This is an optimization exercise on Yosys and OpenROAD, whose aim is small area, not a production implementation.
In this exercise RTL edits were held to simulation tests only and were not proved equivalent to the original.
Some runs may be left out. An edit can pass the tests and still lose a function that they never use.
With no activity given, the tool overestimates toggling in this design, so its power and IR-drop figures are unreliable.

Run 1, floorplan with the power grid:
Scale: 1 px per um. Pins as bars on the die edge. Tap cells in grey.
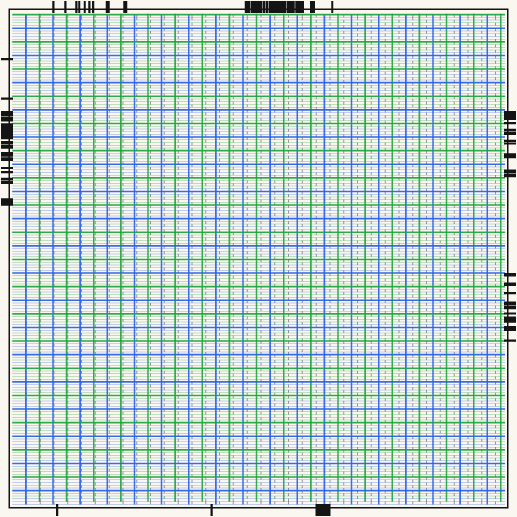
Run 1, IR drop map:
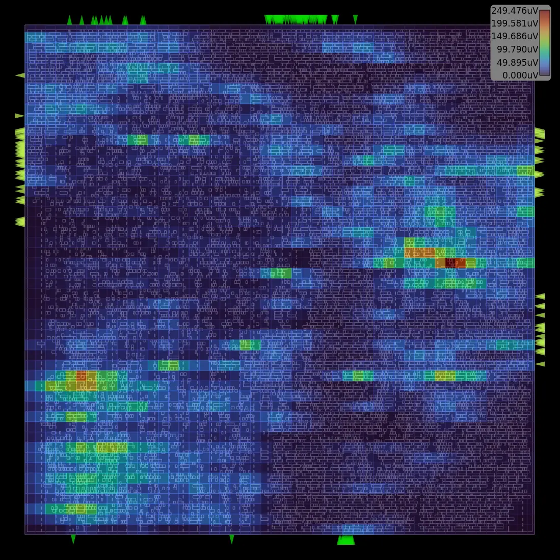
Run 1, flops by top-level scope:
Scale: 1 px per um.
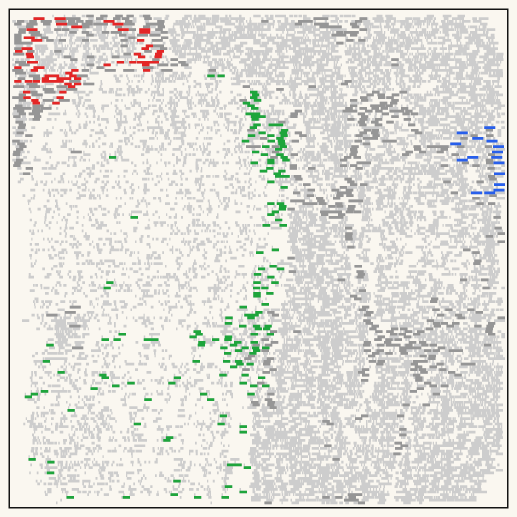
==> flow/design.v <==
`timescale 1ns / 1ps
module Multiply
  #(
    parameter Bit_width = 16  
  ) 
  (
        input [5:0] Enable,  
        input signed [Bit_width-1:0] data_0,
        input signed [Bit_width-1:0] data_1,
        input signed [Bit_width-1:0] data_2,
        input signed [Bit_width-1:0] data_3,
        input signed [Bit_width-1:0] data_4,
        input signed [Bit_width-1:0] weight_0,
        input signed [Bit_width-1:0] weight_1,
        input signed [Bit_width-1:0] weight_2,
        input signed [Bit_width-1:0] weight_3,
        input signed [Bit_width-1:0] weight_4,
        input signed [Bit_width-1:0] weight_5,
        output reg signed [Bit_width*2-1:0] mul_result_0,
        output reg signed [Bit_width*2-1:0] mul_result_1,
        output reg signed [Bit_width*2-1:0] mul_result_2,
        output reg signed [Bit_width*2-1:0] mul_result_3,
        output reg signed [Bit_width*2-1:0] mul_result_4,
        output reg signed [Bit_width*2-1:0] mul_result_5
  );
    always @ (*) begin
        mul_result_0 = Enable[5] ? { {8{weight_0[15]}}, weight_0, 8'h0} : 0;  
        mul_result_1 = Enable[4] ? data_0 * weight_1 : 0;
        mul_result_2 = Enable[3] ? data_1 * weight_2 : 0;
        mul_result_3 = Enable[2] ? data_2 * weight_3 : 0;
        mul_result_4 = Enable[1] ? data_3 * weight_4 : 0;
        mul_result_5 = Enable[0] ? data_4 * weight_5 : 0;
    end
endmodule
`timescale 1ns / 1ps
module Adder
    #(
        parameter Bit_width = 32  
    )(
        input [1:0] Adder_Ctrl,
        input signed [Bit_width-1:0] Mul_result_0,
        input signed [Bit_width-1:0] Mul_result_1,
        input signed [Bit_width-1:0] Mul_result_2,
        input signed [Bit_width-1:0] Mul_result_3,
        input signed [Bit_width-1:0] Mul_result_4,
        input signed [Bit_width-1:0] Mul_result_5,
        input signed [Bit_width-1:0] Additional_input,
        output reg [Bit_width-1:0] Out_sum
    );
    reg [Bit_width-1:0] Sum;
    reg [Bit_width-1:0] Div_sum;
    always @ (*) begin
        Sum = Mul_result_0 + Mul_result_1 + Mul_result_2 + Mul_result_3 + Mul_result_4 + Mul_result_5 + Additional_input;
        Div_sum = (Adder_Ctrl[1]) ? {{8{Sum[31]}}, Sum[31:8]} : Sum;
        Out_sum = (Adder_Ctrl[0]) ? (Div_sum[Bit_width-1]) ? 0 : Div_sum : Div_sum; 
    end 
endmodule
`timescale 1ns / 1ps
module Comparator
    #(
        parameter Bit_width = 32
    )
    (
        input signed [Bit_width - 1 : 0] Input_0,
        input signed [Bit_width - 1 : 0] Input_1,
        input signed [Bit_width - 1 : 0] Input_2,
        input signed [Bit_width - 1 : 0] Input_3,
        input signed [Bit_width - 1 : 0] Input_4,
        output reg signed [Bit_width - 1 : 0] Out_data
    );
    reg signed [Bit_width - 1 : 0] temp_0;
    reg signed [Bit_width - 1 : 0] temp_1;
    reg signed [Bit_width - 1 : 0] temp_2;
    always @ (*) begin
        temp_0 = (Input_0 > Input_1) ? Input_0 : Input_1;
        temp_1 = (Input_2 > Input_3) ? Input_2 : Input_3;
        temp_2 = (temp_0 > temp_1) ? temp_0 : temp_1;
        Out_data = (temp_2 > Input_4) ? temp_2 : Input_4;
    end
endmodule
`timescale 1ns / 1ps
module Comparator_2_into_1#(
    parameter Bit_width = 16
)(
    input Clk,
    input signed [Bit_width - 1 : 0] Data_in_A,
    input signed [Bit_width - 1 : 0] reference_data,
    input [1:0] Latch_reset,
    output signed [Bit_width - 1 : 0] Data_out
);
    wire Latch;
    wire Reset;
    assign Latch = Latch_reset[1];
    assign Reset = Latch_reset[0];
    reg signed [Bit_width - 1 : 0] internal_ref;
    always @ (posedge Clk) begin
        if (Latch) begin
            internal_ref <= reference_data;
        end else if (Reset) begin
            internal_ref <= 0;
        end else begin
            internal_ref <= internal_ref;
        end
    end
    assign Data_out = (Data_in_A > internal_ref) ? Data_in_A : internal_ref;
endmodule
`timescale 1ns / 1ps
module CONV1D_1st_RAM
    #(
        Bit_width = 16,
        RAM_Depth = 8
    )
    (
        input CLK,
        input Enable,
        input [4:0] Depth,
        output reg signed [Bit_width - 1 : 0] data_out_0,
        output reg signed [Bit_width - 1 : 0] data_out_1,
        output reg signed [Bit_width - 1 : 0] data_out_2,
        output reg signed [Bit_width - 1 : 0] data_out_3,
        output reg signed [Bit_width - 1 : 0] data_out_4,
        output reg signed [Bit_width - 1 : 0] data_out_5
    );
    function [15:0] f_RAM_0;
        input [8:0] a;
        begin
            case (a)
                9'd0: f_RAM_0 = 16'd22;
                9'd1: f_RAM_0 = 16'd20;
                9'd2: f_RAM_0 = 16'd80;
                9'd3: f_RAM_0 = 16'd45;
                9'd4: f_RAM_0 = 16'd22;
                9'd5: f_RAM_0 = 16'd13;
                9'd6: f_RAM_0 = -16'd14;
                9'd7: f_RAM_0 = 16'd6;
                default: f_RAM_0 = 16'd0;
            endcase
        end
    endfunction
    function [15:0] f_RAM_1;
        input [8:0] a;
        begin
            case (a)
                9'd0: f_RAM_1 = -16'd31;
                9'd1: f_RAM_1 = 16'd20;
                9'd2: f_RAM_1 = 16'd79;
                9'd3: f_RAM_1 = 16'd12;
                9'd4: f_RAM_1 = -16'd5;
                9'd5: f_RAM_1 = -16'd82;
                9'd6: f_RAM_1 = 16'd114;
                9'd7: f_RAM_1 = -16'd72;
                default: f_RAM_1 = 16'd0;
            endcase
        end
    endfunction
    function [15:0] f_RAM_2;
        input [8:0] a;
        begin
            case (a)
                9'd0: f_RAM_2 = -16'd1;
                9'd1: f_RAM_2 = -16'd10;
                9'd2: f_RAM_2 = 16'd43;
                9'd3: f_RAM_2 = -16'd21;
                9'd4: f_RAM_2 = -16'd40;
                9'd5: f_RAM_2 = 16'd89;
                9'd6: f_RAM_2 = 16'd65;
                9'd7: f_RAM_2 = -16'd44;
                default: f_RAM_2 = 16'd0;
            endcase
        end
    endfunction
    function [15:0] f_RAM_3;
        input [8:0] a;
        begin
            case (a)
                9'd0: f_RAM_3 = 16'd36;
                9'd1: f_RAM_3 = 16'd13;
                9'd2: f_RAM_3 = 16'd38;
                9'd3: f_RAM_3 = -16'd31;
                9'd4: f_RAM_3 = -16'd16;
                9'd5: f_RAM_3 = -16'd2;
                9'd6: f_RAM_3 = -16'd17;
                9'd7: f_RAM_3 = 16'd2;
                default: f_RAM_3 = 16'd0;
            endcase
        end
    endfunction
    function [15:0] f_RAM_4;
        input [8:0] a;
        begin
            case (a)
                9'd0: f_RAM_4 = 16'd62;
                9'd1: f_RAM_4 = -16'd72;
                9'd2: f_RAM_4 = 16'd41;
                9'd3: f_RAM_4 = 16'd40;
                9'd4: f_RAM_4 = -16'd15;
                9'd5: f_RAM_4 = -16'd15;
                9'd6: f_RAM_4 = -16'd86;
                9'd7: f_RAM_4 = 16'd27;
                default: f_RAM_4 = 16'd0;
            endcase
        end
    endfunction
    function [15:0] f_RAM_5;
        input [8:0] a;
        begin
            case (a)
                9'd0: f_RAM_5 = 16'd47;
                9'd1: f_RAM_5 = 16'd70;
                9'd2: f_RAM_5 = -16'd63;
                9'd3: f_RAM_5 = 16'd82;
                9'd4: f_RAM_5 = 16'd97;
                9'd5: f_RAM_5 = 16'd14;
                9'd6: f_RAM_5 = -16'd74;
                9'd7: f_RAM_5 = 16'd32;
                default: f_RAM_5 = 16'd0;
            endcase
        end
    endfunction
    always @ (negedge CLK) begin
        if (Enable) begin
            data_out_0 <= f_RAM_0(Depth);
            data_out_1 <= f_RAM_1(Depth);
            data_out_2 <= f_RAM_2(Depth);
            data_out_3 <= f_RAM_3(Depth);
            data_out_4 <= f_RAM_4(Depth);
            data_out_5 <= f_RAM_5(Depth);
        end else begin
            data_out_0 <= 0;
            data_out_1 <= 0;
            data_out_2 <= 0;
            data_out_3 <= 0;
            data_out_4 <= 0;
            data_out_5 <= 0;
        end
    end
endmodule
`timescale 1ns / 1ps
module CONV1D_2nd_RAM
    #(
        Bit_width = 16,
        RAM_Depth = 128
    )
    (
        input CLK,
        input Enable,
        input [4:0] Depth,
        input [3:0] Width,
        output reg signed [Bit_width - 1 : 0] data_out_0,
        output reg signed [Bit_width - 1 : 0] data_out_1,
        output reg signed [Bit_width - 1 : 0] data_out_2,
        output reg signed [Bit_width - 1 : 0] data_out_3
    );
    wire [6:0] ADDR = (Width << 4) + Depth;
    function [15:0] f_RAM_0;
        input [8:0] a;
        begin
            case (a)
                9'd0: f_RAM_0 = -16'd19;
                9'd1: f_RAM_0 = 16'd48;
                9'd2: f_RAM_0 = 16'd8;
                9'd3: f_RAM_0 = 16'd13;
                9'd4: f_RAM_0 = 16'd2;
                9'd5: f_RAM_0 = 16'd10;
                9'd6: f_RAM_0 = -16'd6;
                9'd7: f_RAM_0 = 16'd2;
                9'd8: f_RAM_0 = -16'd48;
                9'd9: f_RAM_0 = 16'd34;
                9'd10: f_RAM_0 = 16'd5;
                9'd11: f_RAM_0 = 16'd14;
                9'd12: f_RAM_0 = 16'd20;
                9'd13: f_RAM_0 = 16'd20;
                9'd14: f_RAM_0 = 16'd9;
                9'd15: f_RAM_0 = 16'd38;
                9'd16: f_RAM_0 = -16'd19;
                9'd17: f_RAM_0 = 16'd48;
                9'd18: f_RAM_0 = 16'd8;
                9'd19: f_RAM_0 = 16'd13;
                9'd20: f_RAM_0 = 16'd2;
                9'd21: f_RAM_0 = 16'd10;
                9'd22: f_RAM_0 = -16'd6;
                9'd23: f_RAM_0 = 16'd2;
                9'd24: f_RAM_0 = -16'd48;
                9'd25: f_RAM_0 = 16'd34;
                9'd26: f_RAM_0 = 16'd5;
                9'd27: f_RAM_0 = 16'd14;
                9'd28: f_RAM_0 = 16'd20;
                9'd29: f_RAM_0 = 16'd20;
                9'd30: f_RAM_0 = 16'd9;
                9'd31: f_RAM_0 = 16'd38;
                9'd32: f_RAM_0 = -16'd19;
                9'd33: f_RAM_0 = 16'd48;
                9'd34: f_RAM_0 = 16'd8;
                9'd35: f_RAM_0 = 16'd13;
                9'd36: f_RAM_0 = 16'd2;
                9'd37: f_RAM_0 = 16'd10;
                9'd38: f_RAM_0 = -16'd6;
                9'd39: f_RAM_0 = 16'd2;
                9'd40: f_RAM_0 = -16'd48;
                9'd41: f_RAM_0 = 16'd34;
                9'd42: f_RAM_0 = 16'd5;
                9'd43: f_RAM_0 = 16'd14;
                9'd44: f_RAM_0 = 16'd20;
                9'd45: f_RAM_0 = 16'd20;
                9'd46: f_RAM_0 = 16'd9;
                9'd47: f_RAM_0 = 16'd38;
                9'd48: f_RAM_0 = -16'd19;
                9'd49: f_RAM_0 = 16'd48;
                9'd50: f_RAM_0 = 16'd8;
                9'd51: f_RAM_0 = 16'd13;
                9'd52: f_RAM_0 = 16'd2;
                9'd53: f_RAM_0 = 16'd10;
                9'd54: f_RAM_0 = -16'd6;
                9'd55: f_RAM_0 = 16'd2;
                9'd56: f_RAM_0 = -16'd48;
                9'd57: f_RAM_0 = 16'd34;
                9'd58: f_RAM_0 = 16'd5;
                9'd59: f_RAM_0 = 16'd14;
                9'd60: f_RAM_0 = 16'd20;
                9'd61: f_RAM_0 = 16'd20;
                9'd62: f_RAM_0 = 16'd9;
                9'd63: f_RAM_0 = 16'd38;
                9'd64: f_RAM_0 = -16'd19;
                9'd65: f_RAM_0 = 16'd48;
                9'd66: f_RAM_0 = 16'd8;
                9'd67: f_RAM_0 = 16'd13;
                9'd68: f_RAM_0 = 16'd2;
                9'd69: f_RAM_0 = 16'd10;
                9'd70: f_RAM_0 = -16'd6;
                9'd71: f_RAM_0 = 16'd2;
                9'd72: f_RAM_0 = -16'd48;
                9'd73: f_RAM_0 = 16'd34;
                9'd74: f_RAM_0 = 16'd5;
                9'd75: f_RAM_0 = 16'd14;
                9'd76: f_RAM_0 = 16'd20;
                9'd77: f_RAM_0 = 16'd20;
                9'd78: f_RAM_0 = 16'd9;
                9'd79: f_RAM_0 = 16'd38;
                9'd80: f_RAM_0 = -16'd19;
                9'd81: f_RAM_0 = 16'd48;
                9'd82: f_RAM_0 = 16'd8;
                9'd83: f_RAM_0 = 16'd13;
                9'd84: f_RAM_0 = 16'd2;
                9'd85: f_RAM_0 = 16'd10;
                9'd86: f_RAM_0 = -16'd6;
                9'd87: f_RAM_0 = 16'd2;
                9'd88: f_RAM_0 = -16'd48;
                9'd89: f_RAM_0 = 16'd34;
                9'd90: f_RAM_0 = 16'd5;
                9'd91: f_RAM_0 = 16'd14;
                9'd92: f_RAM_0 = 16'd20;
                9'd93: f_RAM_0 = 16'd20;
                9'd94: f_RAM_0 = 16'd9;
                9'd95: f_RAM_0 = 16'd38;
                9'd96: f_RAM_0 = -16'd19;
                9'd97: f_RAM_0 = 16'd48;
                9'd98: f_RAM_0 = 16'd8;
                9'd99: f_RAM_0 = 16'd13;
                9'd100: f_RAM_0 = 16'd2;
                9'd101: f_RAM_0 = 16'd10;
                9'd102: f_RAM_0 = -16'd6;
                9'd103: f_RAM_0 = 16'd2;
                9'd104: f_RAM_0 = -16'd48;
                9'd105: f_RAM_0 = 16'd34;
                9'd106: f_RAM_0 = 16'd5;
                9'd107: f_RAM_0 = 16'd14;
                9'd108: f_RAM_0 = 16'd20;
                9'd109: f_RAM_0 = 16'd20;
                9'd110: f_RAM_0 = 16'd9;
                9'd111: f_RAM_0 = 16'd38;
                9'd112: f_RAM_0 = -16'd19;
                9'd113: f_RAM_0 = 16'd48;
                9'd114: f_RAM_0 = 16'd8;
                9'd115: f_RAM_0 = 16'd13;
                9'd116: f_RAM_0 = 16'd2;
                9'd117: f_RAM_0 = 16'd10;
                9'd118: f_RAM_0 = -16'd6;
                9'd119: f_RAM_0 = 16'd2;
                9'd120: f_RAM_0 = -16'd48;
                9'd121: f_RAM_0 = 16'd34;
                9'd122: f_RAM_0 = 16'd5;
                9'd123: f_RAM_0 = 16'd14;
                9'd124: f_RAM_0 = 16'd20;
                9'd125: f_RAM_0 = 16'd20;
                9'd126: f_RAM_0 = 16'd9;
                9'd127: f_RAM_0 = 16'd38;
                default: f_RAM_0 = 16'd0;
            endcase
        end
    endfunction
    function [15:0] f_RAM_1;
        input [8:0] a;
        begin
            case (a)
                9'd0: f_RAM_1 = 16'd6;
                9'd1: f_RAM_1 = 16'd0;
                9'd2: f_RAM_1 = 16'd10;
                9'd3: f_RAM_1 = -16'd1;
                9'd4: f_RAM_1 = 16'd4;
                9'd5: f_RAM_1 = -16'd11;
                9'd6: f_RAM_1 = -16'd15;
                9'd7: f_RAM_1 = -16'd7;
                9'd8: f_RAM_1 = 16'd4;
                9'd9: f_RAM_1 = 16'd2;
                9'd10: f_RAM_1 = -16'd11;
                9'd11: f_RAM_1 = 16'd18;
                9'd12: f_RAM_1 = -16'd7;
                9'd13: f_RAM_1 = -16'd26;
                9'd14: f_RAM_1 = -16'd7;
                9'd15: f_RAM_1 = -16'd17;
                9'd16: f_RAM_1 = -16'd2;
                9'd17: f_RAM_1 = 16'd9;
                9'd18: f_RAM_1 = -16'd9;
                9'd19: f_RAM_1 = 16'd36;
                9'd20: f_RAM_1 = 16'd11;
                9'd21: f_RAM_1 = 16'd13;
                9'd22: f_RAM_1 = -16'd2;
                9'd23: f_RAM_1 = -16'd4;
                9'd24: f_RAM_1 = -16'd4;
                9'd25: f_RAM_1 = 16'd6;
                9'd26: f_RAM_1 = -16'd2;
                9'd27: f_RAM_1 = -16'd4;
                9'd28: f_RAM_1 = -16'd19;
                9'd29: f_RAM_1 = -16'd35;
                9'd30: f_RAM_1 = -16'd19;
                9'd31: f_RAM_1 = 16'd17;
                9'd32: f_RAM_1 = 16'd26;
                9'd33: f_RAM_1 = 16'd2;
                9'd34: f_RAM_1 = -16'd25;
                9'd35: f_RAM_1 = -16'd45;
                9'd36: f_RAM_1 = 16'd20;
                9'd37: f_RAM_1 = -16'd33;
                9'd38: f_RAM_1 = 16'd43;
                9'd39: f_RAM_1 = 16'd24;
                9'd40: f_RAM_1 = 16'd4;
                9'd41: f_RAM_1 = -16'd4;
                9'd42: f_RAM_1 = 16'd15;
                9'd43: f_RAM_1 = 16'd75;
                9'd44: f_RAM_1 = -16'd2;
                9'd45: f_RAM_1 = 16'd44;
                9'd46: f_RAM_1 = -16'd25;
                9'd47: f_RAM_1 = -16'd45;
                9'd48: f_RAM_1 = 16'd5;
                9'd49: f_RAM_1 = 16'd15;
                9'd50: f_RAM_1 = 16'd27;
                9'd51: f_RAM_1 = 16'd34;
                9'd52: f_RAM_1 = 16'd7;
                9'd53: f_RAM_1 = -16'd20;
                9'd54: f_RAM_1 = -16'd16;
                9'd55: f_RAM_1 = -16'd15;
                9'd56: f_RAM_1 = -16'd2;
                9'd57: f_RAM_1 = 16'd27;
                9'd58: f_RAM_1 = 16'd2;
                9'd59: f_RAM_1 = -16'd7;
                9'd60: f_RAM_1 = -16'd6;
                9'd61: f_RAM_1 = -16'd46;
                9'd62: f_RAM_1 = -16'd26;
                9'd63: f_RAM_1 = -16'd11;
                9'd64: f_RAM_1 = -16'd6;
                9'd65: f_RAM_1 = 16'd19;
                9'd66: f_RAM_1 = 16'd9;
                9'd67: f_RAM_1 = 16'd14;
                9'd68: f_RAM_1 = 16'd5;
                9'd69: f_RAM_1 = -16'd2;
                9'd70: f_RAM_1 = -16'd24;
                9'd71: f_RAM_1 = -16'd20;
                9'd72: f_RAM_1 = -16'd10;
                9'd73: f_RAM_1 = 16'd13;
                9'd74: f_RAM_1 = -16'd4;
                9'd75: f_RAM_1 = -16'd27;
                9'd76: f_RAM_1 = -16'd15;
                9'd77: f_RAM_1 = -16'd59;
                9'd78: f_RAM_1 = -16'd16;
                9'd79: f_RAM_1 = 16'd37;
                9'd80: f_RAM_1 = -16'd9;
                9'd81: f_RAM_1 = 16'd32;
                9'd82: f_RAM_1 = 16'd13;
                9'd83: f_RAM_1 = 16'd54;
                9'd84: f_RAM_1 = 16'd13;
                9'd85: f_RAM_1 = 16'd21;
                9'd86: f_RAM_1 = -16'd15;
                9'd87: f_RAM_1 = -16'd30;
                9'd88: f_RAM_1 = -16'd8;
                9'd89: f_RAM_1 = 16'd28;
                9'd90: f_RAM_1 = -16'd21;
                9'd91: f_RAM_1 = -16'd29;
                9'd92: f_RAM_1 = -16'd17;
                9'd93: f_RAM_1 = -16'd45;
                9'd94: f_RAM_1 = -16'd3;
                9'd95: f_RAM_1 = 16'd1;
                9'd96: f_RAM_1 = 16'd21;
                9'd97: f_RAM_1 = 16'd11;
                9'd98: f_RAM_1 = -16'd4;
                9'd99: f_RAM_1 = -16'd34;
                9'd100: f_RAM_1 = -16'd42;
                9'd101: f_RAM_1 = -16'd6;
                9'd102: f_RAM_1 = -16'd9;
                9'd103: f_RAM_1 = 16'd5;
                9'd104: f_RAM_1 = 16'd8;
                9'd105: f_RAM_1 = 16'd5;
                9'd106: f_RAM_1 = 16'd22;
                9'd107: f_RAM_1 = 16'd83;
                9'd108: f_RAM_1 = 16'd8;
                9'd109: f_RAM_1 = 16'd67;
                9'd110: f_RAM_1 = -16'd1;
                9'd111: f_RAM_1 = -16'd76;
                9'd112: f_RAM_1 = -16'd11;
                9'd113: f_RAM_1 = 16'd16;
                9'd114: f_RAM_1 = 16'd55;
                9'd115: f_RAM_1 = -16'd10;
                9'd116: f_RAM_1 = 16'd5;
                9'd117: f_RAM_1 = -16'd9;
                9'd118: f_RAM_1 = -16'd29;
                9'd119: f_RAM_1 = -16'd16;
                9'd120: f_RAM_1 = -16'd22;
                9'd121: f_RAM_1 = 16'd11;
                9'd122: f_RAM_1 = 16'd6;
                9'd123: f_RAM_1 = -16'd26;
                9'd124: f_RAM_1 = -16'd8;
                9'd125: f_RAM_1 = -16'd30;
                9'd126: f_RAM_1 = 16'd13;
                9'd127: f_RAM_1 = -16'd24;
                default: f_RAM_1 = 16'd0;
            endcase
        end
    endfunction
    function [15:0] f_RAM_2;
        input [8:0] a;
        begin
            case (a)
                9'd0: f_RAM_2 = 16'd13;
                9'd1: f_RAM_2 = 16'd6;
                9'd2: f_RAM_2 = 16'd46;
                9'd3: f_RAM_2 = -16'd8;
                9'd4: f_RAM_2 = 16'd4;
                9'd5: f_RAM_2 = -16'd12;
                9'd6: f_RAM_2 = -16'd17;
                9'd7: f_RAM_2 = -16'd5;
                9'd8: f_RAM_2 = -16'd4;
                9'd9: f_RAM_2 = -16'd10;
                9'd10: f_RAM_2 = 16'd1;
                9'd11: f_RAM_2 = -16'd10;
                9'd12: f_RAM_2 = -16'd7;
                9'd13: f_RAM_2 = 16'd13;
                9'd14: f_RAM_2 = -16'd22;
                9'd15: f_RAM_2 = -16'd40;
                9'd16: f_RAM_2 = -16'd10;
                9'd17: f_RAM_2 = 16'd16;
                9'd18: f_RAM_2 = -16'd27;
                9'd19: f_RAM_2 = 16'd4;
                9'd20: f_RAM_2 = 16'd10;
                9'd21: f_RAM_2 = 16'd2;
                9'd22: f_RAM_2 = 16'd23;
                9'd23: f_RAM_2 = -16'd6;
                9'd24: f_RAM_2 = -16'd15;
                9'd25: f_RAM_2 = 16'd17;
                9'd26: f_RAM_2 = 16'd0;
                9'd27: f_RAM_2 = -16'd25;
                9'd28: f_RAM_2 = -16'd14;
                9'd29: f_RAM_2 = -16'd15;
                9'd30: f_RAM_2 = -16'd7;
                9'd31: f_RAM_2 = 16'd23;
                9'd32: f_RAM_2 = 16'd16;
                9'd33: f_RAM_2 = 16'd41;
                9'd34: f_RAM_2 = 16'd15;
                9'd35: f_RAM_2 = 16'd2;
                9'd36: f_RAM_2 = 16'd30;
                9'd37: f_RAM_2 = -16'd20;
                9'd38: f_RAM_2 = 16'd13;
                9'd39: f_RAM_2 = 16'd6;
                9'd40: f_RAM_2 = -16'd1;
                9'd41: f_RAM_2 = 16'd11;
                9'd42: f_RAM_2 = -16'd3;
                9'd43: f_RAM_2 = 16'd24;
                9'd44: f_RAM_2 = -16'd5;
                9'd45: f_RAM_2 = -16'd6;
                9'd46: f_RAM_2 = -16'd11;
                9'd47: f_RAM_2 = 16'd13;
                9'd48: f_RAM_2 = -16'd1;
                9'd49: f_RAM_2 = 16'd8;
                9'd50: f_RAM_2 = 16'd6;
                9'd51: f_RAM_2 = 16'd9;
                9'd52: f_RAM_2 = 16'd12;
                9'd53: f_RAM_2 = -16'd10;
                9'd54: f_RAM_2 = -16'd17;
                9'd55: f_RAM_2 = -16'd12;
                9'd56: f_RAM_2 = -16'd21;
                9'd57: f_RAM_2 = 16'd31;
                9'd58: f_RAM_2 = 16'd8;
                9'd59: f_RAM_2 = -16'd46;
                9'd60: f_RAM_2 = 16'd2;
                9'd61: f_RAM_2 = -16'd6;
                9'd62: f_RAM_2 = -16'd16;
                9'd63: f_RAM_2 = -16'd2;
                9'd64: f_RAM_2 = -16'd13;
                9'd65: f_RAM_2 = 16'd11;
                9'd66: f_RAM_2 = 16'd14;
                9'd67: f_RAM_2 = 16'd11;
                9'd68: f_RAM_2 = -16'd18;
                9'd69: f_RAM_2 = 16'd5;
                9'd70: f_RAM_2 = 16'd8;
                9'd71: f_RAM_2 = -16'd15;
                9'd72: f_RAM_2 = -16'd27;
                9'd73: f_RAM_2 = 16'd27;
                9'd74: f_RAM_2 = -16'd3;
                9'd75: f_RAM_2 = -16'd60;
                9'd76: f_RAM_2 = -16'd12;
                9'd77: f_RAM_2 = -16'd14;
                9'd78: f_RAM_2 = 16'd5;
                9'd79: f_RAM_2 = -16'd26;
                9'd80: f_RAM_2 = -16'd2;
                9'd81: f_RAM_2 = 16'd20;
                9'd82: f_RAM_2 = 16'd0;
                9'd83: f_RAM_2 = 16'd12;
                9'd84: f_RAM_2 = 16'd12;
                9'd85: f_RAM_2 = 16'd12;
                9'd86: f_RAM_2 = -16'd5;
                9'd87: f_RAM_2 = -16'd11;
                9'd88: f_RAM_2 = -16'd2;
                9'd89: f_RAM_2 = 16'd20;
                9'd90: f_RAM_2 = -16'd11;
                9'd91: f_RAM_2 = 16'd6;
                9'd92: f_RAM_2 = -16'd18;
                9'd93: f_RAM_2 = 16'd2;
                9'd94: f_RAM_2 = -16'd14;
                9'd95: f_RAM_2 = 16'd20;
                9'd96: f_RAM_2 = 16'd4;
                9'd97: f_RAM_2 = 16'd13;
                9'd98: f_RAM_2 = -16'd27;
                9'd99: f_RAM_2 = -16'd9;
                9'd100: f_RAM_2 = 16'd12;
                9'd101: f_RAM_2 = -16'd3;
                9'd102: f_RAM_2 = -16'd20;
                9'd103: f_RAM_2 = 16'd5;
                9'd104: f_RAM_2 = -16'd3;
                9'd105: f_RAM_2 = 16'd0;
                9'd106: f_RAM_2 = 16'd17;
                9'd107: f_RAM_2 = 16'd50;
                9'd108: f_RAM_2 = -16'd28;
                9'd109: f_RAM_2 = -16'd8;
                9'd110: f_RAM_2 = 16'd16;
                9'd111: f_RAM_2 = -16'd32;
                9'd112: f_RAM_2 = 16'd0;
                9'd113: f_RAM_2 = 16'd5;
                9'd114: f_RAM_2 = 16'd16;
                9'd115: f_RAM_2 = 16'd12;
                9'd116: f_RAM_2 = -16'd17;
                9'd117: f_RAM_2 = 16'd6;
                9'd118: f_RAM_2 = -16'd24;
                9'd119: f_RAM_2 = -16'd6;
                9'd120: f_RAM_2 = -16'd7;
                9'd121: f_RAM_2 = 16'd5;
                9'd122: f_RAM_2 = 16'd19;
                9'd123: f_RAM_2 = -16'd33;
                9'd124: f_RAM_2 = -16'd18;
                9'd125: f_RAM_2 = -16'd7;
                9'd126: f_RAM_2 = -16'd7;
                9'd127: f_RAM_2 = 16'd2;
                default: f_RAM_2 = 16'd0;
            endcase
        end
    endfunction
    function [15:0] f_RAM_3;
        input [8:0] a;
        begin
            case (a)
                9'd0: f_RAM_3 = 16'd3;
                9'd1: f_RAM_3 = -16'd22;
                9'd2: f_RAM_3 = 16'd27;
                9'd3: f_RAM_3 = -16'd27;
                9'd4: f_RAM_3 = -16'd23;
                9'd5: f_RAM_3 = -16'd21;
                9'd6: f_RAM_3 = 16'd36;
                9'd7: f_RAM_3 = -16'd7;
                9'd8: f_RAM_3 = 16'd23;
                9'd9: f_RAM_3 = -16'd14;
                9'd10: f_RAM_3 = 16'd18;
                9'd11: f_RAM_3 = -16'd35;
                9'd12: f_RAM_3 = 16'd6;
                9'd13: f_RAM_3 = 16'd5;
                9'd14: f_RAM_3 = 16'd4;
                9'd15: f_RAM_3 = 16'd2;
                9'd16: f_RAM_3 = -16'd15;
                9'd17: f_RAM_3 = 16'd10;
                9'd18: f_RAM_3 = -16'd49;
                9'd19: f_RAM_3 = 16'd22;
                9'd20: f_RAM_3 = 16'd15;
                9'd21: f_RAM_3 = 16'd13;
                9'd22: f_RAM_3 = -16'd19;
                9'd23: f_RAM_3 = -16'd4;
                9'd24: f_RAM_3 = 16'd2;
                9'd25: f_RAM_3 = -16'd19;
                9'd26: f_RAM_3 = -16'd17;
                9'd27: f_RAM_3 = 16'd19;
                9'd28: f_RAM_3 = -16'd16;
                9'd29: f_RAM_3 = -16'd8;
                9'd30: f_RAM_3 = -16'd7;
                9'd31: f_RAM_3 = 16'd53;
                9'd32: f_RAM_3 = 16'd4;
                9'd33: f_RAM_3 = -16'd15;
                9'd34: f_RAM_3 = -16'd54;
                9'd35: f_RAM_3 = 16'd4;
                9'd36: f_RAM_3 = -16'd39;
                9'd37: f_RAM_3 = 16'd21;
                9'd38: f_RAM_3 = 16'd22;
                9'd39: f_RAM_3 = 16'd0;
                9'd40: f_RAM_3 = 16'd7;
                9'd41: f_RAM_3 = 16'd12;
                9'd42: f_RAM_3 = -16'd21;
                9'd43: f_RAM_3 = -16'd31;
                9'd44: f_RAM_3 = -16'd4;
                9'd45: f_RAM_3 = 16'd5;
                9'd46: f_RAM_3 = 16'd4;
                9'd47: f_RAM_3 = 16'd54;
                9'd48: f_RAM_3 = -16'd12;
                9'd49: f_RAM_3 = -16'd39;
                9'd50: f_RAM_3 = 16'd13;
                9'd51: f_RAM_3 = 16'd7;
                9'd52: f_RAM_3 = 16'd22;
                9'd53: f_RAM_3 = -16'd15;
                9'd54: f_RAM_3 = -16'd15;
                9'd55: f_RAM_3 = -16'd9;
                9'd56: f_RAM_3 = 16'd39;
                9'd57: f_RAM_3 = -16'd35;
                9'd58: f_RAM_3 = -16'd21;
                9'd59: f_RAM_3 = -16'd36;
                9'd60: f_RAM_3 = 16'd22;
                9'd61: f_RAM_3 = -16'd7;
                9'd62: f_RAM_3 = 16'd35;
                9'd63: f_RAM_3 = 16'd1;
                9'd64: f_RAM_3 = -16'd18;
                9'd65: f_RAM_3 = -16'd33;
                9'd66: f_RAM_3 = -16'd2;
                9'd67: f_RAM_3 = 16'd6;
                9'd68: f_RAM_3 = 16'd11;
                9'd69: f_RAM_3 = 16'd13;
                9'd70: f_RAM_3 = 16'd1;
                9'd71: f_RAM_3 = -16'd6;
                9'd72: f_RAM_3 = 16'd18;
                9'd73: f_RAM_3 = -16'd39;
                9'd74: f_RAM_3 = -16'd20;
                9'd75: f_RAM_3 = 16'd45;
                9'd76: f_RAM_3 = -16'd7;
                9'd77: f_RAM_3 = 16'd28;
                9'd78: f_RAM_3 = 16'd28;
                9'd79: f_RAM_3 = -16'd9;
                9'd80: f_RAM_3 = -16'd15;
                9'd81: f_RAM_3 = 16'd36;
                9'd82: f_RAM_3 = -16'd25;
                9'd83: f_RAM_3 = 16'd27;
                9'd84: f_RAM_3 = 16'd14;
                9'd85: f_RAM_3 = 16'd7;
                9'd86: f_RAM_3 = 16'd1;
                9'd87: f_RAM_3 = -16'd9;
                9'd88: f_RAM_3 = -16'd1;
                9'd89: f_RAM_3 = 16'd1;
                9'd90: f_RAM_3 = 16'd2;
                9'd91: f_RAM_3 = 16'd6;
                9'd92: f_RAM_3 = -16'd23;
                9'd93: f_RAM_3 = 16'd15;
                9'd94: f_RAM_3 = -16'd15;
                9'd95: f_RAM_3 = -16'd10;
                9'd96: f_RAM_3 = 16'd2;
                9'd97: f_RAM_3 = 16'd9;
                9'd98: f_RAM_3 = -16'd20;
                9'd99: f_RAM_3 = -16'd40;
                9'd100: f_RAM_3 = 16'd4;
                9'd101: f_RAM_3 = 16'd44;
                9'd102: f_RAM_3 = 16'd7;
                9'd103: f_RAM_3 = 16'd21;
                9'd104: f_RAM_3 = 16'd5;
                9'd105: f_RAM_3 = -16'd50;
                9'd106: f_RAM_3 = 16'd31;
                9'd107: f_RAM_3 = 16'd10;
                9'd108: f_RAM_3 = -16'd27;
                9'd109: f_RAM_3 = -16'd3;
                9'd110: f_RAM_3 = 16'd13;
                9'd111: f_RAM_3 = -16'd14;
                9'd112: f_RAM_3 = 16'd0;
                9'd113: f_RAM_3 = -16'd23;
                9'd114: f_RAM_3 = -16'd2;
                9'd115: f_RAM_3 = -16'd15;
                9'd116: f_RAM_3 = -16'd18;
                9'd117: f_RAM_3 = 16'd10;
                9'd118: f_RAM_3 = 16'd13;
                9'd119: f_RAM_3 = 16'd5;
                9'd120: f_RAM_3 = 16'd16;
                9'd121: f_RAM_3 = -16'd7;
                9'd122: f_RAM_3 = 16'd24;
                9'd123: f_RAM_3 = 16'd3;
                9'd124: f_RAM_3 = -16'd1;
                9'd125: f_RAM_3 = -16'd11;
                9'd126: f_RAM_3 = -16'd1;
                9'd127: f_RAM_3 = -16'd28;
                default: f_RAM_3 = 16'd0;
            endcase
        end
    endfunction
    always @ (negedge CLK) begin
        if (Enable) begin
            data_out_0 <= f_RAM_0(ADDR);
            data_out_1 <= f_RAM_1(ADDR);
            data_out_2 <= f_RAM_2(ADDR);
            data_out_3 <= f_RAM_3(ADDR);
        end else begin
            data_out_0 <= 0;
            data_out_1 <= 0;
            data_out_2 <= 0;
            data_out_3 <= 0;
        end
    end
endmodule
`timescale 1ns / 1ps
module CONV1D_3rd_RAM
    #(
        Bit_width = 16,
        RAM_Depth = 512
    )
    (
        input CLK,
        input Enable,
        input [4:0] Depth,
        input [3:0] Width,
        output reg signed [Bit_width - 1 : 0] data_out_0,
        output reg signed [Bit_width - 1 : 0] data_out_1,
        output reg signed [Bit_width - 1 : 0] data_out_2,
        output reg signed [Bit_width - 1 : 0] data_out_3
    );
    wire [8:0] ADDR = (Width << 5) + Depth;
    function [15:0] f_RAM_0;
        input [8:0] a;
        begin
            case (a)
                9'd0: f_RAM_0 = -16'd6;
                9'd1: f_RAM_0 = -16'd1;
                9'd2: f_RAM_0 = -16'd3;
                9'd3: f_RAM_0 = -16'd2;
                9'd4: f_RAM_0 = -16'd6;
                9'd5: f_RAM_0 = -16'd1;
                9'd6: f_RAM_0 = 16'd1;
                9'd7: f_RAM_0 = -16'd3;
                9'd8: f_RAM_0 = -16'd10;
                9'd9: f_RAM_0 = 16'd8;
                9'd10: f_RAM_0 = -16'd9;
                9'd11: f_RAM_0 = 16'd1;
                9'd12: f_RAM_0 = -16'd16;
                9'd13: f_RAM_0 = -16'd19;
                9'd14: f_RAM_0 = -16'd10;
                9'd15: f_RAM_0 = -16'd4;
                9'd16: f_RAM_0 = -16'd29;
                9'd17: f_RAM_0 = 16'd5;
                9'd18: f_RAM_0 = -16'd1;
                9'd19: f_RAM_0 = 16'd0;
                9'd20: f_RAM_0 = 16'd1;
                9'd21: f_RAM_0 = 16'd7;
                9'd22: f_RAM_0 = 16'd4;
                9'd23: f_RAM_0 = -16'd5;
                9'd24: f_RAM_0 = 16'd1;
                9'd25: f_RAM_0 = 16'd8;
                9'd26: f_RAM_0 = 16'd6;
                9'd27: f_RAM_0 = 16'd0;
                9'd28: f_RAM_0 = 16'd2;
                9'd29: f_RAM_0 = -16'd3;
                9'd30: f_RAM_0 = -16'd20;
                9'd31: f_RAM_0 = -16'd11;
                9'd32: f_RAM_0 = -16'd6;
                9'd33: f_RAM_0 = -16'd1;
                9'd34: f_RAM_0 = -16'd3;
                9'd35: f_RAM_0 = -16'd2;
                9'd36: f_RAM_0 = -16'd6;
                9'd37: f_RAM_0 = -16'd1;
                9'd38: f_RAM_0 = 16'd1;
                9'd39: f_RAM_0 = -16'd3;
                9'd40: f_RAM_0 = -16'd10;
                9'd41: f_RAM_0 = 16'd8;
                9'd42: f_RAM_0 = -16'd9;
                9'd43: f_RAM_0 = 16'd1;
                9'd44: f_RAM_0 = -16'd16;
                9'd45: f_RAM_0 = -16'd19;
                9'd46: f_RAM_0 = -16'd10;
                9'd47: f_RAM_0 = -16'd4;
                9'd48: f_RAM_0 = -16'd29;
                9'd49: f_RAM_0 = 16'd5;
                9'd50: f_RAM_0 = -16'd1;
                9'd51: f_RAM_0 = 16'd0;
                9'd52: f_RAM_0 = 16'd1;
                9'd53: f_RAM_0 = 16'd7;
                9'd54: f_RAM_0 = 16'd4;
                9'd55: f_RAM_0 = -16'd5;
                9'd56: f_RAM_0 = 16'd1;
                9'd57: f_RAM_0 = 16'd8;
                9'd58: f_RAM_0 = 16'd6;
                9'd59: f_RAM_0 = 16'd0;
                9'd60: f_RAM_0 = 16'd2;
                9'd61: f_RAM_0 = -16'd3;
                9'd62: f_RAM_0 = -16'd20;
                9'd63: f_RAM_0 = -16'd11;
                9'd64: f_RAM_0 = -16'd6;
                9'd65: f_RAM_0 = -16'd1;
                9'd66: f_RAM_0 = -16'd3;
                9'd67: f_RAM_0 = -16'd2;
                9'd68: f_RAM_0 = -16'd6;
                9'd69: f_RAM_0 = -16'd1;
                9'd70: f_RAM_0 = 16'd1;
                9'd71: f_RAM_0 = -16'd3;
                9'd72: f_RAM_0 = -16'd10;
                9'd73: f_RAM_0 = 16'd8;
                9'd74: f_RAM_0 = -16'd9;
                9'd75: f_RAM_0 = 16'd1;
                9'd76: f_RAM_0 = -16'd16;
                9'd77: f_RAM_0 = -16'd19;
                9'd78: f_RAM_0 = -16'd10;
                9'd79: f_RAM_0 = -16'd4;
                9'd80: f_RAM_0 = -16'd29;
                9'd81: f_RAM_0 = 16'd5;
                9'd82: f_RAM_0 = -16'd1;
                9'd83: f_RAM_0 = 16'd0;
                9'd84: f_RAM_0 = 16'd1;
                9'd85: f_RAM_0 = 16'd7;
                9'd86: f_RAM_0 = 16'd4;
                9'd87: f_RAM_0 = -16'd5;
                9'd88: f_RAM_0 = 16'd1;
                9'd89: f_RAM_0 = 16'd8;
                9'd90: f_RAM_0 = 16'd6;
                9'd91: f_RAM_0 = 16'd0;
                9'd92: f_RAM_0 = 16'd2;
                9'd93: f_RAM_0 = -16'd3;
                9'd94: f_RAM_0 = -16'd20;
                9'd95: f_RAM_0 = -16'd11;
                9'd96: f_RAM_0 = -16'd6;
                9'd97: f_RAM_0 = -16'd1;
                9'd98: f_RAM_0 = -16'd3;
                9'd99: f_RAM_0 = -16'd2;
                9'd100: f_RAM_0 = -16'd6;
                9'd101: f_RAM_0 = -16'd1;
                9'd102: f_RAM_0 = 16'd1;
                9'd103: f_RAM_0 = -16'd3;
                9'd104: f_RAM_0 = -16'd10;
                9'd105: f_RAM_0 = 16'd8;
                9'd106: f_RAM_0 = -16'd9;
                9'd107: f_RAM_0 = 16'd1;
                9'd108: f_RAM_0 = -16'd16;
                9'd109: f_RAM_0 = -16'd19;
                9'd110: f_RAM_0 = -16'd10;
                9'd111: f_RAM_0 = -16'd4;
                9'd112: f_RAM_0 = -16'd29;
                9'd113: f_RAM_0 = 16'd5;
                9'd114: f_RAM_0 = -16'd1;
                9'd115: f_RAM_0 = 16'd0;
                9'd116: f_RAM_0 = 16'd1;
                9'd117: f_RAM_0 = 16'd7;
                9'd118: f_RAM_0 = 16'd4;
                9'd119: f_RAM_0 = -16'd5;
                9'd120: f_RAM_0 = 16'd1;
                9'd121: f_RAM_0 = 16'd8;
                9'd122: f_RAM_0 = 16'd6;
                9'd123: f_RAM_0 = 16'd0;
                9'd124: f_RAM_0 = 16'd2;
                9'd125: f_RAM_0 = -16'd3;
                9'd126: f_RAM_0 = -16'd20;
                9'd127: f_RAM_0 = -16'd11;
                9'd128: f_RAM_0 = -16'd6;
                9'd129: f_RAM_0 = -16'd1;
                9'd130: f_RAM_0 = -16'd3;
                9'd131: f_RAM_0 = -16'd2;
                9'd132: f_RAM_0 = -16'd6;
                9'd133: f_RAM_0 = -16'd1;
                9'd134: f_RAM_0 = 16'd1;
                9'd135: f_RAM_0 = -16'd3;
                9'd136: f_RAM_0 = -16'd10;
                9'd137: f_RAM_0 = 16'd8;
                9'd138: f_RAM_0 = -16'd9;
                9'd139: f_RAM_0 = 16'd1;
                9'd140: f_RAM_0 = -16'd16;
                9'd141: f_RAM_0 = -16'd19;
                9'd142: f_RAM_0 = -16'd10;
                9'd143: f_RAM_0 = -16'd4;
                9'd144: f_RAM_0 = -16'd29;
                9'd145: f_RAM_0 = 16'd5;
                9'd146: f_RAM_0 = -16'd1;
                9'd147: f_RAM_0 = 16'd0;
                9'd148: f_RAM_0 = 16'd1;
                9'd149: f_RAM_0 = 16'd7;
                9'd150: f_RAM_0 = 16'd4;
                9'd151: f_RAM_0 = -16'd5;
                9'd152: f_RAM_0 = 16'd1;
                9'd153: f_RAM_0 = 16'd8;
                9'd154: f_RAM_0 = 16'd6;
                9'd155: f_RAM_0 = 16'd0;
                9'd156: f_RAM_0 = 16'd2;
                9'd157: f_RAM_0 = -16'd3;
                9'd158: f_RAM_0 = -16'd20;
                9'd159: f_RAM_0 = -16'd11;
                9'd160: f_RAM_0 = -16'd6;
                9'd161: f_RAM_0 = -16'd1;
                9'd162: f_RAM_0 = -16'd3;
                9'd163: f_RAM_0 = -16'd2;
                9'd164: f_RAM_0 = -16'd6;
                9'd165: f_RAM_0 = -16'd1;
                9'd166: f_RAM_0 = 16'd1;
                9'd167: f_RAM_0 = -16'd3;
                9'd168: f_RAM_0 = -16'd10;
                9'd169: f_RAM_0 = 16'd8;
                9'd170: f_RAM_0 = -16'd9;
                9'd171: f_RAM_0 = 16'd1;
                9'd172: f_RAM_0 = -16'd16;
                9'd173: f_RAM_0 = -16'd19;
                9'd174: f_RAM_0 = -16'd10;
                9'd175: f_RAM_0 = -16'd4;
                9'd176: f_RAM_0 = -16'd29;
                9'd177: f_RAM_0 = 16'd5;
                9'd178: f_RAM_0 = -16'd1;
                9'd179: f_RAM_0 = 16'd0;
                9'd180: f_RAM_0 = 16'd1;
                9'd181: f_RAM_0 = 16'd7;
                9'd182: f_RAM_0 = 16'd4;
                9'd183: f_RAM_0 = -16'd5;
                9'd184: f_RAM_0 = 16'd1;
                9'd185: f_RAM_0 = 16'd8;
                9'd186: f_RAM_0 = 16'd6;
                9'd187: f_RAM_0 = 16'd0;
                9'd188: f_RAM_0 = 16'd2;
                9'd189: f_RAM_0 = -16'd3;
                9'd190: f_RAM_0 = -16'd20;
                9'd191: f_RAM_0 = -16'd11;
                9'd192: f_RAM_0 = -16'd6;
                9'd193: f_RAM_0 = -16'd1;
                9'd194: f_RAM_0 = -16'd3;
                9'd195: f_RAM_0 = -16'd2;
                9'd196: f_RAM_0 = -16'd6;
                9'd197: f_RAM_0 = -16'd1;
                9'd198: f_RAM_0 = 16'd1;
                9'd199: f_RAM_0 = -16'd3;
                9'd200: f_RAM_0 = -16'd10;
                9'd201: f_RAM_0 = 16'd8;
                9'd202: f_RAM_0 = -16'd9;
                9'd203: f_RAM_0 = 16'd1;
                9'd204: f_RAM_0 = -16'd16;
                9'd205: f_RAM_0 = -16'd19;
                9'd206: f_RAM_0 = -16'd10;
                9'd207: f_RAM_0 = -16'd4;
                9'd208: f_RAM_0 = -16'd29;
                9'd209: f_RAM_0 = 16'd5;
                9'd210: f_RAM_0 = -16'd1;
                9'd211: f_RAM_0 = 16'd0;
                9'd212: f_RAM_0 = 16'd1;
                9'd213: f_RAM_0 = 16'd7;
                9'd214: f_RAM_0 = 16'd4;
                9'd215: f_RAM_0 = -16'd5;
                9'd216: f_RAM_0 = 16'd1;
                9'd217: f_RAM_0 = 16'd8;
                9'd218: f_RAM_0 = 16'd6;
                9'd219: f_RAM_0 = 16'd0;
                9'd220: f_RAM_0 = 16'd2;
                9'd221: f_RAM_0 = -16'd3;
                9'd222: f_RAM_0 = -16'd20;
                9'd223: f_RAM_0 = -16'd11;
                9'd224: f_RAM_0 = -16'd6;
                9'd225: f_RAM_0 = -16'd1;
                9'd226: f_RAM_0 = -16'd3;
                9'd227: f_RAM_0 = -16'd2;
                9'd228: f_RAM_0 = -16'd6;
                9'd229: f_RAM_0 = -16'd1;
                9'd230: f_RAM_0 = 16'd1;
                9'd231: f_RAM_0 = -16'd3;
                9'd232: f_RAM_0 = -16'd10;
                9'd233: f_RAM_0 = 16'd8;
                9'd234: f_RAM_0 = -16'd9;
                9'd235: f_RAM_0 = 16'd1;
                9'd236: f_RAM_0 = -16'd16;
                9'd237: f_RAM_0 = -16'd19;
                9'd238: f_RAM_0 = -16'd10;
                9'd239: f_RAM_0 = -16'd4;
                9'd240: f_RAM_0 = -16'd29;
                9'd241: f_RAM_0 = 16'd5;
                9'd242: f_RAM_0 = -16'd1;
                9'd243: f_RAM_0 = 16'd0;
                9'd244: f_RAM_0 = 16'd1;
                9'd245: f_RAM_0 = 16'd7;
                9'd246: f_RAM_0 = 16'd4;
                9'd247: f_RAM_0 = -16'd5;
                9'd248: f_RAM_0 = 16'd1;
                9'd249: f_RAM_0 = 16'd8;
                9'd250: f_RAM_0 = 16'd6;
                9'd251: f_RAM_0 = 16'd0;
                9'd252: f_RAM_0 = 16'd2;
                9'd253: f_RAM_0 = -16'd3;
                9'd254: f_RAM_0 = -16'd20;
                9'd255: f_RAM_0 = -16'd11;
                9'd256: f_RAM_0 = -16'd6;
                9'd257: f_RAM_0 = -16'd1;
                9'd258: f_RAM_0 = -16'd3;
                9'd259: f_RAM_0 = -16'd2;
                9'd260: f_RAM_0 = -16'd6;
                9'd261: f_RAM_0 = -16'd1;
                9'd262: f_RAM_0 = 16'd1;
                9'd263: f_RAM_0 = -16'd3;
                9'd264: f_RAM_0 = -16'd10;
                9'd265: f_RAM_0 = 16'd8;
                9'd266: f_RAM_0 = -16'd9;
                9'd267: f_RAM_0 = 16'd1;
                9'd268: f_RAM_0 = -16'd16;
                9'd269: f_RAM_0 = -16'd19;
                9'd270: f_RAM_0 = -16'd10;
                9'd271: f_RAM_0 = -16'd4;
                9'd272: f_RAM_0 = -16'd29;
                9'd273: f_RAM_0 = 16'd5;
                9'd274: f_RAM_0 = -16'd1;
                9'd275: f_RAM_0 = 16'd0;
                9'd276: f_RAM_0 = 16'd1;
                9'd277: f_RAM_0 = 16'd7;
                9'd278: f_RAM_0 = 16'd4;
                9'd279: f_RAM_0 = -16'd5;
                9'd280: f_RAM_0 = 16'd1;
                9'd281: f_RAM_0 = 16'd8;
                9'd282: f_RAM_0 = 16'd6;
                9'd283: f_RAM_0 = 16'd0;
                9'd284: f_RAM_0 = 16'd2;
                9'd285: f_RAM_0 = -16'd3;
                9'd286: f_RAM_0 = -16'd20;
                9'd287: f_RAM_0 = -16'd11;
                9'd288: f_RAM_0 = -16'd6;
                9'd289: f_RAM_0 = -16'd1;
                9'd290: f_RAM_0 = -16'd3;
                9'd291: f_RAM_0 = -16'd2;
                9'd292: f_RAM_0 = -16'd6;
                9'd293: f_RAM_0 = -16'd1;
                9'd294: f_RAM_0 = 16'd1;
                9'd295: f_RAM_0 = -16'd3;
                9'd296: f_RAM_0 = -16'd10;
                9'd297: f_RAM_0 = 16'd8;
                9'd298: f_RAM_0 = -16'd9;
                9'd299: f_RAM_0 = 16'd1;
                9'd300: f_RAM_0 = -16'd16;
                9'd301: f_RAM_0 = -16'd19;
                9'd302: f_RAM_0 = -16'd10;
                9'd303: f_RAM_0 = -16'd4;
                9'd304: f_RAM_0 = -16'd29;
                9'd305: f_RAM_0 = 16'd5;
                9'd306: f_RAM_0 = -16'd1;
                9'd307: f_RAM_0 = 16'd0;
                9'd308: f_RAM_0 = 16'd1;
                9'd309: f_RAM_0 = 16'd7;
                9'd310: f_RAM_0 = 16'd4;
                9'd311: f_RAM_0 = -16'd5;
                9'd312: f_RAM_0 = 16'd1;
                9'd313: f_RAM_0 = 16'd8;
                9'd314: f_RAM_0 = 16'd6;
                9'd315: f_RAM_0 = 16'd0;
                9'd316: f_RAM_0 = 16'd2;
                9'd317: f_RAM_0 = -16'd3;
                9'd318: f_RAM_0 = -16'd20;
                9'd319: f_RAM_0 = -16'd11;
                9'd320: f_RAM_0 = -16'd6;
                9'd321: f_RAM_0 = -16'd1;
                9'd322: f_RAM_0 = -16'd3;
                9'd323: f_RAM_0 = -16'd2;
                9'd324: f_RAM_0 = -16'd6;
                9'd325: f_RAM_0 = -16'd1;
                9'd326: f_RAM_0 = 16'd1;
                9'd327: f_RAM_0 = -16'd3;
                9'd328: f_RAM_0 = -16'd10;
                9'd329: f_RAM_0 = 16'd8;
                9'd330: f_RAM_0 = -16'd9;
                9'd331: f_RAM_0 = 16'd1;
                9'd332: f_RAM_0 = -16'd16;
                9'd333: f_RAM_0 = -16'd19;
                9'd334: f_RAM_0 = -16'd10;
                9'd335: f_RAM_0 = -16'd4;
                9'd336: f_RAM_0 = -16'd29;
                9'd337: f_RAM_0 = 16'd5;
                9'd338: f_RAM_0 = -16'd1;
                9'd339: f_RAM_0 = 16'd0;
                9'd340: f_RAM_0 = 16'd1;
                9'd341: f_RAM_0 = 16'd7;
                9'd342: f_RAM_0 = 16'd4;
                9'd343: f_RAM_0 = -16'd5;
                9'd344: f_RAM_0 = 16'd1;
                9'd345: f_RAM_0 = 16'd8;
                9'd346: f_RAM_0 = 16'd6;
                9'd347: f_RAM_0 = 16'd0;
                9'd348: f_RAM_0 = 16'd2;
                9'd349: f_RAM_0 = -16'd3;
                9'd350: f_RAM_0 = -16'd20;
                9'd351: f_RAM_0 = -16'd11;
                9'd352: f_RAM_0 = -16'd6;
                9'd353: f_RAM_0 = -16'd1;
                9'd354: f_RAM_0 = -16'd3;
                9'd355: f_RAM_0 = -16'd2;
                9'd356: f_RAM_0 = -16'd6;
                9'd357: f_RAM_0 = -16'd1;
                9'd358: f_RAM_0 = 16'd1;
                9'd359: f_RAM_0 = -16'd3;
                9'd360: f_RAM_0 = -16'd10;
                9'd361: f_RAM_0 = 16'd8;
                9'd362: f_RAM_0 = -16'd9;
                9'd363: f_RAM_0 = 16'd1;
                9'd364: f_RAM_0 = -16'd16;
                9'd365: f_RAM_0 = -16'd19;
                9'd366: f_RAM_0 = -16'd10;
                9'd367: f_RAM_0 = -16'd4;
                9'd368: f_RAM_0 = -16'd29;
                9'd369: f_RAM_0 = 16'd5;
                9'd370: f_RAM_0 = -16'd1;
                9'd371: f_RAM_0 = 16'd0;
                9'd372: f_RAM_0 = 16'd1;
                9'd373: f_RAM_0 = 16'd7;
                9'd374: f_RAM_0 = 16'd4;
                9'd375: f_RAM_0 = -16'd5;
                9'd376: f_RAM_0 = 16'd1;
                9'd377: f_RAM_0 = 16'd8;
                9'd378: f_RAM_0 = 16'd6;
                9'd379: f_RAM_0 = 16'd0;
                9'd380: f_RAM_0 = 16'd2;
                9'd381: f_RAM_0 = -16'd3;
                9'd382: f_RAM_0 = -16'd20;
                9'd383: f_RAM_0 = -16'd11;
                9'd384: f_RAM_0 = -16'd6;
                9'd385: f_RAM_0 = -16'd1;
                9'd386: f_RAM_0 = -16'd3;
                9'd387: f_RAM_0 = -16'd2;
                9'd388: f_RAM_0 = -16'd6;
                9'd389: f_RAM_0 = -16'd1;
                9'd390: f_RAM_0 = 16'd1;
                9'd391: f_RAM_0 = -16'd3;
                9'd392: f_RAM_0 = -16'd10;
                9'd393: f_RAM_0 = 16'd8;
                9'd394: f_RAM_0 = -16'd9;
                9'd395: f_RAM_0 = 16'd1;
                9'd396: f_RAM_0 = -16'd16;
                9'd397: f_RAM_0 = -16'd19;
                9'd398: f_RAM_0 = -16'd10;
                9'd399: f_RAM_0 = -16'd4;
                9'd400: f_RAM_0 = -16'd29;
                9'd401: f_RAM_0 = 16'd5;
                9'd402: f_RAM_0 = -16'd1;
                9'd403: f_RAM_0 = 16'd0;
                9'd404: f_RAM_0 = 16'd1;
                9'd405: f_RAM_0 = 16'd7;
                9'd406: f_RAM_0 = 16'd4;
                9'd407: f_RAM_0 = -16'd5;
                9'd408: f_RAM_0 = 16'd1;
                9'd409: f_RAM_0 = 16'd8;
                9'd410: f_RAM_0 = 16'd6;
                9'd411: f_RAM_0 = 16'd0;
                9'd412: f_RAM_0 = 16'd2;
                9'd413: f_RAM_0 = -16'd3;
                9'd414: f_RAM_0 = -16'd20;
                9'd415: f_RAM_0 = -16'd11;
                9'd416: f_RAM_0 = -16'd6;
                9'd417: f_RAM_0 = -16'd1;
                9'd418: f_RAM_0 = -16'd3;
                9'd419: f_RAM_0 = -16'd2;
                9'd420: f_RAM_0 = -16'd6;
                9'd421: f_RAM_0 = -16'd1;
                9'd422: f_RAM_0 = 16'd1;
                9'd423: f_RAM_0 = -16'd3;
                9'd424: f_RAM_0 = -16'd10;
                9'd425: f_RAM_0 = 16'd8;
                9'd426: f_RAM_0 = -16'd9;
                9'd427: f_RAM_0 = 16'd1;
                9'd428: f_RAM_0 = -16'd16;
                9'd429: f_RAM_0 = -16'd19;
                9'd430: f_RAM_0 = -16'd10;
                9'd431: f_RAM_0 = -16'd4;
                9'd432: f_RAM_0 = -16'd29;
                9'd433: f_RAM_0 = 16'd5;
                9'd434: f_RAM_0 = -16'd1;
                9'd435: f_RAM_0 = 16'd0;
                9'd436: f_RAM_0 = 16'd1;
                9'd437: f_RAM_0 = 16'd7;
                9'd438: f_RAM_0 = 16'd4;
                9'd439: f_RAM_0 = -16'd5;
                9'd440: f_RAM_0 = 16'd1;
                9'd441: f_RAM_0 = 16'd8;
                9'd442: f_RAM_0 = 16'd6;
                9'd443: f_RAM_0 = 16'd0;
                9'd444: f_RAM_0 = 16'd2;
                9'd445: f_RAM_0 = -16'd3;
                9'd446: f_RAM_0 = -16'd20;
                9'd447: f_RAM_0 = -16'd11;
                9'd448: f_RAM_0 = -16'd6;
                9'd449: f_RAM_0 = -16'd1;
                9'd450: f_RAM_0 = -16'd3;
                9'd451: f_RAM_0 = -16'd2;
                9'd452: f_RAM_0 = -16'd6;
                9'd453: f_RAM_0 = -16'd1;
                9'd454: f_RAM_0 = 16'd1;
                9'd455: f_RAM_0 = -16'd3;
                9'd456: f_RAM_0 = -16'd10;
                9'd457: f_RAM_0 = 16'd8;
                9'd458: f_RAM_0 = -16'd9;
                9'd459: f_RAM_0 = 16'd1;
                9'd460: f_RAM_0 = -16'd16;
                9'd461: f_RAM_0 = -16'd19;
                9'd462: f_RAM_0 = -16'd10;
                9'd463: f_RAM_0 = -16'd4;
                9'd464: f_RAM_0 = -16'd29;
                9'd465: f_RAM_0 = 16'd5;
                9'd466: f_RAM_0 = -16'd1;
                9'd467: f_RAM_0 = 16'd0;
                9'd468: f_RAM_0 = 16'd1;
                9'd469: f_RAM_0 = 16'd7;
                9'd470: f_RAM_0 = 16'd4;
                9'd471: f_RAM_0 = -16'd5;
                9'd472: f_RAM_0 = 16'd1;
                9'd473: f_RAM_0 = 16'd8;
                9'd474: f_RAM_0 = 16'd6;
                9'd475: f_RAM_0 = 16'd0;
                9'd476: f_RAM_0 = 16'd2;
                9'd477: f_RAM_0 = -16'd3;
                9'd478: f_RAM_0 = -16'd20;
                9'd479: f_RAM_0 = -16'd11;
                9'd480: f_RAM_0 = -16'd6;
                9'd481: f_RAM_0 = -16'd1;
                9'd482: f_RAM_0 = -16'd3;
                9'd483: f_RAM_0 = -16'd2;
                9'd484: f_RAM_0 = -16'd6;
                9'd485: f_RAM_0 = -16'd1;
                9'd486: f_RAM_0 = 16'd1;
                9'd487: f_RAM_0 = -16'd3;
                9'd488: f_RAM_0 = -16'd10;
                9'd489: f_RAM_0 = 16'd8;
                9'd490: f_RAM_0 = -16'd9;
                9'd491: f_RAM_0 = 16'd1;
                9'd492: f_RAM_0 = -16'd16;
                9'd493: f_RAM_0 = -16'd19;
                9'd494: f_RAM_0 = -16'd10;
                9'd495: f_RAM_0 = -16'd4;
                9'd496: f_RAM_0 = -16'd29;
                9'd497: f_RAM_0 = 16'd5;
                9'd498: f_RAM_0 = -16'd1;
                9'd499: f_RAM_0 = 16'd0;
                9'd500: f_RAM_0 = 16'd1;
                9'd501: f_RAM_0 = 16'd7;
                9'd502: f_RAM_0 = 16'd4;
                9'd503: f_RAM_0 = -16'd5;
                9'd504: f_RAM_0 = 16'd1;
                9'd505: f_RAM_0 = 16'd8;
                9'd506: f_RAM_0 = 16'd6;
                9'd507: f_RAM_0 = 16'd0;
                9'd508: f_RAM_0 = 16'd2;
                9'd509: f_RAM_0 = -16'd3;
                9'd510: f_RAM_0 = -16'd20;
                9'd511: f_RAM_0 = -16'd11;
                default: f_RAM_0 = 16'd0;
            endcase
        end
    endfunction
    function [15:0] f_RAM_1;
        input [8:0] a;
        begin
            case (a)
                9'd0: f_RAM_1 = -16'd3;
                9'd1: f_RAM_1 = 16'd0;
                9'd2: f_RAM_1 = -16'd1;
                9'd3: f_RAM_1 = 16'd0;
                9'd4: f_RAM_1 = 16'd0;
                9'd5: f_RAM_1 = 16'd3;
                9'd6: f_RAM_1 = -16'd9;
                9'd7: f_RAM_1 = -16'd3;
                9'd8: f_RAM_1 = -16'd15;
                9'd9: f_RAM_1 = -16'd9;
                9'd10: f_RAM_1 = 16'd0;
                9'd11: f_RAM_1 = 16'd0;
                9'd12: f_RAM_1 = 16'd0;
                9'd13: f_RAM_1 = -16'd7;
                9'd14: f_RAM_1 = 16'd0;
                9'd15: f_RAM_1 = 16'd0;
                9'd16: f_RAM_1 = -16'd4;
                9'd17: f_RAM_1 = 16'd2;
                9'd18: f_RAM_1 = 16'd0;
                9'd19: f_RAM_1 = -16'd10;
                9'd20: f_RAM_1 = -16'd18;
                9'd21: f_RAM_1 = -16'd5;
                9'd22: f_RAM_1 = 16'd0;
                9'd23: f_RAM_1 = -16'd6;
                9'd24: f_RAM_1 = -16'd1;
                9'd25: f_RAM_1 = -16'd11;
                9'd26: f_RAM_1 = -16'd19;
                9'd27: f_RAM_1 = -16'd14;
                9'd28: f_RAM_1 = -16'd13;
                9'd29: f_RAM_1 = -16'd4;
                9'd30: f_RAM_1 = 16'd6;
                9'd31: f_RAM_1 = 16'd0;
                9'd32: f_RAM_1 = 16'd0;
                9'd33: f_RAM_1 = -16'd8;
                9'd34: f_RAM_1 = -16'd11;
                9'd35: f_RAM_1 = 16'd2;
                9'd36: f_RAM_1 = 16'd0;
                9'd37: f_RAM_1 = 16'd5;
                9'd38: f_RAM_1 = 16'd13;
                9'd39: f_RAM_1 = -16'd4;
                9'd40: f_RAM_1 = 16'd11;
                9'd41: f_RAM_1 = 16'd1;
                9'd42: f_RAM_1 = 16'd0;
                9'd43: f_RAM_1 = -16'd6;
                9'd44: f_RAM_1 = 16'd0;
                9'd45: f_RAM_1 = -16'd7;
                9'd46: f_RAM_1 = 16'd0;
                9'd47: f_RAM_1 = 16'd0;
                9'd48: f_RAM_1 = -16'd4;
                9'd49: f_RAM_1 = 16'd1;
                9'd50: f_RAM_1 = -16'd1;
                9'd51: f_RAM_1 = -16'd7;
                9'd52: f_RAM_1 = 16'd8;
                9'd53: f_RAM_1 = 16'd5;
                9'd54: f_RAM_1 = 16'd0;
                9'd55: f_RAM_1 = 16'd4;
                9'd56: f_RAM_1 = -16'd5;
                9'd57: f_RAM_1 = 16'd11;
                9'd58: f_RAM_1 = 16'd8;
                9'd59: f_RAM_1 = -16'd10;
                9'd60: f_RAM_1 = 16'd3;
                9'd61: f_RAM_1 = 16'd5;
                9'd62: f_RAM_1 = -16'd14;
                9'd63: f_RAM_1 = 16'd0;
                9'd64: f_RAM_1 = -16'd14;
                9'd65: f_RAM_1 = -16'd19;
                9'd66: f_RAM_1 = -16'd28;
                9'd67: f_RAM_1 = -16'd9;
                9'd68: f_RAM_1 = 16'd0;
                9'd69: f_RAM_1 = 16'd11;
                9'd70: f_RAM_1 = -16'd12;
                9'd71: f_RAM_1 = -16'd28;
                9'd72: f_RAM_1 = 16'd2;
                9'd73: f_RAM_1 = 16'd2;
                9'd74: f_RAM_1 = 16'd0;
                9'd75: f_RAM_1 = -16'd7;
                9'd76: f_RAM_1 = 16'd0;
                9'd77: f_RAM_1 = 16'd4;
                9'd78: f_RAM_1 = 16'd0;
                9'd79: f_RAM_1 = 16'd0;
                9'd80: f_RAM_1 = -16'd4;
                9'd81: f_RAM_1 = -16'd4;
                9'd82: f_RAM_1 = -16'd13;
                9'd83: f_RAM_1 = -16'd4;
                9'd84: f_RAM_1 = -16'd24;
                9'd85: f_RAM_1 = -16'd9;
                9'd86: f_RAM_1 = -16'd29;
                9'd87: f_RAM_1 = 16'd1;
                9'd88: f_RAM_1 = -16'd13;
                9'd89: f_RAM_1 = -16'd6;
                9'd90: f_RAM_1 = -16'd3;
                9'd91: f_RAM_1 = -16'd1;
                9'd92: f_RAM_1 = 16'd16;
                9'd93: f_RAM_1 = -16'd1;
                9'd94: f_RAM_1 = 16'd0;
                9'd95: f_RAM_1 = 16'd0;
                9'd96: f_RAM_1 = 16'd16;
                9'd97: f_RAM_1 = 16'd8;
                9'd98: f_RAM_1 = 16'd11;
                9'd99: f_RAM_1 = 16'd15;
                9'd100: f_RAM_1 = 16'd0;
                9'd101: f_RAM_1 = -16'd13;
                9'd102: f_RAM_1 = 16'd18;
                9'd103: f_RAM_1 = 16'd8;
                9'd104: f_RAM_1 = -16'd19;
                9'd105: f_RAM_1 = -16'd26;
                9'd106: f_RAM_1 = 16'd0;
                9'd107: f_RAM_1 = 16'd16;
                9'd108: f_RAM_1 = 16'd0;
                9'd109: f_RAM_1 = -16'd7;
                9'd110: f_RAM_1 = 16'd0;
                9'd111: f_RAM_1 = 16'd0;
                9'd112: f_RAM_1 = -16'd7;
                9'd113: f_RAM_1 = -16'd21;
                9'd114: f_RAM_1 = 16'd17;
                9'd115: f_RAM_1 = -16'd15;
                9'd116: f_RAM_1 = 16'd2;
                9'd117: f_RAM_1 = -16'd39;
                9'd118: f_RAM_1 = 16'd8;
                9'd119: f_RAM_1 = -16'd29;
                9'd120: f_RAM_1 = 16'd0;
                9'd121: f_RAM_1 = -16'd26;
                9'd122: f_RAM_1 = -16'd31;
                9'd123: f_RAM_1 = -16'd9;
                9'd124: f_RAM_1 = -16'd25;
                9'd125: f_RAM_1 = 16'd10;
                9'd126: f_RAM_1 = 16'd0;
                9'd127: f_RAM_1 = 16'd0;
                9'd128: f_RAM_1 = -16'd5;
                9'd129: f_RAM_1 = -16'd23;
                9'd130: f_RAM_1 = 16'd8;
                9'd131: f_RAM_1 = -16'd20;
                9'd132: f_RAM_1 = 16'd0;
                9'd133: f_RAM_1 = -16'd37;
                9'd134: f_RAM_1 = -16'd2;
                9'd135: f_RAM_1 = 16'd2;
                9'd136: f_RAM_1 = -16'd7;
                9'd137: f_RAM_1 = -16'd6;
                9'd138: f_RAM_1 = 16'd0;
                9'd139: f_RAM_1 = 16'd3;
                9'd140: f_RAM_1 = 16'd0;
                9'd141: f_RAM_1 = 16'd5;
                9'd142: f_RAM_1 = 16'd0;
                9'd143: f_RAM_1 = 16'd0;
                9'd144: f_RAM_1 = 16'd1;
                9'd145: f_RAM_1 = -16'd6;
                9'd146: f_RAM_1 = 16'd2;
                9'd147: f_RAM_1 = -16'd13;
                9'd148: f_RAM_1 = 16'd10;
                9'd149: f_RAM_1 = -16'd6;
                9'd150: f_RAM_1 = -16'd12;
                9'd151: f_RAM_1 = -16'd3;
                9'd152: f_RAM_1 = 16'd4;
                9'd153: f_RAM_1 = -16'd11;
                9'd154: f_RAM_1 = -16'd12;
                9'd155: f_RAM_1 = 16'd1;
                9'd156: f_RAM_1 = -16'd8;
                9'd157: f_RAM_1 = -16'd6;
                9'd158: f_RAM_1 = -16'd6;
                9'd159: f_RAM_1 = 16'd0;
                9'd160: f_RAM_1 = 16'd6;
                9'd161: f_RAM_1 = 16'd12;
                9'd162: f_RAM_1 = -16'd5;
                9'd163: f_RAM_1 = 16'd1;
                9'd164: f_RAM_1 = 16'd0;
                9'd165: f_RAM_1 = -16'd22;
                9'd166: f_RAM_1 = -16'd2;
                9'd167: f_RAM_1 = -16'd6;
                9'd168: f_RAM_1 = -16'd6;
                9'd169: f_RAM_1 = -16'd13;
                9'd170: f_RAM_1 = 16'd0;
                9'd171: f_RAM_1 = -16'd4;
                9'd172: f_RAM_1 = 16'd0;
                9'd173: f_RAM_1 = 16'd0;
                9'd174: f_RAM_1 = 16'd0;
                9'd175: f_RAM_1 = 16'd0;
                9'd176: f_RAM_1 = -16'd3;
                9'd177: f_RAM_1 = -16'd4;
                9'd178: f_RAM_1 = 16'd9;
                9'd179: f_RAM_1 = -16'd2;
                9'd180: f_RAM_1 = -16'd14;
                9'd181: f_RAM_1 = -16'd2;
                9'd182: f_RAM_1 = 16'd14;
                9'd183: f_RAM_1 = 16'd5;
                9'd184: f_RAM_1 = -16'd10;
                9'd185: f_RAM_1 = -16'd21;
                9'd186: f_RAM_1 = -16'd24;
                9'd187: f_RAM_1 = -16'd2;
                9'd188: f_RAM_1 = -16'd10;
                9'd189: f_RAM_1 = 16'd10;
                9'd190: f_RAM_1 = -16'd9;
                9'd191: f_RAM_1 = 16'd0;
                9'd192: f_RAM_1 = 16'd2;
                9'd193: f_RAM_1 = -16'd4;
                9'd194: f_RAM_1 = 16'd6;
                9'd195: f_RAM_1 = -16'd14;
                9'd196: f_RAM_1 = 16'd0;
                9'd197: f_RAM_1 = -16'd2;
                9'd198: f_RAM_1 = -16'd10;
                9'd199: f_RAM_1 = 16'd7;
                9'd200: f_RAM_1 = -16'd16;
                9'd201: f_RAM_1 = -16'd17;
                9'd202: f_RAM_1 = 16'd0;
                9'd203: f_RAM_1 = -16'd4;
                9'd204: f_RAM_1 = 16'd0;
                9'd205: f_RAM_1 = -16'd9;
                9'd206: f_RAM_1 = 16'd0;
                9'd207: f_RAM_1 = 16'd0;
                9'd208: f_RAM_1 = 16'd8;
                9'd209: f_RAM_1 = -16'd7;
                9'd210: f_RAM_1 = -16'd3;
                9'd211: f_RAM_1 = -16'd12;
                9'd212: f_RAM_1 = 16'd1;
                9'd213: f_RAM_1 = -16'd15;
                9'd214: f_RAM_1 = -16'd2;
                9'd215: f_RAM_1 = -16'd5;
                9'd216: f_RAM_1 = 16'd2;
                9'd217: f_RAM_1 = -16'd26;
                9'd218: f_RAM_1 = -16'd22;
                9'd219: f_RAM_1 = -16'd11;
                9'd220: f_RAM_1 = -16'd24;
                9'd221: f_RAM_1 = -16'd6;
                9'd222: f_RAM_1 = 16'd6;
                9'd223: f_RAM_1 = 16'd0;
                9'd224: f_RAM_1 = 16'd1;
                9'd225: f_RAM_1 = 16'd0;
                9'd226: f_RAM_1 = 16'd0;
                9'd227: f_RAM_1 = 16'd0;
                9'd228: f_RAM_1 = 16'd0;
                9'd229: f_RAM_1 = -16'd1;
                9'd230: f_RAM_1 = 16'd0;
                9'd231: f_RAM_1 = 16'd1;
                9'd232: f_RAM_1 = -16'd12;
                9'd233: f_RAM_1 = -16'd16;
                9'd234: f_RAM_1 = 16'd0;
                9'd235: f_RAM_1 = 16'd0;
                9'd236: f_RAM_1 = 16'd0;
                9'd237: f_RAM_1 = -16'd5;
                9'd238: f_RAM_1 = 16'd0;
                9'd239: f_RAM_1 = 16'd0;
                9'd240: f_RAM_1 = -16'd2;
                9'd241: f_RAM_1 = -16'd15;
                9'd242: f_RAM_1 = 16'd0;
                9'd243: f_RAM_1 = -16'd6;
                9'd244: f_RAM_1 = 16'd0;
                9'd245: f_RAM_1 = -16'd27;
                9'd246: f_RAM_1 = 16'd0;
                9'd247: f_RAM_1 = -16'd13;
                9'd248: f_RAM_1 = 16'd0;
                9'd249: f_RAM_1 = -16'd17;
                9'd250: f_RAM_1 = -16'd20;
                9'd251: f_RAM_1 = -16'd8;
                9'd252: f_RAM_1 = -16'd19;
                9'd253: f_RAM_1 = 16'd0;
                9'd254: f_RAM_1 = 16'd12;
                9'd255: f_RAM_1 = 16'd0;
                9'd256: f_RAM_1 = 16'd0;
                9'd257: f_RAM_1 = -16'd2;
                9'd258: f_RAM_1 = -16'd1;
                9'd259: f_RAM_1 = -16'd6;
                9'd260: f_RAM_1 = 16'd0;
                9'd261: f_RAM_1 = 16'd6;
                9'd262: f_RAM_1 = 16'd0;
                9'd263: f_RAM_1 = -16'd1;
                9'd264: f_RAM_1 = -16'd11;
                9'd265: f_RAM_1 = 16'd0;
                9'd266: f_RAM_1 = 16'd0;
                9'd267: f_RAM_1 = 16'd1;
                9'd268: f_RAM_1 = 16'd0;
                9'd269: f_RAM_1 = 16'd11;
                9'd270: f_RAM_1 = 16'd0;
                9'd271: f_RAM_1 = 16'd0;
                9'd272: f_RAM_1 = 16'd14;
                9'd273: f_RAM_1 = 16'd0;
                9'd274: f_RAM_1 = -16'd2;
                9'd275: f_RAM_1 = -16'd5;
                9'd276: f_RAM_1 = -16'd21;
                9'd277: f_RAM_1 = -16'd2;
                9'd278: f_RAM_1 = 16'd0;
                9'd279: f_RAM_1 = -16'd1;
                9'd280: f_RAM_1 = -16'd3;
                9'd281: f_RAM_1 = 16'd0;
                9'd282: f_RAM_1 = 16'd0;
                9'd283: f_RAM_1 = 16'd1;
                9'd284: f_RAM_1 = 16'd0;
                9'd285: f_RAM_1 = -16'd3;
                9'd286: f_RAM_1 = -16'd6;
                9'd287: f_RAM_1 = 16'd0;
                9'd288: f_RAM_1 = 16'd5;
                9'd289: f_RAM_1 = 16'd3;
                9'd290: f_RAM_1 = 16'd15;
                9'd291: f_RAM_1 = 16'd9;
                9'd292: f_RAM_1 = 16'd0;
                9'd293: f_RAM_1 = 16'd16;
                9'd294: f_RAM_1 = 16'd11;
                9'd295: f_RAM_1 = 16'd11;
                9'd296: f_RAM_1 = -16'd1;
                9'd297: f_RAM_1 = 16'd10;
                9'd298: f_RAM_1 = 16'd0;
                9'd299: f_RAM_1 = 16'd9;
                9'd300: f_RAM_1 = 16'd0;
                9'd301: f_RAM_1 = -16'd5;
                9'd302: f_RAM_1 = 16'd0;
                9'd303: f_RAM_1 = 16'd0;
                9'd304: f_RAM_1 = -16'd2;
                9'd305: f_RAM_1 = 16'd5;
                9'd306: f_RAM_1 = 16'd8;
                9'd307: f_RAM_1 = 16'd3;
                9'd308: f_RAM_1 = 16'd6;
                9'd309: f_RAM_1 = 16'd12;
                9'd310: f_RAM_1 = 16'd3;
                9'd311: f_RAM_1 = 16'd4;
                9'd312: f_RAM_1 = 16'd8;
                9'd313: f_RAM_1 = -16'd5;
                9'd314: f_RAM_1 = 16'd7;
                9'd315: f_RAM_1 = -16'd7;
                9'd316: f_RAM_1 = 16'd2;
                9'd317: f_RAM_1 = 16'd7;
                9'd318: f_RAM_1 = -16'd7;
                9'd319: f_RAM_1 = 16'd0;
                9'd320: f_RAM_1 = -16'd3;
                9'd321: f_RAM_1 = -16'd8;
                9'd322: f_RAM_1 = -16'd4;
                9'd323: f_RAM_1 = 16'd5;
                9'd324: f_RAM_1 = 16'd0;
                9'd325: f_RAM_1 = 16'd10;
                9'd326: f_RAM_1 = -16'd2;
                9'd327: f_RAM_1 = -16'd5;
                9'd328: f_RAM_1 = 16'd3;
                9'd329: f_RAM_1 = -16'd1;
                9'd330: f_RAM_1 = 16'd0;
                9'd331: f_RAM_1 = 16'd2;
                9'd332: f_RAM_1 = 16'd0;
                9'd333: f_RAM_1 = 16'd0;
                9'd334: f_RAM_1 = 16'd0;
                9'd335: f_RAM_1 = 16'd0;
                9'd336: f_RAM_1 = -16'd6;
                9'd337: f_RAM_1 = -16'd6;
                9'd338: f_RAM_1 = 16'd1;
                9'd339: f_RAM_1 = -16'd9;
                9'd340: f_RAM_1 = 16'd6;
                9'd341: f_RAM_1 = -16'd9;
                9'd342: f_RAM_1 = -16'd16;
                9'd343: f_RAM_1 = -16'd9;
                9'd344: f_RAM_1 = 16'd0;
                9'd345: f_RAM_1 = -16'd1;
                9'd346: f_RAM_1 = 16'd0;
                9'd347: f_RAM_1 = -16'd22;
                9'd348: f_RAM_1 = 16'd3;
                9'd349: f_RAM_1 = 16'd3;
                9'd350: f_RAM_1 = 16'd19;
                9'd351: f_RAM_1 = 16'd0;
                9'd352: f_RAM_1 = -16'd26;
                9'd353: f_RAM_1 = -16'd37;
                9'd354: f_RAM_1 = -16'd35;
                9'd355: f_RAM_1 = -16'd33;
                9'd356: f_RAM_1 = 16'd0;
                9'd357: f_RAM_1 = 16'd1;
                9'd358: f_RAM_1 = -16'd30;
                9'd359: f_RAM_1 = -16'd35;
                9'd360: f_RAM_1 = 16'd10;
                9'd361: f_RAM_1 = -16'd1;
                9'd362: f_RAM_1 = 16'd0;
                9'd363: f_RAM_1 = -16'd28;
                9'd364: f_RAM_1 = 16'd0;
                9'd365: f_RAM_1 = 16'd11;
                9'd366: f_RAM_1 = 16'd0;
                9'd367: f_RAM_1 = 16'd0;
                9'd368: f_RAM_1 = 16'd2;
                9'd369: f_RAM_1 = 16'd3;
                9'd370: f_RAM_1 = -16'd25;
                9'd371: f_RAM_1 = 16'd6;
                9'd372: f_RAM_1 = -16'd26;
                9'd373: f_RAM_1 = 16'd3;
                9'd374: f_RAM_1 = -16'd31;
                9'd375: f_RAM_1 = 16'd13;
                9'd376: f_RAM_1 = -16'd36;
                9'd377: f_RAM_1 = -16'd3;
                9'd378: f_RAM_1 = -16'd6;
                9'd379: f_RAM_1 = 16'd17;
                9'd380: f_RAM_1 = -16'd4;
                9'd381: f_RAM_1 = -16'd28;
                9'd382: f_RAM_1 = -16'd1;
                9'd383: f_RAM_1 = 16'd0;
                9'd384: f_RAM_1 = -16'd11;
                9'd385: f_RAM_1 = 16'd4;
                9'd386: f_RAM_1 = -16'd3;
                9'd387: f_RAM_1 = -16'd10;
                9'd388: f_RAM_1 = 16'd0;
                9'd389: f_RAM_1 = -16'd1;
                9'd390: f_RAM_1 = -16'd14;
                9'd391: f_RAM_1 = 16'd3;
                9'd392: f_RAM_1 = 16'd3;
                9'd393: f_RAM_1 = 16'd13;
                9'd394: f_RAM_1 = 16'd0;
                9'd395: f_RAM_1 = -16'd11;
                9'd396: f_RAM_1 = 16'd0;
                9'd397: f_RAM_1 = 16'd7;
                9'd398: f_RAM_1 = 16'd0;
                9'd399: f_RAM_1 = 16'd0;
                9'd400: f_RAM_1 = -16'd2;
                9'd401: f_RAM_1 = 16'd9;
                9'd402: f_RAM_1 = -16'd9;
                9'd403: f_RAM_1 = 16'd3;
                9'd404: f_RAM_1 = -16'd11;
                9'd405: f_RAM_1 = 16'd17;
                9'd406: f_RAM_1 = -16'd4;
                9'd407: f_RAM_1 = 16'd3;
                9'd408: f_RAM_1 = -16'd9;
                9'd409: f_RAM_1 = 16'd16;
                9'd410: f_RAM_1 = 16'd18;
                9'd411: f_RAM_1 = 16'd0;
                9'd412: f_RAM_1 = 16'd12;
                9'd413: f_RAM_1 = -16'd9;
                9'd414: f_RAM_1 = 16'd1;
                9'd415: f_RAM_1 = 16'd0;
                9'd416: f_RAM_1 = -16'd29;
                9'd417: f_RAM_1 = -16'd26;
                9'd418: f_RAM_1 = -16'd34;
                9'd419: f_RAM_1 = -16'd24;
                9'd420: f_RAM_1 = 16'd0;
                9'd421: f_RAM_1 = -16'd2;
                9'd422: f_RAM_1 = -16'd38;
                9'd423: f_RAM_1 = -16'd27;
                9'd424: f_RAM_1 = -16'd2;
                9'd425: f_RAM_1 = 16'd5;
                9'd426: f_RAM_1 = 16'd0;
                9'd427: f_RAM_1 = -16'd23;
                9'd428: f_RAM_1 = 16'd0;
                9'd429: f_RAM_1 = 16'd5;
                9'd430: f_RAM_1 = 16'd0;
                9'd431: f_RAM_1 = 16'd0;
                9'd432: f_RAM_1 = 16'd9;
                9'd433: f_RAM_1 = -16'd1;
                9'd434: f_RAM_1 = -16'd23;
                9'd435: f_RAM_1 = 16'd0;
                9'd436: f_RAM_1 = -16'd39;
                9'd437: f_RAM_1 = 16'd1;
                9'd438: f_RAM_1 = -16'd24;
                9'd439: f_RAM_1 = -16'd11;
                9'd440: f_RAM_1 = -16'd14;
                9'd441: f_RAM_1 = 16'd9;
                9'd442: f_RAM_1 = 16'd2;
                9'd443: f_RAM_1 = -16'd1;
                9'd444: f_RAM_1 = 16'd3;
                9'd445: f_RAM_1 = -16'd24;
                9'd446: f_RAM_1 = 16'd21;
                9'd447: f_RAM_1 = 16'd0;
                9'd448: f_RAM_1 = -16'd5;
                9'd449: f_RAM_1 = 16'd4;
                9'd450: f_RAM_1 = 16'd2;
                9'd451: f_RAM_1 = -16'd11;
                9'd452: f_RAM_1 = 16'd0;
                9'd453: f_RAM_1 = -16'd3;
                9'd454: f_RAM_1 = -16'd20;
                9'd455: f_RAM_1 = -16'd2;
                9'd456: f_RAM_1 = -16'd14;
                9'd457: f_RAM_1 = -16'd3;
                9'd458: f_RAM_1 = 16'd0;
                9'd459: f_RAM_1 = 16'd2;
                9'd460: f_RAM_1 = 16'd0;
                9'd461: f_RAM_1 = 16'd9;
                9'd462: f_RAM_1 = 16'd0;
                9'd463: f_RAM_1 = 16'd0;
                9'd464: f_RAM_1 = 16'd17;
                9'd465: f_RAM_1 = -16'd3;
                9'd466: f_RAM_1 = 16'd4;
                9'd467: f_RAM_1 = -16'd8;
                9'd468: f_RAM_1 = -16'd20;
                9'd469: f_RAM_1 = -16'd10;
                9'd470: f_RAM_1 = -16'd9;
                9'd471: f_RAM_1 = -16'd5;
                9'd472: f_RAM_1 = 16'd0;
                9'd473: f_RAM_1 = -16'd13;
                9'd474: f_RAM_1 = -16'd12;
                9'd475: f_RAM_1 = 16'd1;
                9'd476: f_RAM_1 = -16'd4;
                9'd477: f_RAM_1 = -16'd15;
                9'd478: f_RAM_1 = -16'd4;
                9'd479: f_RAM_1 = 16'd0;
                9'd480: f_RAM_1 = 16'd37;
                9'd481: f_RAM_1 = 16'd14;
                9'd482: f_RAM_1 = 16'd18;
                9'd483: f_RAM_1 = 16'd8;
                9'd484: f_RAM_1 = 16'd0;
                9'd485: f_RAM_1 = -16'd25;
                9'd486: f_RAM_1 = 16'd20;
                9'd487: f_RAM_1 = 16'd23;
                9'd488: f_RAM_1 = -16'd14;
                9'd489: f_RAM_1 = -16'd5;
                9'd490: f_RAM_1 = 16'd0;
                9'd491: f_RAM_1 = 16'd14;
                9'd492: f_RAM_1 = 16'd0;
                9'd493: f_RAM_1 = -16'd6;
                9'd494: f_RAM_1 = 16'd0;
                9'd495: f_RAM_1 = 16'd0;
                9'd496: f_RAM_1 = -16'd14;
                9'd497: f_RAM_1 = -16'd8;
                9'd498: f_RAM_1 = 16'd11;
                9'd499: f_RAM_1 = -16'd19;
                9'd500: f_RAM_1 = 16'd7;
                9'd501: f_RAM_1 = -16'd20;
                9'd502: f_RAM_1 = 16'd15;
                9'd503: f_RAM_1 = -16'd34;
                9'd504: f_RAM_1 = 16'd1;
                9'd505: f_RAM_1 = -16'd3;
                9'd506: f_RAM_1 = -16'd7;
                9'd507: f_RAM_1 = -16'd17;
                9'd508: f_RAM_1 = -16'd11;
                9'd509: f_RAM_1 = 16'd21;
                9'd510: f_RAM_1 = 16'd0;
                9'd511: f_RAM_1 = 16'd0;
                default: f_RAM_1 = 16'd0;
            endcase
        end
    endfunction
    function [15:0] f_RAM_2;
        input [8:0] a;
        begin
            case (a)
                9'd0: f_RAM_2 = -16'd2;
                9'd1: f_RAM_2 = 16'd0;
                9'd2: f_RAM_2 = -16'd2;
                9'd3: f_RAM_2 = 16'd0;
                9'd4: f_RAM_2 = 16'd0;
                9'd5: f_RAM_2 = -16'd18;
                9'd6: f_RAM_2 = -16'd2;
                9'd7: f_RAM_2 = -16'd1;
                9'd8: f_RAM_2 = -16'd4;
                9'd9: f_RAM_2 = -16'd5;
                9'd10: f_RAM_2 = 16'd0;
                9'd11: f_RAM_2 = -16'd1;
                9'd12: f_RAM_2 = 16'd0;
                9'd13: f_RAM_2 = -16'd2;
                9'd14: f_RAM_2 = 16'd0;
                9'd15: f_RAM_2 = 16'd0;
                9'd16: f_RAM_2 = -16'd1;
                9'd17: f_RAM_2 = 16'd5;
                9'd18: f_RAM_2 = 16'd0;
                9'd19: f_RAM_2 = -16'd4;
                9'd20: f_RAM_2 = -16'd13;
                9'd21: f_RAM_2 = 16'd2;
                9'd22: f_RAM_2 = 16'd0;
                9'd23: f_RAM_2 = -16'd4;
                9'd24: f_RAM_2 = 16'd1;
                9'd25: f_RAM_2 = -16'd9;
                9'd26: f_RAM_2 = -16'd10;
                9'd27: f_RAM_2 = 16'd0;
                9'd28: f_RAM_2 = -16'd9;
                9'd29: f_RAM_2 = -16'd2;
                9'd30: f_RAM_2 = 16'd4;
                9'd31: f_RAM_2 = 16'd0;
                9'd32: f_RAM_2 = 16'd6;
                9'd33: f_RAM_2 = 16'd6;
                9'd34: f_RAM_2 = 16'd6;
                9'd35: f_RAM_2 = -16'd30;
                9'd36: f_RAM_2 = 16'd0;
                9'd37: f_RAM_2 = 16'd4;
                9'd38: f_RAM_2 = -16'd12;
                9'd39: f_RAM_2 = 16'd0;
                9'd40: f_RAM_2 = -16'd20;
                9'd41: f_RAM_2 = -16'd6;
                9'd42: f_RAM_2 = 16'd0;
                9'd43: f_RAM_2 = -16'd16;
                9'd44: f_RAM_2 = 16'd0;
                9'd45: f_RAM_2 = -16'd5;
                9'd46: f_RAM_2 = 16'd0;
                9'd47: f_RAM_2 = 16'd0;
                9'd48: f_RAM_2 = -16'd4;
                9'd49: f_RAM_2 = -16'd3;
                9'd50: f_RAM_2 = -16'd15;
                9'd51: f_RAM_2 = -16'd21;
                9'd52: f_RAM_2 = 16'd4;
                9'd53: f_RAM_2 = -16'd14;
                9'd54: f_RAM_2 = 16'd10;
                9'd55: f_RAM_2 = -16'd7;
                9'd56: f_RAM_2 = -16'd19;
                9'd57: f_RAM_2 = -16'd7;
                9'd58: f_RAM_2 = -16'd17;
                9'd59: f_RAM_2 = -16'd7;
                9'd60: f_RAM_2 = 16'd0;
                9'd61: f_RAM_2 = -16'd3;
                9'd62: f_RAM_2 = -16'd14;
                9'd63: f_RAM_2 = 16'd0;
                9'd64: f_RAM_2 = -16'd36;
                9'd65: f_RAM_2 = -16'd19;
                9'd66: f_RAM_2 = -16'd18;
                9'd67: f_RAM_2 = 16'd25;
                9'd68: f_RAM_2 = 16'd0;
                9'd69: f_RAM_2 = -16'd15;
                9'd70: f_RAM_2 = -16'd5;
                9'd71: f_RAM_2 = -16'd12;
                9'd72: f_RAM_2 = 16'd4;
                9'd73: f_RAM_2 = -16'd15;
                9'd74: f_RAM_2 = 16'd0;
                9'd75: f_RAM_2 = -16'd8;
                9'd76: f_RAM_2 = 16'd0;
                9'd77: f_RAM_2 = 16'd16;
                9'd78: f_RAM_2 = 16'd0;
                9'd79: f_RAM_2 = 16'd0;
                9'd80: f_RAM_2 = 16'd5;
                9'd81: f_RAM_2 = -16'd11;
                9'd82: f_RAM_2 = 16'd5;
                9'd83: f_RAM_2 = -16'd4;
                9'd84: f_RAM_2 = -16'd35;
                9'd85: f_RAM_2 = -16'd19;
                9'd86: f_RAM_2 = -16'd32;
                9'd87: f_RAM_2 = -16'd8;
                9'd88: f_RAM_2 = 16'd2;
                9'd89: f_RAM_2 = -16'd9;
                9'd90: f_RAM_2 = -16'd19;
                9'd91: f_RAM_2 = 16'd14;
                9'd92: f_RAM_2 = 16'd3;
                9'd93: f_RAM_2 = -16'd5;
                9'd94: f_RAM_2 = 16'd2;
                9'd95: f_RAM_2 = 16'd0;
                9'd96: f_RAM_2 = -16'd8;
                9'd97: f_RAM_2 = -16'd1;
                9'd98: f_RAM_2 = -16'd5;
                9'd99: f_RAM_2 = 16'd5;
                9'd100: f_RAM_2 = 16'd0;
                9'd101: f_RAM_2 = -16'd14;
                9'd102: f_RAM_2 = -16'd10;
                9'd103: f_RAM_2 = 16'd7;
                9'd104: f_RAM_2 = -16'd1;
                9'd105: f_RAM_2 = -16'd11;
                9'd106: f_RAM_2 = 16'd0;
                9'd107: f_RAM_2 = 16'd6;
                9'd108: f_RAM_2 = 16'd0;
                9'd109: f_RAM_2 = -16'd14;
                9'd110: f_RAM_2 = 16'd0;
                9'd111: f_RAM_2 = 16'd0;
                9'd112: f_RAM_2 = 16'd7;
                9'd113: f_RAM_2 = -16'd4;
                9'd114: f_RAM_2 = 16'd10;
                9'd115: f_RAM_2 = 16'd6;
                9'd116: f_RAM_2 = -16'd13;
                9'd117: f_RAM_2 = -16'd10;
                9'd118: f_RAM_2 = -16'd12;
                9'd119: f_RAM_2 = 16'd1;
                9'd120: f_RAM_2 = 16'd5;
                9'd121: f_RAM_2 = -16'd15;
                9'd122: f_RAM_2 = -16'd7;
                9'd123: f_RAM_2 = 16'd4;
                9'd124: f_RAM_2 = -16'd3;
                9'd125: f_RAM_2 = 16'd6;
                9'd126: f_RAM_2 = 16'd2;
                9'd127: f_RAM_2 = 16'd0;
                9'd128: f_RAM_2 = 16'd3;
                9'd129: f_RAM_2 = -16'd26;
                9'd130: f_RAM_2 = -16'd10;
                9'd131: f_RAM_2 = -16'd4;
                9'd132: f_RAM_2 = 16'd0;
                9'd133: f_RAM_2 = 16'd6;
                9'd134: f_RAM_2 = 16'd5;
                9'd135: f_RAM_2 = -16'd15;
                9'd136: f_RAM_2 = -16'd3;
                9'd137: f_RAM_2 = -16'd8;
                9'd138: f_RAM_2 = 16'd0;
                9'd139: f_RAM_2 = 16'd1;
                9'd140: f_RAM_2 = 16'd0;
                9'd141: f_RAM_2 = -16'd8;
                9'd142: f_RAM_2 = 16'd0;
                9'd143: f_RAM_2 = 16'd0;
                9'd144: f_RAM_2 = -16'd1;
                9'd145: f_RAM_2 = -16'd5;
                9'd146: f_RAM_2 = -16'd11;
                9'd147: f_RAM_2 = 16'd1;
                9'd148: f_RAM_2 = -16'd19;
                9'd149: f_RAM_2 = -16'd12;
                9'd150: f_RAM_2 = -16'd12;
                9'd151: f_RAM_2 = 16'd8;
                9'd152: f_RAM_2 = 16'd7;
                9'd153: f_RAM_2 = -16'd18;
                9'd154: f_RAM_2 = -16'd20;
                9'd155: f_RAM_2 = -16'd1;
                9'd156: f_RAM_2 = -16'd3;
                9'd157: f_RAM_2 = 16'd15;
                9'd158: f_RAM_2 = -16'd7;
                9'd159: f_RAM_2 = 16'd0;
                9'd160: f_RAM_2 = -16'd3;
                9'd161: f_RAM_2 = 16'd16;
                9'd162: f_RAM_2 = -16'd5;
                9'd163: f_RAM_2 = 16'd3;
                9'd164: f_RAM_2 = 16'd0;
                9'd165: f_RAM_2 = -16'd2;
                9'd166: f_RAM_2 = -16'd7;
                9'd167: f_RAM_2 = -16'd1;
                9'd168: f_RAM_2 = -16'd1;
                9'd169: f_RAM_2 = -16'd5;
                9'd170: f_RAM_2 = 16'd0;
                9'd171: f_RAM_2 = -16'd5;
                9'd172: f_RAM_2 = 16'd0;
                9'd173: f_RAM_2 = -16'd1;
                9'd174: f_RAM_2 = 16'd0;
                9'd175: f_RAM_2 = 16'd0;
                9'd176: f_RAM_2 = 16'd3;
                9'd177: f_RAM_2 = 16'd4;
                9'd178: f_RAM_2 = 16'd1;
                9'd179: f_RAM_2 = -16'd7;
                9'd180: f_RAM_2 = -16'd27;
                9'd181: f_RAM_2 = -16'd2;
                9'd182: f_RAM_2 = 16'd20;
                9'd183: f_RAM_2 = 16'd4;
                9'd184: f_RAM_2 = -16'd14;
                9'd185: f_RAM_2 = -16'd15;
                9'd186: f_RAM_2 = -16'd11;
                9'd187: f_RAM_2 = -16'd1;
                9'd188: f_RAM_2 = 16'd6;
                9'd189: f_RAM_2 = 16'd1;
                9'd190: f_RAM_2 = -16'd1;
                9'd191: f_RAM_2 = 16'd0;
                9'd192: f_RAM_2 = -16'd6;
                9'd193: f_RAM_2 = -16'd2;
                9'd194: f_RAM_2 = 16'd4;
                9'd195: f_RAM_2 = -16'd14;
                9'd196: f_RAM_2 = 16'd0;
                9'd197: f_RAM_2 = -16'd4;
                9'd198: f_RAM_2 = 16'd0;
                9'd199: f_RAM_2 = 16'd5;
                9'd200: f_RAM_2 = -16'd5;
                9'd201: f_RAM_2 = -16'd5;
                9'd202: f_RAM_2 = 16'd0;
                9'd203: f_RAM_2 = -16'd4;
                9'd204: f_RAM_2 = 16'd0;
                9'd205: f_RAM_2 = 16'd14;
                9'd206: f_RAM_2 = 16'd0;
                9'd207: f_RAM_2 = 16'd0;
                9'd208: f_RAM_2 = 16'd4;
                9'd209: f_RAM_2 = 16'd0;
                9'd210: f_RAM_2 = -16'd9;
                9'd211: f_RAM_2 = -16'd8;
                9'd212: f_RAM_2 = 16'd4;
                9'd213: f_RAM_2 = 16'd5;
                9'd214: f_RAM_2 = -16'd4;
                9'd215: f_RAM_2 = 16'd4;
                9'd216: f_RAM_2 = -16'd7;
                9'd217: f_RAM_2 = -16'd20;
                9'd218: f_RAM_2 = -16'd11;
                9'd219: f_RAM_2 = -16'd2;
                9'd220: f_RAM_2 = -16'd13;
                9'd221: f_RAM_2 = -16'd6;
                9'd222: f_RAM_2 = -16'd2;
                9'd223: f_RAM_2 = 16'd0;
                9'd224: f_RAM_2 = -16'd3;
                9'd225: f_RAM_2 = 16'd1;
                9'd226: f_RAM_2 = -16'd1;
                9'd227: f_RAM_2 = 16'd0;
                9'd228: f_RAM_2 = 16'd0;
                9'd229: f_RAM_2 = -16'd1;
                9'd230: f_RAM_2 = -16'd6;
                9'd231: f_RAM_2 = -16'd2;
                9'd232: f_RAM_2 = -16'd1;
                9'd233: f_RAM_2 = -16'd7;
                9'd234: f_RAM_2 = 16'd0;
                9'd235: f_RAM_2 = -16'd1;
                9'd236: f_RAM_2 = 16'd0;
                9'd237: f_RAM_2 = 16'd0;
                9'd238: f_RAM_2 = 16'd0;
                9'd239: f_RAM_2 = 16'd0;
                9'd240: f_RAM_2 = 16'd0;
                9'd241: f_RAM_2 = -16'd8;
                9'd242: f_RAM_2 = 16'd0;
                9'd243: f_RAM_2 = 16'd1;
                9'd244: f_RAM_2 = 16'd0;
                9'd245: f_RAM_2 = -16'd2;
                9'd246: f_RAM_2 = -16'd2;
                9'd247: f_RAM_2 = -16'd13;
                9'd248: f_RAM_2 = 16'd0;
                9'd249: f_RAM_2 = -16'd6;
                9'd250: f_RAM_2 = -16'd3;
                9'd251: f_RAM_2 = -16'd4;
                9'd252: f_RAM_2 = -16'd6;
                9'd253: f_RAM_2 = -16'd3;
                9'd254: f_RAM_2 = 16'd7;
                9'd255: f_RAM_2 = 16'd0;
                9'd256: f_RAM_2 = -16'd20;
                9'd257: f_RAM_2 = -16'd9;
                9'd258: f_RAM_2 = -16'd2;
                9'd259: f_RAM_2 = 16'd7;
                9'd260: f_RAM_2 = 16'd0;
                9'd261: f_RAM_2 = -16'd2;
                9'd262: f_RAM_2 = -16'd22;
                9'd263: f_RAM_2 = -16'd5;
                9'd264: f_RAM_2 = -16'd2;
                9'd265: f_RAM_2 = 16'd7;
                9'd266: f_RAM_2 = 16'd0;
                9'd267: f_RAM_2 = -16'd26;
                9'd268: f_RAM_2 = 16'd0;
                9'd269: f_RAM_2 = 16'd10;
                9'd270: f_RAM_2 = 16'd0;
                9'd271: f_RAM_2 = 16'd0;
                9'd272: f_RAM_2 = 16'd9;
                9'd273: f_RAM_2 = -16'd11;
                9'd274: f_RAM_2 = -16'd31;
                9'd275: f_RAM_2 = -16'd7;
                9'd276: f_RAM_2 = -16'd16;
                9'd277: f_RAM_2 = 16'd9;
                9'd278: f_RAM_2 = -16'd7;
                9'd279: f_RAM_2 = -16'd6;
                9'd280: f_RAM_2 = -16'd4;
                9'd281: f_RAM_2 = 16'd1;
                9'd282: f_RAM_2 = 16'd8;
                9'd283: f_RAM_2 = -16'd16;
                9'd284: f_RAM_2 = -16'd13;
                9'd285: f_RAM_2 = -16'd21;
                9'd286: f_RAM_2 = -16'd1;
                9'd287: f_RAM_2 = 16'd0;
                9'd288: f_RAM_2 = -16'd19;
                9'd289: f_RAM_2 = -16'd2;
                9'd290: f_RAM_2 = 16'd4;
                9'd291: f_RAM_2 = -16'd10;
                9'd292: f_RAM_2 = 16'd0;
                9'd293: f_RAM_2 = -16'd7;
                9'd294: f_RAM_2 = -16'd29;
                9'd295: f_RAM_2 = 16'd1;
                9'd296: f_RAM_2 = -16'd8;
                9'd297: f_RAM_2 = -16'd8;
                9'd298: f_RAM_2 = 16'd0;
                9'd299: f_RAM_2 = -16'd14;
                9'd300: f_RAM_2 = 16'd0;
                9'd301: f_RAM_2 = 16'd0;
                9'd302: f_RAM_2 = 16'd0;
                9'd303: f_RAM_2 = 16'd0;
                9'd304: f_RAM_2 = 16'd2;
                9'd305: f_RAM_2 = -16'd3;
                9'd306: f_RAM_2 = -16'd11;
                9'd307: f_RAM_2 = -16'd3;
                9'd308: f_RAM_2 = -16'd2;
                9'd309: f_RAM_2 = 16'd3;
                9'd310: f_RAM_2 = -16'd18;
                9'd311: f_RAM_2 = -16'd6;
                9'd312: f_RAM_2 = -16'd7;
                9'd313: f_RAM_2 = -16'd6;
                9'd314: f_RAM_2 = -16'd7;
                9'd315: f_RAM_2 = -16'd4;
                9'd316: f_RAM_2 = -16'd16;
                9'd317: f_RAM_2 = -16'd28;
                9'd318: f_RAM_2 = 16'd1;
                9'd319: f_RAM_2 = 16'd0;
                9'd320: f_RAM_2 = 16'd0;
                9'd321: f_RAM_2 = -16'd6;
                9'd322: f_RAM_2 = -16'd6;
                9'd323: f_RAM_2 = -16'd2;
                9'd324: f_RAM_2 = 16'd0;
                9'd325: f_RAM_2 = -16'd20;
                9'd326: f_RAM_2 = -16'd10;
                9'd327: f_RAM_2 = -16'd6;
                9'd328: f_RAM_2 = -16'd7;
                9'd329: f_RAM_2 = -16'd8;
                9'd330: f_RAM_2 = 16'd0;
                9'd331: f_RAM_2 = -16'd2;
                9'd332: f_RAM_2 = 16'd0;
                9'd333: f_RAM_2 = 16'd0;
                9'd334: f_RAM_2 = 16'd0;
                9'd335: f_RAM_2 = 16'd0;
                9'd336: f_RAM_2 = -16'd5;
                9'd337: f_RAM_2 = -16'd7;
                9'd338: f_RAM_2 = 16'd0;
                9'd339: f_RAM_2 = -16'd10;
                9'd340: f_RAM_2 = -16'd11;
                9'd341: f_RAM_2 = -16'd17;
                9'd342: f_RAM_2 = -16'd13;
                9'd343: f_RAM_2 = -16'd16;
                9'd344: f_RAM_2 = 16'd2;
                9'd345: f_RAM_2 = -16'd2;
                9'd346: f_RAM_2 = -16'd9;
                9'd347: f_RAM_2 = -16'd21;
                9'd348: f_RAM_2 = -16'd5;
                9'd349: f_RAM_2 = -16'd7;
                9'd350: f_RAM_2 = 16'd3;
                9'd351: f_RAM_2 = 16'd0;
                9'd352: f_RAM_2 = -16'd17;
                9'd353: f_RAM_2 = -16'd21;
                9'd354: f_RAM_2 = -16'd28;
                9'd355: f_RAM_2 = -16'd21;
                9'd356: f_RAM_2 = 16'd0;
                9'd357: f_RAM_2 = -16'd9;
                9'd358: f_RAM_2 = -16'd25;
                9'd359: f_RAM_2 = -16'd26;
                9'd360: f_RAM_2 = -16'd3;
                9'd361: f_RAM_2 = 16'd6;
                9'd362: f_RAM_2 = 16'd0;
                9'd363: f_RAM_2 = -16'd28;
                9'd364: f_RAM_2 = 16'd0;
                9'd365: f_RAM_2 = -16'd18;
                9'd366: f_RAM_2 = 16'd0;
                9'd367: f_RAM_2 = 16'd0;
                9'd368: f_RAM_2 = -16'd3;
                9'd369: f_RAM_2 = 16'd2;
                9'd370: f_RAM_2 = -16'd27;
                9'd371: f_RAM_2 = 16'd1;
                9'd372: f_RAM_2 = -16'd36;
                9'd373: f_RAM_2 = -16'd4;
                9'd374: f_RAM_2 = -16'd31;
                9'd375: f_RAM_2 = -16'd3;
                9'd376: f_RAM_2 = -16'd29;
                9'd377: f_RAM_2 = 16'd7;
                9'd378: f_RAM_2 = 16'd12;
                9'd379: f_RAM_2 = -16'd3;
                9'd380: f_RAM_2 = 16'd8;
                9'd381: f_RAM_2 = -16'd21;
                9'd382: f_RAM_2 = 16'd4;
                9'd383: f_RAM_2 = 16'd0;
                9'd384: f_RAM_2 = -16'd10;
                9'd385: f_RAM_2 = -16'd4;
                9'd386: f_RAM_2 = -16'd7;
                9'd387: f_RAM_2 = 16'd14;
                9'd388: f_RAM_2 = 16'd0;
                9'd389: f_RAM_2 = 16'd0;
                9'd390: f_RAM_2 = -16'd16;
                9'd391: f_RAM_2 = -16'd1;
                9'd392: f_RAM_2 = -16'd7;
                9'd393: f_RAM_2 = 16'd7;
                9'd394: f_RAM_2 = 16'd0;
                9'd395: f_RAM_2 = -16'd16;
                9'd396: f_RAM_2 = 16'd0;
                9'd397: f_RAM_2 = -16'd8;
                9'd398: f_RAM_2 = 16'd0;
                9'd399: f_RAM_2 = 16'd0;
                9'd400: f_RAM_2 = 16'd0;
                9'd401: f_RAM_2 = 16'd4;
                9'd402: f_RAM_2 = -16'd8;
                9'd403: f_RAM_2 = -16'd3;
                9'd404: f_RAM_2 = -16'd11;
                9'd405: f_RAM_2 = 16'd5;
                9'd406: f_RAM_2 = -16'd15;
                9'd407: f_RAM_2 = -16'd3;
                9'd408: f_RAM_2 = 16'd6;
                9'd409: f_RAM_2 = 16'd6;
                9'd410: f_RAM_2 = 16'd5;
                9'd411: f_RAM_2 = -16'd2;
                9'd412: f_RAM_2 = 16'd5;
                9'd413: f_RAM_2 = -16'd7;
                9'd414: f_RAM_2 = 16'd10;
                9'd415: f_RAM_2 = 16'd0;
                9'd416: f_RAM_2 = -16'd3;
                9'd417: f_RAM_2 = -16'd14;
                9'd418: f_RAM_2 = -16'd13;
                9'd419: f_RAM_2 = -16'd8;
                9'd420: f_RAM_2 = 16'd0;
                9'd421: f_RAM_2 = -16'd9;
                9'd422: f_RAM_2 = -16'd14;
                9'd423: f_RAM_2 = -16'd14;
                9'd424: f_RAM_2 = -16'd7;
                9'd425: f_RAM_2 = 16'd0;
                9'd426: f_RAM_2 = 16'd0;
                9'd427: f_RAM_2 = -16'd16;
                9'd428: f_RAM_2 = 16'd0;
                9'd429: f_RAM_2 = -16'd9;
                9'd430: f_RAM_2 = 16'd0;
                9'd431: f_RAM_2 = 16'd0;
                9'd432: f_RAM_2 = 16'd3;
                9'd433: f_RAM_2 = -16'd6;
                9'd434: f_RAM_2 = -16'd17;
                9'd435: f_RAM_2 = -16'd11;
                9'd436: f_RAM_2 = -16'd18;
                9'd437: f_RAM_2 = -16'd4;
                9'd438: f_RAM_2 = -16'd25;
                9'd439: f_RAM_2 = -16'd12;
                9'd440: f_RAM_2 = -16'd2;
                9'd441: f_RAM_2 = -16'd3;
                9'd442: f_RAM_2 = 16'd1;
                9'd443: f_RAM_2 = -16'd3;
                9'd444: f_RAM_2 = -16'd2;
                9'd445: f_RAM_2 = -16'd11;
                9'd446: f_RAM_2 = 16'd4;
                9'd447: f_RAM_2 = 16'd0;
                9'd448: f_RAM_2 = -16'd16;
                9'd449: f_RAM_2 = -16'd10;
                9'd450: f_RAM_2 = -16'd11;
                9'd451: f_RAM_2 = -16'd4;
                9'd452: f_RAM_2 = 16'd0;
                9'd453: f_RAM_2 = -16'd8;
                9'd454: f_RAM_2 = -16'd24;
                9'd455: f_RAM_2 = -16'd16;
                9'd456: f_RAM_2 = 16'd28;
                9'd457: f_RAM_2 = -16'd9;
                9'd458: f_RAM_2 = 16'd0;
                9'd459: f_RAM_2 = -16'd18;
                9'd460: f_RAM_2 = 16'd0;
                9'd461: f_RAM_2 = 16'd14;
                9'd462: f_RAM_2 = 16'd0;
                9'd463: f_RAM_2 = 16'd0;
                9'd464: f_RAM_2 = 16'd1;
                9'd465: f_RAM_2 = -16'd13;
                9'd466: f_RAM_2 = -16'd9;
                9'd467: f_RAM_2 = 16'd14;
                9'd468: f_RAM_2 = -16'd32;
                9'd469: f_RAM_2 = -16'd7;
                9'd470: f_RAM_2 = -16'd11;
                9'd471: f_RAM_2 = 16'd4;
                9'd472: f_RAM_2 = 16'd3;
                9'd473: f_RAM_2 = -16'd12;
                9'd474: f_RAM_2 = -16'd8;
                9'd475: f_RAM_2 = 16'd4;
                9'd476: f_RAM_2 = -16'd9;
                9'd477: f_RAM_2 = 16'd1;
                9'd478: f_RAM_2 = -16'd2;
                9'd479: f_RAM_2 = 16'd0;
                9'd480: f_RAM_2 = 16'd22;
                9'd481: f_RAM_2 = 16'd3;
                9'd482: f_RAM_2 = -16'd6;
                9'd483: f_RAM_2 = 16'd7;
                9'd484: f_RAM_2 = 16'd0;
                9'd485: f_RAM_2 = -16'd9;
                9'd486: f_RAM_2 = 16'd7;
                9'd487: f_RAM_2 = -16'd5;
                9'd488: f_RAM_2 = 16'd0;
                9'd489: f_RAM_2 = 16'd0;
                9'd490: f_RAM_2 = 16'd0;
                9'd491: f_RAM_2 = 16'd5;
                9'd492: f_RAM_2 = 16'd0;
                9'd493: f_RAM_2 = -16'd13;
                9'd494: f_RAM_2 = 16'd0;
                9'd495: f_RAM_2 = 16'd0;
                9'd496: f_RAM_2 = 16'd3;
                9'd497: f_RAM_2 = -16'd1;
                9'd498: f_RAM_2 = -16'd3;
                9'd499: f_RAM_2 = -16'd5;
                9'd500: f_RAM_2 = -16'd6;
                9'd501: f_RAM_2 = -16'd8;
                9'd502: f_RAM_2 = -16'd2;
                9'd503: f_RAM_2 = -16'd1;
                9'd504: f_RAM_2 = 16'd3;
                9'd505: f_RAM_2 = -16'd1;
                9'd506: f_RAM_2 = -16'd6;
                9'd507: f_RAM_2 = -16'd5;
                9'd508: f_RAM_2 = -16'd9;
                9'd509: f_RAM_2 = 16'd11;
                9'd510: f_RAM_2 = 16'd6;
                9'd511: f_RAM_2 = 16'd0;
                default: f_RAM_2 = 16'd0;
            endcase
        end
    endfunction
    function [15:0] f_RAM_3;
        input [8:0] a;
        begin
            case (a)
                9'd0: f_RAM_3 = -16'd3;
                9'd1: f_RAM_3 = 16'd0;
                9'd2: f_RAM_3 = 16'd0;
                9'd3: f_RAM_3 = 16'd0;
                9'd4: f_RAM_3 = 16'd0;
                9'd5: f_RAM_3 = -16'd22;
                9'd6: f_RAM_3 = -16'd1;
                9'd7: f_RAM_3 = 16'd2;
                9'd8: f_RAM_3 = -16'd2;
                9'd9: f_RAM_3 = -16'd3;
                9'd10: f_RAM_3 = 16'd0;
                9'd11: f_RAM_3 = 16'd3;
                9'd12: f_RAM_3 = 16'd0;
                9'd13: f_RAM_3 = -16'd3;
                9'd14: f_RAM_3 = 16'd0;
                9'd15: f_RAM_3 = 16'd0;
                9'd16: f_RAM_3 = 16'd1;
                9'd17: f_RAM_3 = -16'd4;
                9'd18: f_RAM_3 = 16'd1;
                9'd19: f_RAM_3 = -16'd4;
                9'd20: f_RAM_3 = 16'd1;
                9'd21: f_RAM_3 = -16'd1;
                9'd22: f_RAM_3 = 16'd0;
                9'd23: f_RAM_3 = -16'd4;
                9'd24: f_RAM_3 = 16'd2;
                9'd25: f_RAM_3 = -16'd4;
                9'd26: f_RAM_3 = -16'd1;
                9'd27: f_RAM_3 = 16'd2;
                9'd28: f_RAM_3 = 16'd0;
                9'd29: f_RAM_3 = -16'd2;
                9'd30: f_RAM_3 = -16'd2;
                9'd31: f_RAM_3 = 16'd0;
                9'd32: f_RAM_3 = -16'd27;
                9'd33: f_RAM_3 = -16'd30;
                9'd34: f_RAM_3 = -16'd31;
                9'd35: f_RAM_3 = 16'd3;
                9'd36: f_RAM_3 = 16'd0;
                9'd37: f_RAM_3 = 16'd8;
                9'd38: f_RAM_3 = -16'd7;
                9'd39: f_RAM_3 = -16'd39;
                9'd40: f_RAM_3 = 16'd6;
                9'd41: f_RAM_3 = -16'd23;
                9'd42: f_RAM_3 = 16'd0;
                9'd43: f_RAM_3 = -16'd24;
                9'd44: f_RAM_3 = 16'd0;
                9'd45: f_RAM_3 = -16'd18;
                9'd46: f_RAM_3 = 16'd0;
                9'd47: f_RAM_3 = 16'd0;
                9'd48: f_RAM_3 = 16'd3;
                9'd49: f_RAM_3 = -16'd22;
                9'd50: f_RAM_3 = -16'd34;
                9'd51: f_RAM_3 = 16'd3;
                9'd52: f_RAM_3 = 16'd1;
                9'd53: f_RAM_3 = -16'd16;
                9'd54: f_RAM_3 = -16'd30;
                9'd55: f_RAM_3 = -16'd10;
                9'd56: f_RAM_3 = -16'd14;
                9'd57: f_RAM_3 = -16'd22;
                9'd58: f_RAM_3 = -16'd18;
                9'd59: f_RAM_3 = 16'd1;
                9'd60: f_RAM_3 = -16'd9;
                9'd61: f_RAM_3 = -16'd8;
                9'd62: f_RAM_3 = -16'd20;
                9'd63: f_RAM_3 = 16'd0;
                9'd64: f_RAM_3 = -16'd18;
                9'd65: f_RAM_3 = -16'd5;
                9'd66: f_RAM_3 = 16'd8;
                9'd67: f_RAM_3 = -16'd15;
                9'd68: f_RAM_3 = 16'd0;
                9'd69: f_RAM_3 = -16'd25;
                9'd70: f_RAM_3 = -16'd9;
                9'd71: f_RAM_3 = -16'd4;
                9'd72: f_RAM_3 = 16'd7;
                9'd73: f_RAM_3 = -16'd8;
                9'd74: f_RAM_3 = 16'd0;
                9'd75: f_RAM_3 = -16'd14;
                9'd76: f_RAM_3 = 16'd0;
                9'd77: f_RAM_3 = 16'd5;
                9'd78: f_RAM_3 = 16'd0;
                9'd79: f_RAM_3 = 16'd0;
                9'd80: f_RAM_3 = 16'd20;
                9'd81: f_RAM_3 = -16'd6;
                9'd82: f_RAM_3 = -16'd5;
                9'd83: f_RAM_3 = 16'd5;
                9'd84: f_RAM_3 = 16'd18;
                9'd85: f_RAM_3 = -16'd6;
                9'd86: f_RAM_3 = -16'd7;
                9'd87: f_RAM_3 = -16'd1;
                9'd88: f_RAM_3 = -16'd16;
                9'd89: f_RAM_3 = -16'd12;
                9'd90: f_RAM_3 = 16'd1;
                9'd91: f_RAM_3 = -16'd5;
                9'd92: f_RAM_3 = -16'd2;
                9'd93: f_RAM_3 = -16'd19;
                9'd94: f_RAM_3 = 16'd5;
                9'd95: f_RAM_3 = 16'd0;
                9'd96: f_RAM_3 = -16'd9;
                9'd97: f_RAM_3 = 16'd7;
                9'd98: f_RAM_3 = 16'd12;
                9'd99: f_RAM_3 = 16'd1;
                9'd100: f_RAM_3 = 16'd0;
                9'd101: f_RAM_3 = -16'd26;
                9'd102: f_RAM_3 = -16'd21;
                9'd103: f_RAM_3 = 16'd7;
                9'd104: f_RAM_3 = -16'd9;
                9'd105: f_RAM_3 = 16'd2;
                9'd106: f_RAM_3 = 16'd0;
                9'd107: f_RAM_3 = -16'd3;
                9'd108: f_RAM_3 = 16'd0;
                9'd109: f_RAM_3 = 16'd6;
                9'd110: f_RAM_3 = 16'd0;
                9'd111: f_RAM_3 = 16'd0;
                9'd112: f_RAM_3 = -16'd11;
                9'd113: f_RAM_3 = -16'd4;
                9'd114: f_RAM_3 = 16'd11;
                9'd115: f_RAM_3 = -16'd4;
                9'd116: f_RAM_3 = -16'd7;
                9'd117: f_RAM_3 = 16'd9;
                9'd118: f_RAM_3 = -16'd1;
                9'd119: f_RAM_3 = -16'd3;
                9'd120: f_RAM_3 = -16'd1;
                9'd121: f_RAM_3 = -16'd1;
                9'd122: f_RAM_3 = -16'd4;
                9'd123: f_RAM_3 = 16'd6;
                9'd124: f_RAM_3 = 16'd1;
                9'd125: f_RAM_3 = -16'd24;
                9'd126: f_RAM_3 = -16'd18;
                9'd127: f_RAM_3 = 16'd0;
                9'd128: f_RAM_3 = -16'd1;
                9'd129: f_RAM_3 = 16'd8;
                9'd130: f_RAM_3 = 16'd25;
                9'd131: f_RAM_3 = -16'd27;
                9'd132: f_RAM_3 = 16'd0;
                9'd133: f_RAM_3 = 16'd0;
                9'd134: f_RAM_3 = -16'd1;
                9'd135: f_RAM_3 = 16'd20;
                9'd136: f_RAM_3 = -16'd2;
                9'd137: f_RAM_3 = 16'd5;
                9'd138: f_RAM_3 = 16'd0;
                9'd139: f_RAM_3 = -16'd13;
                9'd140: f_RAM_3 = 16'd0;
                9'd141: f_RAM_3 = -16'd16;
                9'd142: f_RAM_3 = 16'd0;
                9'd143: f_RAM_3 = 16'd0;
                9'd144: f_RAM_3 = 16'd0;
                9'd145: f_RAM_3 = 16'd2;
                9'd146: f_RAM_3 = -16'd8;
                9'd147: f_RAM_3 = -16'd6;
                9'd148: f_RAM_3 = 16'd14;
                9'd149: f_RAM_3 = 16'd14;
                9'd150: f_RAM_3 = 16'd4;
                9'd151: f_RAM_3 = 16'd15;
                9'd152: f_RAM_3 = -16'd18;
                9'd153: f_RAM_3 = 16'd10;
                9'd154: f_RAM_3 = 16'd18;
                9'd155: f_RAM_3 = 16'd5;
                9'd156: f_RAM_3 = -16'd8;
                9'd157: f_RAM_3 = -16'd16;
                9'd158: f_RAM_3 = -16'd5;
                9'd159: f_RAM_3 = 16'd0;
                9'd160: f_RAM_3 = -16'd19;
                9'd161: f_RAM_3 = 16'd6;
                9'd162: f_RAM_3 = -16'd5;
                9'd163: f_RAM_3 = 16'd12;
                9'd164: f_RAM_3 = 16'd0;
                9'd165: f_RAM_3 = 16'd5;
                9'd166: f_RAM_3 = 16'd12;
                9'd167: f_RAM_3 = 16'd7;
                9'd168: f_RAM_3 = 16'd17;
                9'd169: f_RAM_3 = -16'd4;
                9'd170: f_RAM_3 = 16'd0;
                9'd171: f_RAM_3 = -16'd13;
                9'd172: f_RAM_3 = 16'd0;
                9'd173: f_RAM_3 = 16'd13;
                9'd174: f_RAM_3 = 16'd0;
                9'd175: f_RAM_3 = 16'd0;
                9'd176: f_RAM_3 = 16'd6;
                9'd177: f_RAM_3 = -16'd6;
                9'd178: f_RAM_3 = 16'd6;
                9'd179: f_RAM_3 = 16'd21;
                9'd180: f_RAM_3 = 16'd2;
                9'd181: f_RAM_3 = 16'd6;
                9'd182: f_RAM_3 = -16'd5;
                9'd183: f_RAM_3 = 16'd19;
                9'd184: f_RAM_3 = -16'd20;
                9'd185: f_RAM_3 = -16'd3;
                9'd186: f_RAM_3 = 16'd3;
                9'd187: f_RAM_3 = 16'd11;
                9'd188: f_RAM_3 = -16'd6;
                9'd189: f_RAM_3 = 16'd3;
                9'd190: f_RAM_3 = -16'd6;
                9'd191: f_RAM_3 = 16'd0;
                9'd192: f_RAM_3 = 16'd20;
                9'd193: f_RAM_3 = -16'd16;
                9'd194: f_RAM_3 = -16'd20;
                9'd195: f_RAM_3 = -16'd1;
                9'd196: f_RAM_3 = 16'd0;
                9'd197: f_RAM_3 = -16'd6;
                9'd198: f_RAM_3 = 16'd9;
                9'd199: f_RAM_3 = -16'd9;
                9'd200: f_RAM_3 = 16'd19;
                9'd201: f_RAM_3 = 16'd5;
                9'd202: f_RAM_3 = 16'd0;
                9'd203: f_RAM_3 = 16'd16;
                9'd204: f_RAM_3 = 16'd0;
                9'd205: f_RAM_3 = -16'd3;
                9'd206: f_RAM_3 = 16'd0;
                9'd207: f_RAM_3 = 16'd0;
                9'd208: f_RAM_3 = 16'd0;
                9'd209: f_RAM_3 = 16'd14;
                9'd210: f_RAM_3 = -16'd7;
                9'd211: f_RAM_3 = 16'd11;
                9'd212: f_RAM_3 = -16'd14;
                9'd213: f_RAM_3 = 16'd4;
                9'd214: f_RAM_3 = -16'd7;
                9'd215: f_RAM_3 = 16'd24;
                9'd216: f_RAM_3 = 16'd15;
                9'd217: f_RAM_3 = 16'd11;
                9'd218: f_RAM_3 = 16'd2;
                9'd219: f_RAM_3 = 16'd5;
                9'd220: f_RAM_3 = 16'd2;
                9'd221: f_RAM_3 = 16'd13;
                9'd222: f_RAM_3 = 16'd1;
                9'd223: f_RAM_3 = 16'd0;
                9'd224: f_RAM_3 = -16'd3;
                9'd225: f_RAM_3 = 16'd2;
                9'd226: f_RAM_3 = 16'd0;
                9'd227: f_RAM_3 = 16'd1;
                9'd228: f_RAM_3 = 16'd0;
                9'd229: f_RAM_3 = -16'd5;
                9'd230: f_RAM_3 = 16'd4;
                9'd231: f_RAM_3 = 16'd9;
                9'd232: f_RAM_3 = -16'd2;
                9'd233: f_RAM_3 = -16'd2;
                9'd234: f_RAM_3 = 16'd0;
                9'd235: f_RAM_3 = 16'd4;
                9'd236: f_RAM_3 = 16'd0;
                9'd237: f_RAM_3 = 16'd0;
                9'd238: f_RAM_3 = 16'd0;
                9'd239: f_RAM_3 = 16'd0;
                9'd240: f_RAM_3 = 16'd0;
                9'd241: f_RAM_3 = -16'd2;
                9'd242: f_RAM_3 = 16'd0;
                9'd243: f_RAM_3 = 16'd0;
                9'd244: f_RAM_3 = -16'd5;
                9'd245: f_RAM_3 = -16'd1;
                9'd246: f_RAM_3 = 16'd2;
                9'd247: f_RAM_3 = -16'd5;
                9'd248: f_RAM_3 = -16'd4;
                9'd249: f_RAM_3 = -16'd6;
                9'd250: f_RAM_3 = -16'd2;
                9'd251: f_RAM_3 = 16'd2;
                9'd252: f_RAM_3 = 16'd0;
                9'd253: f_RAM_3 = -16'd10;
                9'd254: f_RAM_3 = 16'd2;
                9'd255: f_RAM_3 = 16'd0;
                9'd256: f_RAM_3 = -16'd10;
                9'd257: f_RAM_3 = -16'd17;
                9'd258: f_RAM_3 = -16'd7;
                9'd259: f_RAM_3 = -16'd20;
                9'd260: f_RAM_3 = 16'd0;
                9'd261: f_RAM_3 = -16'd3;
                9'd262: f_RAM_3 = -16'd4;
                9'd263: f_RAM_3 = -16'd7;
                9'd264: f_RAM_3 = 16'd7;
                9'd265: f_RAM_3 = -16'd6;
                9'd266: f_RAM_3 = 16'd0;
                9'd267: f_RAM_3 = -16'd3;
                9'd268: f_RAM_3 = 16'd0;
                9'd269: f_RAM_3 = -16'd4;
                9'd270: f_RAM_3 = 16'd0;
                9'd271: f_RAM_3 = 16'd0;
                9'd272: f_RAM_3 = 16'd3;
                9'd273: f_RAM_3 = 16'd4;
                9'd274: f_RAM_3 = 16'd0;
                9'd275: f_RAM_3 = 16'd1;
                9'd276: f_RAM_3 = 16'd4;
                9'd277: f_RAM_3 = -16'd6;
                9'd278: f_RAM_3 = -16'd16;
                9'd279: f_RAM_3 = 16'd9;
                9'd280: f_RAM_3 = -16'd2;
                9'd281: f_RAM_3 = -16'd7;
                9'd282: f_RAM_3 = -16'd15;
                9'd283: f_RAM_3 = 16'd13;
                9'd284: f_RAM_3 = -16'd1;
                9'd285: f_RAM_3 = -16'd7;
                9'd286: f_RAM_3 = 16'd1;
                9'd287: f_RAM_3 = 16'd0;
                9'd288: f_RAM_3 = -16'd15;
                9'd289: f_RAM_3 = -16'd31;
                9'd290: f_RAM_3 = -16'd22;
                9'd291: f_RAM_3 = -16'd4;
                9'd292: f_RAM_3 = 16'd0;
                9'd293: f_RAM_3 = -16'd1;
                9'd294: f_RAM_3 = -16'd39;
                9'd295: f_RAM_3 = -16'd24;
                9'd296: f_RAM_3 = -16'd10;
                9'd297: f_RAM_3 = -16'd9;
                9'd298: f_RAM_3 = 16'd0;
                9'd299: f_RAM_3 = -16'd17;
                9'd300: f_RAM_3 = 16'd0;
                9'd301: f_RAM_3 = 16'd15;
                9'd302: f_RAM_3 = 16'd0;
                9'd303: f_RAM_3 = 16'd0;
                9'd304: f_RAM_3 = -16'd14;
                9'd305: f_RAM_3 = -16'd14;
                9'd306: f_RAM_3 = -16'd9;
                9'd307: f_RAM_3 = -16'd18;
                9'd308: f_RAM_3 = -16'd45;
                9'd309: f_RAM_3 = -16'd22;
                9'd310: f_RAM_3 = -16'd23;
                9'd311: f_RAM_3 = -16'd13;
                9'd312: f_RAM_3 = 16'd0;
                9'd313: f_RAM_3 = -16'd17;
                9'd314: f_RAM_3 = -16'd11;
                9'd315: f_RAM_3 = -16'd25;
                9'd316: f_RAM_3 = 16'd1;
                9'd317: f_RAM_3 = -16'd31;
                9'd318: f_RAM_3 = -16'd9;
                9'd319: f_RAM_3 = 16'd0;
                9'd320: f_RAM_3 = 16'd1;
                9'd321: f_RAM_3 = 16'd4;
                9'd322: f_RAM_3 = 16'd0;
                9'd323: f_RAM_3 = -16'd2;
                9'd324: f_RAM_3 = 16'd0;
                9'd325: f_RAM_3 = -16'd26;
                9'd326: f_RAM_3 = 16'd8;
                9'd327: f_RAM_3 = 16'd7;
                9'd328: f_RAM_3 = 16'd0;
                9'd329: f_RAM_3 = -16'd18;
                9'd330: f_RAM_3 = 16'd0;
                9'd331: f_RAM_3 = -16'd3;
                9'd332: f_RAM_3 = 16'd0;
                9'd333: f_RAM_3 = 16'd8;
                9'd334: f_RAM_3 = 16'd0;
                9'd335: f_RAM_3 = 16'd0;
                9'd336: f_RAM_3 = 16'd3;
                9'd337: f_RAM_3 = -16'd9;
                9'd338: f_RAM_3 = -16'd6;
                9'd339: f_RAM_3 = 16'd2;
                9'd340: f_RAM_3 = 16'd6;
                9'd341: f_RAM_3 = -16'd10;
                9'd342: f_RAM_3 = 16'd6;
                9'd343: f_RAM_3 = 16'd0;
                9'd344: f_RAM_3 = -16'd1;
                9'd345: f_RAM_3 = -16'd26;
                9'd346: f_RAM_3 = -16'd30;
                9'd347: f_RAM_3 = 16'd4;
                9'd348: f_RAM_3 = -16'd15;
                9'd349: f_RAM_3 = 16'd1;
                9'd350: f_RAM_3 = 16'd5;
                9'd351: f_RAM_3 = 16'd0;
                9'd352: f_RAM_3 = -16'd11;
                9'd353: f_RAM_3 = -16'd19;
                9'd354: f_RAM_3 = -16'd31;
                9'd355: f_RAM_3 = -16'd3;
                9'd356: f_RAM_3 = 16'd0;
                9'd357: f_RAM_3 = 16'd5;
                9'd358: f_RAM_3 = -16'd7;
                9'd359: f_RAM_3 = -16'd26;
                9'd360: f_RAM_3 = -16'd4;
                9'd361: f_RAM_3 = -16'd5;
                9'd362: f_RAM_3 = 16'd0;
                9'd363: f_RAM_3 = -16'd13;
                9'd364: f_RAM_3 = 16'd0;
                9'd365: f_RAM_3 = 16'd2;
                9'd366: f_RAM_3 = 16'd0;
                9'd367: f_RAM_3 = 16'd0;
                9'd368: f_RAM_3 = 16'd0;
                9'd369: f_RAM_3 = -16'd5;
                9'd370: f_RAM_3 = -16'd10;
                9'd371: f_RAM_3 = 16'd0;
                9'd372: f_RAM_3 = -16'd19;
                9'd373: f_RAM_3 = 16'd1;
                9'd374: f_RAM_3 = -16'd20;
                9'd375: f_RAM_3 = -16'd19;
                9'd376: f_RAM_3 = -16'd4;
                9'd377: f_RAM_3 = 16'd5;
                9'd378: f_RAM_3 = 16'd0;
                9'd379: f_RAM_3 = -16'd9;
                9'd380: f_RAM_3 = -16'd5;
                9'd381: f_RAM_3 = -16'd6;
                9'd382: f_RAM_3 = -16'd10;
                9'd383: f_RAM_3 = 16'd0;
                9'd384: f_RAM_3 = 16'd9;
                9'd385: f_RAM_3 = 16'd1;
                9'd386: f_RAM_3 = 16'd1;
                9'd387: f_RAM_3 = -16'd4;
                9'd388: f_RAM_3 = 16'd0;
                9'd389: f_RAM_3 = -16'd4;
                9'd390: f_RAM_3 = 16'd5;
                9'd391: f_RAM_3 = -16'd2;
                9'd392: f_RAM_3 = -16'd1;
                9'd393: f_RAM_3 = 16'd8;
                9'd394: f_RAM_3 = 16'd0;
                9'd395: f_RAM_3 = 16'd1;
                9'd396: f_RAM_3 = 16'd0;
                9'd397: f_RAM_3 = -16'd1;
                9'd398: f_RAM_3 = 16'd0;
                9'd399: f_RAM_3 = 16'd0;
                9'd400: f_RAM_3 = 16'd0;
                9'd401: f_RAM_3 = 16'd9;
                9'd402: f_RAM_3 = 16'd3;
                9'd403: f_RAM_3 = 16'd4;
                9'd404: f_RAM_3 = 16'd5;
                9'd405: f_RAM_3 = 16'd14;
                9'd406: f_RAM_3 = -16'd5;
                9'd407: f_RAM_3 = 16'd8;
                9'd408: f_RAM_3 = 16'd2;
                9'd409: f_RAM_3 = 16'd11;
                9'd410: f_RAM_3 = 16'd8;
                9'd411: f_RAM_3 = 16'd7;
                9'd412: f_RAM_3 = -16'd1;
                9'd413: f_RAM_3 = -16'd1;
                9'd414: f_RAM_3 = 16'd9;
                9'd415: f_RAM_3 = 16'd0;
                9'd416: f_RAM_3 = 16'd0;
                9'd417: f_RAM_3 = -16'd12;
                9'd418: f_RAM_3 = -16'd10;
                9'd419: f_RAM_3 = -16'd2;
                9'd420: f_RAM_3 = 16'd0;
                9'd421: f_RAM_3 = 16'd10;
                9'd422: f_RAM_3 = 16'd3;
                9'd423: f_RAM_3 = -16'd7;
                9'd424: f_RAM_3 = 16'd1;
                9'd425: f_RAM_3 = 16'd10;
                9'd426: f_RAM_3 = 16'd0;
                9'd427: f_RAM_3 = -16'd20;
                9'd428: f_RAM_3 = 16'd0;
                9'd429: f_RAM_3 = -16'd1;
                9'd430: f_RAM_3 = 16'd0;
                9'd431: f_RAM_3 = 16'd0;
                9'd432: f_RAM_3 = 16'd0;
                9'd433: f_RAM_3 = 16'd9;
                9'd434: f_RAM_3 = -16'd14;
                9'd435: f_RAM_3 = 16'd8;
                9'd436: f_RAM_3 = -16'd8;
                9'd437: f_RAM_3 = 16'd6;
                9'd438: f_RAM_3 = -16'd8;
                9'd439: f_RAM_3 = 16'd2;
                9'd440: f_RAM_3 = -16'd14;
                9'd441: f_RAM_3 = 16'd4;
                9'd442: f_RAM_3 = 16'd3;
                9'd443: f_RAM_3 = -16'd3;
                9'd444: f_RAM_3 = -16'd3;
                9'd445: f_RAM_3 = 16'd1;
                9'd446: f_RAM_3 = -16'd1;
                9'd447: f_RAM_3 = 16'd0;
                9'd448: f_RAM_3 = 16'd6;
                9'd449: f_RAM_3 = 16'd20;
                9'd450: f_RAM_3 = 16'd12;
                9'd451: f_RAM_3 = 16'd5;
                9'd452: f_RAM_3 = 16'd0;
                9'd453: f_RAM_3 = -16'd8;
                9'd454: f_RAM_3 = 16'd4;
                9'd455: f_RAM_3 = 16'd12;
                9'd456: f_RAM_3 = 16'd10;
                9'd457: f_RAM_3 = 16'd1;
                9'd458: f_RAM_3 = 16'd0;
                9'd459: f_RAM_3 = 16'd13;
                9'd460: f_RAM_3 = 16'd0;
                9'd461: f_RAM_3 = 16'd7;
                9'd462: f_RAM_3 = 16'd0;
                9'd463: f_RAM_3 = 16'd0;
                9'd464: f_RAM_3 = -16'd1;
                9'd465: f_RAM_3 = -16'd2;
                9'd466: f_RAM_3 = 16'd19;
                9'd467: f_RAM_3 = 16'd10;
                9'd468: f_RAM_3 = 16'd3;
                9'd469: f_RAM_3 = -16'd6;
                9'd470: f_RAM_3 = 16'd19;
                9'd471: f_RAM_3 = 16'd1;
                9'd472: f_RAM_3 = 16'd7;
                9'd473: f_RAM_3 = 16'd1;
                9'd474: f_RAM_3 = 16'd8;
                9'd475: f_RAM_3 = 16'd12;
                9'd476: f_RAM_3 = 16'd23;
                9'd477: f_RAM_3 = 16'd9;
                9'd478: f_RAM_3 = 16'd1;
                9'd479: f_RAM_3 = 16'd0;
                9'd480: f_RAM_3 = 16'd0;
                9'd481: f_RAM_3 = 16'd10;
                9'd482: f_RAM_3 = 16'd9;
                9'd483: f_RAM_3 = 16'd8;
                9'd484: f_RAM_3 = 16'd0;
                9'd485: f_RAM_3 = -16'd38;
                9'd486: f_RAM_3 = 16'd4;
                9'd487: f_RAM_3 = 16'd20;
                9'd488: f_RAM_3 = -16'd9;
                9'd489: f_RAM_3 = 16'd6;
                9'd490: f_RAM_3 = 16'd0;
                9'd491: f_RAM_3 = 16'd14;
                9'd492: f_RAM_3 = 16'd0;
                9'd493: f_RAM_3 = 16'd15;
                9'd494: f_RAM_3 = 16'd0;
                9'd495: f_RAM_3 = 16'd0;
                9'd496: f_RAM_3 = 16'd3;
                9'd497: f_RAM_3 = 16'd4;
                9'd498: f_RAM_3 = 16'd20;
                9'd499: f_RAM_3 = -16'd9;
                9'd500: f_RAM_3 = 16'd5;
                9'd501: f_RAM_3 = 16'd2;
                9'd502: f_RAM_3 = 16'd2;
                9'd503: f_RAM_3 = -16'd13;
                9'd504: f_RAM_3 = 16'd25;
                9'd505: f_RAM_3 = 16'd2;
                9'd506: f_RAM_3 = 16'd1;
                9'd507: f_RAM_3 = 16'd2;
                9'd508: f_RAM_3 = -16'd13;
                9'd509: f_RAM_3 = 16'd9;
                9'd510: f_RAM_3 = 16'd2;
                9'd511: f_RAM_3 = 16'd0;
                default: f_RAM_3 = 16'd0;
            endcase
        end
    endfunction
    always @ (negedge CLK) begin
        if (Enable) begin
            data_out_0 <= f_RAM_0(ADDR);
            data_out_1 <= f_RAM_1(ADDR);
            data_out_2 <= f_RAM_2(ADDR);
            data_out_3 <= f_RAM_3(ADDR);
        end else begin
            data_out_0 <= 0;
            data_out_1 <= 0;
            data_out_2 <= 0;
            data_out_3 <= 0;
        end
    end
endmodule
`timescale 1ns / 1ps
module FC_1st_RAM
    #(
        Bit_width = 16,
        RAM_Depth = 112
    )
    (
        input CLK,
        input Enable,
        input [4:0] Depth,
        input [3:0] Width,
        output reg [Bit_width - 1 : 0] data_out_0,
        output reg [Bit_width - 1 : 0] data_out_1,
        output reg [Bit_width - 1 : 0] data_out_2,
        output reg [Bit_width - 1 : 0] data_out_3,
        output reg [Bit_width - 1 : 0] data_out_4,
        output reg [Bit_width - 1 : 0] data_out_5
    );
    function [15:0] f_RAM_0;
        input [8:0] a;
        begin
            case (a)
                9'd0: f_RAM_0 = 16'd31;
                9'd1: f_RAM_0 = 16'd19;
                9'd2: f_RAM_0 = 16'd20;
                9'd3: f_RAM_0 = 16'd21;
                9'd4: f_RAM_0 = 16'd28;
                9'd5: f_RAM_0 = 16'd23;
                9'd6: f_RAM_0 = 16'd25;
                9'd7: f_RAM_0 = 16'd33;
                9'd8: f_RAM_0 = 16'd27;
                9'd9: f_RAM_0 = 16'd27;
                9'd10: f_RAM_0 = 16'd31;
                9'd11: f_RAM_0 = 16'd22;
                9'd12: f_RAM_0 = 16'd23;
                9'd13: f_RAM_0 = 16'd19;
                9'd14: f_RAM_0 = 16'd30;
                9'd15: f_RAM_0 = 16'd34;
                default: f_RAM_0 = 16'd0;
            endcase
        end
    endfunction
    function [15:0] f_RAM_1;
        input [8:0] a;
        begin
            case (a)
                9'd0: f_RAM_1 = -16'd297;
                9'd1: f_RAM_1 = -16'd168;
                9'd2: f_RAM_1 = 16'd81;
                9'd3: f_RAM_1 = 16'd29;
                9'd4: f_RAM_1 = -16'd290;
                9'd5: f_RAM_1 = 16'd46;
                9'd6: f_RAM_1 = -16'd44;
                9'd7: f_RAM_1 = 16'd151;
                9'd8: f_RAM_1 = 16'd147;
                9'd9: f_RAM_1 = 16'd72;
                9'd10: f_RAM_1 = -16'd2;
                9'd11: f_RAM_1 = 16'd95;
                9'd12: f_RAM_1 = -16'd150;
                9'd13: f_RAM_1 = -16'd67;
                9'd14: f_RAM_1 = 16'd130;
                9'd15: f_RAM_1 = 16'd153;
                9'd16: f_RAM_1 = -16'd26;
                9'd17: f_RAM_1 = 16'd25;
                9'd18: f_RAM_1 = 16'd196;
                9'd19: f_RAM_1 = -16'd139;
                9'd20: f_RAM_1 = -16'd88;
                9'd21: f_RAM_1 = 16'd47;
                9'd22: f_RAM_1 = 16'd176;
                9'd23: f_RAM_1 = -16'd33;
                9'd24: f_RAM_1 = -16'd27;
                9'd25: f_RAM_1 = 16'd170;
                9'd26: f_RAM_1 = -16'd164;
                9'd27: f_RAM_1 = -16'd65;
                9'd28: f_RAM_1 = -16'd167;
                9'd29: f_RAM_1 = -16'd98;
                9'd30: f_RAM_1 = -16'd39;
                9'd31: f_RAM_1 = 16'd37;
                9'd32: f_RAM_1 = -16'd253;
                9'd33: f_RAM_1 = 16'd153;
                9'd34: f_RAM_1 = 16'd46;
                9'd35: f_RAM_1 = 16'd111;
                9'd36: f_RAM_1 = 16'd86;
                9'd37: f_RAM_1 = -16'd32;
                9'd38: f_RAM_1 = 16'd52;
                9'd39: f_RAM_1 = 16'd202;
                9'd40: f_RAM_1 = -16'd191;
                9'd41: f_RAM_1 = -16'd95;
                9'd42: f_RAM_1 = -16'd211;
                9'd43: f_RAM_1 = -16'd130;
                9'd44: f_RAM_1 = 16'd50;
                9'd45: f_RAM_1 = 16'd45;
                9'd46: f_RAM_1 = -16'd255;
                9'd47: f_RAM_1 = 16'd123;
                9'd48: f_RAM_1 = 16'd6;
                9'd49: f_RAM_1 = -16'd205;
                9'd50: f_RAM_1 = -16'd208;
                9'd51: f_RAM_1 = 16'd25;
                9'd52: f_RAM_1 = 16'd42;
                9'd53: f_RAM_1 = -16'd288;
                9'd54: f_RAM_1 = 16'd2;
                9'd55: f_RAM_1 = 16'd17;
                9'd56: f_RAM_1 = 16'd130;
                9'd57: f_RAM_1 = 16'd89;
                9'd58: f_RAM_1 = 16'd14;
                9'd59: f_RAM_1 = -16'd9;
                9'd60: f_RAM_1 = 16'd142;
                9'd61: f_RAM_1 = -16'd187;
                9'd62: f_RAM_1 = -16'd106;
                9'd63: f_RAM_1 = -16'd191;
                9'd64: f_RAM_1 = -16'd96;
                9'd65: f_RAM_1 = 16'd87;
                9'd66: f_RAM_1 = 16'd46;
                9'd67: f_RAM_1 = -16'd197;
                9'd68: f_RAM_1 = 16'd124;
                9'd69: f_RAM_1 = 16'd51;
                9'd70: f_RAM_1 = -16'd233;
                9'd71: f_RAM_1 = -16'd179;
                9'd72: f_RAM_1 = -16'd58;
                9'd73: f_RAM_1 = 16'd51;
                9'd74: f_RAM_1 = -16'd211;
                9'd75: f_RAM_1 = 16'd90;
                9'd76: f_RAM_1 = 16'd28;
                9'd77: f_RAM_1 = 16'd161;
                9'd78: f_RAM_1 = 16'd102;
                9'd79: f_RAM_1 = 16'd58;
                9'd80: f_RAM_1 = 16'd42;
                9'd81: f_RAM_1 = 16'd196;
                9'd82: f_RAM_1 = -16'd165;
                9'd83: f_RAM_1 = -16'd115;
                9'd84: f_RAM_1 = 16'd184;
                9'd85: f_RAM_1 = 16'd159;
                9'd86: f_RAM_1 = 16'd9;
                9'd87: f_RAM_1 = -16'd2;
                9'd88: f_RAM_1 = 16'd199;
                9'd89: f_RAM_1 = -16'd166;
                9'd90: f_RAM_1 = -16'd75;
                9'd91: f_RAM_1 = 16'd165;
                9'd92: f_RAM_1 = 16'd107;
                9'd93: f_RAM_1 = 16'd16;
                9'd94: f_RAM_1 = 16'd2;
                9'd95: f_RAM_1 = 16'd153;
                9'd96: f_RAM_1 = -16'd182;
                9'd97: f_RAM_1 = -16'd102;
                9'd98: f_RAM_1 = -16'd242;
                9'd99: f_RAM_1 = -16'd191;
                9'd100: f_RAM_1 = 16'd86;
                9'd101: f_RAM_1 = -16'd16;
                9'd102: f_RAM_1 = -16'd206;
                9'd103: f_RAM_1 = 16'd164;
                9'd104: f_RAM_1 = -16'd30;
                9'd105: f_RAM_1 = -16'd249;
                9'd106: f_RAM_1 = -16'd159;
                9'd107: f_RAM_1 = 16'd54;
                9'd108: f_RAM_1 = -16'd28;
                9'd109: f_RAM_1 = -16'd278;
                9'd110: f_RAM_1 = 16'd96;
                9'd111: f_RAM_1 = 16'd39;
                default: f_RAM_1 = 16'd0;
            endcase
        end
    endfunction
    function [15:0] f_RAM_2;
        input [8:0] a;
        begin
            case (a)
                9'd0: f_RAM_2 = -16'd300;
                9'd1: f_RAM_2 = -16'd220;
                9'd2: f_RAM_2 = -16'd296;
                9'd3: f_RAM_2 = -16'd13;
                9'd4: f_RAM_2 = 16'd167;
                9'd5: f_RAM_2 = 16'd154;
                9'd6: f_RAM_2 = -16'd23;
                9'd7: f_RAM_2 = 16'd91;
                9'd8: f_RAM_2 = 16'd99;
                9'd9: f_RAM_2 = 16'd46;
                9'd10: f_RAM_2 = -16'd99;
                9'd11: f_RAM_2 = -16'd93;
                9'd12: f_RAM_2 = -16'd191;
                9'd13: f_RAM_2 = 16'd11;
                9'd14: f_RAM_2 = 16'd159;
                9'd15: f_RAM_2 = 16'd6;
                9'd16: f_RAM_2 = 16'd143;
                9'd17: f_RAM_2 = -16'd44;
                9'd18: f_RAM_2 = -16'd86;
                9'd19: f_RAM_2 = -16'd150;
                9'd20: f_RAM_2 = 16'd28;
                9'd21: f_RAM_2 = 16'd168;
                9'd22: f_RAM_2 = 16'd155;
                9'd23: f_RAM_2 = 16'd237;
                9'd24: f_RAM_2 = -16'd119;
                9'd25: f_RAM_2 = -16'd71;
                9'd26: f_RAM_2 = -16'd147;
                9'd27: f_RAM_2 = -16'd3;
                9'd28: f_RAM_2 = -16'd313;
                9'd29: f_RAM_2 = -16'd193;
                9'd30: f_RAM_2 = -16'd165;
                9'd31: f_RAM_2 = -16'd30;
                9'd32: f_RAM_2 = 16'd24;
                9'd33: f_RAM_2 = 16'd43;
                9'd34: f_RAM_2 = 16'd86;
                9'd35: f_RAM_2 = 16'd29;
                9'd36: f_RAM_2 = -16'd15;
                9'd37: f_RAM_2 = 16'd103;
                9'd38: f_RAM_2 = -16'd44;
                9'd39: f_RAM_2 = -16'd136;
                9'd40: f_RAM_2 = -16'd186;
                9'd41: f_RAM_2 = -16'd59;
                9'd42: f_RAM_2 = -16'd188;
                9'd43: f_RAM_2 = -16'd182;
                9'd44: f_RAM_2 = -16'd265;
                9'd45: f_RAM_2 = 16'd58;
                9'd46: f_RAM_2 = 16'd104;
                9'd47: f_RAM_2 = 16'd135;
                9'd48: f_RAM_2 = 16'd30;
                9'd49: f_RAM_2 = -16'd298;
                9'd50: f_RAM_2 = -16'd275;
                9'd51: f_RAM_2 = -16'd262;
                9'd52: f_RAM_2 = -16'd15;
                9'd53: f_RAM_2 = 16'd127;
                9'd54: f_RAM_2 = 16'd127;
                9'd55: f_RAM_2 = -16'd41;
                9'd56: f_RAM_2 = 16'd186;
                9'd57: f_RAM_2 = 16'd104;
                9'd58: f_RAM_2 = 16'd69;
                9'd59: f_RAM_2 = -16'd104;
                9'd60: f_RAM_2 = -16'd127;
                9'd61: f_RAM_2 = -16'd247;
                9'd62: f_RAM_2 = -16'd73;
                9'd63: f_RAM_2 = -16'd197;
                9'd64: f_RAM_2 = -16'd255;
                9'd65: f_RAM_2 = -16'd255;
                9'd66: f_RAM_2 = 16'd54;
                9'd67: f_RAM_2 = 16'd97;
                9'd68: f_RAM_2 = 16'd49;
                9'd69: f_RAM_2 = -16'd46;
                9'd70: f_RAM_2 = -16'd245;
                9'd71: f_RAM_2 = -16'd220;
                9'd72: f_RAM_2 = -16'd186;
                9'd73: f_RAM_2 = 16'd1;
                9'd74: f_RAM_2 = 16'd104;
                9'd75: f_RAM_2 = 16'd144;
                9'd76: f_RAM_2 = 16'd55;
                9'd77: f_RAM_2 = 16'd91;
                9'd78: f_RAM_2 = 16'd103;
                9'd79: f_RAM_2 = 16'd80;
                9'd80: f_RAM_2 = -16'd123;
                9'd81: f_RAM_2 = -16'd119;
                9'd82: f_RAM_2 = -16'd156;
                9'd83: f_RAM_2 = -16'd36;
                9'd84: f_RAM_2 = 16'd182;
                9'd85: f_RAM_2 = 16'd135;
                9'd86: f_RAM_2 = 16'd76;
                9'd87: f_RAM_2 = -16'd109;
                9'd88: f_RAM_2 = -16'd135;
                9'd89: f_RAM_2 = -16'd176;
                9'd90: f_RAM_2 = -16'd67;
                9'd91: f_RAM_2 = 16'd164;
                9'd92: f_RAM_2 = 16'd88;
                9'd93: f_RAM_2 = 16'd105;
                9'd94: f_RAM_2 = -16'd103;
                9'd95: f_RAM_2 = -16'd124;
                9'd96: f_RAM_2 = -16'd135;
                9'd97: f_RAM_2 = -16'd49;
                9'd98: f_RAM_2 = -16'd261;
                9'd99: f_RAM_2 = -16'd258;
                9'd100: f_RAM_2 = -16'd198;
                9'd101: f_RAM_2 = 16'd44;
                9'd102: f_RAM_2 = 16'd125;
                9'd103: f_RAM_2 = 16'd137;
                9'd104: f_RAM_2 = 16'd7;
                9'd105: f_RAM_2 = -16'd406;
                9'd106: f_RAM_2 = -16'd216;
                9'd107: f_RAM_2 = -16'd273;
                9'd108: f_RAM_2 = 16'd23;
                9'd109: f_RAM_2 = 16'd161;
                9'd110: f_RAM_2 = 16'd120;
                9'd111: f_RAM_2 = -16'd7;
                default: f_RAM_2 = 16'd0;
            endcase
        end
    endfunction
    function [15:0] f_RAM_3;
        input [8:0] a;
        begin
            case (a)
                9'd0: f_RAM_3 = -16'd276;
                9'd1: f_RAM_3 = -16'd294;
                9'd2: f_RAM_3 = 16'd24;
                9'd3: f_RAM_3 = 16'd88;
                9'd4: f_RAM_3 = -16'd218;
                9'd5: f_RAM_3 = 16'd115;
                9'd6: f_RAM_3 = 16'd0;
                9'd7: f_RAM_3 = 16'd110;
                9'd8: f_RAM_3 = 16'd143;
                9'd9: f_RAM_3 = -16'd81;
                9'd10: f_RAM_3 = -16'd21;
                9'd11: f_RAM_3 = 16'd158;
                9'd12: f_RAM_3 = -16'd68;
                9'd13: f_RAM_3 = 16'd0;
                9'd14: f_RAM_3 = 16'd142;
                9'd15: f_RAM_3 = 16'd13;
                9'd16: f_RAM_3 = -16'd25;
                9'd17: f_RAM_3 = -16'd43;
                9'd18: f_RAM_3 = 16'd131;
                9'd19: f_RAM_3 = -16'd82;
                9'd20: f_RAM_3 = 16'd0;
                9'd21: f_RAM_3 = 16'd199;
                9'd22: f_RAM_3 = 16'd66;
                9'd23: f_RAM_3 = -16'd14;
                9'd24: f_RAM_3 = -16'd79;
                9'd25: f_RAM_3 = 16'd101;
                9'd26: f_RAM_3 = -16'd62;
                9'd27: f_RAM_3 = 16'd0;
                9'd28: f_RAM_3 = -16'd260;
                9'd29: f_RAM_3 = -16'd223;
                9'd30: f_RAM_3 = 16'd27;
                9'd31: f_RAM_3 = 16'd76;
                9'd32: f_RAM_3 = -16'd228;
                9'd33: f_RAM_3 = 16'd33;
                9'd34: f_RAM_3 = 16'd0;
                9'd35: f_RAM_3 = 16'd106;
                9'd36: f_RAM_3 = -16'd20;
                9'd37: f_RAM_3 = -16'd69;
                9'd38: f_RAM_3 = -16'd18;
                9'd39: f_RAM_3 = 16'd173;
                9'd40: f_RAM_3 = -16'd132;
                9'd41: f_RAM_3 = 16'd0;
                9'd42: f_RAM_3 = -16'd194;
                9'd43: f_RAM_3 = -16'd256;
                9'd44: f_RAM_3 = -16'd73;
                9'd45: f_RAM_3 = 16'd60;
                9'd46: f_RAM_3 = -16'd183;
                9'd47: f_RAM_3 = 16'd38;
                9'd48: f_RAM_3 = 16'd0;
                9'd49: f_RAM_3 = -16'd269;
                9'd50: f_RAM_3 = -16'd314;
                9'd51: f_RAM_3 = -16'd3;
                9'd52: f_RAM_3 = 16'd97;
                9'd53: f_RAM_3 = -16'd244;
                9'd54: f_RAM_3 = 16'd66;
                9'd55: f_RAM_3 = 16'd0;
                9'd56: f_RAM_3 = 16'd126;
                9'd57: f_RAM_3 = 16'd165;
                9'd58: f_RAM_3 = -16'd77;
                9'd59: f_RAM_3 = -16'd53;
                9'd60: f_RAM_3 = 16'd153;
                9'd61: f_RAM_3 = -16'd91;
                9'd62: f_RAM_3 = 16'd0;
                9'd63: f_RAM_3 = -16'd211;
                9'd64: f_RAM_3 = -16'd200;
                9'd65: f_RAM_3 = -16'd43;
                9'd66: f_RAM_3 = 16'd36;
                9'd67: f_RAM_3 = -16'd207;
                9'd68: f_RAM_3 = 16'd20;
                9'd69: f_RAM_3 = 16'd0;
                9'd70: f_RAM_3 = -16'd242;
                9'd71: f_RAM_3 = -16'd266;
                9'd72: f_RAM_3 = -16'd62;
                9'd73: f_RAM_3 = 16'd51;
                9'd74: f_RAM_3 = -16'd256;
                9'd75: f_RAM_3 = 16'd72;
                9'd76: f_RAM_3 = 16'd0;
                9'd77: f_RAM_3 = 16'd39;
                9'd78: f_RAM_3 = 16'd109;
                9'd79: f_RAM_3 = -16'd21;
                9'd80: f_RAM_3 = -16'd76;
                9'd81: f_RAM_3 = 16'd124;
                9'd82: f_RAM_3 = -16'd121;
                9'd83: f_RAM_3 = 16'd0;
                9'd84: f_RAM_3 = 16'd97;
                9'd85: f_RAM_3 = 16'd145;
                9'd86: f_RAM_3 = -16'd85;
                9'd87: f_RAM_3 = -16'd83;
                9'd88: f_RAM_3 = 16'd187;
                9'd89: f_RAM_3 = -16'd113;
                9'd90: f_RAM_3 = 16'd0;
                9'd91: f_RAM_3 = 16'd35;
                9'd92: f_RAM_3 = 16'd119;
                9'd93: f_RAM_3 = 16'd9;
                9'd94: f_RAM_3 = -16'd13;
                9'd95: f_RAM_3 = 16'd167;
                9'd96: f_RAM_3 = -16'd56;
                9'd97: f_RAM_3 = 16'd0;
                9'd98: f_RAM_3 = -16'd206;
                9'd99: f_RAM_3 = -16'd294;
                9'd100: f_RAM_3 = 16'd37;
                9'd101: f_RAM_3 = 16'd57;
                9'd102: f_RAM_3 = -16'd206;
                9'd103: f_RAM_3 = 16'd46;
                9'd104: f_RAM_3 = 16'd0;
                9'd105: f_RAM_3 = -16'd351;
                9'd106: f_RAM_3 = -16'd303;
                9'd107: f_RAM_3 = -16'd71;
                9'd108: f_RAM_3 = 16'd114;
                9'd109: f_RAM_3 = -16'd357;
                9'd110: f_RAM_3 = 16'd88;
                9'd111: f_RAM_3 = 16'd0;
                default: f_RAM_3 = 16'd0;
            endcase
        end
    endfunction
    function [15:0] f_RAM_4;
        input [8:0] a;
        begin
            case (a)
                9'd0: f_RAM_4 = -16'd245;
                9'd1: f_RAM_4 = 16'd26;
                9'd2: f_RAM_4 = 16'd14;
                9'd3: f_RAM_4 = -16'd272;
                9'd4: f_RAM_4 = 16'd63;
                9'd5: f_RAM_4 = 16'd123;
                9'd6: f_RAM_4 = 16'd0;
                9'd7: f_RAM_4 = 16'd69;
                9'd8: f_RAM_4 = -16'd91;
                9'd9: f_RAM_4 = -16'd36;
                9'd10: f_RAM_4 = 16'd26;
                9'd11: f_RAM_4 = -16'd112;
                9'd12: f_RAM_4 = -16'd127;
                9'd13: f_RAM_4 = 16'd0;
                9'd14: f_RAM_4 = 16'd57;
                9'd15: f_RAM_4 = -16'd97;
                9'd16: f_RAM_4 = -16'd94;
                9'd17: f_RAM_4 = 16'd24;
                9'd18: f_RAM_4 = -16'd109;
                9'd19: f_RAM_4 = -16'd94;
                9'd20: f_RAM_4 = 16'd0;
                9'd21: f_RAM_4 = 16'd85;
                9'd22: f_RAM_4 = -16'd106;
                9'd23: f_RAM_4 = -16'd117;
                9'd24: f_RAM_4 = 16'd54;
                9'd25: f_RAM_4 = -16'd76;
                9'd26: f_RAM_4 = -16'd105;
                9'd27: f_RAM_4 = 16'd0;
                9'd28: f_RAM_4 = -16'd173;
                9'd29: f_RAM_4 = 16'd50;
                9'd30: f_RAM_4 = 16'd68;
                9'd31: f_RAM_4 = -16'd224;
                9'd32: f_RAM_4 = 16'd39;
                9'd33: f_RAM_4 = 16'd64;
                9'd34: f_RAM_4 = 16'd0;
                9'd35: f_RAM_4 = 16'd59;
                9'd36: f_RAM_4 = -16'd120;
                9'd37: f_RAM_4 = -16'd157;
                9'd38: f_RAM_4 = 16'd75;
                9'd39: f_RAM_4 = -16'd147;
                9'd40: f_RAM_4 = -16'd129;
                9'd41: f_RAM_4 = 16'd0;
                9'd42: f_RAM_4 = -16'd162;
                9'd43: f_RAM_4 = 16'd73;
                9'd44: f_RAM_4 = 16'd35;
                9'd45: f_RAM_4 = -16'd232;
                9'd46: f_RAM_4 = 16'd80;
                9'd47: f_RAM_4 = 16'd39;
                9'd48: f_RAM_4 = 16'd0;
                9'd49: f_RAM_4 = -16'd175;
                9'd50: f_RAM_4 = -16'd18;
                9'd51: f_RAM_4 = 16'd17;
                9'd52: f_RAM_4 = -16'd217;
                9'd53: f_RAM_4 = 16'd28;
                9'd54: f_RAM_4 = 16'd119;
                9'd55: f_RAM_4 = 16'd0;
                9'd56: f_RAM_4 = 16'd115;
                9'd57: f_RAM_4 = -16'd159;
                9'd58: f_RAM_4 = -16'd156;
                9'd59: f_RAM_4 = 16'd148;
                9'd60: f_RAM_4 = -16'd149;
                9'd61: f_RAM_4 = -16'd183;
                9'd62: f_RAM_4 = 16'd0;
                9'd63: f_RAM_4 = -16'd136;
                9'd64: f_RAM_4 = 16'd38;
                9'd65: f_RAM_4 = 16'd13;
                9'd66: f_RAM_4 = -16'd229;
                9'd67: f_RAM_4 = 16'd65;
                9'd68: f_RAM_4 = 16'd25;
                9'd69: f_RAM_4 = 16'd0;
                9'd70: f_RAM_4 = -16'd169;
                9'd71: f_RAM_4 = 16'd67;
                9'd72: f_RAM_4 = -16'd14;
                9'd73: f_RAM_4 = -16'd228;
                9'd74: f_RAM_4 = 16'd104;
                9'd75: f_RAM_4 = 16'd83;
                9'd76: f_RAM_4 = 16'd0;
                9'd77: f_RAM_4 = 16'd134;
                9'd78: f_RAM_4 = -16'd109;
                9'd79: f_RAM_4 = -16'd99;
                9'd80: f_RAM_4 = 16'd128;
                9'd81: f_RAM_4 = -16'd113;
                9'd82: f_RAM_4 = -16'd114;
                9'd83: f_RAM_4 = 16'd0;
                9'd84: f_RAM_4 = 16'd148;
                9'd85: f_RAM_4 = -16'd124;
                9'd86: f_RAM_4 = -16'd69;
                9'd87: f_RAM_4 = 16'd157;
                9'd88: f_RAM_4 = -16'd102;
                9'd89: f_RAM_4 = -16'd124;
                9'd90: f_RAM_4 = 16'd0;
                9'd91: f_RAM_4 = 16'd162;
                9'd92: f_RAM_4 = -16'd67;
                9'd93: f_RAM_4 = -16'd61;
                9'd94: f_RAM_4 = 16'd14;
                9'd95: f_RAM_4 = -16'd105;
                9'd96: f_RAM_4 = -16'd141;
                9'd97: f_RAM_4 = 16'd0;
                9'd98: f_RAM_4 = -16'd133;
                9'd99: f_RAM_4 = 16'd108;
                9'd100: f_RAM_4 = 16'd16;
                9'd101: f_RAM_4 = -16'd196;
                9'd102: f_RAM_4 = 16'd37;
                9'd103: f_RAM_4 = 16'd48;
                9'd104: f_RAM_4 = 16'd0;
                9'd105: f_RAM_4 = -16'd137;
                9'd106: f_RAM_4 = 16'd48;
                9'd107: f_RAM_4 = 16'd46;
                9'd108: f_RAM_4 = -16'd263;
                9'd109: f_RAM_4 = 16'd107;
                9'd110: f_RAM_4 = 16'd73;
                9'd111: f_RAM_4 = 16'd0;
                default: f_RAM_4 = 16'd0;
            endcase
        end
    endfunction
    function [15:0] f_RAM_5;
        input [8:0] a;
        begin
            case (a)
                9'd0: f_RAM_5 = -16'd13;
                9'd1: f_RAM_5 = 16'd134;
                9'd2: f_RAM_5 = -16'd1;
                9'd3: f_RAM_5 = 16'd104;
                9'd4: f_RAM_5 = -16'd124;
                9'd5: f_RAM_5 = -16'd151;
                9'd6: f_RAM_5 = 16'd0;
                9'd7: f_RAM_5 = 16'd16;
                9'd8: f_RAM_5 = -16'd67;
                9'd9: f_RAM_5 = 16'd13;
                9'd10: f_RAM_5 = -16'd55;
                9'd11: f_RAM_5 = 16'd111;
                9'd12: f_RAM_5 = 16'd59;
                9'd13: f_RAM_5 = 16'd0;
                9'd14: f_RAM_5 = -16'd74;
                9'd15: f_RAM_5 = -16'd100;
                9'd16: f_RAM_5 = 16'd31;
                9'd17: f_RAM_5 = -16'd66;
                9'd18: f_RAM_5 = 16'd168;
                9'd19: f_RAM_5 = 16'd88;
                9'd20: f_RAM_5 = 16'd0;
                9'd21: f_RAM_5 = 16'd51;
                9'd22: f_RAM_5 = -16'd32;
                9'd23: f_RAM_5 = 16'd48;
                9'd24: f_RAM_5 = -16'd89;
                9'd25: f_RAM_5 = 16'd91;
                9'd26: f_RAM_5 = 16'd180;
                9'd27: f_RAM_5 = 16'd0;
                9'd28: f_RAM_5 = -16'd4;
                9'd29: f_RAM_5 = 16'd112;
                9'd30: f_RAM_5 = 16'd53;
                9'd31: f_RAM_5 = 16'd107;
                9'd32: f_RAM_5 = -16'd126;
                9'd33: f_RAM_5 = -16'd207;
                9'd34: f_RAM_5 = 16'd0;
                9'd35: f_RAM_5 = 16'd64;
                9'd36: f_RAM_5 = -16'd32;
                9'd37: f_RAM_5 = -16'd79;
                9'd38: f_RAM_5 = -16'd64;
                9'd39: f_RAM_5 = 16'd120;
                9'd40: f_RAM_5 = 16'd109;
                9'd41: f_RAM_5 = 16'd0;
                9'd42: f_RAM_5 = -16'd25;
                9'd43: f_RAM_5 = 16'd56;
                9'd44: f_RAM_5 = 16'd41;
                9'd45: f_RAM_5 = 16'd28;
                9'd46: f_RAM_5 = -16'd126;
                9'd47: f_RAM_5 = -16'd179;
                9'd48: f_RAM_5 = 16'd0;
                9'd49: f_RAM_5 = 16'd35;
                9'd50: f_RAM_5 = 16'd74;
                9'd51: f_RAM_5 = -16'd70;
                9'd52: f_RAM_5 = 16'd92;
                9'd53: f_RAM_5 = -16'd126;
                9'd54: f_RAM_5 = -16'd153;
                9'd55: f_RAM_5 = 16'd0;
                9'd56: f_RAM_5 = 16'd83;
                9'd57: f_RAM_5 = -16'd53;
                9'd58: f_RAM_5 = -16'd11;
                9'd59: f_RAM_5 = -16'd51;
                9'd60: f_RAM_5 = 16'd157;
                9'd61: f_RAM_5 = -16'd10;
                9'd62: f_RAM_5 = 16'd0;
                9'd63: f_RAM_5 = 16'd12;
                9'd64: f_RAM_5 = 16'd47;
                9'd65: f_RAM_5 = -16'd34;
                9'd66: f_RAM_5 = 16'd101;
                9'd67: f_RAM_5 = -16'd170;
                9'd68: f_RAM_5 = -16'd210;
                9'd69: f_RAM_5 = 16'd0;
                9'd70: f_RAM_5 = 16'd80;
                9'd71: f_RAM_5 = 16'd75;
                9'd72: f_RAM_5 = -16'd15;
                9'd73: f_RAM_5 = 16'd76;
                9'd74: f_RAM_5 = -16'd93;
                9'd75: f_RAM_5 = -16'd209;
                9'd76: f_RAM_5 = 16'd0;
                9'd77: f_RAM_5 = 16'd69;
                9'd78: f_RAM_5 = -16'd94;
                9'd79: f_RAM_5 = 16'd81;
                9'd80: f_RAM_5 = -16'd52;
                9'd81: f_RAM_5 = 16'd135;
                9'd82: f_RAM_5 = 16'd129;
                9'd83: f_RAM_5 = 16'd0;
                9'd84: f_RAM_5 = -16'd58;
                9'd85: f_RAM_5 = -16'd61;
                9'd86: f_RAM_5 = 16'd22;
                9'd87: f_RAM_5 = -16'd51;
                9'd88: f_RAM_5 = 16'd87;
                9'd89: f_RAM_5 = 16'd72;
                9'd90: f_RAM_5 = 16'd0;
                9'd91: f_RAM_5 = -16'd57;
                9'd92: f_RAM_5 = -16'd117;
                9'd93: f_RAM_5 = -16'd52;
                9'd94: f_RAM_5 = -16'd72;
                9'd95: f_RAM_5 = 16'd98;
                9'd96: f_RAM_5 = -16'd1;
                9'd97: f_RAM_5 = 16'd0;
                9'd98: f_RAM_5 = 16'd79;
                9'd99: f_RAM_5 = 16'd57;
                9'd100: f_RAM_5 = -16'd84;
                9'd101: f_RAM_5 = -16'd2;
                9'd102: f_RAM_5 = -16'd119;
                9'd103: f_RAM_5 = -16'd199;
                9'd104: f_RAM_5 = 16'd0;
                9'd105: f_RAM_5 = -16'd23;
                9'd106: f_RAM_5 = 16'd123;
                9'd107: f_RAM_5 = 16'd65;
                9'd108: f_RAM_5 = 16'd34;
                9'd109: f_RAM_5 = -16'd151;
                9'd110: f_RAM_5 = -16'd187;
                9'd111: f_RAM_5 = 16'd0;
                default: f_RAM_5 = 16'd0;
            endcase
        end
    endfunction
    always @ (negedge CLK) begin  
        if (Enable) begin
            data_out_0 <= f_RAM_0(Depth);
            data_out_1 <= f_RAM_1(Depth * 7 + Width);
            data_out_2 <= f_RAM_2(Depth * 7 + Width);
            data_out_3 <= f_RAM_3(Depth * 7 + Width);
            data_out_4 <= f_RAM_4(Depth * 7 + Width);
            data_out_5 <= f_RAM_5(Depth * 7 + Width);
        end else begin
            data_out_0 <= 0;
            data_out_1 <= 0;
            data_out_2 <= 0;
            data_out_3 <= 0;
            data_out_4 <= 0;
            data_out_5 <= 0;
        end
    end
endmodule
`timescale 1ns / 1ps
module FC_2nd_RAM
    #(
        Bit_width = 16,
        RAM_Depth = 10
    )
    (
        input CLK,
        input Enable,
        input [3:0] Width,
        output reg [Bit_width - 1 : 0] data_out_0,
        output reg [Bit_width - 1 : 0] data_out_1,
        output reg [Bit_width - 1 : 0] data_out_2,
        output reg [Bit_width - 1 : 0] data_out_3,
        output reg [Bit_width - 1 : 0] data_out_4,
        output reg [Bit_width - 1 : 0] data_out_5
    );
    function [15:0] f_RAM_1;
        input [8:0] a;
        begin
            case (a)
                9'd0: f_RAM_1 = -16'd316;
                9'd1: f_RAM_1 = 16'd267;
                9'd2: f_RAM_1 = -16'd359;
                9'd3: f_RAM_1 = -16'd297;
                default: f_RAM_1 = 16'd0;
            endcase
        end
    endfunction
    function [15:0] f_RAM_2;
        input [8:0] a;
        begin
            case (a)
                9'd0: f_RAM_2 = 16'd267;
                9'd1: f_RAM_2 = -16'd380;
                9'd2: f_RAM_2 = 16'd217;
                9'd3: f_RAM_2 = 16'd0;
                default: f_RAM_2 = 16'd0;
            endcase
        end
    endfunction
    function [15:0] f_RAM_3;
        input [8:0] a;
        begin
            case (a)
                9'd0: f_RAM_3 = 16'd259;
                9'd1: f_RAM_3 = -16'd364;
                9'd2: f_RAM_3 = 16'd195;
                9'd3: f_RAM_3 = 16'd0;
                default: f_RAM_3 = 16'd0;
            endcase
        end
    endfunction
    function [15:0] f_RAM_4;
        input [8:0] a;
        begin
            case (a)
                9'd0: f_RAM_4 = 16'd176;
                9'd1: f_RAM_4 = 16'd190;
                9'd2: f_RAM_4 = 16'd266;
                9'd3: f_RAM_4 = 16'd0;
                default: f_RAM_4 = 16'd0;
            endcase
        end
    endfunction
    function [15:0] f_RAM_5;
        input [8:0] a;
        begin
            case (a)
                9'd0: f_RAM_5 = -16'd372;
                9'd1: f_RAM_5 = -16'd396;
                9'd2: f_RAM_5 = -16'd351;
                9'd3: f_RAM_5 = 16'd0;
                default: f_RAM_5 = 16'd0;
            endcase
        end
    endfunction
    always @ (negedge CLK) begin  
        if (Enable) begin
            data_out_0 = 16'sd29;  
            data_out_1 = f_RAM_1(Width);
            data_out_2 = f_RAM_2(Width);
            data_out_3 = f_RAM_3(Width);
            data_out_4 = f_RAM_4(Width);
            data_out_5 = f_RAM_5(Width);
        end else begin
            data_out_0 <= 0;
            data_out_1 <= 0;
            data_out_2 <= 0;
            data_out_3 <= 0;
            data_out_4 <= 0;
            data_out_5 <= 0;
        end
    end
endmodule
`timescale 1ns / 1ps
module Weights_RAM
    #(Bit_width = 16)
    (
        input Clk,
        input [14:0] uCode,
        output reg [Bit_width - 1 : 0] Read_data_out_0,
        output reg [Bit_width - 1 : 0] Read_data_out_1,
        output reg [Bit_width - 1 : 0] Read_data_out_2,
        output reg [Bit_width - 1 : 0] Read_data_out_3,
        output reg [Bit_width - 1 : 0] Read_data_out_4,
        output reg [Bit_width - 1 : 0] Read_data_out_5
    );
    wire Enable;
    wire [4:0] Mode;
    wire [4:0] Depth;
    wire [3:0] Width;  
    assign Width = uCode[14:11];
    assign Depth = uCode[10:6];
    assign Mode = uCode[5:1];
    assign Enable = uCode[0];
    localparam CONV1D_1st = 5'b1_0000;
    localparam CONV1D_2nd = 5'b0_1000;
    localparam CONV1D_3rd = 5'b0_0100;
    localparam FC_1st = 5'b0_0010;
    localparam FC_2nd = 5'b0_0001;
    wire [Bit_width - 1 : 0] Data_out_CONV_1D_1st_0;
    wire [Bit_width - 1 : 0] Data_out_CONV_1D_1st_1;
    wire [Bit_width - 1 : 0] Data_out_CONV_1D_1st_2;
    wire [Bit_width - 1 : 0] Data_out_CONV_1D_1st_3;
    wire [Bit_width - 1 : 0] Data_out_CONV_1D_1st_4;
    wire [Bit_width - 1 : 0] Data_out_CONV_1D_1st_5;
    wire [Bit_width - 1 : 0] Data_out_CONV_1D_2nd_0;
    wire [Bit_width - 1 : 0] Data_out_CONV_1D_2nd_1;
    wire [Bit_width - 1 : 0] Data_out_CONV_1D_2nd_2;
    wire [Bit_width - 1 : 0] Data_out_CONV_1D_2nd_3;
    wire [Bit_width - 1 : 0] Data_out_CONV_1D_3rd_0;
    wire [Bit_width - 1 : 0] Data_out_CONV_1D_3rd_1;
    wire [Bit_width - 1 : 0] Data_out_CONV_1D_3rd_2;
    wire [Bit_width - 1 : 0] Data_out_CONV_1D_3rd_3;
    wire [Bit_width - 1 : 0] Data_out_FC_1st_0;
    wire [Bit_width - 1 : 0] Data_out_FC_1st_1;
    wire [Bit_width - 1 : 0] Data_out_FC_1st_2;
    wire [Bit_width - 1 : 0] Data_out_FC_1st_3;
    wire [Bit_width - 1 : 0] Data_out_FC_1st_4;
    wire [Bit_width - 1 : 0] Data_out_FC_1st_5;
    wire [Bit_width - 1 : 0] Data_out_FC_2nd_0;
    wire [Bit_width - 1 : 0] Data_out_FC_2nd_1;
    wire [Bit_width - 1 : 0] Data_out_FC_2nd_2;
    wire [Bit_width - 1 : 0] Data_out_FC_2nd_3;
    wire [Bit_width - 1 : 0] Data_out_FC_2nd_4;
    wire [Bit_width - 1 : 0] Data_out_FC_2nd_5;
    always @ (*) begin
        if (Enable) begin
            case (Mode)
                CONV1D_1st:
                    begin
                        Read_data_out_0 = Data_out_CONV_1D_1st_0;
                        Read_data_out_1 = Data_out_CONV_1D_1st_1;
                        Read_data_out_2 = Data_out_CONV_1D_1st_2;
                        Read_data_out_3 = Data_out_CONV_1D_1st_3;
                        Read_data_out_4 = Data_out_CONV_1D_1st_4;
                        Read_data_out_5 = Data_out_CONV_1D_1st_5;
                    end
                CONV1D_2nd:
                    begin
                        Read_data_out_0 = Data_out_CONV_1D_2nd_0;
                        Read_data_out_1 = Data_out_CONV_1D_2nd_1;
                        Read_data_out_2 = Data_out_CONV_1D_2nd_2;
                        Read_data_out_3 = Data_out_CONV_1D_2nd_3;
                        Read_data_out_4 = 0;
                        Read_data_out_5 = 0;
                    end
                CONV1D_3rd:
                    begin
                        Read_data_out_0 = Data_out_CONV_1D_3rd_0;
                        Read_data_out_1 = Data_out_CONV_1D_3rd_1;
                        Read_data_out_2 = Data_out_CONV_1D_3rd_2;
                        Read_data_out_3 = Data_out_CONV_1D_3rd_3;
                        Read_data_out_4 = 0;
                        Read_data_out_5 = 0;
                    end
                FC_1st:
                    begin
                        Read_data_out_0 = Data_out_FC_1st_0;
                        Read_data_out_1 = Data_out_FC_1st_1;
                        Read_data_out_2 = Data_out_FC_1st_2;
                        Read_data_out_3 = Data_out_FC_1st_3;
                        Read_data_out_4 = Data_out_FC_1st_4;
                        Read_data_out_5 = Data_out_FC_1st_5;
                    end
                FC_2nd:
                    begin
                        Read_data_out_0 = Data_out_FC_2nd_0;
                        Read_data_out_1 = Data_out_FC_2nd_1;
                        Read_data_out_2 = Data_out_FC_2nd_2;
                        Read_data_out_3 = Data_out_FC_2nd_3;
                        Read_data_out_4 = Data_out_FC_2nd_4;
                        Read_data_out_5 = Data_out_FC_2nd_5;
                    end
                default:
                    begin
                        Read_data_out_0 = 0;
                        Read_data_out_1 = 0;
                        Read_data_out_2 = 0;
                        Read_data_out_3 = 0;
                        Read_data_out_4 = 0;
                        Read_data_out_5 = 0;
                    end
            endcase
        end else begin
            Read_data_out_0 = 0;
            Read_data_out_1 = 0;
            Read_data_out_2 = 0;
            Read_data_out_3 = 0;
            Read_data_out_4 = 0;
            Read_data_out_5 = 0;
        end
    end
    CONV1D_1st_RAM CONV1D_1st_RAM (
        .CLK(Clk),
        .Enable(Mode[4]),
        .Depth(Depth),
        .data_out_0(Data_out_CONV_1D_1st_0),
        .data_out_1(Data_out_CONV_1D_1st_1),
        .data_out_2(Data_out_CONV_1D_1st_2),
        .data_out_3(Data_out_CONV_1D_1st_3),
        .data_out_4(Data_out_CONV_1D_1st_4),
        .data_out_5(Data_out_CONV_1D_1st_5)
    );
    CONV1D_2nd_RAM CONV1D_2nd_RAM (
        .CLK(Clk),
        .Enable(Mode[3]),
        .Depth(Depth),
        .Width(Width),
        .data_out_0(Data_out_CONV_1D_2nd_0),
        .data_out_1(Data_out_CONV_1D_2nd_1),
        .data_out_2(Data_out_CONV_1D_2nd_2),
        .data_out_3(Data_out_CONV_1D_2nd_3)
    );
    CONV1D_3rd_RAM CONV1D_3rd_RAM (
        .CLK(Clk),
        .Enable(Mode[2]),
        .Depth(Depth),
        .Width(Width),
        .data_out_0(Data_out_CONV_1D_3rd_0),
        .data_out_1(Data_out_CONV_1D_3rd_1),
        .data_out_2(Data_out_CONV_1D_3rd_2),
        .data_out_3(Data_out_CONV_1D_3rd_3)
    );
    FC_1st_RAM FC_1st_RAM (
        .CLK(Clk),
        .Enable(Mode[1]),
        .Depth(Depth),
        .Width(Width),
        .data_out_0(Data_out_FC_1st_0),
        .data_out_1(Data_out_FC_1st_1),
        .data_out_2(Data_out_FC_1st_2),
        .data_out_3(Data_out_FC_1st_3),
        .data_out_4(Data_out_FC_1st_4),
        .data_out_5(Data_out_FC_1st_5)
    );
    FC_2nd_RAM FC_2nd_RAM (
        .CLK(Clk),
        .Enable(Mode[0]),
        .Width(Width),
        .data_out_0(Data_out_FC_2nd_0),
        .data_out_1(Data_out_FC_2nd_1),
        .data_out_2(Data_out_FC_2nd_2),
        .data_out_3(Data_out_FC_2nd_3),
        .data_out_4(Data_out_FC_2nd_4),
        .data_out_5(Data_out_FC_2nd_5)
    );
endmodule
`timescale 1ns / 1ps
module uCode
    (
        input Clk,
        input [8:0] Compute_stage,
        input [3:0] Height, 
        input [4:0] Depth,
        input [8:0] Width,
        output reg [15:0] pipeline_uCode,
        output reg [23:0] Data_Read_uCode,
        output reg [23:0] Data_Write_uCode,
        output reg [14:0] Weight_Read_uCode
    );
    localparam CONV1D_1st = 9'b0010_0000_0;
    localparam MaxPool = 9'b0001_0000_0; 
    localparam CONV1D_2nd = 9'b0000_1000_0; 
    localparam CONV1D_3rd = 9'b0000_0100_0; 
    localparam Global_MaxPool = 9'b0000_0010_0; 
    localparam FC_1st = 9'b0000_0001_0; 
    localparam FC_2nd = 9'b0000_0000_1; 
    always @ (posedge Clk) begin
        Data_Read_uCode[9:1] <= Compute_stage;
        Data_Write_uCode[9:1] <= Compute_stage;
        case (Compute_stage)
            CONV1D_1st:
                begin
                    pipeline_uCode[15:14] <= 2'b01;
                    pipeline_uCode[13] <= 0;
                    pipeline_uCode[12] <= 0;
                    pipeline_uCode[11:10] <= 2'b11;
                    pipeline_uCode[9:4] <= 6'b111111;
                    pipeline_uCode[3] <= 0;
                    pipeline_uCode[2] <= 0;
                    pipeline_uCode[1] <= 0;
                    pipeline_uCode[0] <= 0;
                    Weight_Read_uCode[14:11] <= 0;
                    Weight_Read_uCode[10:6] <= Depth;
                    Weight_Read_uCode[5:1] <= 5'b10000;
                    Weight_Read_uCode[0] <= 1;
                    Data_Read_uCode[23:15] <= Width;
                    Data_Read_uCode[14:10] <= 0;
                    Data_Read_uCode[0] <= 1;
                    Data_Write_uCode[23:15] <= Width;
                    Data_Write_uCode[14:10] <= Depth;
                    Data_Write_uCode[0] <= 1;
                end
            MaxPool:
                begin
                    pipeline_uCode[15:14] <= 2'b01;
                    pipeline_uCode[13] <= 0;
                    pipeline_uCode[12] <= 0;
                    pipeline_uCode[11:10] <= 2'b0;
                    pipeline_uCode[9:4] <= 6'b0;
                    pipeline_uCode[3] <= 1;
                    pipeline_uCode[2] <= 1;
                    pipeline_uCode[1] <= 1;
                    pipeline_uCode[0] <= 0;
                    Weight_Read_uCode <= 0;
                    Data_Read_uCode[23:15] <= Width << 1;  
                    Data_Read_uCode[14:10] <= Depth;
                    Data_Read_uCode[0] <= 1;
                    Data_Write_uCode[23:15] <= Width;
                    Data_Write_uCode[14:10] <= Depth;
                    Data_Write_uCode[0] <= 1;
                end
            CONV1D_2nd:
                begin
                    pipeline_uCode[15:14] <= 2'b01;
                    pipeline_uCode[13] <= 0;
                    pipeline_uCode[12] <= (Height == 0) ? 0 : 1;
                    pipeline_uCode[11:10] <= (Height == 7) ? 2'b11: 2'b0;
                    pipeline_uCode[9:4] <= (Height == 0) ? 6'b111100 : 6'b011100;
                    pipeline_uCode[3] <= 0;
                    pipeline_uCode[2] <= 0;
                    pipeline_uCode[1] <= 0;
                    pipeline_uCode[0] <= 0;
                    Weight_Read_uCode[14:11] <= Height;
                    Weight_Read_uCode[10:6] <= Depth;
                    Weight_Read_uCode[5:1] <= 5'b01000;
                    Weight_Read_uCode[0] <= 1;
                    Data_Read_uCode[23:15] <= Width;
                    Data_Read_uCode[14:10] <= {{1'b0}, Height};  
                    Data_Read_uCode[0] <= 1;
                    Data_Write_uCode[23:15] <= Width;
                    Data_Write_uCode[14:10] <= Depth;
                    Data_Write_uCode[0] <= 1;
                end
            CONV1D_3rd:
                begin
                    pipeline_uCode[15] <= (Height == 0);
                    pipeline_uCode[14] <= (Width == 0);
                    pipeline_uCode[13] <= (Height == 15);
                    pipeline_uCode[12] <= (Height == 0) ? 0 : 1;
                    pipeline_uCode[11:10] <= (Height == 15) ? 2'b11: 2'b0;
                    pipeline_uCode[9:4] <= (Height == 0) ? 6'b111100 : 6'b011100;
                    pipeline_uCode[3] <= 0;
                    pipeline_uCode[2] <= 0;
                    pipeline_uCode[1] <= 0;
                    pipeline_uCode[0] <= 0;
                    Weight_Read_uCode[14:11] <= Height;
                    Weight_Read_uCode[10:6] <= Depth;
                    Weight_Read_uCode[5:1] <= 5'b00100;
                    Weight_Read_uCode[0] <= 1;
                    Data_Read_uCode[23:15] <= Width;
                    Data_Read_uCode[14:10] <= {{1'b0}, Height};  
                    Data_Read_uCode[0] <= 1;
                    Data_Write_uCode[23:15] <= 0;
                    Data_Write_uCode[14:10] <= Depth;
                    Data_Write_uCode[0] <= (Height == 15);
                end
            FC_1st:
                begin
                    pipeline_uCode[15:14] <= 2'b01;
                    pipeline_uCode[13] <= 0;
                    pipeline_uCode[12] <= (Width != 0);
                    pipeline_uCode[11:10] <= (Width == 6) ? 2'b11 : 2'b00;  
                    pipeline_uCode[9:4] <= (Width == 0) ? 6'b111111 : 6'b011111;
                    pipeline_uCode[3] <= 0;
                    pipeline_uCode[2] <= 0;
                    pipeline_uCode[1] <= 0;
                    pipeline_uCode[0] <= 0;
                    Weight_Read_uCode[14:11] <= Width[3:0];
                    Weight_Read_uCode[10:6] <= Depth;
                    Weight_Read_uCode[5:1] <= 5'b00010;
                    Weight_Read_uCode[0] <= 1;
                    Data_Read_uCode[23:15] <= Width * 5;
                    Data_Read_uCode[14:10] <= 0;
                    Data_Read_uCode[0] <= 1;
                    Data_Write_uCode[23:15] <= { {4'b0}, Depth};
                    Data_Write_uCode[14:10] <= 0;
                    Data_Write_uCode[0] <= 1;
                end
            FC_2nd:
                begin
                    pipeline_uCode[15:14] <= 2'b01;
                    pipeline_uCode[13] <= 0;
                    pipeline_uCode[12] <= (Width != 0);
                    pipeline_uCode[11:10] <= (Width == 3) ? 2'b11 : 2'b00;  
                    pipeline_uCode[9:4] <= (Width == 0) ? 6'b111111 : 6'b011111;
                    pipeline_uCode[3] <= 0;
                    pipeline_uCode[2] <= 0;
                    pipeline_uCode[1] <= 0;
                    pipeline_uCode[0] <= (Width == 3) ? 1 : 0;  
                    Weight_Read_uCode[14:11] <= Width[3:0];
                    Weight_Read_uCode[10:6] <= 0;
                    Weight_Read_uCode[5:1] <= 5'b00001;
                    Weight_Read_uCode[0] <= 1;
                    Data_Read_uCode[23:15] <= Width * 5;
                    Data_Read_uCode[14:10] <= 0;
                    Data_Read_uCode[0] <= 1;
                end
            default:  
                begin
                    pipeline_uCode <= 0;
                    Data_Read_uCode <= 0;
                    Data_Write_uCode <= 0;
                    Weight_Read_uCode <= 0;
                end
        endcase
    end
endmodule
`timescale 1ns / 1ps
module Compute_Processor
    #(
        parameter Bit_width = 16
    )
    (
    input Clk,
    input Enable,
    input [Bit_width - 1 : 0] Data_read_out_0,
    input [Bit_width - 1 : 0] Data_read_out_1,
    input [Bit_width - 1 : 0] Data_read_out_2,
    input [Bit_width - 1 : 0] Data_read_out_3,
    input [Bit_width - 1 : 0] Data_read_out_4,
    output reg [23:0] Data_Read_Control,  
    output reg [23:0] Data_Write_Control,  
    output reg [Bit_width - 1 : 0] Data_Write,  
    output reg Compute_Done
    );
    localparam Pipelining_Control_uCode_bit_width = 16;
    localparam CONV1D_1st = 9'b0010_0000_0; localparam CONV1D_1st_depth_num = 5'd7; localparam CONV1D_1st_width_num = 9'd511;
    localparam MaxPool = 9'b0001_0000_0; localparam MaxPool_depth_num = 5'd7; localparam MaxPool_width_num = 9'd255;
    localparam CONV1D_2nd = 9'b0000_1000_0; localparam CONV1D_2nd_height_num = 4'd7; localparam CONV1D_2nd_depth_num = 5'd15; localparam CONV1D_2nd_width_num = 9'd255;
    localparam CONV1D_3rd = 9'b0000_0100_0; localparam CONV1D_3rd_height_num = 4'd15; localparam CONV1D_3rd_depth_num = 5'd31; localparam CONV1D_3rd_width_num = 9'd255;
    localparam Global_MaxPool = 9'b0000_0010_0; localparam Global_MaxPool_depth_num = 5'd31; localparam Global_MaxPool_width_num_0 = 9'd51; localparam Global_MaxPool_width_num_1 = 9'd10; localparam Global_MaxPool_width_num_2 = 9'd2; 
    localparam FC_1st = 9'b0000_0001_0; localparam FC_1st_depth_num = 5'd15; localparam FC_1st_width_num = 9'd6;
    localparam FC_2nd = 9'b0000_0000_1; localparam FC_2nd_width_num = 9'd3; 
    reg [8:0] Compute_stage;
    reg [3:0] Height;  
    reg [4:0] Depth;
    reg [8:0] Width;
    reg delay_by_1_cycle;
    always @ (posedge Clk) begin
        if (Enable) begin
            case (Compute_stage)
                CONV1D_1st:
                    begin
                        if (delay_by_1_cycle) begin
                            if (Depth == CONV1D_1st_depth_num && Width == CONV1D_1st_width_num) begin  
                                Compute_stage <= MaxPool;
                                Depth <= 0; Width <= 0; Height <= 0;
                                delay_by_1_cycle <= 0;
                            end else begin  
                                Width <= Width + 1;  
                                Depth <= (Width == CONV1D_1st_width_num) ? Depth + 1 : Depth;
                            end
                        end else begin
                            Compute_stage <= CONV1D_1st;
                            Depth <= 0; Width <= 0; Height <= 0;
                            delay_by_1_cycle <= 1;  
                        end
                    end
                MaxPool:
                    begin
                        if (delay_by_1_cycle) begin
                            if (Depth == MaxPool_depth_num && Width == MaxPool_width_num) begin  
                                Compute_stage <= CONV1D_2nd;
                                Depth <= 0; Width <= 0; Height <= 0;
                                delay_by_1_cycle <= 0;
                            end else begin  
                                Width <= (Width == MaxPool_width_num) ? 0 : Width + 1;
                                Depth <= (Width == MaxPool_width_num) ? Depth + 1 : Depth;
                            end
                        end else begin
                            Compute_stage <= MaxPool;
                            Depth <= 0; Width <= 0; Height <= 0;
                            delay_by_1_cycle <= 1;  
                        end
                    end
                CONV1D_2nd:
                    begin
                        if (delay_by_1_cycle) begin
                            if (Depth == CONV1D_2nd_depth_num && Width == CONV1D_2nd_width_num && Height == CONV1D_2nd_height_num) begin  
                                Compute_stage <= CONV1D_3rd;
                                Depth <= 0; Width <= 0; Height <= 0;
                                delay_by_1_cycle <= 0;
                            end else begin  
                                Height <= (Height == CONV1D_2nd_height_num) ? 0 : Height + 1;
                                Width <= (Height == CONV1D_2nd_height_num) ? (Width == CONV1D_2nd_width_num) ? 0 : Width + 1 : Width;
                                Depth <= (Height == CONV1D_2nd_height_num && Width == CONV1D_2nd_width_num) ? Depth + 1 : Depth;
                            end
                        end else begin
                            Compute_stage <= CONV1D_2nd;
                            Depth <= 0; Width <= 0; Height <= 0;
                            delay_by_1_cycle <= 1;  
                        end
                    end
                CONV1D_3rd:
                    begin
                        if (delay_by_1_cycle) begin
                            if (Depth == CONV1D_3rd_depth_num && Width == CONV1D_3rd_width_num && Height == CONV1D_3rd_height_num) begin  
                                Compute_stage <= FC_1st;  
                                Depth <= 0; Width <= 0; Height <= 0;
                                delay_by_1_cycle <= 0;
                            end else begin  
                                Height <= (Height == CONV1D_3rd_height_num) ? 0 : Height + 1;
                                Width <= (Height == CONV1D_3rd_height_num) ? (Width == CONV1D_3rd_width_num) ? 0 : Width + 1 : Width;
                                Depth <= (Height == CONV1D_3rd_height_num && Width == CONV1D_3rd_width_num) ? Depth + 1 : Depth;
                            end
                        end else begin
                            Compute_stage <= CONV1D_3rd;
                            Depth <= 0; Width <= 0; Height <= 0;
                            delay_by_1_cycle <= 1;  
                        end
                    end
                FC_1st:
                    begin
                        if (delay_by_1_cycle) begin
                            if (Depth == FC_1st_depth_num && Width == FC_1st_width_num) begin  
                                Compute_stage <= FC_2nd;
                                Depth <= 0; Width <= 0; Height <= 0;
                                delay_by_1_cycle <= 0;
                            end else begin  
                                Width <= (Width == FC_1st_width_num) ? 0 : Width + 1;
                                Depth <= (Width == FC_1st_width_num) ? Depth + 1 : Depth;
                            end
                        end else begin
                            Compute_stage <= FC_1st;
                            Depth <= 0; Width <= 0; Height <= 0;
                            delay_by_1_cycle <= 1;  
                        end
                    end
                FC_2nd:
                    begin                        
                        if (delay_by_1_cycle) begin
                            if (Width == FC_2nd_width_num) begin  
                                Compute_stage <= CONV1D_1st;
                                Depth <= 0; Width <= 0; Height <= 0;
                                delay_by_1_cycle <= 0;
                            end else begin  
                                Width <= Width + 1;
                            end
                        end else begin
                            Compute_stage <= FC_2nd;
                            Depth <= 0; Width <= 0; Height <= 0;
                            delay_by_1_cycle <= 1;  
                        end
                    end
                default:
                    begin
                        Compute_stage <= CONV1D_1st;
                        Height <= 0; Depth <= 0; Width <= 0;
                        delay_by_1_cycle <= 0;
                    end
            endcase
        end else begin
            Compute_stage <= CONV1D_1st;
            Height <= 0; Depth <= 0; Width <= 0;
            delay_by_1_cycle <= 0;
        end
    end
    wire [Pipelining_Control_uCode_bit_width - 1 : 0] uCode;
    wire [23 : 0] Data_Read_Addr_Ctrl;
    wire [23 : 0] Data_Write_Addr_Ctrl;
    wire [14 : 0] Weight_Read_Addr_Ctrl;
    reg [23 : 0] Data_Write_Control_Reg;
    reg Adder_Input_Reg;
    reg [1:0] Adder_Ctrl_Reg;
    reg [5:0] Mul_Path_Enable_Reg;
    reg Compute_Done_Reg;
    reg Mul_Mux_Control_reg;
    reg Mul_Mux_Sel_Reg;
    reg ALU_Mux_Reg;
    reg Data_Write_Mux_Reg;
    reg [1:0] Comparator_Ctrl_Reg;
    reg [14:0] Weight_Read_Control;  
    wire [Bit_width - 1 : 0] Weight_read_out_0;
    wire [Bit_width - 1 : 0] Weight_read_out_1;
    wire [Bit_width - 1 : 0] Weight_read_out_2;
    wire [Bit_width - 1 : 0] Weight_read_out_3;
    wire [Bit_width - 1 : 0] Weight_read_out_4;
    wire [Bit_width - 1 : 0] Weight_read_out_5;
    reg Adder_Input_MUL;
    reg [1:0] Adder_Ctrl_MUL;
    reg Compute_Done_MUL;
    reg MUL_Mux_Control;
    reg [23:0] Data_Write_Control_MUL;
    reg MUL_Mux_Sel;
    reg ALU_Mux_MUL;
    reg [5:0] Mul_Path_Enable;
    wire Final_Mul_Mux_Control;  
    wire [23:0] Data_Write_Control_MUL_Muxed;
    reg Data_Write_Mux_MUL;
    reg [1:0] Comparator_Ctrl_MUL;
    reg [Bit_width - 1 : 0] Mul_input_data_0;
    reg [Bit_width - 1 : 0] Mul_input_data_1;
    reg [Bit_width - 1 : 0] Mul_input_data_2;
    reg [Bit_width - 1 : 0] Mul_input_data_3;
    reg [Bit_width - 1 : 0] Mul_input_data_4;
    reg [Bit_width - 1 : 0] Mul_input_weight_0;  
    reg [Bit_width - 1 : 0] Mul_input_weight_1;
    reg [Bit_width - 1 : 0] Mul_input_weight_2;
    reg [Bit_width - 1 : 0] Mul_input_weight_3;
    reg [Bit_width - 1 : 0] Mul_input_weight_4;
    reg [Bit_width - 1 : 0] Mul_input_weight_5;
    wire [2 * Bit_width - 1 : 0] Mul_output_mul_data_0;
    wire [2 * Bit_width - 1 : 0] Mul_output_mul_data_1;
    wire [2 * Bit_width - 1 : 0] Mul_output_mul_data_2;
    wire [2 * Bit_width - 1 : 0] Mul_output_mul_data_3;
    wire [2 * Bit_width - 1 : 0] Mul_output_mul_data_4;
    wire [2 * Bit_width - 1 : 0] Mul_output_mul_data_5;
    wire [2 * Bit_width - 1 : 0] Mul_Mux_data_out_0;
    wire [2 * Bit_width - 1 : 0] Mul_Mux_data_out_1;
    wire [2 * Bit_width - 1 : 0] Mul_Mux_data_out_2;
    wire [2 * Bit_width - 1 : 0] Mul_Mux_data_out_3;
    wire [2 * Bit_width - 1 : 0] Mul_Mux_data_out_4;
    wire [2 * Bit_width - 1 : 0] Mul_Mux_data_out_5;
    assign Final_Mul_Mux_Control = MUL_Mux_Sel ? Mul_Mux_Control_reg : MUL_Mux_Control;  
    assign Mul_Mux_data_out_0 = Final_Mul_Mux_Control ? { {16{Data_read_out_0[Bit_width-1]}}, Data_read_out_0} : Mul_output_mul_data_0;
    assign Mul_Mux_data_out_1 = Final_Mul_Mux_Control ? { {16{Data_read_out_1[Bit_width-1]}}, Data_read_out_1} : Mul_output_mul_data_1;
    assign Mul_Mux_data_out_2 = Final_Mul_Mux_Control ? { {16{Data_read_out_2[Bit_width-1]}}, Data_read_out_2} : Mul_output_mul_data_2;
    assign Mul_Mux_data_out_3 = Final_Mul_Mux_Control ? { {16{Data_read_out_3[Bit_width-1]}}, Data_read_out_3} : Mul_output_mul_data_3;
    assign Mul_Mux_data_out_4 = Final_Mul_Mux_Control ? { {16{Data_read_out_4[Bit_width-1]}}, Data_read_out_4} : Mul_output_mul_data_4;
    assign Mul_Mux_data_out_5 = Final_Mul_Mux_Control ? 0 : Mul_output_mul_data_5;
    reg Adder_Input_Mux;
    reg Compute_Done_ALU;
    reg [1:0] Adder_Ctrl;
    reg ALU_Mux_Ctrl;
    reg [23:0] Data_Write_Control_ALU;
    wire [2 * Bit_width - 1 : 0] Additional_input;
    reg [2 * Bit_width - 1 : 0] Mul_output_mul_data_ALU_0;
    reg [2 * Bit_width - 1 : 0] Mul_output_mul_data_ALU_1;
    reg [2 * Bit_width - 1 : 0] Mul_output_mul_data_ALU_2;
    reg [2 * Bit_width - 1 : 0] Mul_output_mul_data_ALU_3;
    reg [2 * Bit_width - 1 : 0] Mul_output_mul_data_ALU_4;
    reg [2 * Bit_width - 1 : 0] Mul_output_mul_data_ALU_5;
    wire [2 * Bit_width - 1 : 0] Adder_output;
    wire [2 * Bit_width - 1 : 0] Comparator_output;
    wire [2 * Bit_width - 1 : 0] ALU_output;
    assign ALU_output = (ALU_Mux_Ctrl) ? Comparator_output : Adder_output;
    reg [1:0] Comparator_Ctrl;
    reg Data_Write_Mux_ALU;
    wire signed [Bit_width - 1 : 0] CMP_2_to_1_output;
    reg [2 * Bit_width - 1 : 0] Data_Write_32_bit;
    assign Additional_input = (Adder_Input_Mux) ? Data_Write_32_bit : 0;
    assign Data_Write_Control_MUL_Muxed = (MUL_Mux_Sel) ? Data_Write_Control_Reg : Data_Write_Control_MUL;
    always @ (posedge Clk) begin
        if (Enable) begin
            Comparator_Ctrl_Reg <= uCode[15:14];
            Data_Write_Mux_Reg <= uCode[13];
            Adder_Input_Reg <= uCode[12];
            Adder_Ctrl_Reg <= uCode[11:10];
            Mul_Path_Enable_Reg <= uCode[9:4];
            Mul_Mux_Control_reg <= uCode[3];
            Mul_Mux_Sel_Reg <= uCode[2];
            ALU_Mux_Reg <= uCode[1];
            Compute_Done_Reg <= uCode[0];
            Data_Write_Control_Reg <= Data_Write_Addr_Ctrl;
            Data_Read_Control <= Data_Read_Addr_Ctrl;
            Weight_Read_Control <= Weight_Read_Addr_Ctrl;
        end else begin
            Comparator_Ctrl_Reg <= 2'b01;  
            Data_Write_Mux_Reg <= 0;
            Adder_Input_Reg <= 0;
            Adder_Ctrl_Reg <= 0;
            Mul_Path_Enable_Reg <= 0;
            Mul_Mux_Control_reg <= 0;
            Mul_Mux_Sel_Reg <= 0;
            ALU_Mux_Reg <= 0;
            Compute_Done_Reg <= 0;
        end
        Adder_Input_MUL <= Adder_Input_Reg;
        Adder_Ctrl_MUL <= Adder_Ctrl_Reg;
        Mul_Path_Enable <= Mul_Path_Enable_Reg;
        MUL_Mux_Control <= Mul_Mux_Control_reg;
        MUL_Mux_Sel <= Mul_Mux_Sel_Reg;
        ALU_Mux_MUL <= ALU_Mux_Reg;
        Compute_Done_MUL <= Compute_Done_Reg;
        Data_Write_Mux_MUL <= Data_Write_Mux_Reg;
        Comparator_Ctrl_MUL <= Comparator_Ctrl_Reg;
        Data_Write_Control_MUL <= Data_Write_Control_Reg;
        Mul_input_data_0 <= Data_read_out_0;
        Mul_input_data_1 <= Data_read_out_1;
        Mul_input_data_2 <= Data_read_out_2;
        Mul_input_data_3 <= Data_read_out_3;
        Mul_input_data_4 <= Data_read_out_4;
        Mul_input_weight_0 <= Weight_read_out_0;
        Mul_input_weight_1 <= Weight_read_out_1;
        Mul_input_weight_2 <= Weight_read_out_2;
        Mul_input_weight_3 <= Weight_read_out_3;
        Mul_input_weight_4 <= Weight_read_out_4;
        Mul_input_weight_5 <= Weight_read_out_5;
        Adder_Input_Mux <= Adder_Input_MUL;
        Adder_Ctrl <= Adder_Ctrl_MUL;
        ALU_Mux_Ctrl <= ALU_Mux_MUL;
        Compute_Done_ALU <= Compute_Done_MUL;
        Data_Write_Mux_ALU <= Data_Write_Mux_MUL;
        Comparator_Ctrl <= Comparator_Ctrl_MUL;
        Data_Write_Control_ALU <= Data_Write_Control_MUL_Muxed;
        Mul_output_mul_data_ALU_0 <= Mul_Mux_data_out_0;
        Mul_output_mul_data_ALU_1 <= Mul_Mux_data_out_1;
        Mul_output_mul_data_ALU_2 <= Mul_Mux_data_out_2;
        Mul_output_mul_data_ALU_3 <= Mul_Mux_data_out_3;
        Mul_output_mul_data_ALU_4 <= Mul_Mux_data_out_4;
        Mul_output_mul_data_ALU_5 <= Mul_Mux_data_out_5;
        Compute_Done <= Compute_Done_ALU;
        Data_Write_Control <= Data_Write_Control_ALU;
        Data_Write <= Data_Write_Mux_ALU ? CMP_2_to_1_output : ALU_output[15:0];  
        Data_Write_32_bit <= ALU_output;  
    end
    uCode uCode_gen (
        .Clk(Clk),
        .Compute_stage(Compute_stage),
        .Height(Height),
        .Depth(Depth),
        .Width(Width),
        .pipeline_uCode(uCode),
        .Data_Read_uCode(Data_Read_Addr_Ctrl),
        .Data_Write_uCode(Data_Write_Addr_Ctrl),
        .Weight_Read_uCode(Weight_Read_Addr_Ctrl)
    );
    Weights_RAM Weights_RAM (
        .Clk(Clk),
        .uCode(Weight_Read_Control),
        .Read_data_out_0(Weight_read_out_0),
        .Read_data_out_1(Weight_read_out_1),
        .Read_data_out_2(Weight_read_out_2),
        .Read_data_out_3(Weight_read_out_3),
        .Read_data_out_4(Weight_read_out_4),
        .Read_data_out_5(Weight_read_out_5)
    );
    Multiply Multiply_unit_parallel(
        .Enable(Mul_Path_Enable),
        .data_0(Mul_input_data_0),
        .data_1(Mul_input_data_1),
        .data_2(Mul_input_data_2),
        .data_3(Mul_input_data_3),
        .data_4(Mul_input_data_4),
        .weight_0(Mul_input_weight_0),
        .weight_1(Mul_input_weight_1),
        .weight_2(Mul_input_weight_2),
        .weight_3(Mul_input_weight_3),
        .weight_4(Mul_input_weight_4),
        .weight_5(Mul_input_weight_5),
        .mul_result_0(Mul_output_mul_data_0),
        .mul_result_1(Mul_output_mul_data_1),
        .mul_result_2(Mul_output_mul_data_2),
        .mul_result_3(Mul_output_mul_data_3),
        .mul_result_4(Mul_output_mul_data_4),
        .mul_result_5(Mul_output_mul_data_5)
    );
    Adder Adder_unit(
        .Adder_Ctrl(Adder_Ctrl),
        .Mul_result_0(Mul_output_mul_data_ALU_0),
        .Mul_result_1(Mul_output_mul_data_ALU_1),
        .Mul_result_2(Mul_output_mul_data_ALU_2),
        .Mul_result_3(Mul_output_mul_data_ALU_3),
        .Mul_result_4(Mul_output_mul_data_ALU_4),
        .Mul_result_5(Mul_output_mul_data_ALU_5),
        .Additional_input(Additional_input),
        .Out_sum(Adder_output)
    );
    Comparator Comparator(
        .Input_0(Mul_output_mul_data_ALU_0),
        .Input_1(Mul_output_mul_data_ALU_1),
        .Input_2(Mul_output_mul_data_ALU_2),
        .Input_3(Mul_output_mul_data_ALU_3),
        .Input_4(Mul_output_mul_data_ALU_4),
        .Out_data(Comparator_output)
    );
    Comparator_2_into_1 Comparator_2_into_1(
        .Clk(Clk),
        .Data_in_A(ALU_output[15:0]),
        .reference_data(Data_Write),
        .Latch_reset(Comparator_Ctrl),
        .Data_out(CMP_2_to_1_output)
    );
endmodule
==> flow/run.sh <==
#!/bin/bash
# synth_recipe.tcl (not shown) runs the flow's synth.tcl, then flattens the netlist and writes it again
# the make line also repeats each setting of config.mk as NAME=value (left out here)
make -C /OpenROAD-flow-scripts/flow DESIGN_CONFIG=/design/flow/config.mk WORK_HOME=/design/flow/orfs CLKGATE_MAP_FILE= SYNTH_SCRIPT=/design/flow/synth_recipe.tcl finish
==> flow/config.mk <==
export PLATFORM = sky130hd
export DESIGN_NAME = Compute_Processor
export DESIGN_NICKNAME = Compute_Processor
export VERILOG_FILES = /design/flow/design.v
export SDC_FILE = /design/flow/constraint.sdc
export NUM_CORES = 4
export LEC_CHECK = 0
export CAP_MARGIN = 20
export CORE_MARGIN = 2
export CORE_UTILIZATION = 40
export SLEW_MARGIN = 20
export SYNTH_MEMORY_MAX_BITS = 65536
==> flow/constraint.sdc <==
create_clock -name core_clock -period 12.0 [get_ports {Clk}]
set_input_delay 2.4000 -clock core_clock [delete_from_list [all_inputs] [get_ports {Clk}]]
set_output_delay 2.4000 -clock core_clock [all_outputs]
set_load 0.01 [all_outputs]
==> results.txt, run 1 <==
top cell category: multi-input gates
Vias: 91.7k
via-per-instance ratio: 6.13
Die Width: 497 um
Reg area: 16300 sq um
Area Overhead vs Synth: 12.1%
fin worst setup slack: 0.0766 ns
Post-synth EDFFs: 82
Clock-cell share: 3.77%
htree depth: 3
post-synthesis simple-gate area fraction: 14.7%
#MultiIn Comb: 8019
Place WS: 0.421 ns
total grt overflow: 0
Fillers: 23.8k
clock sink count: 771
Setup crit end: Weights_RAM.FC_1st_RAM.data_out_2[1]
n_diodes: 49
Synth Flop Type: dfxtp_1
fraction of registers with async set/reset: 0%
DR iter-0 viols: 11.4k
total track usage: 41.1%
number of endpoints failing setup at the final stage: 0
Tapcells: 3185
initial core utilization: 40.3%
DRC violations left: 0
synth warn: 12
core outline area: 241000 sq um
R2R setup slack: 0.08 ns
Critical Path Sink Type: flip-flop
Setup crit start kind: flip-flop
Reg-to-Reg Start: Weight_Read_Control[6]
mux cell area share after synthesis: 1.35%
Worst-Margin Slew: 1.30 ns
Hold Crit Class: reg -> reg
Worst Setup SP: Weight_Read_Control[6]
Hold Crit Endpoint: Data_Write_Control[11]
clock skew: 0.0602 ns
Port Buffers: 140
WHS: 0.326 ns
commonest cells after routing, fill and taps aside: 2070 x inv_1, 1434 x fa_1, 1101 x nand2_1
XOR/XNOR Fraction of Synth Area: 2.15%
max-cap viol count: 0
Pre-antenna DRT Iters: 8
Routed Antenna Nets: 0
multi-input logic area: 71500 sq um
Max Buffers Root-to-Sink: 3
CTS Buf Count: 97
Non-clock buffer share: 5.35%
multi-input combinational area share: 65.6%
vias in the first global route: 91.7k
Syn Std Cell Area: 97200 sq um
TritonCTS clock tree: built
fraction of area in registers: 14.9%
initial antenna violation count: 82
FF-to-FF End: Weights_RAM.FC_1st_RAM.data_out_2[1]
wire per inst: 34.4 um
Fin. Hold Viols: 0
Resized cells post-CTS: 0
main combinational cell family by area after synthesis: adder cells
kind of critical path: reg -> reg
Reg2Reg Depth: 15
CP Data Arrival Time: 6.59 ns
invs w/o clock: 1915
Compound-Gate Fraction of Synth Area: 16.7%
number of clock buffers in the layout: 117
Syn Inst Count: 11.4k
post-synthesis cell type count: 97
first-pass GRT wire length: 720000 um
clock latency (worst-skew pair): 0.80 ns
Seq cells: 771
Max Slew Vio Count: 0
setup TNS: 0 ns
worst-path maximum fanout: 62
min-delay src: Data_Write_Control_ALU[11]
commonest non-fill, non-tap cell in the layout: inv_1
post-synthesis adder-cell area fraction: 38.2%
Non-clock buffers: 686
largest net degree at the start of global routing: 140
Placer Congestion: 1.14
row cnt: 180
hold depth: 0
setup bufs post-CTS: 0
Final #Nets: 13.8k
register clock-pin slew on the reported worst setup and hold paths: 0.06 ns
Critical Path RT: 6.67 ns
sequential fraction of the synthesis area: 16.7%
number of synthesized register bits: 771
Avg Cell Area, Syn: 8.54 sq um
DRT Wirelength: 515000 um
# IOs: 147
Chip Height: 497 um
dpl hpwl: 404000 um
RSZ-0062 raised after global routing: no
Die ar.: 247000 sq um
outcome: finished clean
CTS Root Cell: clkbuf_16
layout cells sized above 1: 7.65%
Slew Limit Headroom: 13.2%
About 'floorplan with the power grid':
legend:
  VSS:
    colour: blue
  VDD:
    colour: green
met1 rails: 181
rows: 180
tap cells: 3185
met5 straps: 36
met4 straps: 36

About 'IR drop map':

About 'flops by top-level scope':
legend:
  Comparator_2_into_1:
    colour: blue
    placed_flops: 16
  Weights_RAM:
    colour: green
    placed_flops: 165
  uCode_gen:
    colour: red
    placed_flops: 61
    where: top left
not coloured: 529

run 1: through the flow:
step                      utilization, %  instance area (sq um)  std cells
after detailed placement            43.4                 105000      14600
after CTS                           45.1                 109000      14900
after global routing                45.2                 109000      14900
after floorplan                        -                  97200      11400
after global placement              43.4                 105000      14600
final                               45.2                 109000      15000
run 1: cell usage after synthesis, drive strengths merged (65+ instances only):
| library cell | instances | area [sq um] |
|---|---|---|
| o21ai | 587 | 2950 |
| a21oi | 716 | 3590 |
| a22oi | 71 | 533 |
| a21o | 125 | 938 |
| edfxtp | 82 | 2460 |
| nor2 | 604 | 2270 |
| clkbuf | 572 | 2150 |
| a221oi | 65 | 569 |
| ha | 672 | 8410 |
| a211oi | 117 | 878 |
| and2 | 493 | 3080 |
| buf | 107 | 502 |
| nor3 | 187 | 936 |
| dfxtp | 689 | 13800 |
| o211ai | 84 | 636 |
| nand2 | 1104 | 4140 |
| fa | 1434 | 28700 |
| xor2 | 92 | 806 |
| a31oi | 149 | 932 |
| and3 | 73 | 457 |
| xnor2 | 144 | 1260 |
| a311oi | 81 | 709 |
| nand2b | 125 | 782 |
| nand3 | 212 | 1070 |
| mux2i | 68 | 693 |
| inv | 1910 | 7170 |
| o221ai | 70 | 613 |
run 1: critical path, stage by stage (launching register included):
cell	delay [ns]
edfxtp_1	0.42
inv_1	0.11
fa_1	0.56
inv_1	0.05
ha_1	0.28
ha_1	0.37
a21oi_1	0.54
xnor2_2	0.20
buf_12	0.28
buf_12	0.32
nor2_1	0.19
a211oi_1	0.92
o21ai_0	0.16
a2111oi_0	0.95
nor3_1	0.11
a211oi_1	0.25
run 1: per-layer routing:
layer | part of all wire, % | up-vias | track usage [%]
li1 | - | 38100 | -
met1 | 39 | 46400 | 51.7
met2 | 42 | 5541 | 60.1
met3 | 11 | 1645 | 13.4
met4 | 8.2 | 56 | 27.2
met5 | 0.070 | - | 0
--- run 2: outline of the changes from run 1 ---
flow/design.v: 4380 -> 4570 lines; modules unchanged: 0
  Multiply: edited, 33 -> 1419 lines
  Adder: edited, 22 -> 14 lines
  Comparator: edited, 22 -> 14 lines
  Comparator_2_into_1: edited, 25 -> 15 lines
  CONV1D_1st_RAM: edited, 130 -> 108 lines
  CONV1D_2nd_RAM: edited, 574 -> 443 lines
  CONV1D_3rd_RAM: edited, 2110 -> 1611 lines
  FC_1st_RAM: edited, 659 -> 637 lines
  FC_2nd_RAM: edited, 94 -> 72 lines
  Weights_RAM: edited, 173 -> 47 lines
  Compute_Processor: edited, 366 -> 178 lines
  removed: uCode
==> module Compute_Processor as of run 2 <==
module Compute_Processor
    #(
        parameter Bit_width = 16
    )
    (
    input Clk,
    input Enable,
    input [Bit_width - 1 : 0] Data_read_out_0,
    input [Bit_width - 1 : 0] Data_read_out_1,
    input [Bit_width - 1 : 0] Data_read_out_2,
    input [Bit_width - 1 : 0] Data_read_out_3,
    input [Bit_width - 1 : 0] Data_read_out_4,
    output [23:0] Data_Read_Control,
    output reg [23:0] Data_Write_Control,
    output [Bit_width - 1 : 0] Data_Write,
    output reg Compute_Done
    );
    localparam KS = 29;    
    localparam KA = 29;    
    reg en_d;                        
    reg [5:0] stg;                   
    reg [3:0] Height;
    reg [4:0] Depth;
    reg [8:0] Width;
    reg delay_by_1_cycle;
    localparam ST_C1 = 6'b100000, ST_MP = 6'b010000, ST_C2 = 6'b001000,
               ST_C3 = 6'b000100, ST_F1 = 6'b000010, ST_F2 = 6'b000001;
    always @ (posedge Clk) begin
        en_d <= Enable;
    end
    always @ (posedge Clk) begin
        if (!en_d || !delay_by_1_cycle || !(stg == ST_C1 || stg == ST_MP || stg == ST_C2 ||
                                           stg == ST_C3 || stg == ST_F1 || stg == ST_F2)) begin
            if (!en_d || !(stg == ST_C1 || stg == ST_MP || stg == ST_C2 ||
                           stg == ST_C3 || stg == ST_F1 || stg == ST_F2)) begin
                stg <= ST_C1;
                delay_by_1_cycle <= 0;
            end else begin
                delay_by_1_cycle <= 1;
            end
            Height <= 0; Depth <= 0; Width <= 0;
        end else begin
            case (stg)
                ST_C1:
                    if (Depth == 5'd7 && Width == 9'd511) begin
                        stg <= ST_MP; Depth <= 0; Width <= 0; Height <= 0; delay_by_1_cycle <= 0;
                    end else begin
                        Width <= Width + 1;
                        Depth <= (Width == 9'd511) ? Depth + 1 : Depth;
                    end
                ST_MP:
                    if (Depth == 5'd7 && Width == 9'd255) begin
                        stg <= ST_C2; Depth <= 0; Width <= 0; Height <= 0; delay_by_1_cycle <= 0;
                    end else begin
                        Width <= (Width == 9'd255) ? 0 : Width + 1;
                        Depth <= (Width == 9'd255) ? Depth + 1 : Depth;
                    end
                ST_C2:
                    if (Depth == 5'd15 && Width == 9'd255 && Height == 4'd7) begin
                        stg <= ST_C3; Depth <= 0; Width <= 0; Height <= 0; delay_by_1_cycle <= 0;
                    end else begin
                        Height <= (Height == 4'd7) ? 0 : Height + 1;
                        Width <= (Height == 4'd7) ? ((Width == 9'd255) ? 0 : Width + 1) : Width;
                        Depth <= (Height == 4'd7 && Width == 9'd255) ? Depth + 1 : Depth;
                    end
                ST_C3:
                    if (Depth == 5'd31 && Width == 9'd255 && Height == 4'd15) begin
                        stg <= ST_F1; Depth <= 0; Width <= 0; Height <= 0; delay_by_1_cycle <= 0;
                    end else begin
                        Height <= (Height == 4'd15) ? 0 : Height + 1;
                        Width <= (Height == 4'd15) ? ((Width == 9'd255) ? 0 : Width + 1) : Width;
                        Depth <= (Height == 4'd15 && Width == 9'd255) ? Depth + 1 : Depth;
                    end
                ST_F1:
                    if (Depth == 5'd15 && Width == 9'd6) begin
                        stg <= ST_F2; Depth <= 0; Width <= 0; Height <= 0; delay_by_1_cycle <= 0;
                    end else begin
                        Width <= (Width == 9'd6) ? 0 : Width + 1;
                        Depth <= (Width == 9'd6) ? Depth + 1 : Depth;
                    end
                default:  
                    if (Width == 9'd3) begin
                        stg <= ST_C1; Depth <= 0; Width <= 0; Height <= 0; delay_by_1_cycle <= 0;
                    end else begin
                        Width <= Width + 1;
                    end
            endcase
        end
    end
    reg [5:0] q_stg;
    reg [3:0] q_H;
    reg [4:0] q_D;
    reg [8:0] q_W;
    always @ (posedge Clk) begin
        if (Enable) begin
            q_stg <= stg; q_H <= Height; q_D <= Depth; q_W <= Width;
        end
    end
    wire c1 = q_stg[5], mp = q_stg[4], c2 = q_stg[3], c3 = q_stg[2], f1 = q_stg[1], f2 = q_stg[0];
    wire [8:0] rd_w = ({9{c1 | c2 | c3}} & q_W) | ({9{mp}} & {q_W[7:0], 1'b0})
                    | ({9{f1 | f2}} & ({6'd0, q_W[2:0]} + {4'd0, q_W[2:0], 2'b00}));
    wire [4:0] rd_d = ({5{mp}} & q_D) | ({5{c2 | c3}} & {1'b0, q_H});
    assign Data_Read_Control = {rd_w, rd_d, 2'b00, c1, mp, c2, c3, 1'b0, f1, f2, |q_stg};
    wire h15 = (q_H == 4'd15);
    wire [8:0] wr_w = ({9{c1 | mp | c2}} & q_W) | ({9{f1}} & {4'd0, q_D}) | ({9{f2}} & 9'd15);
    wire [4:0] wr_d = {5{c1 | mp | c2 | c3}} & q_D;
    wire [23:0] wc_dec = {wr_w, wr_d, 2'b00, c1, mp, c2, c3, 1'b0, f1, f2, (c1 | mp | c2 | f1 | f2 | (c3 & h15))};
    wire hz = (q_H == 4'd0);
    wire wz = (q_W == 9'd0);
    wire x_dec   = en_d & mp;                                            
    wire ai_dec  = en_d & (((c2 | c3) & ~hz) | ((f1 | f2) & ~wz));       
    wire ac_dec  = en_d & (c1 | (c2 & q_H == 4'd7) | (c3 & h15) | (f1 & q_W == 9'd6) | (f2 & q_W == 9'd3));  
    wire dn_dec  = en_d & f2 & (q_W == 9'd3);
    wire dwm_dec = en_d & c3 & h15;                                      
    wire cl_dec  = en_d & c3 & hz;                                       
    wire cr_dec  = ~(en_d & c3) | wz;                                    
    wire [7:0] bias;
    wire [9:0] w1, w2, w3, w4, w5;
    Weights_RAM Weights_RAM (
        .valid(en_d), .s_c1(c1), .s_c2(c2), .s_c3(c3), .s_f1(f1), .s_f2(f2),
        .Height(q_H), .Depth(q_D), .Width(q_W),
        .bias(bias), .w1(w1), .w2(w2), .w3(w3), .w4(w4), .w5(w5)
    );
    wire [KS-1:0] ra, rb;
    Multiply Multiply_unit_parallel (
        .d0(Data_read_out_0), .d1(Data_read_out_1), .d2(Data_read_out_2),
        .d3(Data_read_out_3), .d4(Data_read_out_4),
        .w1(w1), .w2(w2), .w3(w3), .w4(w4), .w5(w5), .b(bias),
        .ra(ra), .rb(rb)
    );
    reg [KS-1:0] Sa, Sb;             
    reg x_m, ai_m, ac_m, dn_m, dwm_m, cl_m, cr_m;
    reg [23:0] wc_m;
    always @ (posedge Clk) begin
        Sa <= ra; Sb <= rb;
        x_m <= x_dec; ai_m <= ai_dec; ac_m <= ac_dec; dn_m <= dn_dec;
        dwm_m <= dwm_dec; cl_m <= cl_dec; cr_m <= cr_dec;
        wc_m <= wc_dec;
    end
    wire [15:0] mx;
    Comparator Comparator (
        .Input_0(Data_read_out_0), .Input_1(Data_read_out_1), .Input_2(Data_read_out_2),
        .Input_3(Data_read_out_3), .Input_4(Data_read_out_4),
        .Out_data(mx)
    );
    wire [15:0] mx_g = {16{x_dec}} & mx;
    reg [KA-1:0] Acc;                
    wire [KA-1:0] addend = ai_m ? Acc : {KA{1'b0}};
    wire [KA-1:0] alu;
    Adder Adder_unit (
        .Div_relu(ac_m),
        .Sa(Sa),
        .Sb(Sb),
        .Addend(addend),
        .Out_sum(alu)
    );
    wire [15:0] gmp;
    Comparator_2_into_1 Comparator_2_into_1 (
        .Clk(Clk),
        .Data_in_A(alu[15:0]),
        .reference_data(Acc[15:0]),
        .Latch(cl_m),
        .Reset(cr_m),
        .Data_out(gmp)
    );
    reg dn_a;
    reg [23:0] wc_a;
    reg [15:0] DW;
    always @ (posedge Clk) begin
        Acc <= x_m ? {{(KA-16){mx_g[15]}}, mx_g} : {alu[KA-1:16], dwm_m ? gmp : alu[15:0]};
        DW <= Acc[15:0];
        dn_a <= dn_m;
        wc_a <= x_m ? wc_dec : wc_m;
        Data_Write_Control <= wc_a;
        Compute_Done <= dn_a;
    end
    assign Data_Write = DW;
endmodule
==> module Adder as of run 2 <==
module Adder
    #(
        parameter Bit_width = 29
    )(
        input Div_relu,
        input [Bit_width-1:0] Sa,
        input [Bit_width-1:0] Sb,
        input [Bit_width-1:0] Addend,
        output [Bit_width-1:0] Out_sum
    );
    wire [Bit_width-1:0] Sum = Sa + Sb + Addend;
    wire [Bit_width-1:0] Div_sum = Div_relu ? {{8{Sum[Bit_width-1]}}, Sum[Bit_width-1:8]} : Sum;
    assign Out_sum = (Div_relu & Sum[Bit_width-1]) ? {Bit_width{1'b0}} : Div_sum;
endmodule
==> module Comparator_2_into_1 as of run 2 <==
module Comparator_2_into_1 (
    input Clk,
    input signed [15:0] Data_in_A,
    input signed [15:0] reference_data,
    input Latch,
    input Reset,
    output signed [15:0] Data_out
);
    reg signed [15:0] internal_ref;
    always @ (posedge Clk) begin
        if (Latch) internal_ref <= reference_data;
        else if (Reset) internal_ref <= 0;
    end
    assign Data_out = (Data_in_A > internal_ref) ? Data_in_A : internal_ref;
endmodule
==> module Weights_RAM as of run 2 <==
module Weights_RAM (
    input valid,
    input s_c1, input s_c2, input s_c3, input s_f1, input s_f2,
    input [3:0] Height,
    input [4:0] Depth,
    input [8:0] Width,
    output [7:0] bias,
    output [9:0] w1, output [9:0] w2, output [9:0] w3, output [9:0] w4, output [9:0] w5
);
    wire [7:0] eb;
    wire [9:0] e1, e2, e3, e4, e5;
    assign bias = {eb[7], eb[6:0] ^ {7{eb[7]}}};
    assign w1 = {e1[9], e1[8:0] ^ {9{e1[9]}}};
    assign w2 = {e2[9], e2[8:0] ^ {9{e2[9]}}};
    assign w3 = {e3[9], e3[8:0] ^ {9{e3[9]}}};
    assign w4 = {e4[9], e4[8:0] ^ {9{e4[9]}}};
    assign w5 = {e5[9], e5[8:0] ^ {9{e5[9]}}};
    wire [7:0] c1_b, c2_b, c3_b, f1_b, f2_b;
    wire [9:0] c1_1, c1_2, c1_3, c1_4, c1_5;
    wire [9:0] c2_1, c2_2, c2_3;
    wire [9:0] c3_1, c3_2, c3_3;
    wire [9:0] f1_1, f1_2, f1_3, f1_4, f1_5;
    wire [9:0] f2_1, f2_2, f2_3, f2_4, f2_5;
    wire any = s_c1 | s_c2 | s_c3 | s_f1 | s_f2;
    wire [3:0] H = Height & {4{any}};
    wire [4:0] D = Depth & {5{any}};
    wire [2:0] W = Width[2:0] & {3{any}};
    CONV1D_1st_RAM r_c1 (.Depth(D[2:0]), .bias(c1_b), .w1(c1_1), .w2(c1_2), .w3(c1_3), .w4(c1_4), .w5(c1_5));
    CONV1D_2nd_RAM r_c2 (.Height(H[2:0]), .Depth(D[3:0]), .bias(c2_b), .w1(c2_1), .w2(c2_2), .w3(c2_3));
    CONV1D_3rd_RAM r_c3 (.Height(H), .Depth(D), .bias(c3_b), .w1(c3_1), .w2(c3_2), .w3(c3_3));
    FC_1st_RAM r_f1 (.Depth(D[3:0]), .Width(W), .bias(f1_b), .w1(f1_1), .w2(f1_2), .w3(f1_3), .w4(f1_4), .w5(f1_5));
    FC_2nd_RAM r_f2 (.Width(W[1:0]), .bias(f2_b), .w1(f2_1), .w2(f2_2), .w3(f2_3), .w4(f2_4), .w5(f2_5));
    wire h0 = (Height == 4'd0);
    wire wd0 = (Width == 9'd0);
    wire e_c1 = valid & s_c1;
    wire e_c2 = valid & s_c2;
    wire e_c3 = valid & s_c3;
    wire e_f1 = valid & s_f1;
    wire e_f2 = valid & s_f2;
    assign eb = ({8{e_c1}} & c1_b) | ({8{e_c2 & h0}} & c2_b) | ({8{e_c3 & h0}} & c3_b)
                | ({8{e_f1 & wd0}} & f1_b) | ({8{e_f2 & wd0}} & f2_b);
    assign e1 = ({10{e_c1}} & c1_1) | ({10{e_c2}} & c2_1) | ({10{e_c3}} & c3_1) | ({10{e_f1}} & f1_1) | ({10{e_f2}} & f2_1);
    assign e2 = ({10{e_c1}} & c1_2) | ({10{e_c2}} & c2_2) | ({10{e_c3}} & c3_2) | ({10{e_f1}} & f1_2) | ({10{e_f2}} & f2_2);
    assign e3 = ({10{e_c1}} & c1_3) | ({10{e_c2}} & c2_3) | ({10{e_c3}} & c3_3) | ({10{e_f1}} & f1_3) | ({10{e_f2}} & f2_3);
    assign e4 = ({10{e_c1}} & c1_4) | ({10{e_f1}} & f1_4) | ({10{e_f2}} & f2_4);
    assign e5 = ({10{e_c1}} & c1_5) | ({10{e_f1}} & f1_5) | ({10{e_f2}} & f2_5);
endmodule
==> module FC_2nd_RAM as of run 2 <==
module FC_2nd_RAM (
    input [1:0] Width,
    output [7:0] bias,
    output [9:0] w1, output [9:0] w2, output [9:0] w3, output [9:0] w4, output [9:0] w5
);
    function [9:0] f_w1;
        input [1:0] a;
        begin
            case (a)
                2'd0: f_w1 = 10'd827;
                2'd1: f_w1 = 10'd267;
                2'd2: f_w1 = 10'd870;
                2'd3: f_w1 = 10'd808;
                default: f_w1 = 10'd0;
            endcase
        end
    endfunction
    function [9:0] f_w2;
        input [1:0] a;
        begin
            case (a)
                2'd0: f_w2 = 10'd267;
                2'd1: f_w2 = 10'd891;
                2'd2: f_w2 = 10'd217;
                2'd3: f_w2 = 10'd0;
                default: f_w2 = 10'd0;
            endcase
        end
    endfunction
    function [9:0] f_w3;
        input [1:0] a;
        begin
            case (a)
                2'd0: f_w3 = 10'd259;
                2'd1: f_w3 = 10'd875;
                2'd2: f_w3 = 10'd195;
                2'd3: f_w3 = 10'd0;
                default: f_w3 = 10'd0;
            endcase
        end
    endfunction
    function [9:0] f_w4;
        input [1:0] a;
        begin
            case (a)
                2'd0: f_w4 = 10'd176;
                2'd1: f_w4 = 10'd190;
                2'd2: f_w4 = 10'd266;
                2'd3: f_w4 = 10'd0;
                default: f_w4 = 10'd0;
            endcase
        end
    endfunction
    function [9:0] f_w5;
        input [1:0] a;
        begin
            case (a)
                2'd0: f_w5 = 10'd883;
                2'd1: f_w5 = 10'd907;
                2'd2: f_w5 = 10'd862;
                2'd3: f_w5 = 10'd0;
                default: f_w5 = 10'd0;
            endcase
        end
    endfunction
    assign bias = 8'd29;
    assign w1 = f_w1(Width);
    assign w2 = f_w2(Width);
    assign w3 = f_w3(Width);
    assign w4 = f_w4(Width);
    assign w5 = f_w5(Width);
endmodule
==> module Comparator as of run 2 <==
module Comparator
    (
        input signed [15:0] Input_0,
        input signed [15:0] Input_1,
        input signed [15:0] Input_2,
        input signed [15:0] Input_3,
        input signed [15:0] Input_4,
        output signed [15:0] Out_data
    );
    wire signed [15:0] temp_0 = (Input_0 > Input_1) ? Input_0 : Input_1;
    wire signed [15:0] temp_1 = (Input_2 > Input_3) ? Input_2 : Input_3;
    wire signed [15:0] temp_2 = (temp_0 > temp_1) ? temp_0 : temp_1;
    assign Out_data = (temp_2 > Input_4) ? temp_2 : Input_4;
endmodule
==> flow/flow/run.sh (new file) <==
#!/bin/bash
# Layout flow: the standard synthesis, then a stronger re-mapping of the
# combinational logic (registers, full and half adders kept as they are),
# then the standard layout from floorplan on. Each tool writes its own
# log in this folder.
set -euo pipefail
W=$PWD
F=$W/flow
P=${FLOW_PLATFORM:-sky130hd}
R=$W/orfs/results/$P/Compute_Processor/base
L=$W/orfs/logs/$P/Compute_Processor/base
YOSYS=$FLOW_HOME/../tools/install/yosys/bin/yosys
[ -x "$YOSYS" ] || YOSYS=yosys
LIB=$FLOW_HOME/platforms/$P/lib/sky130_fd_sc_hd__tt_025C_1v80.lib

# 1. standard synthesis (yosys netlist only)
bash standard.sh $R/1_2_yosys.v > $W/log_1_synth.log 2>&1
cp $R/1_2_yosys.v $W/net_std.v

# 2. re-map the combinational logic
DU=$(grep -o -- "-dont_use [^ ]*" $L/1_2_yosys.log | sort -u | tr '\n' ' ')
python3 $F/libmodels.py $LIB '(__fa_|__ha_|__dfxtp|__edfxtp|__conb|__probe|lpflow|__fah|__dlx|__sdf|__df|__ebuf|__einv|__tap|__fill|__decap|__diode|macro)' > $W/models.v
cat >> $W/models.v <<'EOM'
module sky130_fd_sc_hd__ha_1 (A, B, COUT, SUM);
  input A;
  input B;
  output COUT;
  output SUM;
  assign COUT = A & B;
  assign SUM = A ^ B;
endmodule
EOM
python3 $F/faflip.py $W/net_std.v $W/net_flip.v > $W/log_2_faflip.log 2>&1
python3 $F/bbmodels.py $LIB $W/net_flip.v $W/models.v > $W/models_bb.v
cat > $W/resyn.ys <<EOS
read_verilog -lib $W/models_bb.v
read_verilog $W/models.v
read_verilog $W/net_flip.v
hierarchy -top $FLOW_TOP
flatten
techmap
opt -fast
abc -D 11000 -script $F/abc_area.script -liberty $LIB $DU
opt_clean -purge
setundef -zero
splitnets
opt_clean -purge
hilomap -singleton -hicell sky130_fd_sc_hd__conb_1 HI -locell sky130_fd_sc_hd__conb_1 LO
insbuf -buf sky130_fd_sc_hd__buf_4 A X
check
tee -o $W/resyn_stat.txt stat -liberty $LIB
write_verilog -noattr -nohex -nodec $W/net_resyn.v
EOS
$YOSYS -s $W/resyn.ys > $W/log_3_resyn.log 2>&1
cp $W/net_resyn.v $R/1_2_yosys.v

# 3. standard layout from floorplan on
bash standard.sh finish > $W/log_4_layout.log 2>&1
==> flow/flow/abc_area.script (new file) <==
strash
&get -n
&deepsyn -T 150
&put
dch -f
map -a
strash
dch -f
map -a
strash
&get -n
&dch -f
&nf -R 20
&put
topo
stime -c
buffer -c
upsize -c
dnsize -c
==> flow/flow/bbmodels.py (new file) <==
#!/usr/bin/env python3
# bbmodels.py LIB NETLIST MODELS > blackboxes.v
# Empty modules (pins only) for the cells the netlist uses that have no logic
# model in MODELS: flip-flops, adder cells, tie cells.
import re, sys
lib = open(sys.argv[1]).read()
net = open(sys.argv[2]).read()
have = set(re.findall(r'module (\w+)', open(sys.argv[3]).read()))
used = set(re.findall(r'(sky130_fd_sc_hd__\w+)\s+\S+\s*\(', net))
for c in sorted(used - have):
    m = re.search(r'\n\s*cell\s*\(\s*"?' + c + r'"?\s*\)\s*\{', lib)
    i = m.end(); d = 1
    while d:
        ch = lib[i]; d += (ch == '{') - (ch == '}'); i += 1
    body = lib[m.end():i]
    pins = re.findall(r'\n\s*pin\s*\(\s*"?(\w+)"?\s*\)\s*\{\s*[^}]*?direction\s*:\s*"?(\w+)"?', body)
    sys.stdout.write(f"module {c}({', '.join(p for p, _ in pins)});\n" +
                     "".join(f"  {dd} {p};\n" for p, dd in pins) + "endmodule\n")
==> flow/flow/faflip.py (new file) <==
#!/usr/bin/env python3
# faflip.py IN.v OUT.v
# Full adders are self-dual: FA(~a,~b,~c) = ~FA(a,b,c). Chooses which fa
# cells of a mapped netlist to complement (all inputs and both outputs) so
# that fewer inversions sit between full adders, and writes the netlist with
# the chosen cells wrapped in inverters (a later logic optimisation removes
# the inverter pairs this creates).
import re, sys, random
src = open(sys.argv[1]).read()
inst_re = re.compile(r'^(\s*)(sky130_fd_sc_hd__\w+)\s+(\S+)\s*\((.*?)\);', re.S | re.M)
pin_re = re.compile(r'\.(\w+)\(\s*(.*?)\s*\)\s*(?:,|$)', re.S)
insts = []
for m in inst_re.finditer(src):
    typ, name, body = m.group(2), m.group(3), m.group(4)
    pins = {p: n.strip() for p, n in pin_re.findall(body)}
    insts.append((m.start(), m.end(), typ, name, pins))
def esc(n): return n + ' ' if n.startswith('\\') else n
OUTP = {'X', 'Y', 'Q', 'SUM', 'COUT', 'HI', 'LO', 'Q_N'}
drv = {}
for idx, (_, _, typ, name, pins) in enumerate(insts):
    for p, n in pins.items():
        if p in OUTP:
            drv[n] = (idx, p)
def is_inv(t): return re.search(r'__(clk)?inv_\d+$', t) is not None
def is_buf(t): return re.search(r'__(clk)?buf_\d+$', t) is not None
def trace(net):
    par = 0
    seen = 0
    while net in drv and seen < 50:
        idx, p = drv[net]
        t = insts[idx][2]
        if is_inv(t):
            par ^= 1; net = insts[idx][4]['A']; seen += 1
        elif is_buf(t):
            net = insts[idx][4]['A']; seen += 1
        else:
            return idx, par
    return None, par
fas = [i for i, x in enumerate(insts) if re.search(r'__fa_\d+$', x[2])]
fidx = {i: k for k, i in enumerate(fas)}
edges = []   # (driver fa k or None, load fa k, parity, weight)
for i in fas:
    for p in ('A', 'B', 'CIN'):
        d, par = trace(insts[i][4][p])
        if d is not None and d in fidx:
            edges.append((fidx[d], fidx[i], par, 1.0))
        else:
            edges.append((None, fidx[i], par, 0.3))
loads_nonfa = {}
N = len(fas)
adj = [[] for _ in range(N)]
for e in edges:
    d, l, par, w = e
    adj[l].append(e)
    if d is not None:
        adj[d].append(e)
x = [0] * N
def ecost(e):
    d, l, par, w = e
    return w * (par ^ (x[d] if d is not None else 0) ^ x[l])
def cost(): return sum(ecost(e) for e in edges)
c0 = cost()
improved = True
it = 0
while improved and it < 100:
    improved = False; it += 1
    for k in range(N):
        before = sum(ecost(e) for e in adj[k])
        x[k] ^= 1
        after = sum(ecost(e) for e in adj[k])
        if after < before - 1e-9:
            improved = True
        else:
            x[k] ^= 1
print(f"fa cells {N}, cost {c0:.1f} -> {cost():.1f}, flipped {sum(x)}", file=sys.stderr)
# rewrite
out = []; pos = 0; extra = []; wires = []; cnt = 0
for i in fas:
    k = fidx[i]
    if not x[k]:
        continue
    s, e, typ, name, pins = insts[i]
    out.append(src[pos:s]); pos = e
    newp = {}
    for p in ('A', 'B', 'CIN'):
        w = f"_faflip_{cnt}_"; cnt += 1; wires.append(w)
        extra.append(f"  sky130_fd_sc_hd__inv_1 _faflipi_{cnt}_ (.A({esc(pins[p])}), .Y({w}));")
        newp[p] = w
    for p in ('SUM', 'COUT'):
        if p in pins and pins[p] != '':
            w = f"_faflip_{cnt}_"; cnt += 1; wires.append(w)
            extra.append(f"  sky130_fd_sc_hd__inv_1 _faflipo_{cnt}_ (.A({w}), .Y({esc(pins[p])}));")
            newp[p] = w
    conn = ",\n".join(f"    .{p}({newp.get(p, esc(pins[p]))})" for p in pins)
    out.append(f"  {typ} {name} (\n{conn}\n  );")
out.append(src[pos:])
txt = "".join(out)
txt = txt.replace("endmodule", "".join(f"  wire {w};\n" for w in wires) + "\n".join(extra) + "\nendmodule", 1)
open(sys.argv[2], 'w').write(txt)
==> flow/flow/libmodels.py (new file) <==
#!/usr/bin/env python3
# Writes Verilog models (continuous assigns) for the combinational single-output
# cells of a liberty file, so yosys can flatten a mapped netlist into gates.
import re, sys
lib = open(sys.argv[1]).read()
skip = re.compile(sys.argv[2]) if len(sys.argv) > 2 else None
out = []
for m in re.finditer(r'\n\s*cell\s*\(\s*"?([\w]+)"?\s*\)\s*\{', lib):
    name = m.group(1)
    start = m.end()
    # find matching brace
    depth = 1; i = start
    while depth:
        c = lib[i]
        if c == '{': depth += 1
        elif c == '}': depth -= 1
        i += 1
    body = lib[start:i]
    if skip and skip.search(name):
        continue
    if re.search(r'\b(ff|latch|statetable)\s*\(', body):
        continue
    pins = []
    for pm in re.finditer(r'\n\s*pin\s*\(\s*"?(\w+)"?\s*\)\s*\{', body):
        pstart = pm.end(); depth = 1; j = pstart
        while depth:
            c = body[j]
            if c == '{': depth += 1
            elif c == '}': depth -= 1
            j += 1
        pb = body[pstart:j]
        d = re.search(r'direction\s*:\s*"?(\w+)"?', pb)
        f = re.search(r'\bfunction\s*:\s*"([^"]*)"', pb)
        pins.append((pm.group(1), d.group(1) if d else None, f.group(1) if f else None))
    outs = [p for p in pins if p[1] == 'output']
    ins = [p for p in pins if p[1] == 'input']
    if len(outs) != 1 or outs[0][2] is None or not ins:
        continue
    fn = outs[0][2]
    e = fn.replace('!', '~').replace('+', '|').replace('*', '&')
    # implicit AND by whitespace between operands
    e = re.sub(r'(\w|\))\s+(?=[\w(~])', r'\1 & ', e)
    out.append(f"module {name} ({', '.join(p[0] for p in ins + outs)});\n" +
               "".join(f"  input {p[0]};\n" for p in ins) + f"  output {outs[0][0]};\n" +
               f"  assign {outs[0][0]} = {e};\nendmodule\n")
sys.stdout.write("".join(out))
==> flow/standard.sh (new file) <==
#!/bin/bash
# synth_recipe.tcl (not shown) runs the flow's synth.tcl, then flattens the netlist and writes it again
# the make line also repeats each setting of config.mk as NAME=value (left out here)
make -C /OpenROAD-flow-scripts/flow DESIGN_CONFIG=/design/flow/config.mk WORK_HOME=/design/flow/orfs CLKGATE_MAP_FILE= SYNTH_SCRIPT=/design/flow/synth_recipe.tcl "${@:-finish}"
--- a/flow/config.mk
+++ b/flow/config.mk
@@ -6,7 +6,11 @@
 export NUM_CORES = 4
 export LEC_CHECK = 0
-export CAP_MARGIN = 20
+export ABC_AREA = 1
+export CAP_MARGIN = 30
 export CORE_MARGIN = 2
-export CORE_UTILIZATION = 40
-export SLEW_MARGIN = 20
+export CORE_UTILIZATION = 30
+export GPL_TIMING_DRIVEN = 0
+export PLACE_DENSITY = 0.6
+export SETUP_SLACK_MARGIN = 0.9
+export SLEW_MARGIN = 30
 export SYNTH_MEMORY_MAX_BITS = 65536
removed: flow/run.sh
Run 2, floorplan with the power grid:
Scale: 1 px per um. Pins as bars on the die edge. Tap cells in grey.
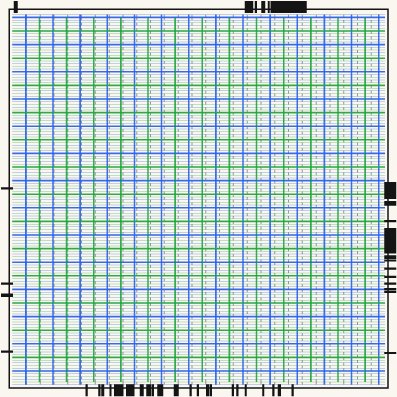
legend:
  VSS:
    colour: blue
  VDD:
    colour: green
rows: 136
met1 rails: 137
signal pins: 147
met4 straps: 27

==> run 2 against run 1 <==
  * Non-clock buffer count down 52
  * Area after synthesis down 57%
  * Synthesized cell count down 51%
  * Die area down 42%
  * Still clean
  * Hold slack worse by 0.0028 ns
  * Design area down 54%
==> results.txt, run 2 <==
RSZ-0062 raised after global routing: yes
Max Buffers Root-to-Sink: 3 (unchanged)
first-pass GRT wire length: 552000 um (-23%)
Critical Path RT: 12.48 ns (+5.81 ns)
Syn Inst Count: 5525 (-51%)
number of endpoints failing setup at the final stage: 0 (unchanged)
Final #Nets: 6320 (-54%)
initial core utilization: 30.3% (-10 points)
Chip Height: 377 um (-24%)
Routed Antenna Nets: 0 (unchanged)
Port Buffers: 140 (unchanged)
DR iter-0 viols: 12.1k (+6.5%)
DRC violations left: 0 (unchanged)
Largest regs: Acc x29, Sa x27, Sb x27
# hold bufs at CTS: 0
core outline area: 138000 sq um (-43%)
TritonCTS clock tree: built
Reg2Reg Depth: 32 (+17)
Setup crit start kind: flip-flop
worst-path maximum fanout: 10 (-84%)
synth warn: 7 (-5)
htree depth: 1 (-2)
commonest cells after routing, fill and taps aside: 615 x nand2_1, 536 x a21oi_1, 443 x o21ai_0
CTS Buf Count: 24 (-75%)
most used cell, CP: fa_1
DRT Wirelength: 425000 um (-18%)
Fillers: 14.5k (-39%)
Avg Cell Area, Syn: 7.57 sq um (-11%)
Vias: 60.1k (-35%)
clock sink count: 237 (-69%)
fin worst setup slack: 0.142 ns (+0.0656 ns)
dpl hpwl: 321000 um (-21%)
Non-Filler Instances: 7737 (-48%)
commonest non-fill, non-tap cell in the layout: nand2_1
Hold Crit Class: reg -> reg
CP Buf/Inv Count: 7 (+3)
Reg area: 5220 sq um (-68%)
clock skew: 0.0616 ns (+0.00138 ns)
hold depth: 0 (unchanged)
largest reg by FF count: Acc
slowest stage delay, CP: 1.12 ns (+0.17 ns)
layout cells sized above 1: 14.6% (+7.0 points)
setup TNS: 0 ns (unchanged)
Area Overhead vs Synth: 19.7%
initial antenna violation count: 92 (+12%)
total track usage: 59.1% (+18 points)
Die Width: 377 um (-24%)
Worst-Margin Slew: 1.49 ns (+0.190 ns)
kind of critical path: reg -> reg
clock latency (worst-skew pair): 0.61 ns (-0.19 ns)
Pre-antenna DRT Iters: 14 (+6)
Slew Limit Headroom: 0.509% (-13 points)
Fin. Hold Viols: 0 (unchanged)
Placer Congestion: 1.23 (+8.1%)
max reg flops: 29
dpl cells: 7536 (-48%)
CP delay by family, top: adder cells
Max Slew Vio Count: 0 (unchanged)
CP Data Arrival Time: 12.34 ns (+5.75 ns)
Critical Path Sink Type: flip-flop
multi-input logic area: 35800 sq um (-50%)
vias in the first global route: 53.5k (-42%)
Syn Std Cell Area: 41800 sq um (-57%)
row cnt: 136 (-24%)
register clock-pin slew on the reported worst setup and hold paths: 0.07 ns (about the same)
total grt overflow: 0 (unchanged)
outcome: finished clean
Fmax: 0.0843 GHz
Place WS: -1.21 ns (-1.63 ns)
critical path's slowest cell: a21oi_2
Die ar.: 142000 sq um (-42%)
wire per inst: 54.9 um (+60%)
CP Depth: 32 (+17)
CTS Root Cell: clkbuf_16
min Tclk post-route: 11.86 ns
# IOs: 147 (unchanged)
max-cap viol count: 0 (unchanged)
via-per-instance ratio: 7.77 (+27%)
fin crit share: 98.8%
largest net degree at the start of global routing: 43 (-69%)
Run 2, IR drop map:
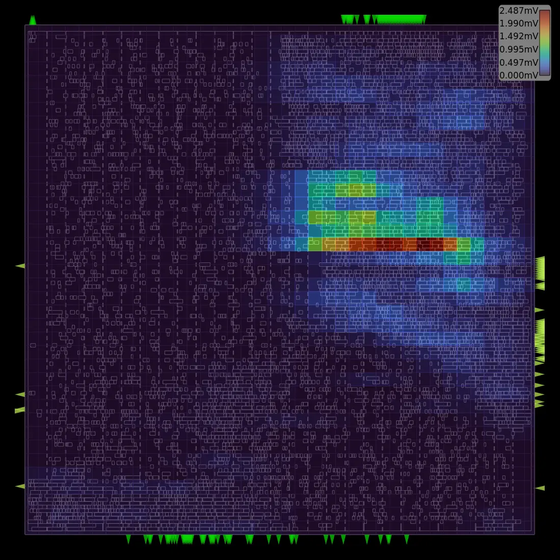

-- run 2: cell count changes in the layout (fill, tap and decap cells not counted), moves of 443 or more --
cell	previous run	this run
and2_1	484	41
inv_1	2070	161
dfxtp_1	687	187
fa_1	1434	418
ha_1	666	0
nand2_1	1101	615
-- run 2: per-layer routing --
| metal | wire (um) | GRT usage (%) | vias up |
|---|---|---|---|
| li1 | - | - | 20900 |
| met2 | 160000 | 76.5 | 7031 |
| met4 | 54000 | 56.2 | 62 |
| met1 | 144000 | 62.7 | 29300 |
| met3 | 66400 | 38.7 | 2791 |
| met5 | 1210 | 9.37 | - |
-- run 2: timing repair --
action | 4_1_cts | 5_1_grt
resized for setup | 109 | 212
pin swaps | 9 | 23
cloned | 0 | 0
setup buffers | 15 | 29
setup endpoints to repair | 49 | 40
-- run 2: worst paths after layout --
path                               start                    end  slack [ns]
worst max-delay path            q_stg[3]                 Sb[10]        0.14
worst min-delay path             wc_a[2]  Data_Write_Control[2]        0.32
worst max register to register  q_stg[3]                 Sb[10]        0.14
worst min register to register   wc_a[2]  Data_Write_Control[2]        0.32
-- run 2: layout make-up --
class                   instances  share of cell area [%]
multi-input cells            4755                    71.5
flip-flops and latches        237                    10.4
repair buffers                264                    6.01
well taps                    1794                    4.49
plain buffers                 370                    4.21
clock buffers                  31                    1.32
inverters                     168                    1.26
diodes                        105                   0.525
clock inverters                13                   0.263
-- run 2: metrics by stage --
step	utilization (%)	instance area, sq um	hold WS (ns)
after global routing	36.2	49800	0.332
after CTS	35.2	48600	0.326
after floorplan	-	41800	0.310
after global placement	33.0	45500	0.311
after detailed placement	34.3	47300	0.312
final	36.3	50000	0.323
==> run 2 -> run 3 <==
--- a/flow/config.mk
+++ b/flow/config.mk
@@ -11,6 +11,6 @@
 export CORE_UTILIZATION = 30
 export GPL_TIMING_DRIVEN = 0
 export PLACE_DENSITY = 0.6
-export SETUP_SLACK_MARGIN = 0.9
+export SETUP_SLACK_MARGIN = 1.4
 export SLEW_MARGIN = 30
 export SYNTH_MEMORY_MAX_BITS = 65536
Run 3, IR drop map:
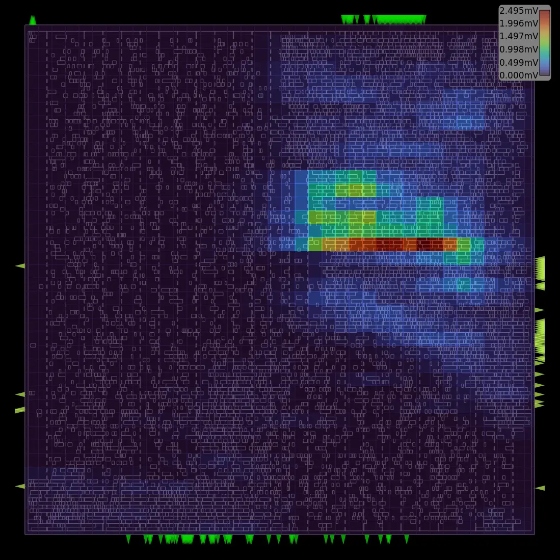

==> run 3 against run 2 <==
  * Critical path depth did not move
  * Critical path type unchanged
  * Count of clock-buffer cells in the layout stayed put
  * Largest cell class unchanged
  * Die area did not move
  * Still clean on timing, DRC and antenna
  * Critical endpoint is now Sb[8]
  * First-iteration DRC count increased by 1.2%
==> results.txt, run 3 <==
dpl hpwl: 321000 um (unchanged)
via-per-instance ratio: 7.76 (about the same)
clock skew: 0.0625 ns (+0.000847 ns)
Syn Inst Count: 5525 (unchanged)
register clock-pin slew on the reported worst setup and hold paths: 0.07 ns (about the same)
dpl cells: 7536 (unchanged)
clock sink count: 237 (unchanged)
Syn Std Cell Area: 41800 sq um (unchanged)
Max Slew Vio Count: 0 (unchanged)
worst-path maximum fanout: 10 (unchanged)
Die ar.: 142000 sq um (unchanged)
Slew Limit Headroom: 16.8% (+16 points)
Worst-Margin Slew: 1.24 ns (-0.249 ns)
Largest regs: Acc x29, Sa x27, Sb x27
most used cell, CP: fa_1
setup TNS: 0 ns (unchanged)
# IOs: 147 (unchanged)
vias in the first global route: 53.7k (+0.24%)
wire per inst: 54.7 um (-0.37%)
TritonCTS clock tree: built
layout cells sized above 1: 17.5% (+2.9 points)
number of endpoints failing setup at the final stage: 0 (unchanged)
largest reg by FF count: Acc
Area Overhead vs Synth: 23.4%
commonest cells after routing, fill and taps aside: 584 x nand2_1, 525 x a21oi_1, 436 x o21ai_0
Post-DP Area: 47300 sq um (unchanged)
CTS Root Cell: clkbuf_16
initial antenna violation count: 87 (-5.4%)
Max Buffers Root-to-Sink: 3 (unchanged)
Setup crit start kind: flip-flop
Hold Crit Class: reg -> reg
outcome: finished clean
initial core utilization: 30.3% (unchanged)
largest net degree at the start of global routing: 43 (unchanged)
# hold bufs at CTS: 0 (unchanged)
fin area: 51600 sq um (+3.1%)
Placer Congestion: 1.23 (unchanged)
core outline area: 138000 sq um (unchanged)
htree depth: 1 (unchanged)
DRT Wirelength: 426000 um (+0.30%)
RSZ-0062 raised after global routing: yes
commonest non-fill, non-tap cell in the layout: nand2_1
max-cap viol count: 0 (unchanged)
DRC violations left: 0 (unchanged)
row cnt: 136 (unchanged)
Fmax: 0.0907 GHz (+7.5%)
Critical Path RT: 12.49 ns (about the same)
Vias: 60.4k (+0.57%)
WHS: 0.325 ns (+0.00136 ns)
Fin. Hold Viols: 0 (unchanged)
Fillers: 14.4k (-0.80%)
synth warn: 7 (unchanged)
max reg flops: 29 (unchanged)
Reg area: 5220 sq um (unchanged)
Non-Filler Instances: 7789 (+0.67%)
Pre-antenna DRT Iters: 13 (-1)
clock latency (worst-skew pair): 0.61 ns (about the same)
Chip Height: 377 um (unchanged)
CTS Buf Count: 24 (unchanged)
Port Buffers: 140 (unchanged)
total track usage: 59.2% (+0.16 points)
critical path's slowest cell: fa_1
Routed Antenna Nets: 0 (unchanged)
kind of critical path: reg -> reg
total grt overflow: 0 (unchanged)
min Tclk post-route: 11.03 ns (-0.829 ns)
slowest stage delay, CP: 0.69 ns (-0.43 ns)
fin crit share: 91.9% (-6.9 points)
multi-input logic area: 36600 sq um (+2.3%)
DR iter-0 viols: 12.3k (+1.2%)
Avg Cell Area, Syn: 7.57 sq um (unchanged)
CP Data Arrival Time: 11.52 ns (-0.82 ns)
Critical Path Sink Type: flip-flop
Final #Nets: 6376 (+0.89%)
Die Width: 377 um (unchanged)
first-pass GRT wire length: 554000 um (+0.32%)
Run 3, clock network drawn from the DEF:
Scale: 1.5 px per um.
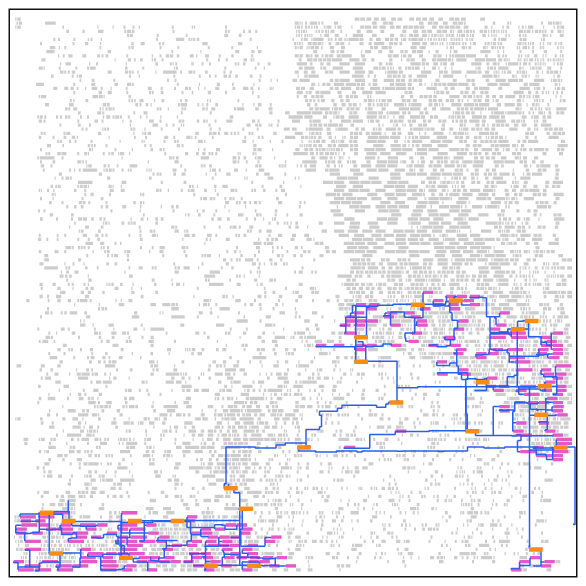
legend:
  clock drivers:
    colour: orange
    count: 24
  flip-flops:
    colour: magenta
    count: 237
  clock wires:
    colour: blue
    length: 3380 um
routed clock nets: 25

-- run 3: stage by stage --
| stage | worst slack [ns] | util [%] |
|---|---|---|
| 6_report | 0.971 | 37.4 |
| 4_1_cts | 1.40 | 35.7 |
| 2_1_floorplan | 3.43 | - |
| 3_5_place_dp | -1.21 | 34.3 |
| 3_3_place_gp | -3.02 | 33.0 |
| 5_1_grt | 1.28 | 37.3 |
-- run 3: path summary, 6_finish.rpt --
kind / from / endpoint / slack (ns) / cells past startpoint
max reg2reg: q_stg[2] / Sb[8] / 0.97 / 32
min reg2reg: wc_a[23] / Data_Write_Control[23] / 0.32 / 0
max: q_stg[2] / Sb[8] / 0.97 / 32
min: wc_a[23] / Data_Write_Control[23] / 0.32 / 0
-- run 3: timing repair --
action | in CTS | in global routing
gates resized for setup | 263 | 355
hold endpoints to repair | 0 | 0
pin swaps | 19 | 50
setup endpoints to repair | 52 | 40
setup buffers | 24 | 74
-- run 3: layout make-up --
type                            instances  share of cell area, %
Antenna cell                          101                  0.490
Buffer                                370                   4.51
Clock buffer                           31                   1.28
Clock inverter                         13                  0.255
Inverter                              168                   1.23
Multi-Input combinational cell       4755                   70.9
Sequential cell                       237                   10.1
Tap cell                             1794                   4.35
Timing Repair Buffer                  320                   6.83
-- run 3: metal layers --
layer / track usage [%] / up-vias / wire, um
met5: 9.30 / - / 1480
met2: 76.7 / 7133 / 160000
met3: 38.7 / 2800 / 66500
met1: 63.0 / 29400 / 144000
li1: - / 21000 / -
met4: 56.2 / 56 / 55000
-- run 3: worst max-delay path: cells and delay by family, from the launching register on --
kind	cells	cell delay, ns
compound gates	7	1.83
xor+xnor	1	0.36
buf+inv	9	1.58
flops	1	0.43
simple gates	8	3.01
fa+ha+maj	7	3.71
==> run 3 -> run 4 <==
==> flow/run.sh (new file) <==
#!/bin/bash
# synth_recipe.tcl (not shown) runs the flow's synth.tcl, then flattens the netlist and writes it again
# the make line also repeats each setting of config.mk as NAME=value (left out here)
make -C /OpenROAD-flow-scripts/flow DESIGN_CONFIG=/design/flow/config.mk WORK_HOME=/design/flow/orfs CLKGATE_MAP_FILE= SYNTH_SCRIPT=/design/flow/synth_recipe.tcl finish
--- a/flow/config.mk
+++ b/flow/config.mk
@@ -11,6 +11,6 @@
 export CORE_UTILIZATION = 30
 export GPL_TIMING_DRIVEN = 0
 export PLACE_DENSITY = 0.6
-export SETUP_SLACK_MARGIN = 1.4
+export SETUP_SLACK_MARGIN = 0.9
 export SLEW_MARGIN = 30
 export SYNTH_MEMORY_MAX_BITS = 65536
removed: flow/flow/run.sh
removed: flow/flow/abc_area.script
removed: flow/flow/bbmodels.py
removed: flow/flow/faflip.py
removed: flow/flow/libmodels.py
removed: flow/standard.sh
Run 4, IR drop map:
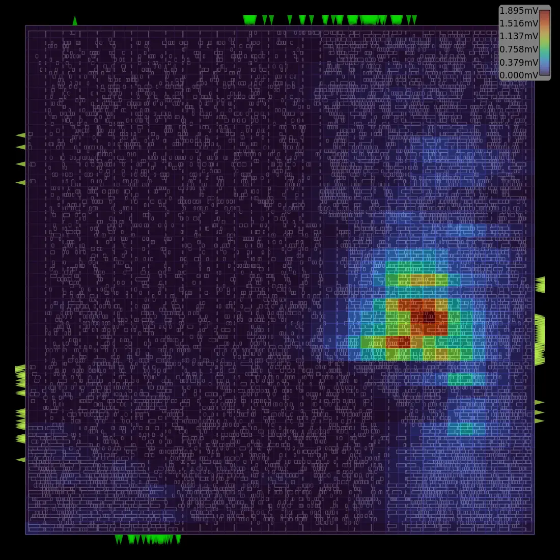

==> run 4 against run 3 <==
  * Design area is 7.1% higher
  * Synthesized cell count is 44% higher
  * Area after synthesis is 18% higher
  * Maximum frequency is 3.6% lower
  * Cell count is 34% higher
  * Clock skew is 0.019 ns lower
  * Hold slack worse by 0.027 ns
  * Critical endpoint is now Sb[16]
==> results.txt, run 4 <==
Critical Path Sink Type: flip-flop
first-pass GRT wire length: 607000 um (+9.6%)
Critical Path RT: 12.39 ns (-0.10 ns)
clock latency (worst-skew pair): 0.58 ns (-0.03 ns)
commonest cells after routing, fill and taps aside: 2421 x nand2_1, 892 x inv_1, 842 x nand3_1
Syn Inst Count: 7956 (+44%)
hold depth: 0 (unchanged)
layout cells sized above 1: 8.22% (-9.3 points)
clock skew: 0.0430 ns (-0.0195 ns)
Chip Height: 410 um (+8.6%)
Max Slew Vio Count: 0 (unchanged)
register clock-pin slew on the reported worst setup and hold paths: 0.11 ns (+0.04 ns)
most used cell, CP: fa_1
core outline area: 163000 sq um (+18%)
commonest non-fill, non-tap cell in the layout: nand2_1
max reg flops: 29 (unchanged)
clock sink count: 237 (unchanged)
Reg2Reg Depth: 31 (-3.1%)
# IOs: 147 (unchanged)
max-cap viol count: 0 (unchanged)
min Tclk post-route: 11.44 ns (+0.413 ns)
Placer Congestion: 1.23 (about the same)
Final #Nets: 8818 (+38%)
fin crit share: 95.4% (+3.4 points)
Setup crit start kind: flip-flop
CP Buf/Inv Count: 10 (+1)
Final Util: 33.9% (-3.6 points)
WHS: 0.298 ns (-0.0270 ns)
TritonCTS clock tree: built
outcome: finished clean
R2R setup slack: 0.56 ns (-0.41 ns)
Worst Setup SP: q_stg[5]
RSZ-0062 raised after global routing: yes
via-per-instance ratio: 6.64 (-14%)
Worst-Margin Slew: 1.16 ns (-0.0817 ns)
kind of critical path: reg -> reg
DRC violations left: 0 (unchanged)
row cnt: 148 (+8.8%)
Syn Std Cell Area: 49400 sq um (+18%)
vias in the first global route: 62.6k (+17%)
largest reg by FF count: Acc
initial core utilization: 30.3% (-0.068 points)
total grt overflow: 0 (unchanged)
setup TNS: 0 ns (unchanged)
initial antenna violation count: 92 (+5.7%)
Fmax: 0.0874 GHz (-3.6%)
CTS Root Cell: clkbuf_16
Area Overhead vs Synth: 11.8%
largest net degree at the start of global routing: 26 (-40%)
total track usage: 54.3% (-4.9 points)
DR iter-0 viols: 13.0k (+5.6%)
slowest stage delay, CP: 0.90 ns (+0.21 ns)
CP Depth: 31 (-3.1%)
Largest regs: Acc x29, Sa x27, Sb x27
Avg Cell Area, Syn: 6.21 sq um (-18%)
Max Buffers Root-to-Sink: 3 (unchanged)
Die ar.: 168000 sq um (+18%)
Die Width: 410 um (+8.6%)
Port Buffers: 124 (-11%)
critical path's slowest cell: buf_1
wire per inst: 45.1 um (-17%)
Routed Antenna Nets: 0 (unchanged)
Pre-antenna DRT Iters: 10 (-3)
CP Data Arrival Time: 11.83 ns (+0.31 ns)
synth warn: 7 (unchanged)
Run 4, clock network drawn from the DEF:
Scale: 1.5 px per um.
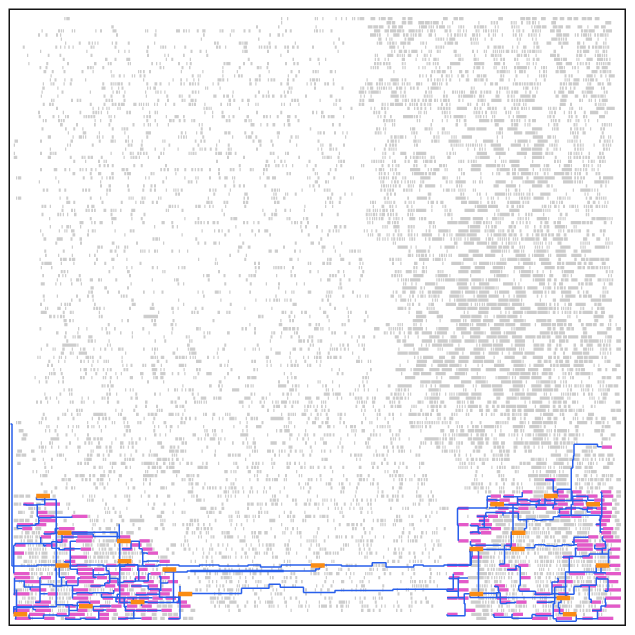
legend:
  clock wires:
    colour: blue
    length: 3510 um
  flip-flops:
    colour: magenta
    count: 237
  clock drivers:
    colour: orange
    count: 21
flops lie: a band across the bottom

run 4: worst min path at each step:
| stage | startpoint | endpoint | slack [ns] |
|---|---|---|---|
| final | wc_a[16] | Data_Write_Control[16] | 0.30 |
| after global routing | wc_a[16] | Data_Write_Control[16] | 0.31 |
| after CTS | wc_a[16] | Data_Write_Control[16] | 0.31 |
| after detailed placement | wc_a[23] | Data_Write_Control[23] | 0.31 |
| after global placement | wc_a[4] | Data_Write_Control[4] | 0.31 |
| after floorplan | dn_a | Compute_Done | 0.31 |
run 4: cell families after synthesis:
logic type      count (synthesis)  synth area share, %
buf+inv                      1449                 12.3
xor+xnor                      230                 4.29
fa+ha+maj                     596                 21.5
flops                         237                 10.6
simple gates                 3904                 33.3
other cells                     1              0.00759
compound gates               1539                 18.0
run 4: cell type report:
class | count | area [sq um] | area share, %
multi-input combinational | 6275 | 38500 | 69.8
sequential | 237 | 5220 | 9.44
inverter | 973 | 3700 | 6.70
tap | 2175 | 2720 | 4.93
buffer | 476 | 2480 | 4.49
timing repair buffer | 156 | 1610 | 2.92
clock buffer | 28 | 624 | 1.13
antenna | 97 | 243 | 0.440
clock inverter | 8 | 92.6 | 0.168
run 4: through the flow:
step                      setup slack [ns]  cells  cell area (sq um)
after global routing                 0.836  10400              55000
after CTS                            0.886  10300              54600
after detailed placement             -1.14  10300              53800
final                                0.558  10400              55200
after global placement               -1.65  10300              53400
after floorplan                       3.60   7961              49400
run 4: metal layers:
layer | part of all wire [%] | GRT usage (%) | up-vias | wire length (um)
met1 | 34 | 59.0 | 33300 | 161000
met5 | 0.19 | 2.18 | - | 891
met2 | 39 | 75.0 | 6839 | 184000
met4 | 13 | 53.7 | 46 | 60100
li1 | - | - | 26500 | -
met3 | 14 | 26.7 | 2493 | 65300
run 4: timing repair:
action	CTS	global route
pin swaps	1	3
gates resized for setup	18	63
buffers inserted	1	11
endpoints found under the setup margin	43	64
run 4: worst reg2reg max path: cells and delay by family (launching register included):
kind / cells / cell delay, ns
xor+xnor: 1 / 0.42
buf+inv: 10 / 3.22
simple gates: 11 / 2.42
fa+ha+maj: 7 / 3.61
compound gates: 2 / 1.01
flops: 1 / 0.58

## port drivers added, routing unchanged
In the flow no input, the clock included, has a driving cell. The finished layouts below were timed again as built, in two steps. Step 1, drivers: a clkbuf_16 drives Clk and a buf_2 each remaining input, both assumed. Step 2 moves the port delays by t, midway between the first and last clock arrival at a register: inputs arrive t later, outputs are due t later. That takes back most of the time a late clock gives input paths. a / b / c = ideal ports / drivers / drivers and shift; a / b = the first two.
run | shift t [ns] | setup WS [ns] | hold slack, ns | worst setup path at the end | cell pins on the clock port's net
run 2 | 0.649 | 0.142 / 0.142 / 0.142 | 0.323 / 0.323 / 0.323 | register to register | 1
run 3 | 0.650 | 0.971 / 0.971 / 0.971 | 0.325 / 0.325 / 0.325 | register to register | 1
run 4 | 0.631 | 0.558 / 0.558 / 0.492 | 0.298 / 0.298 / 0.298 | input to register | 1
After both steps every run listed still meets setup and hold. The setup slack of run 4, which loses most, moves by 0.000 ns with the drivers and by -0.066 ns with both steps.
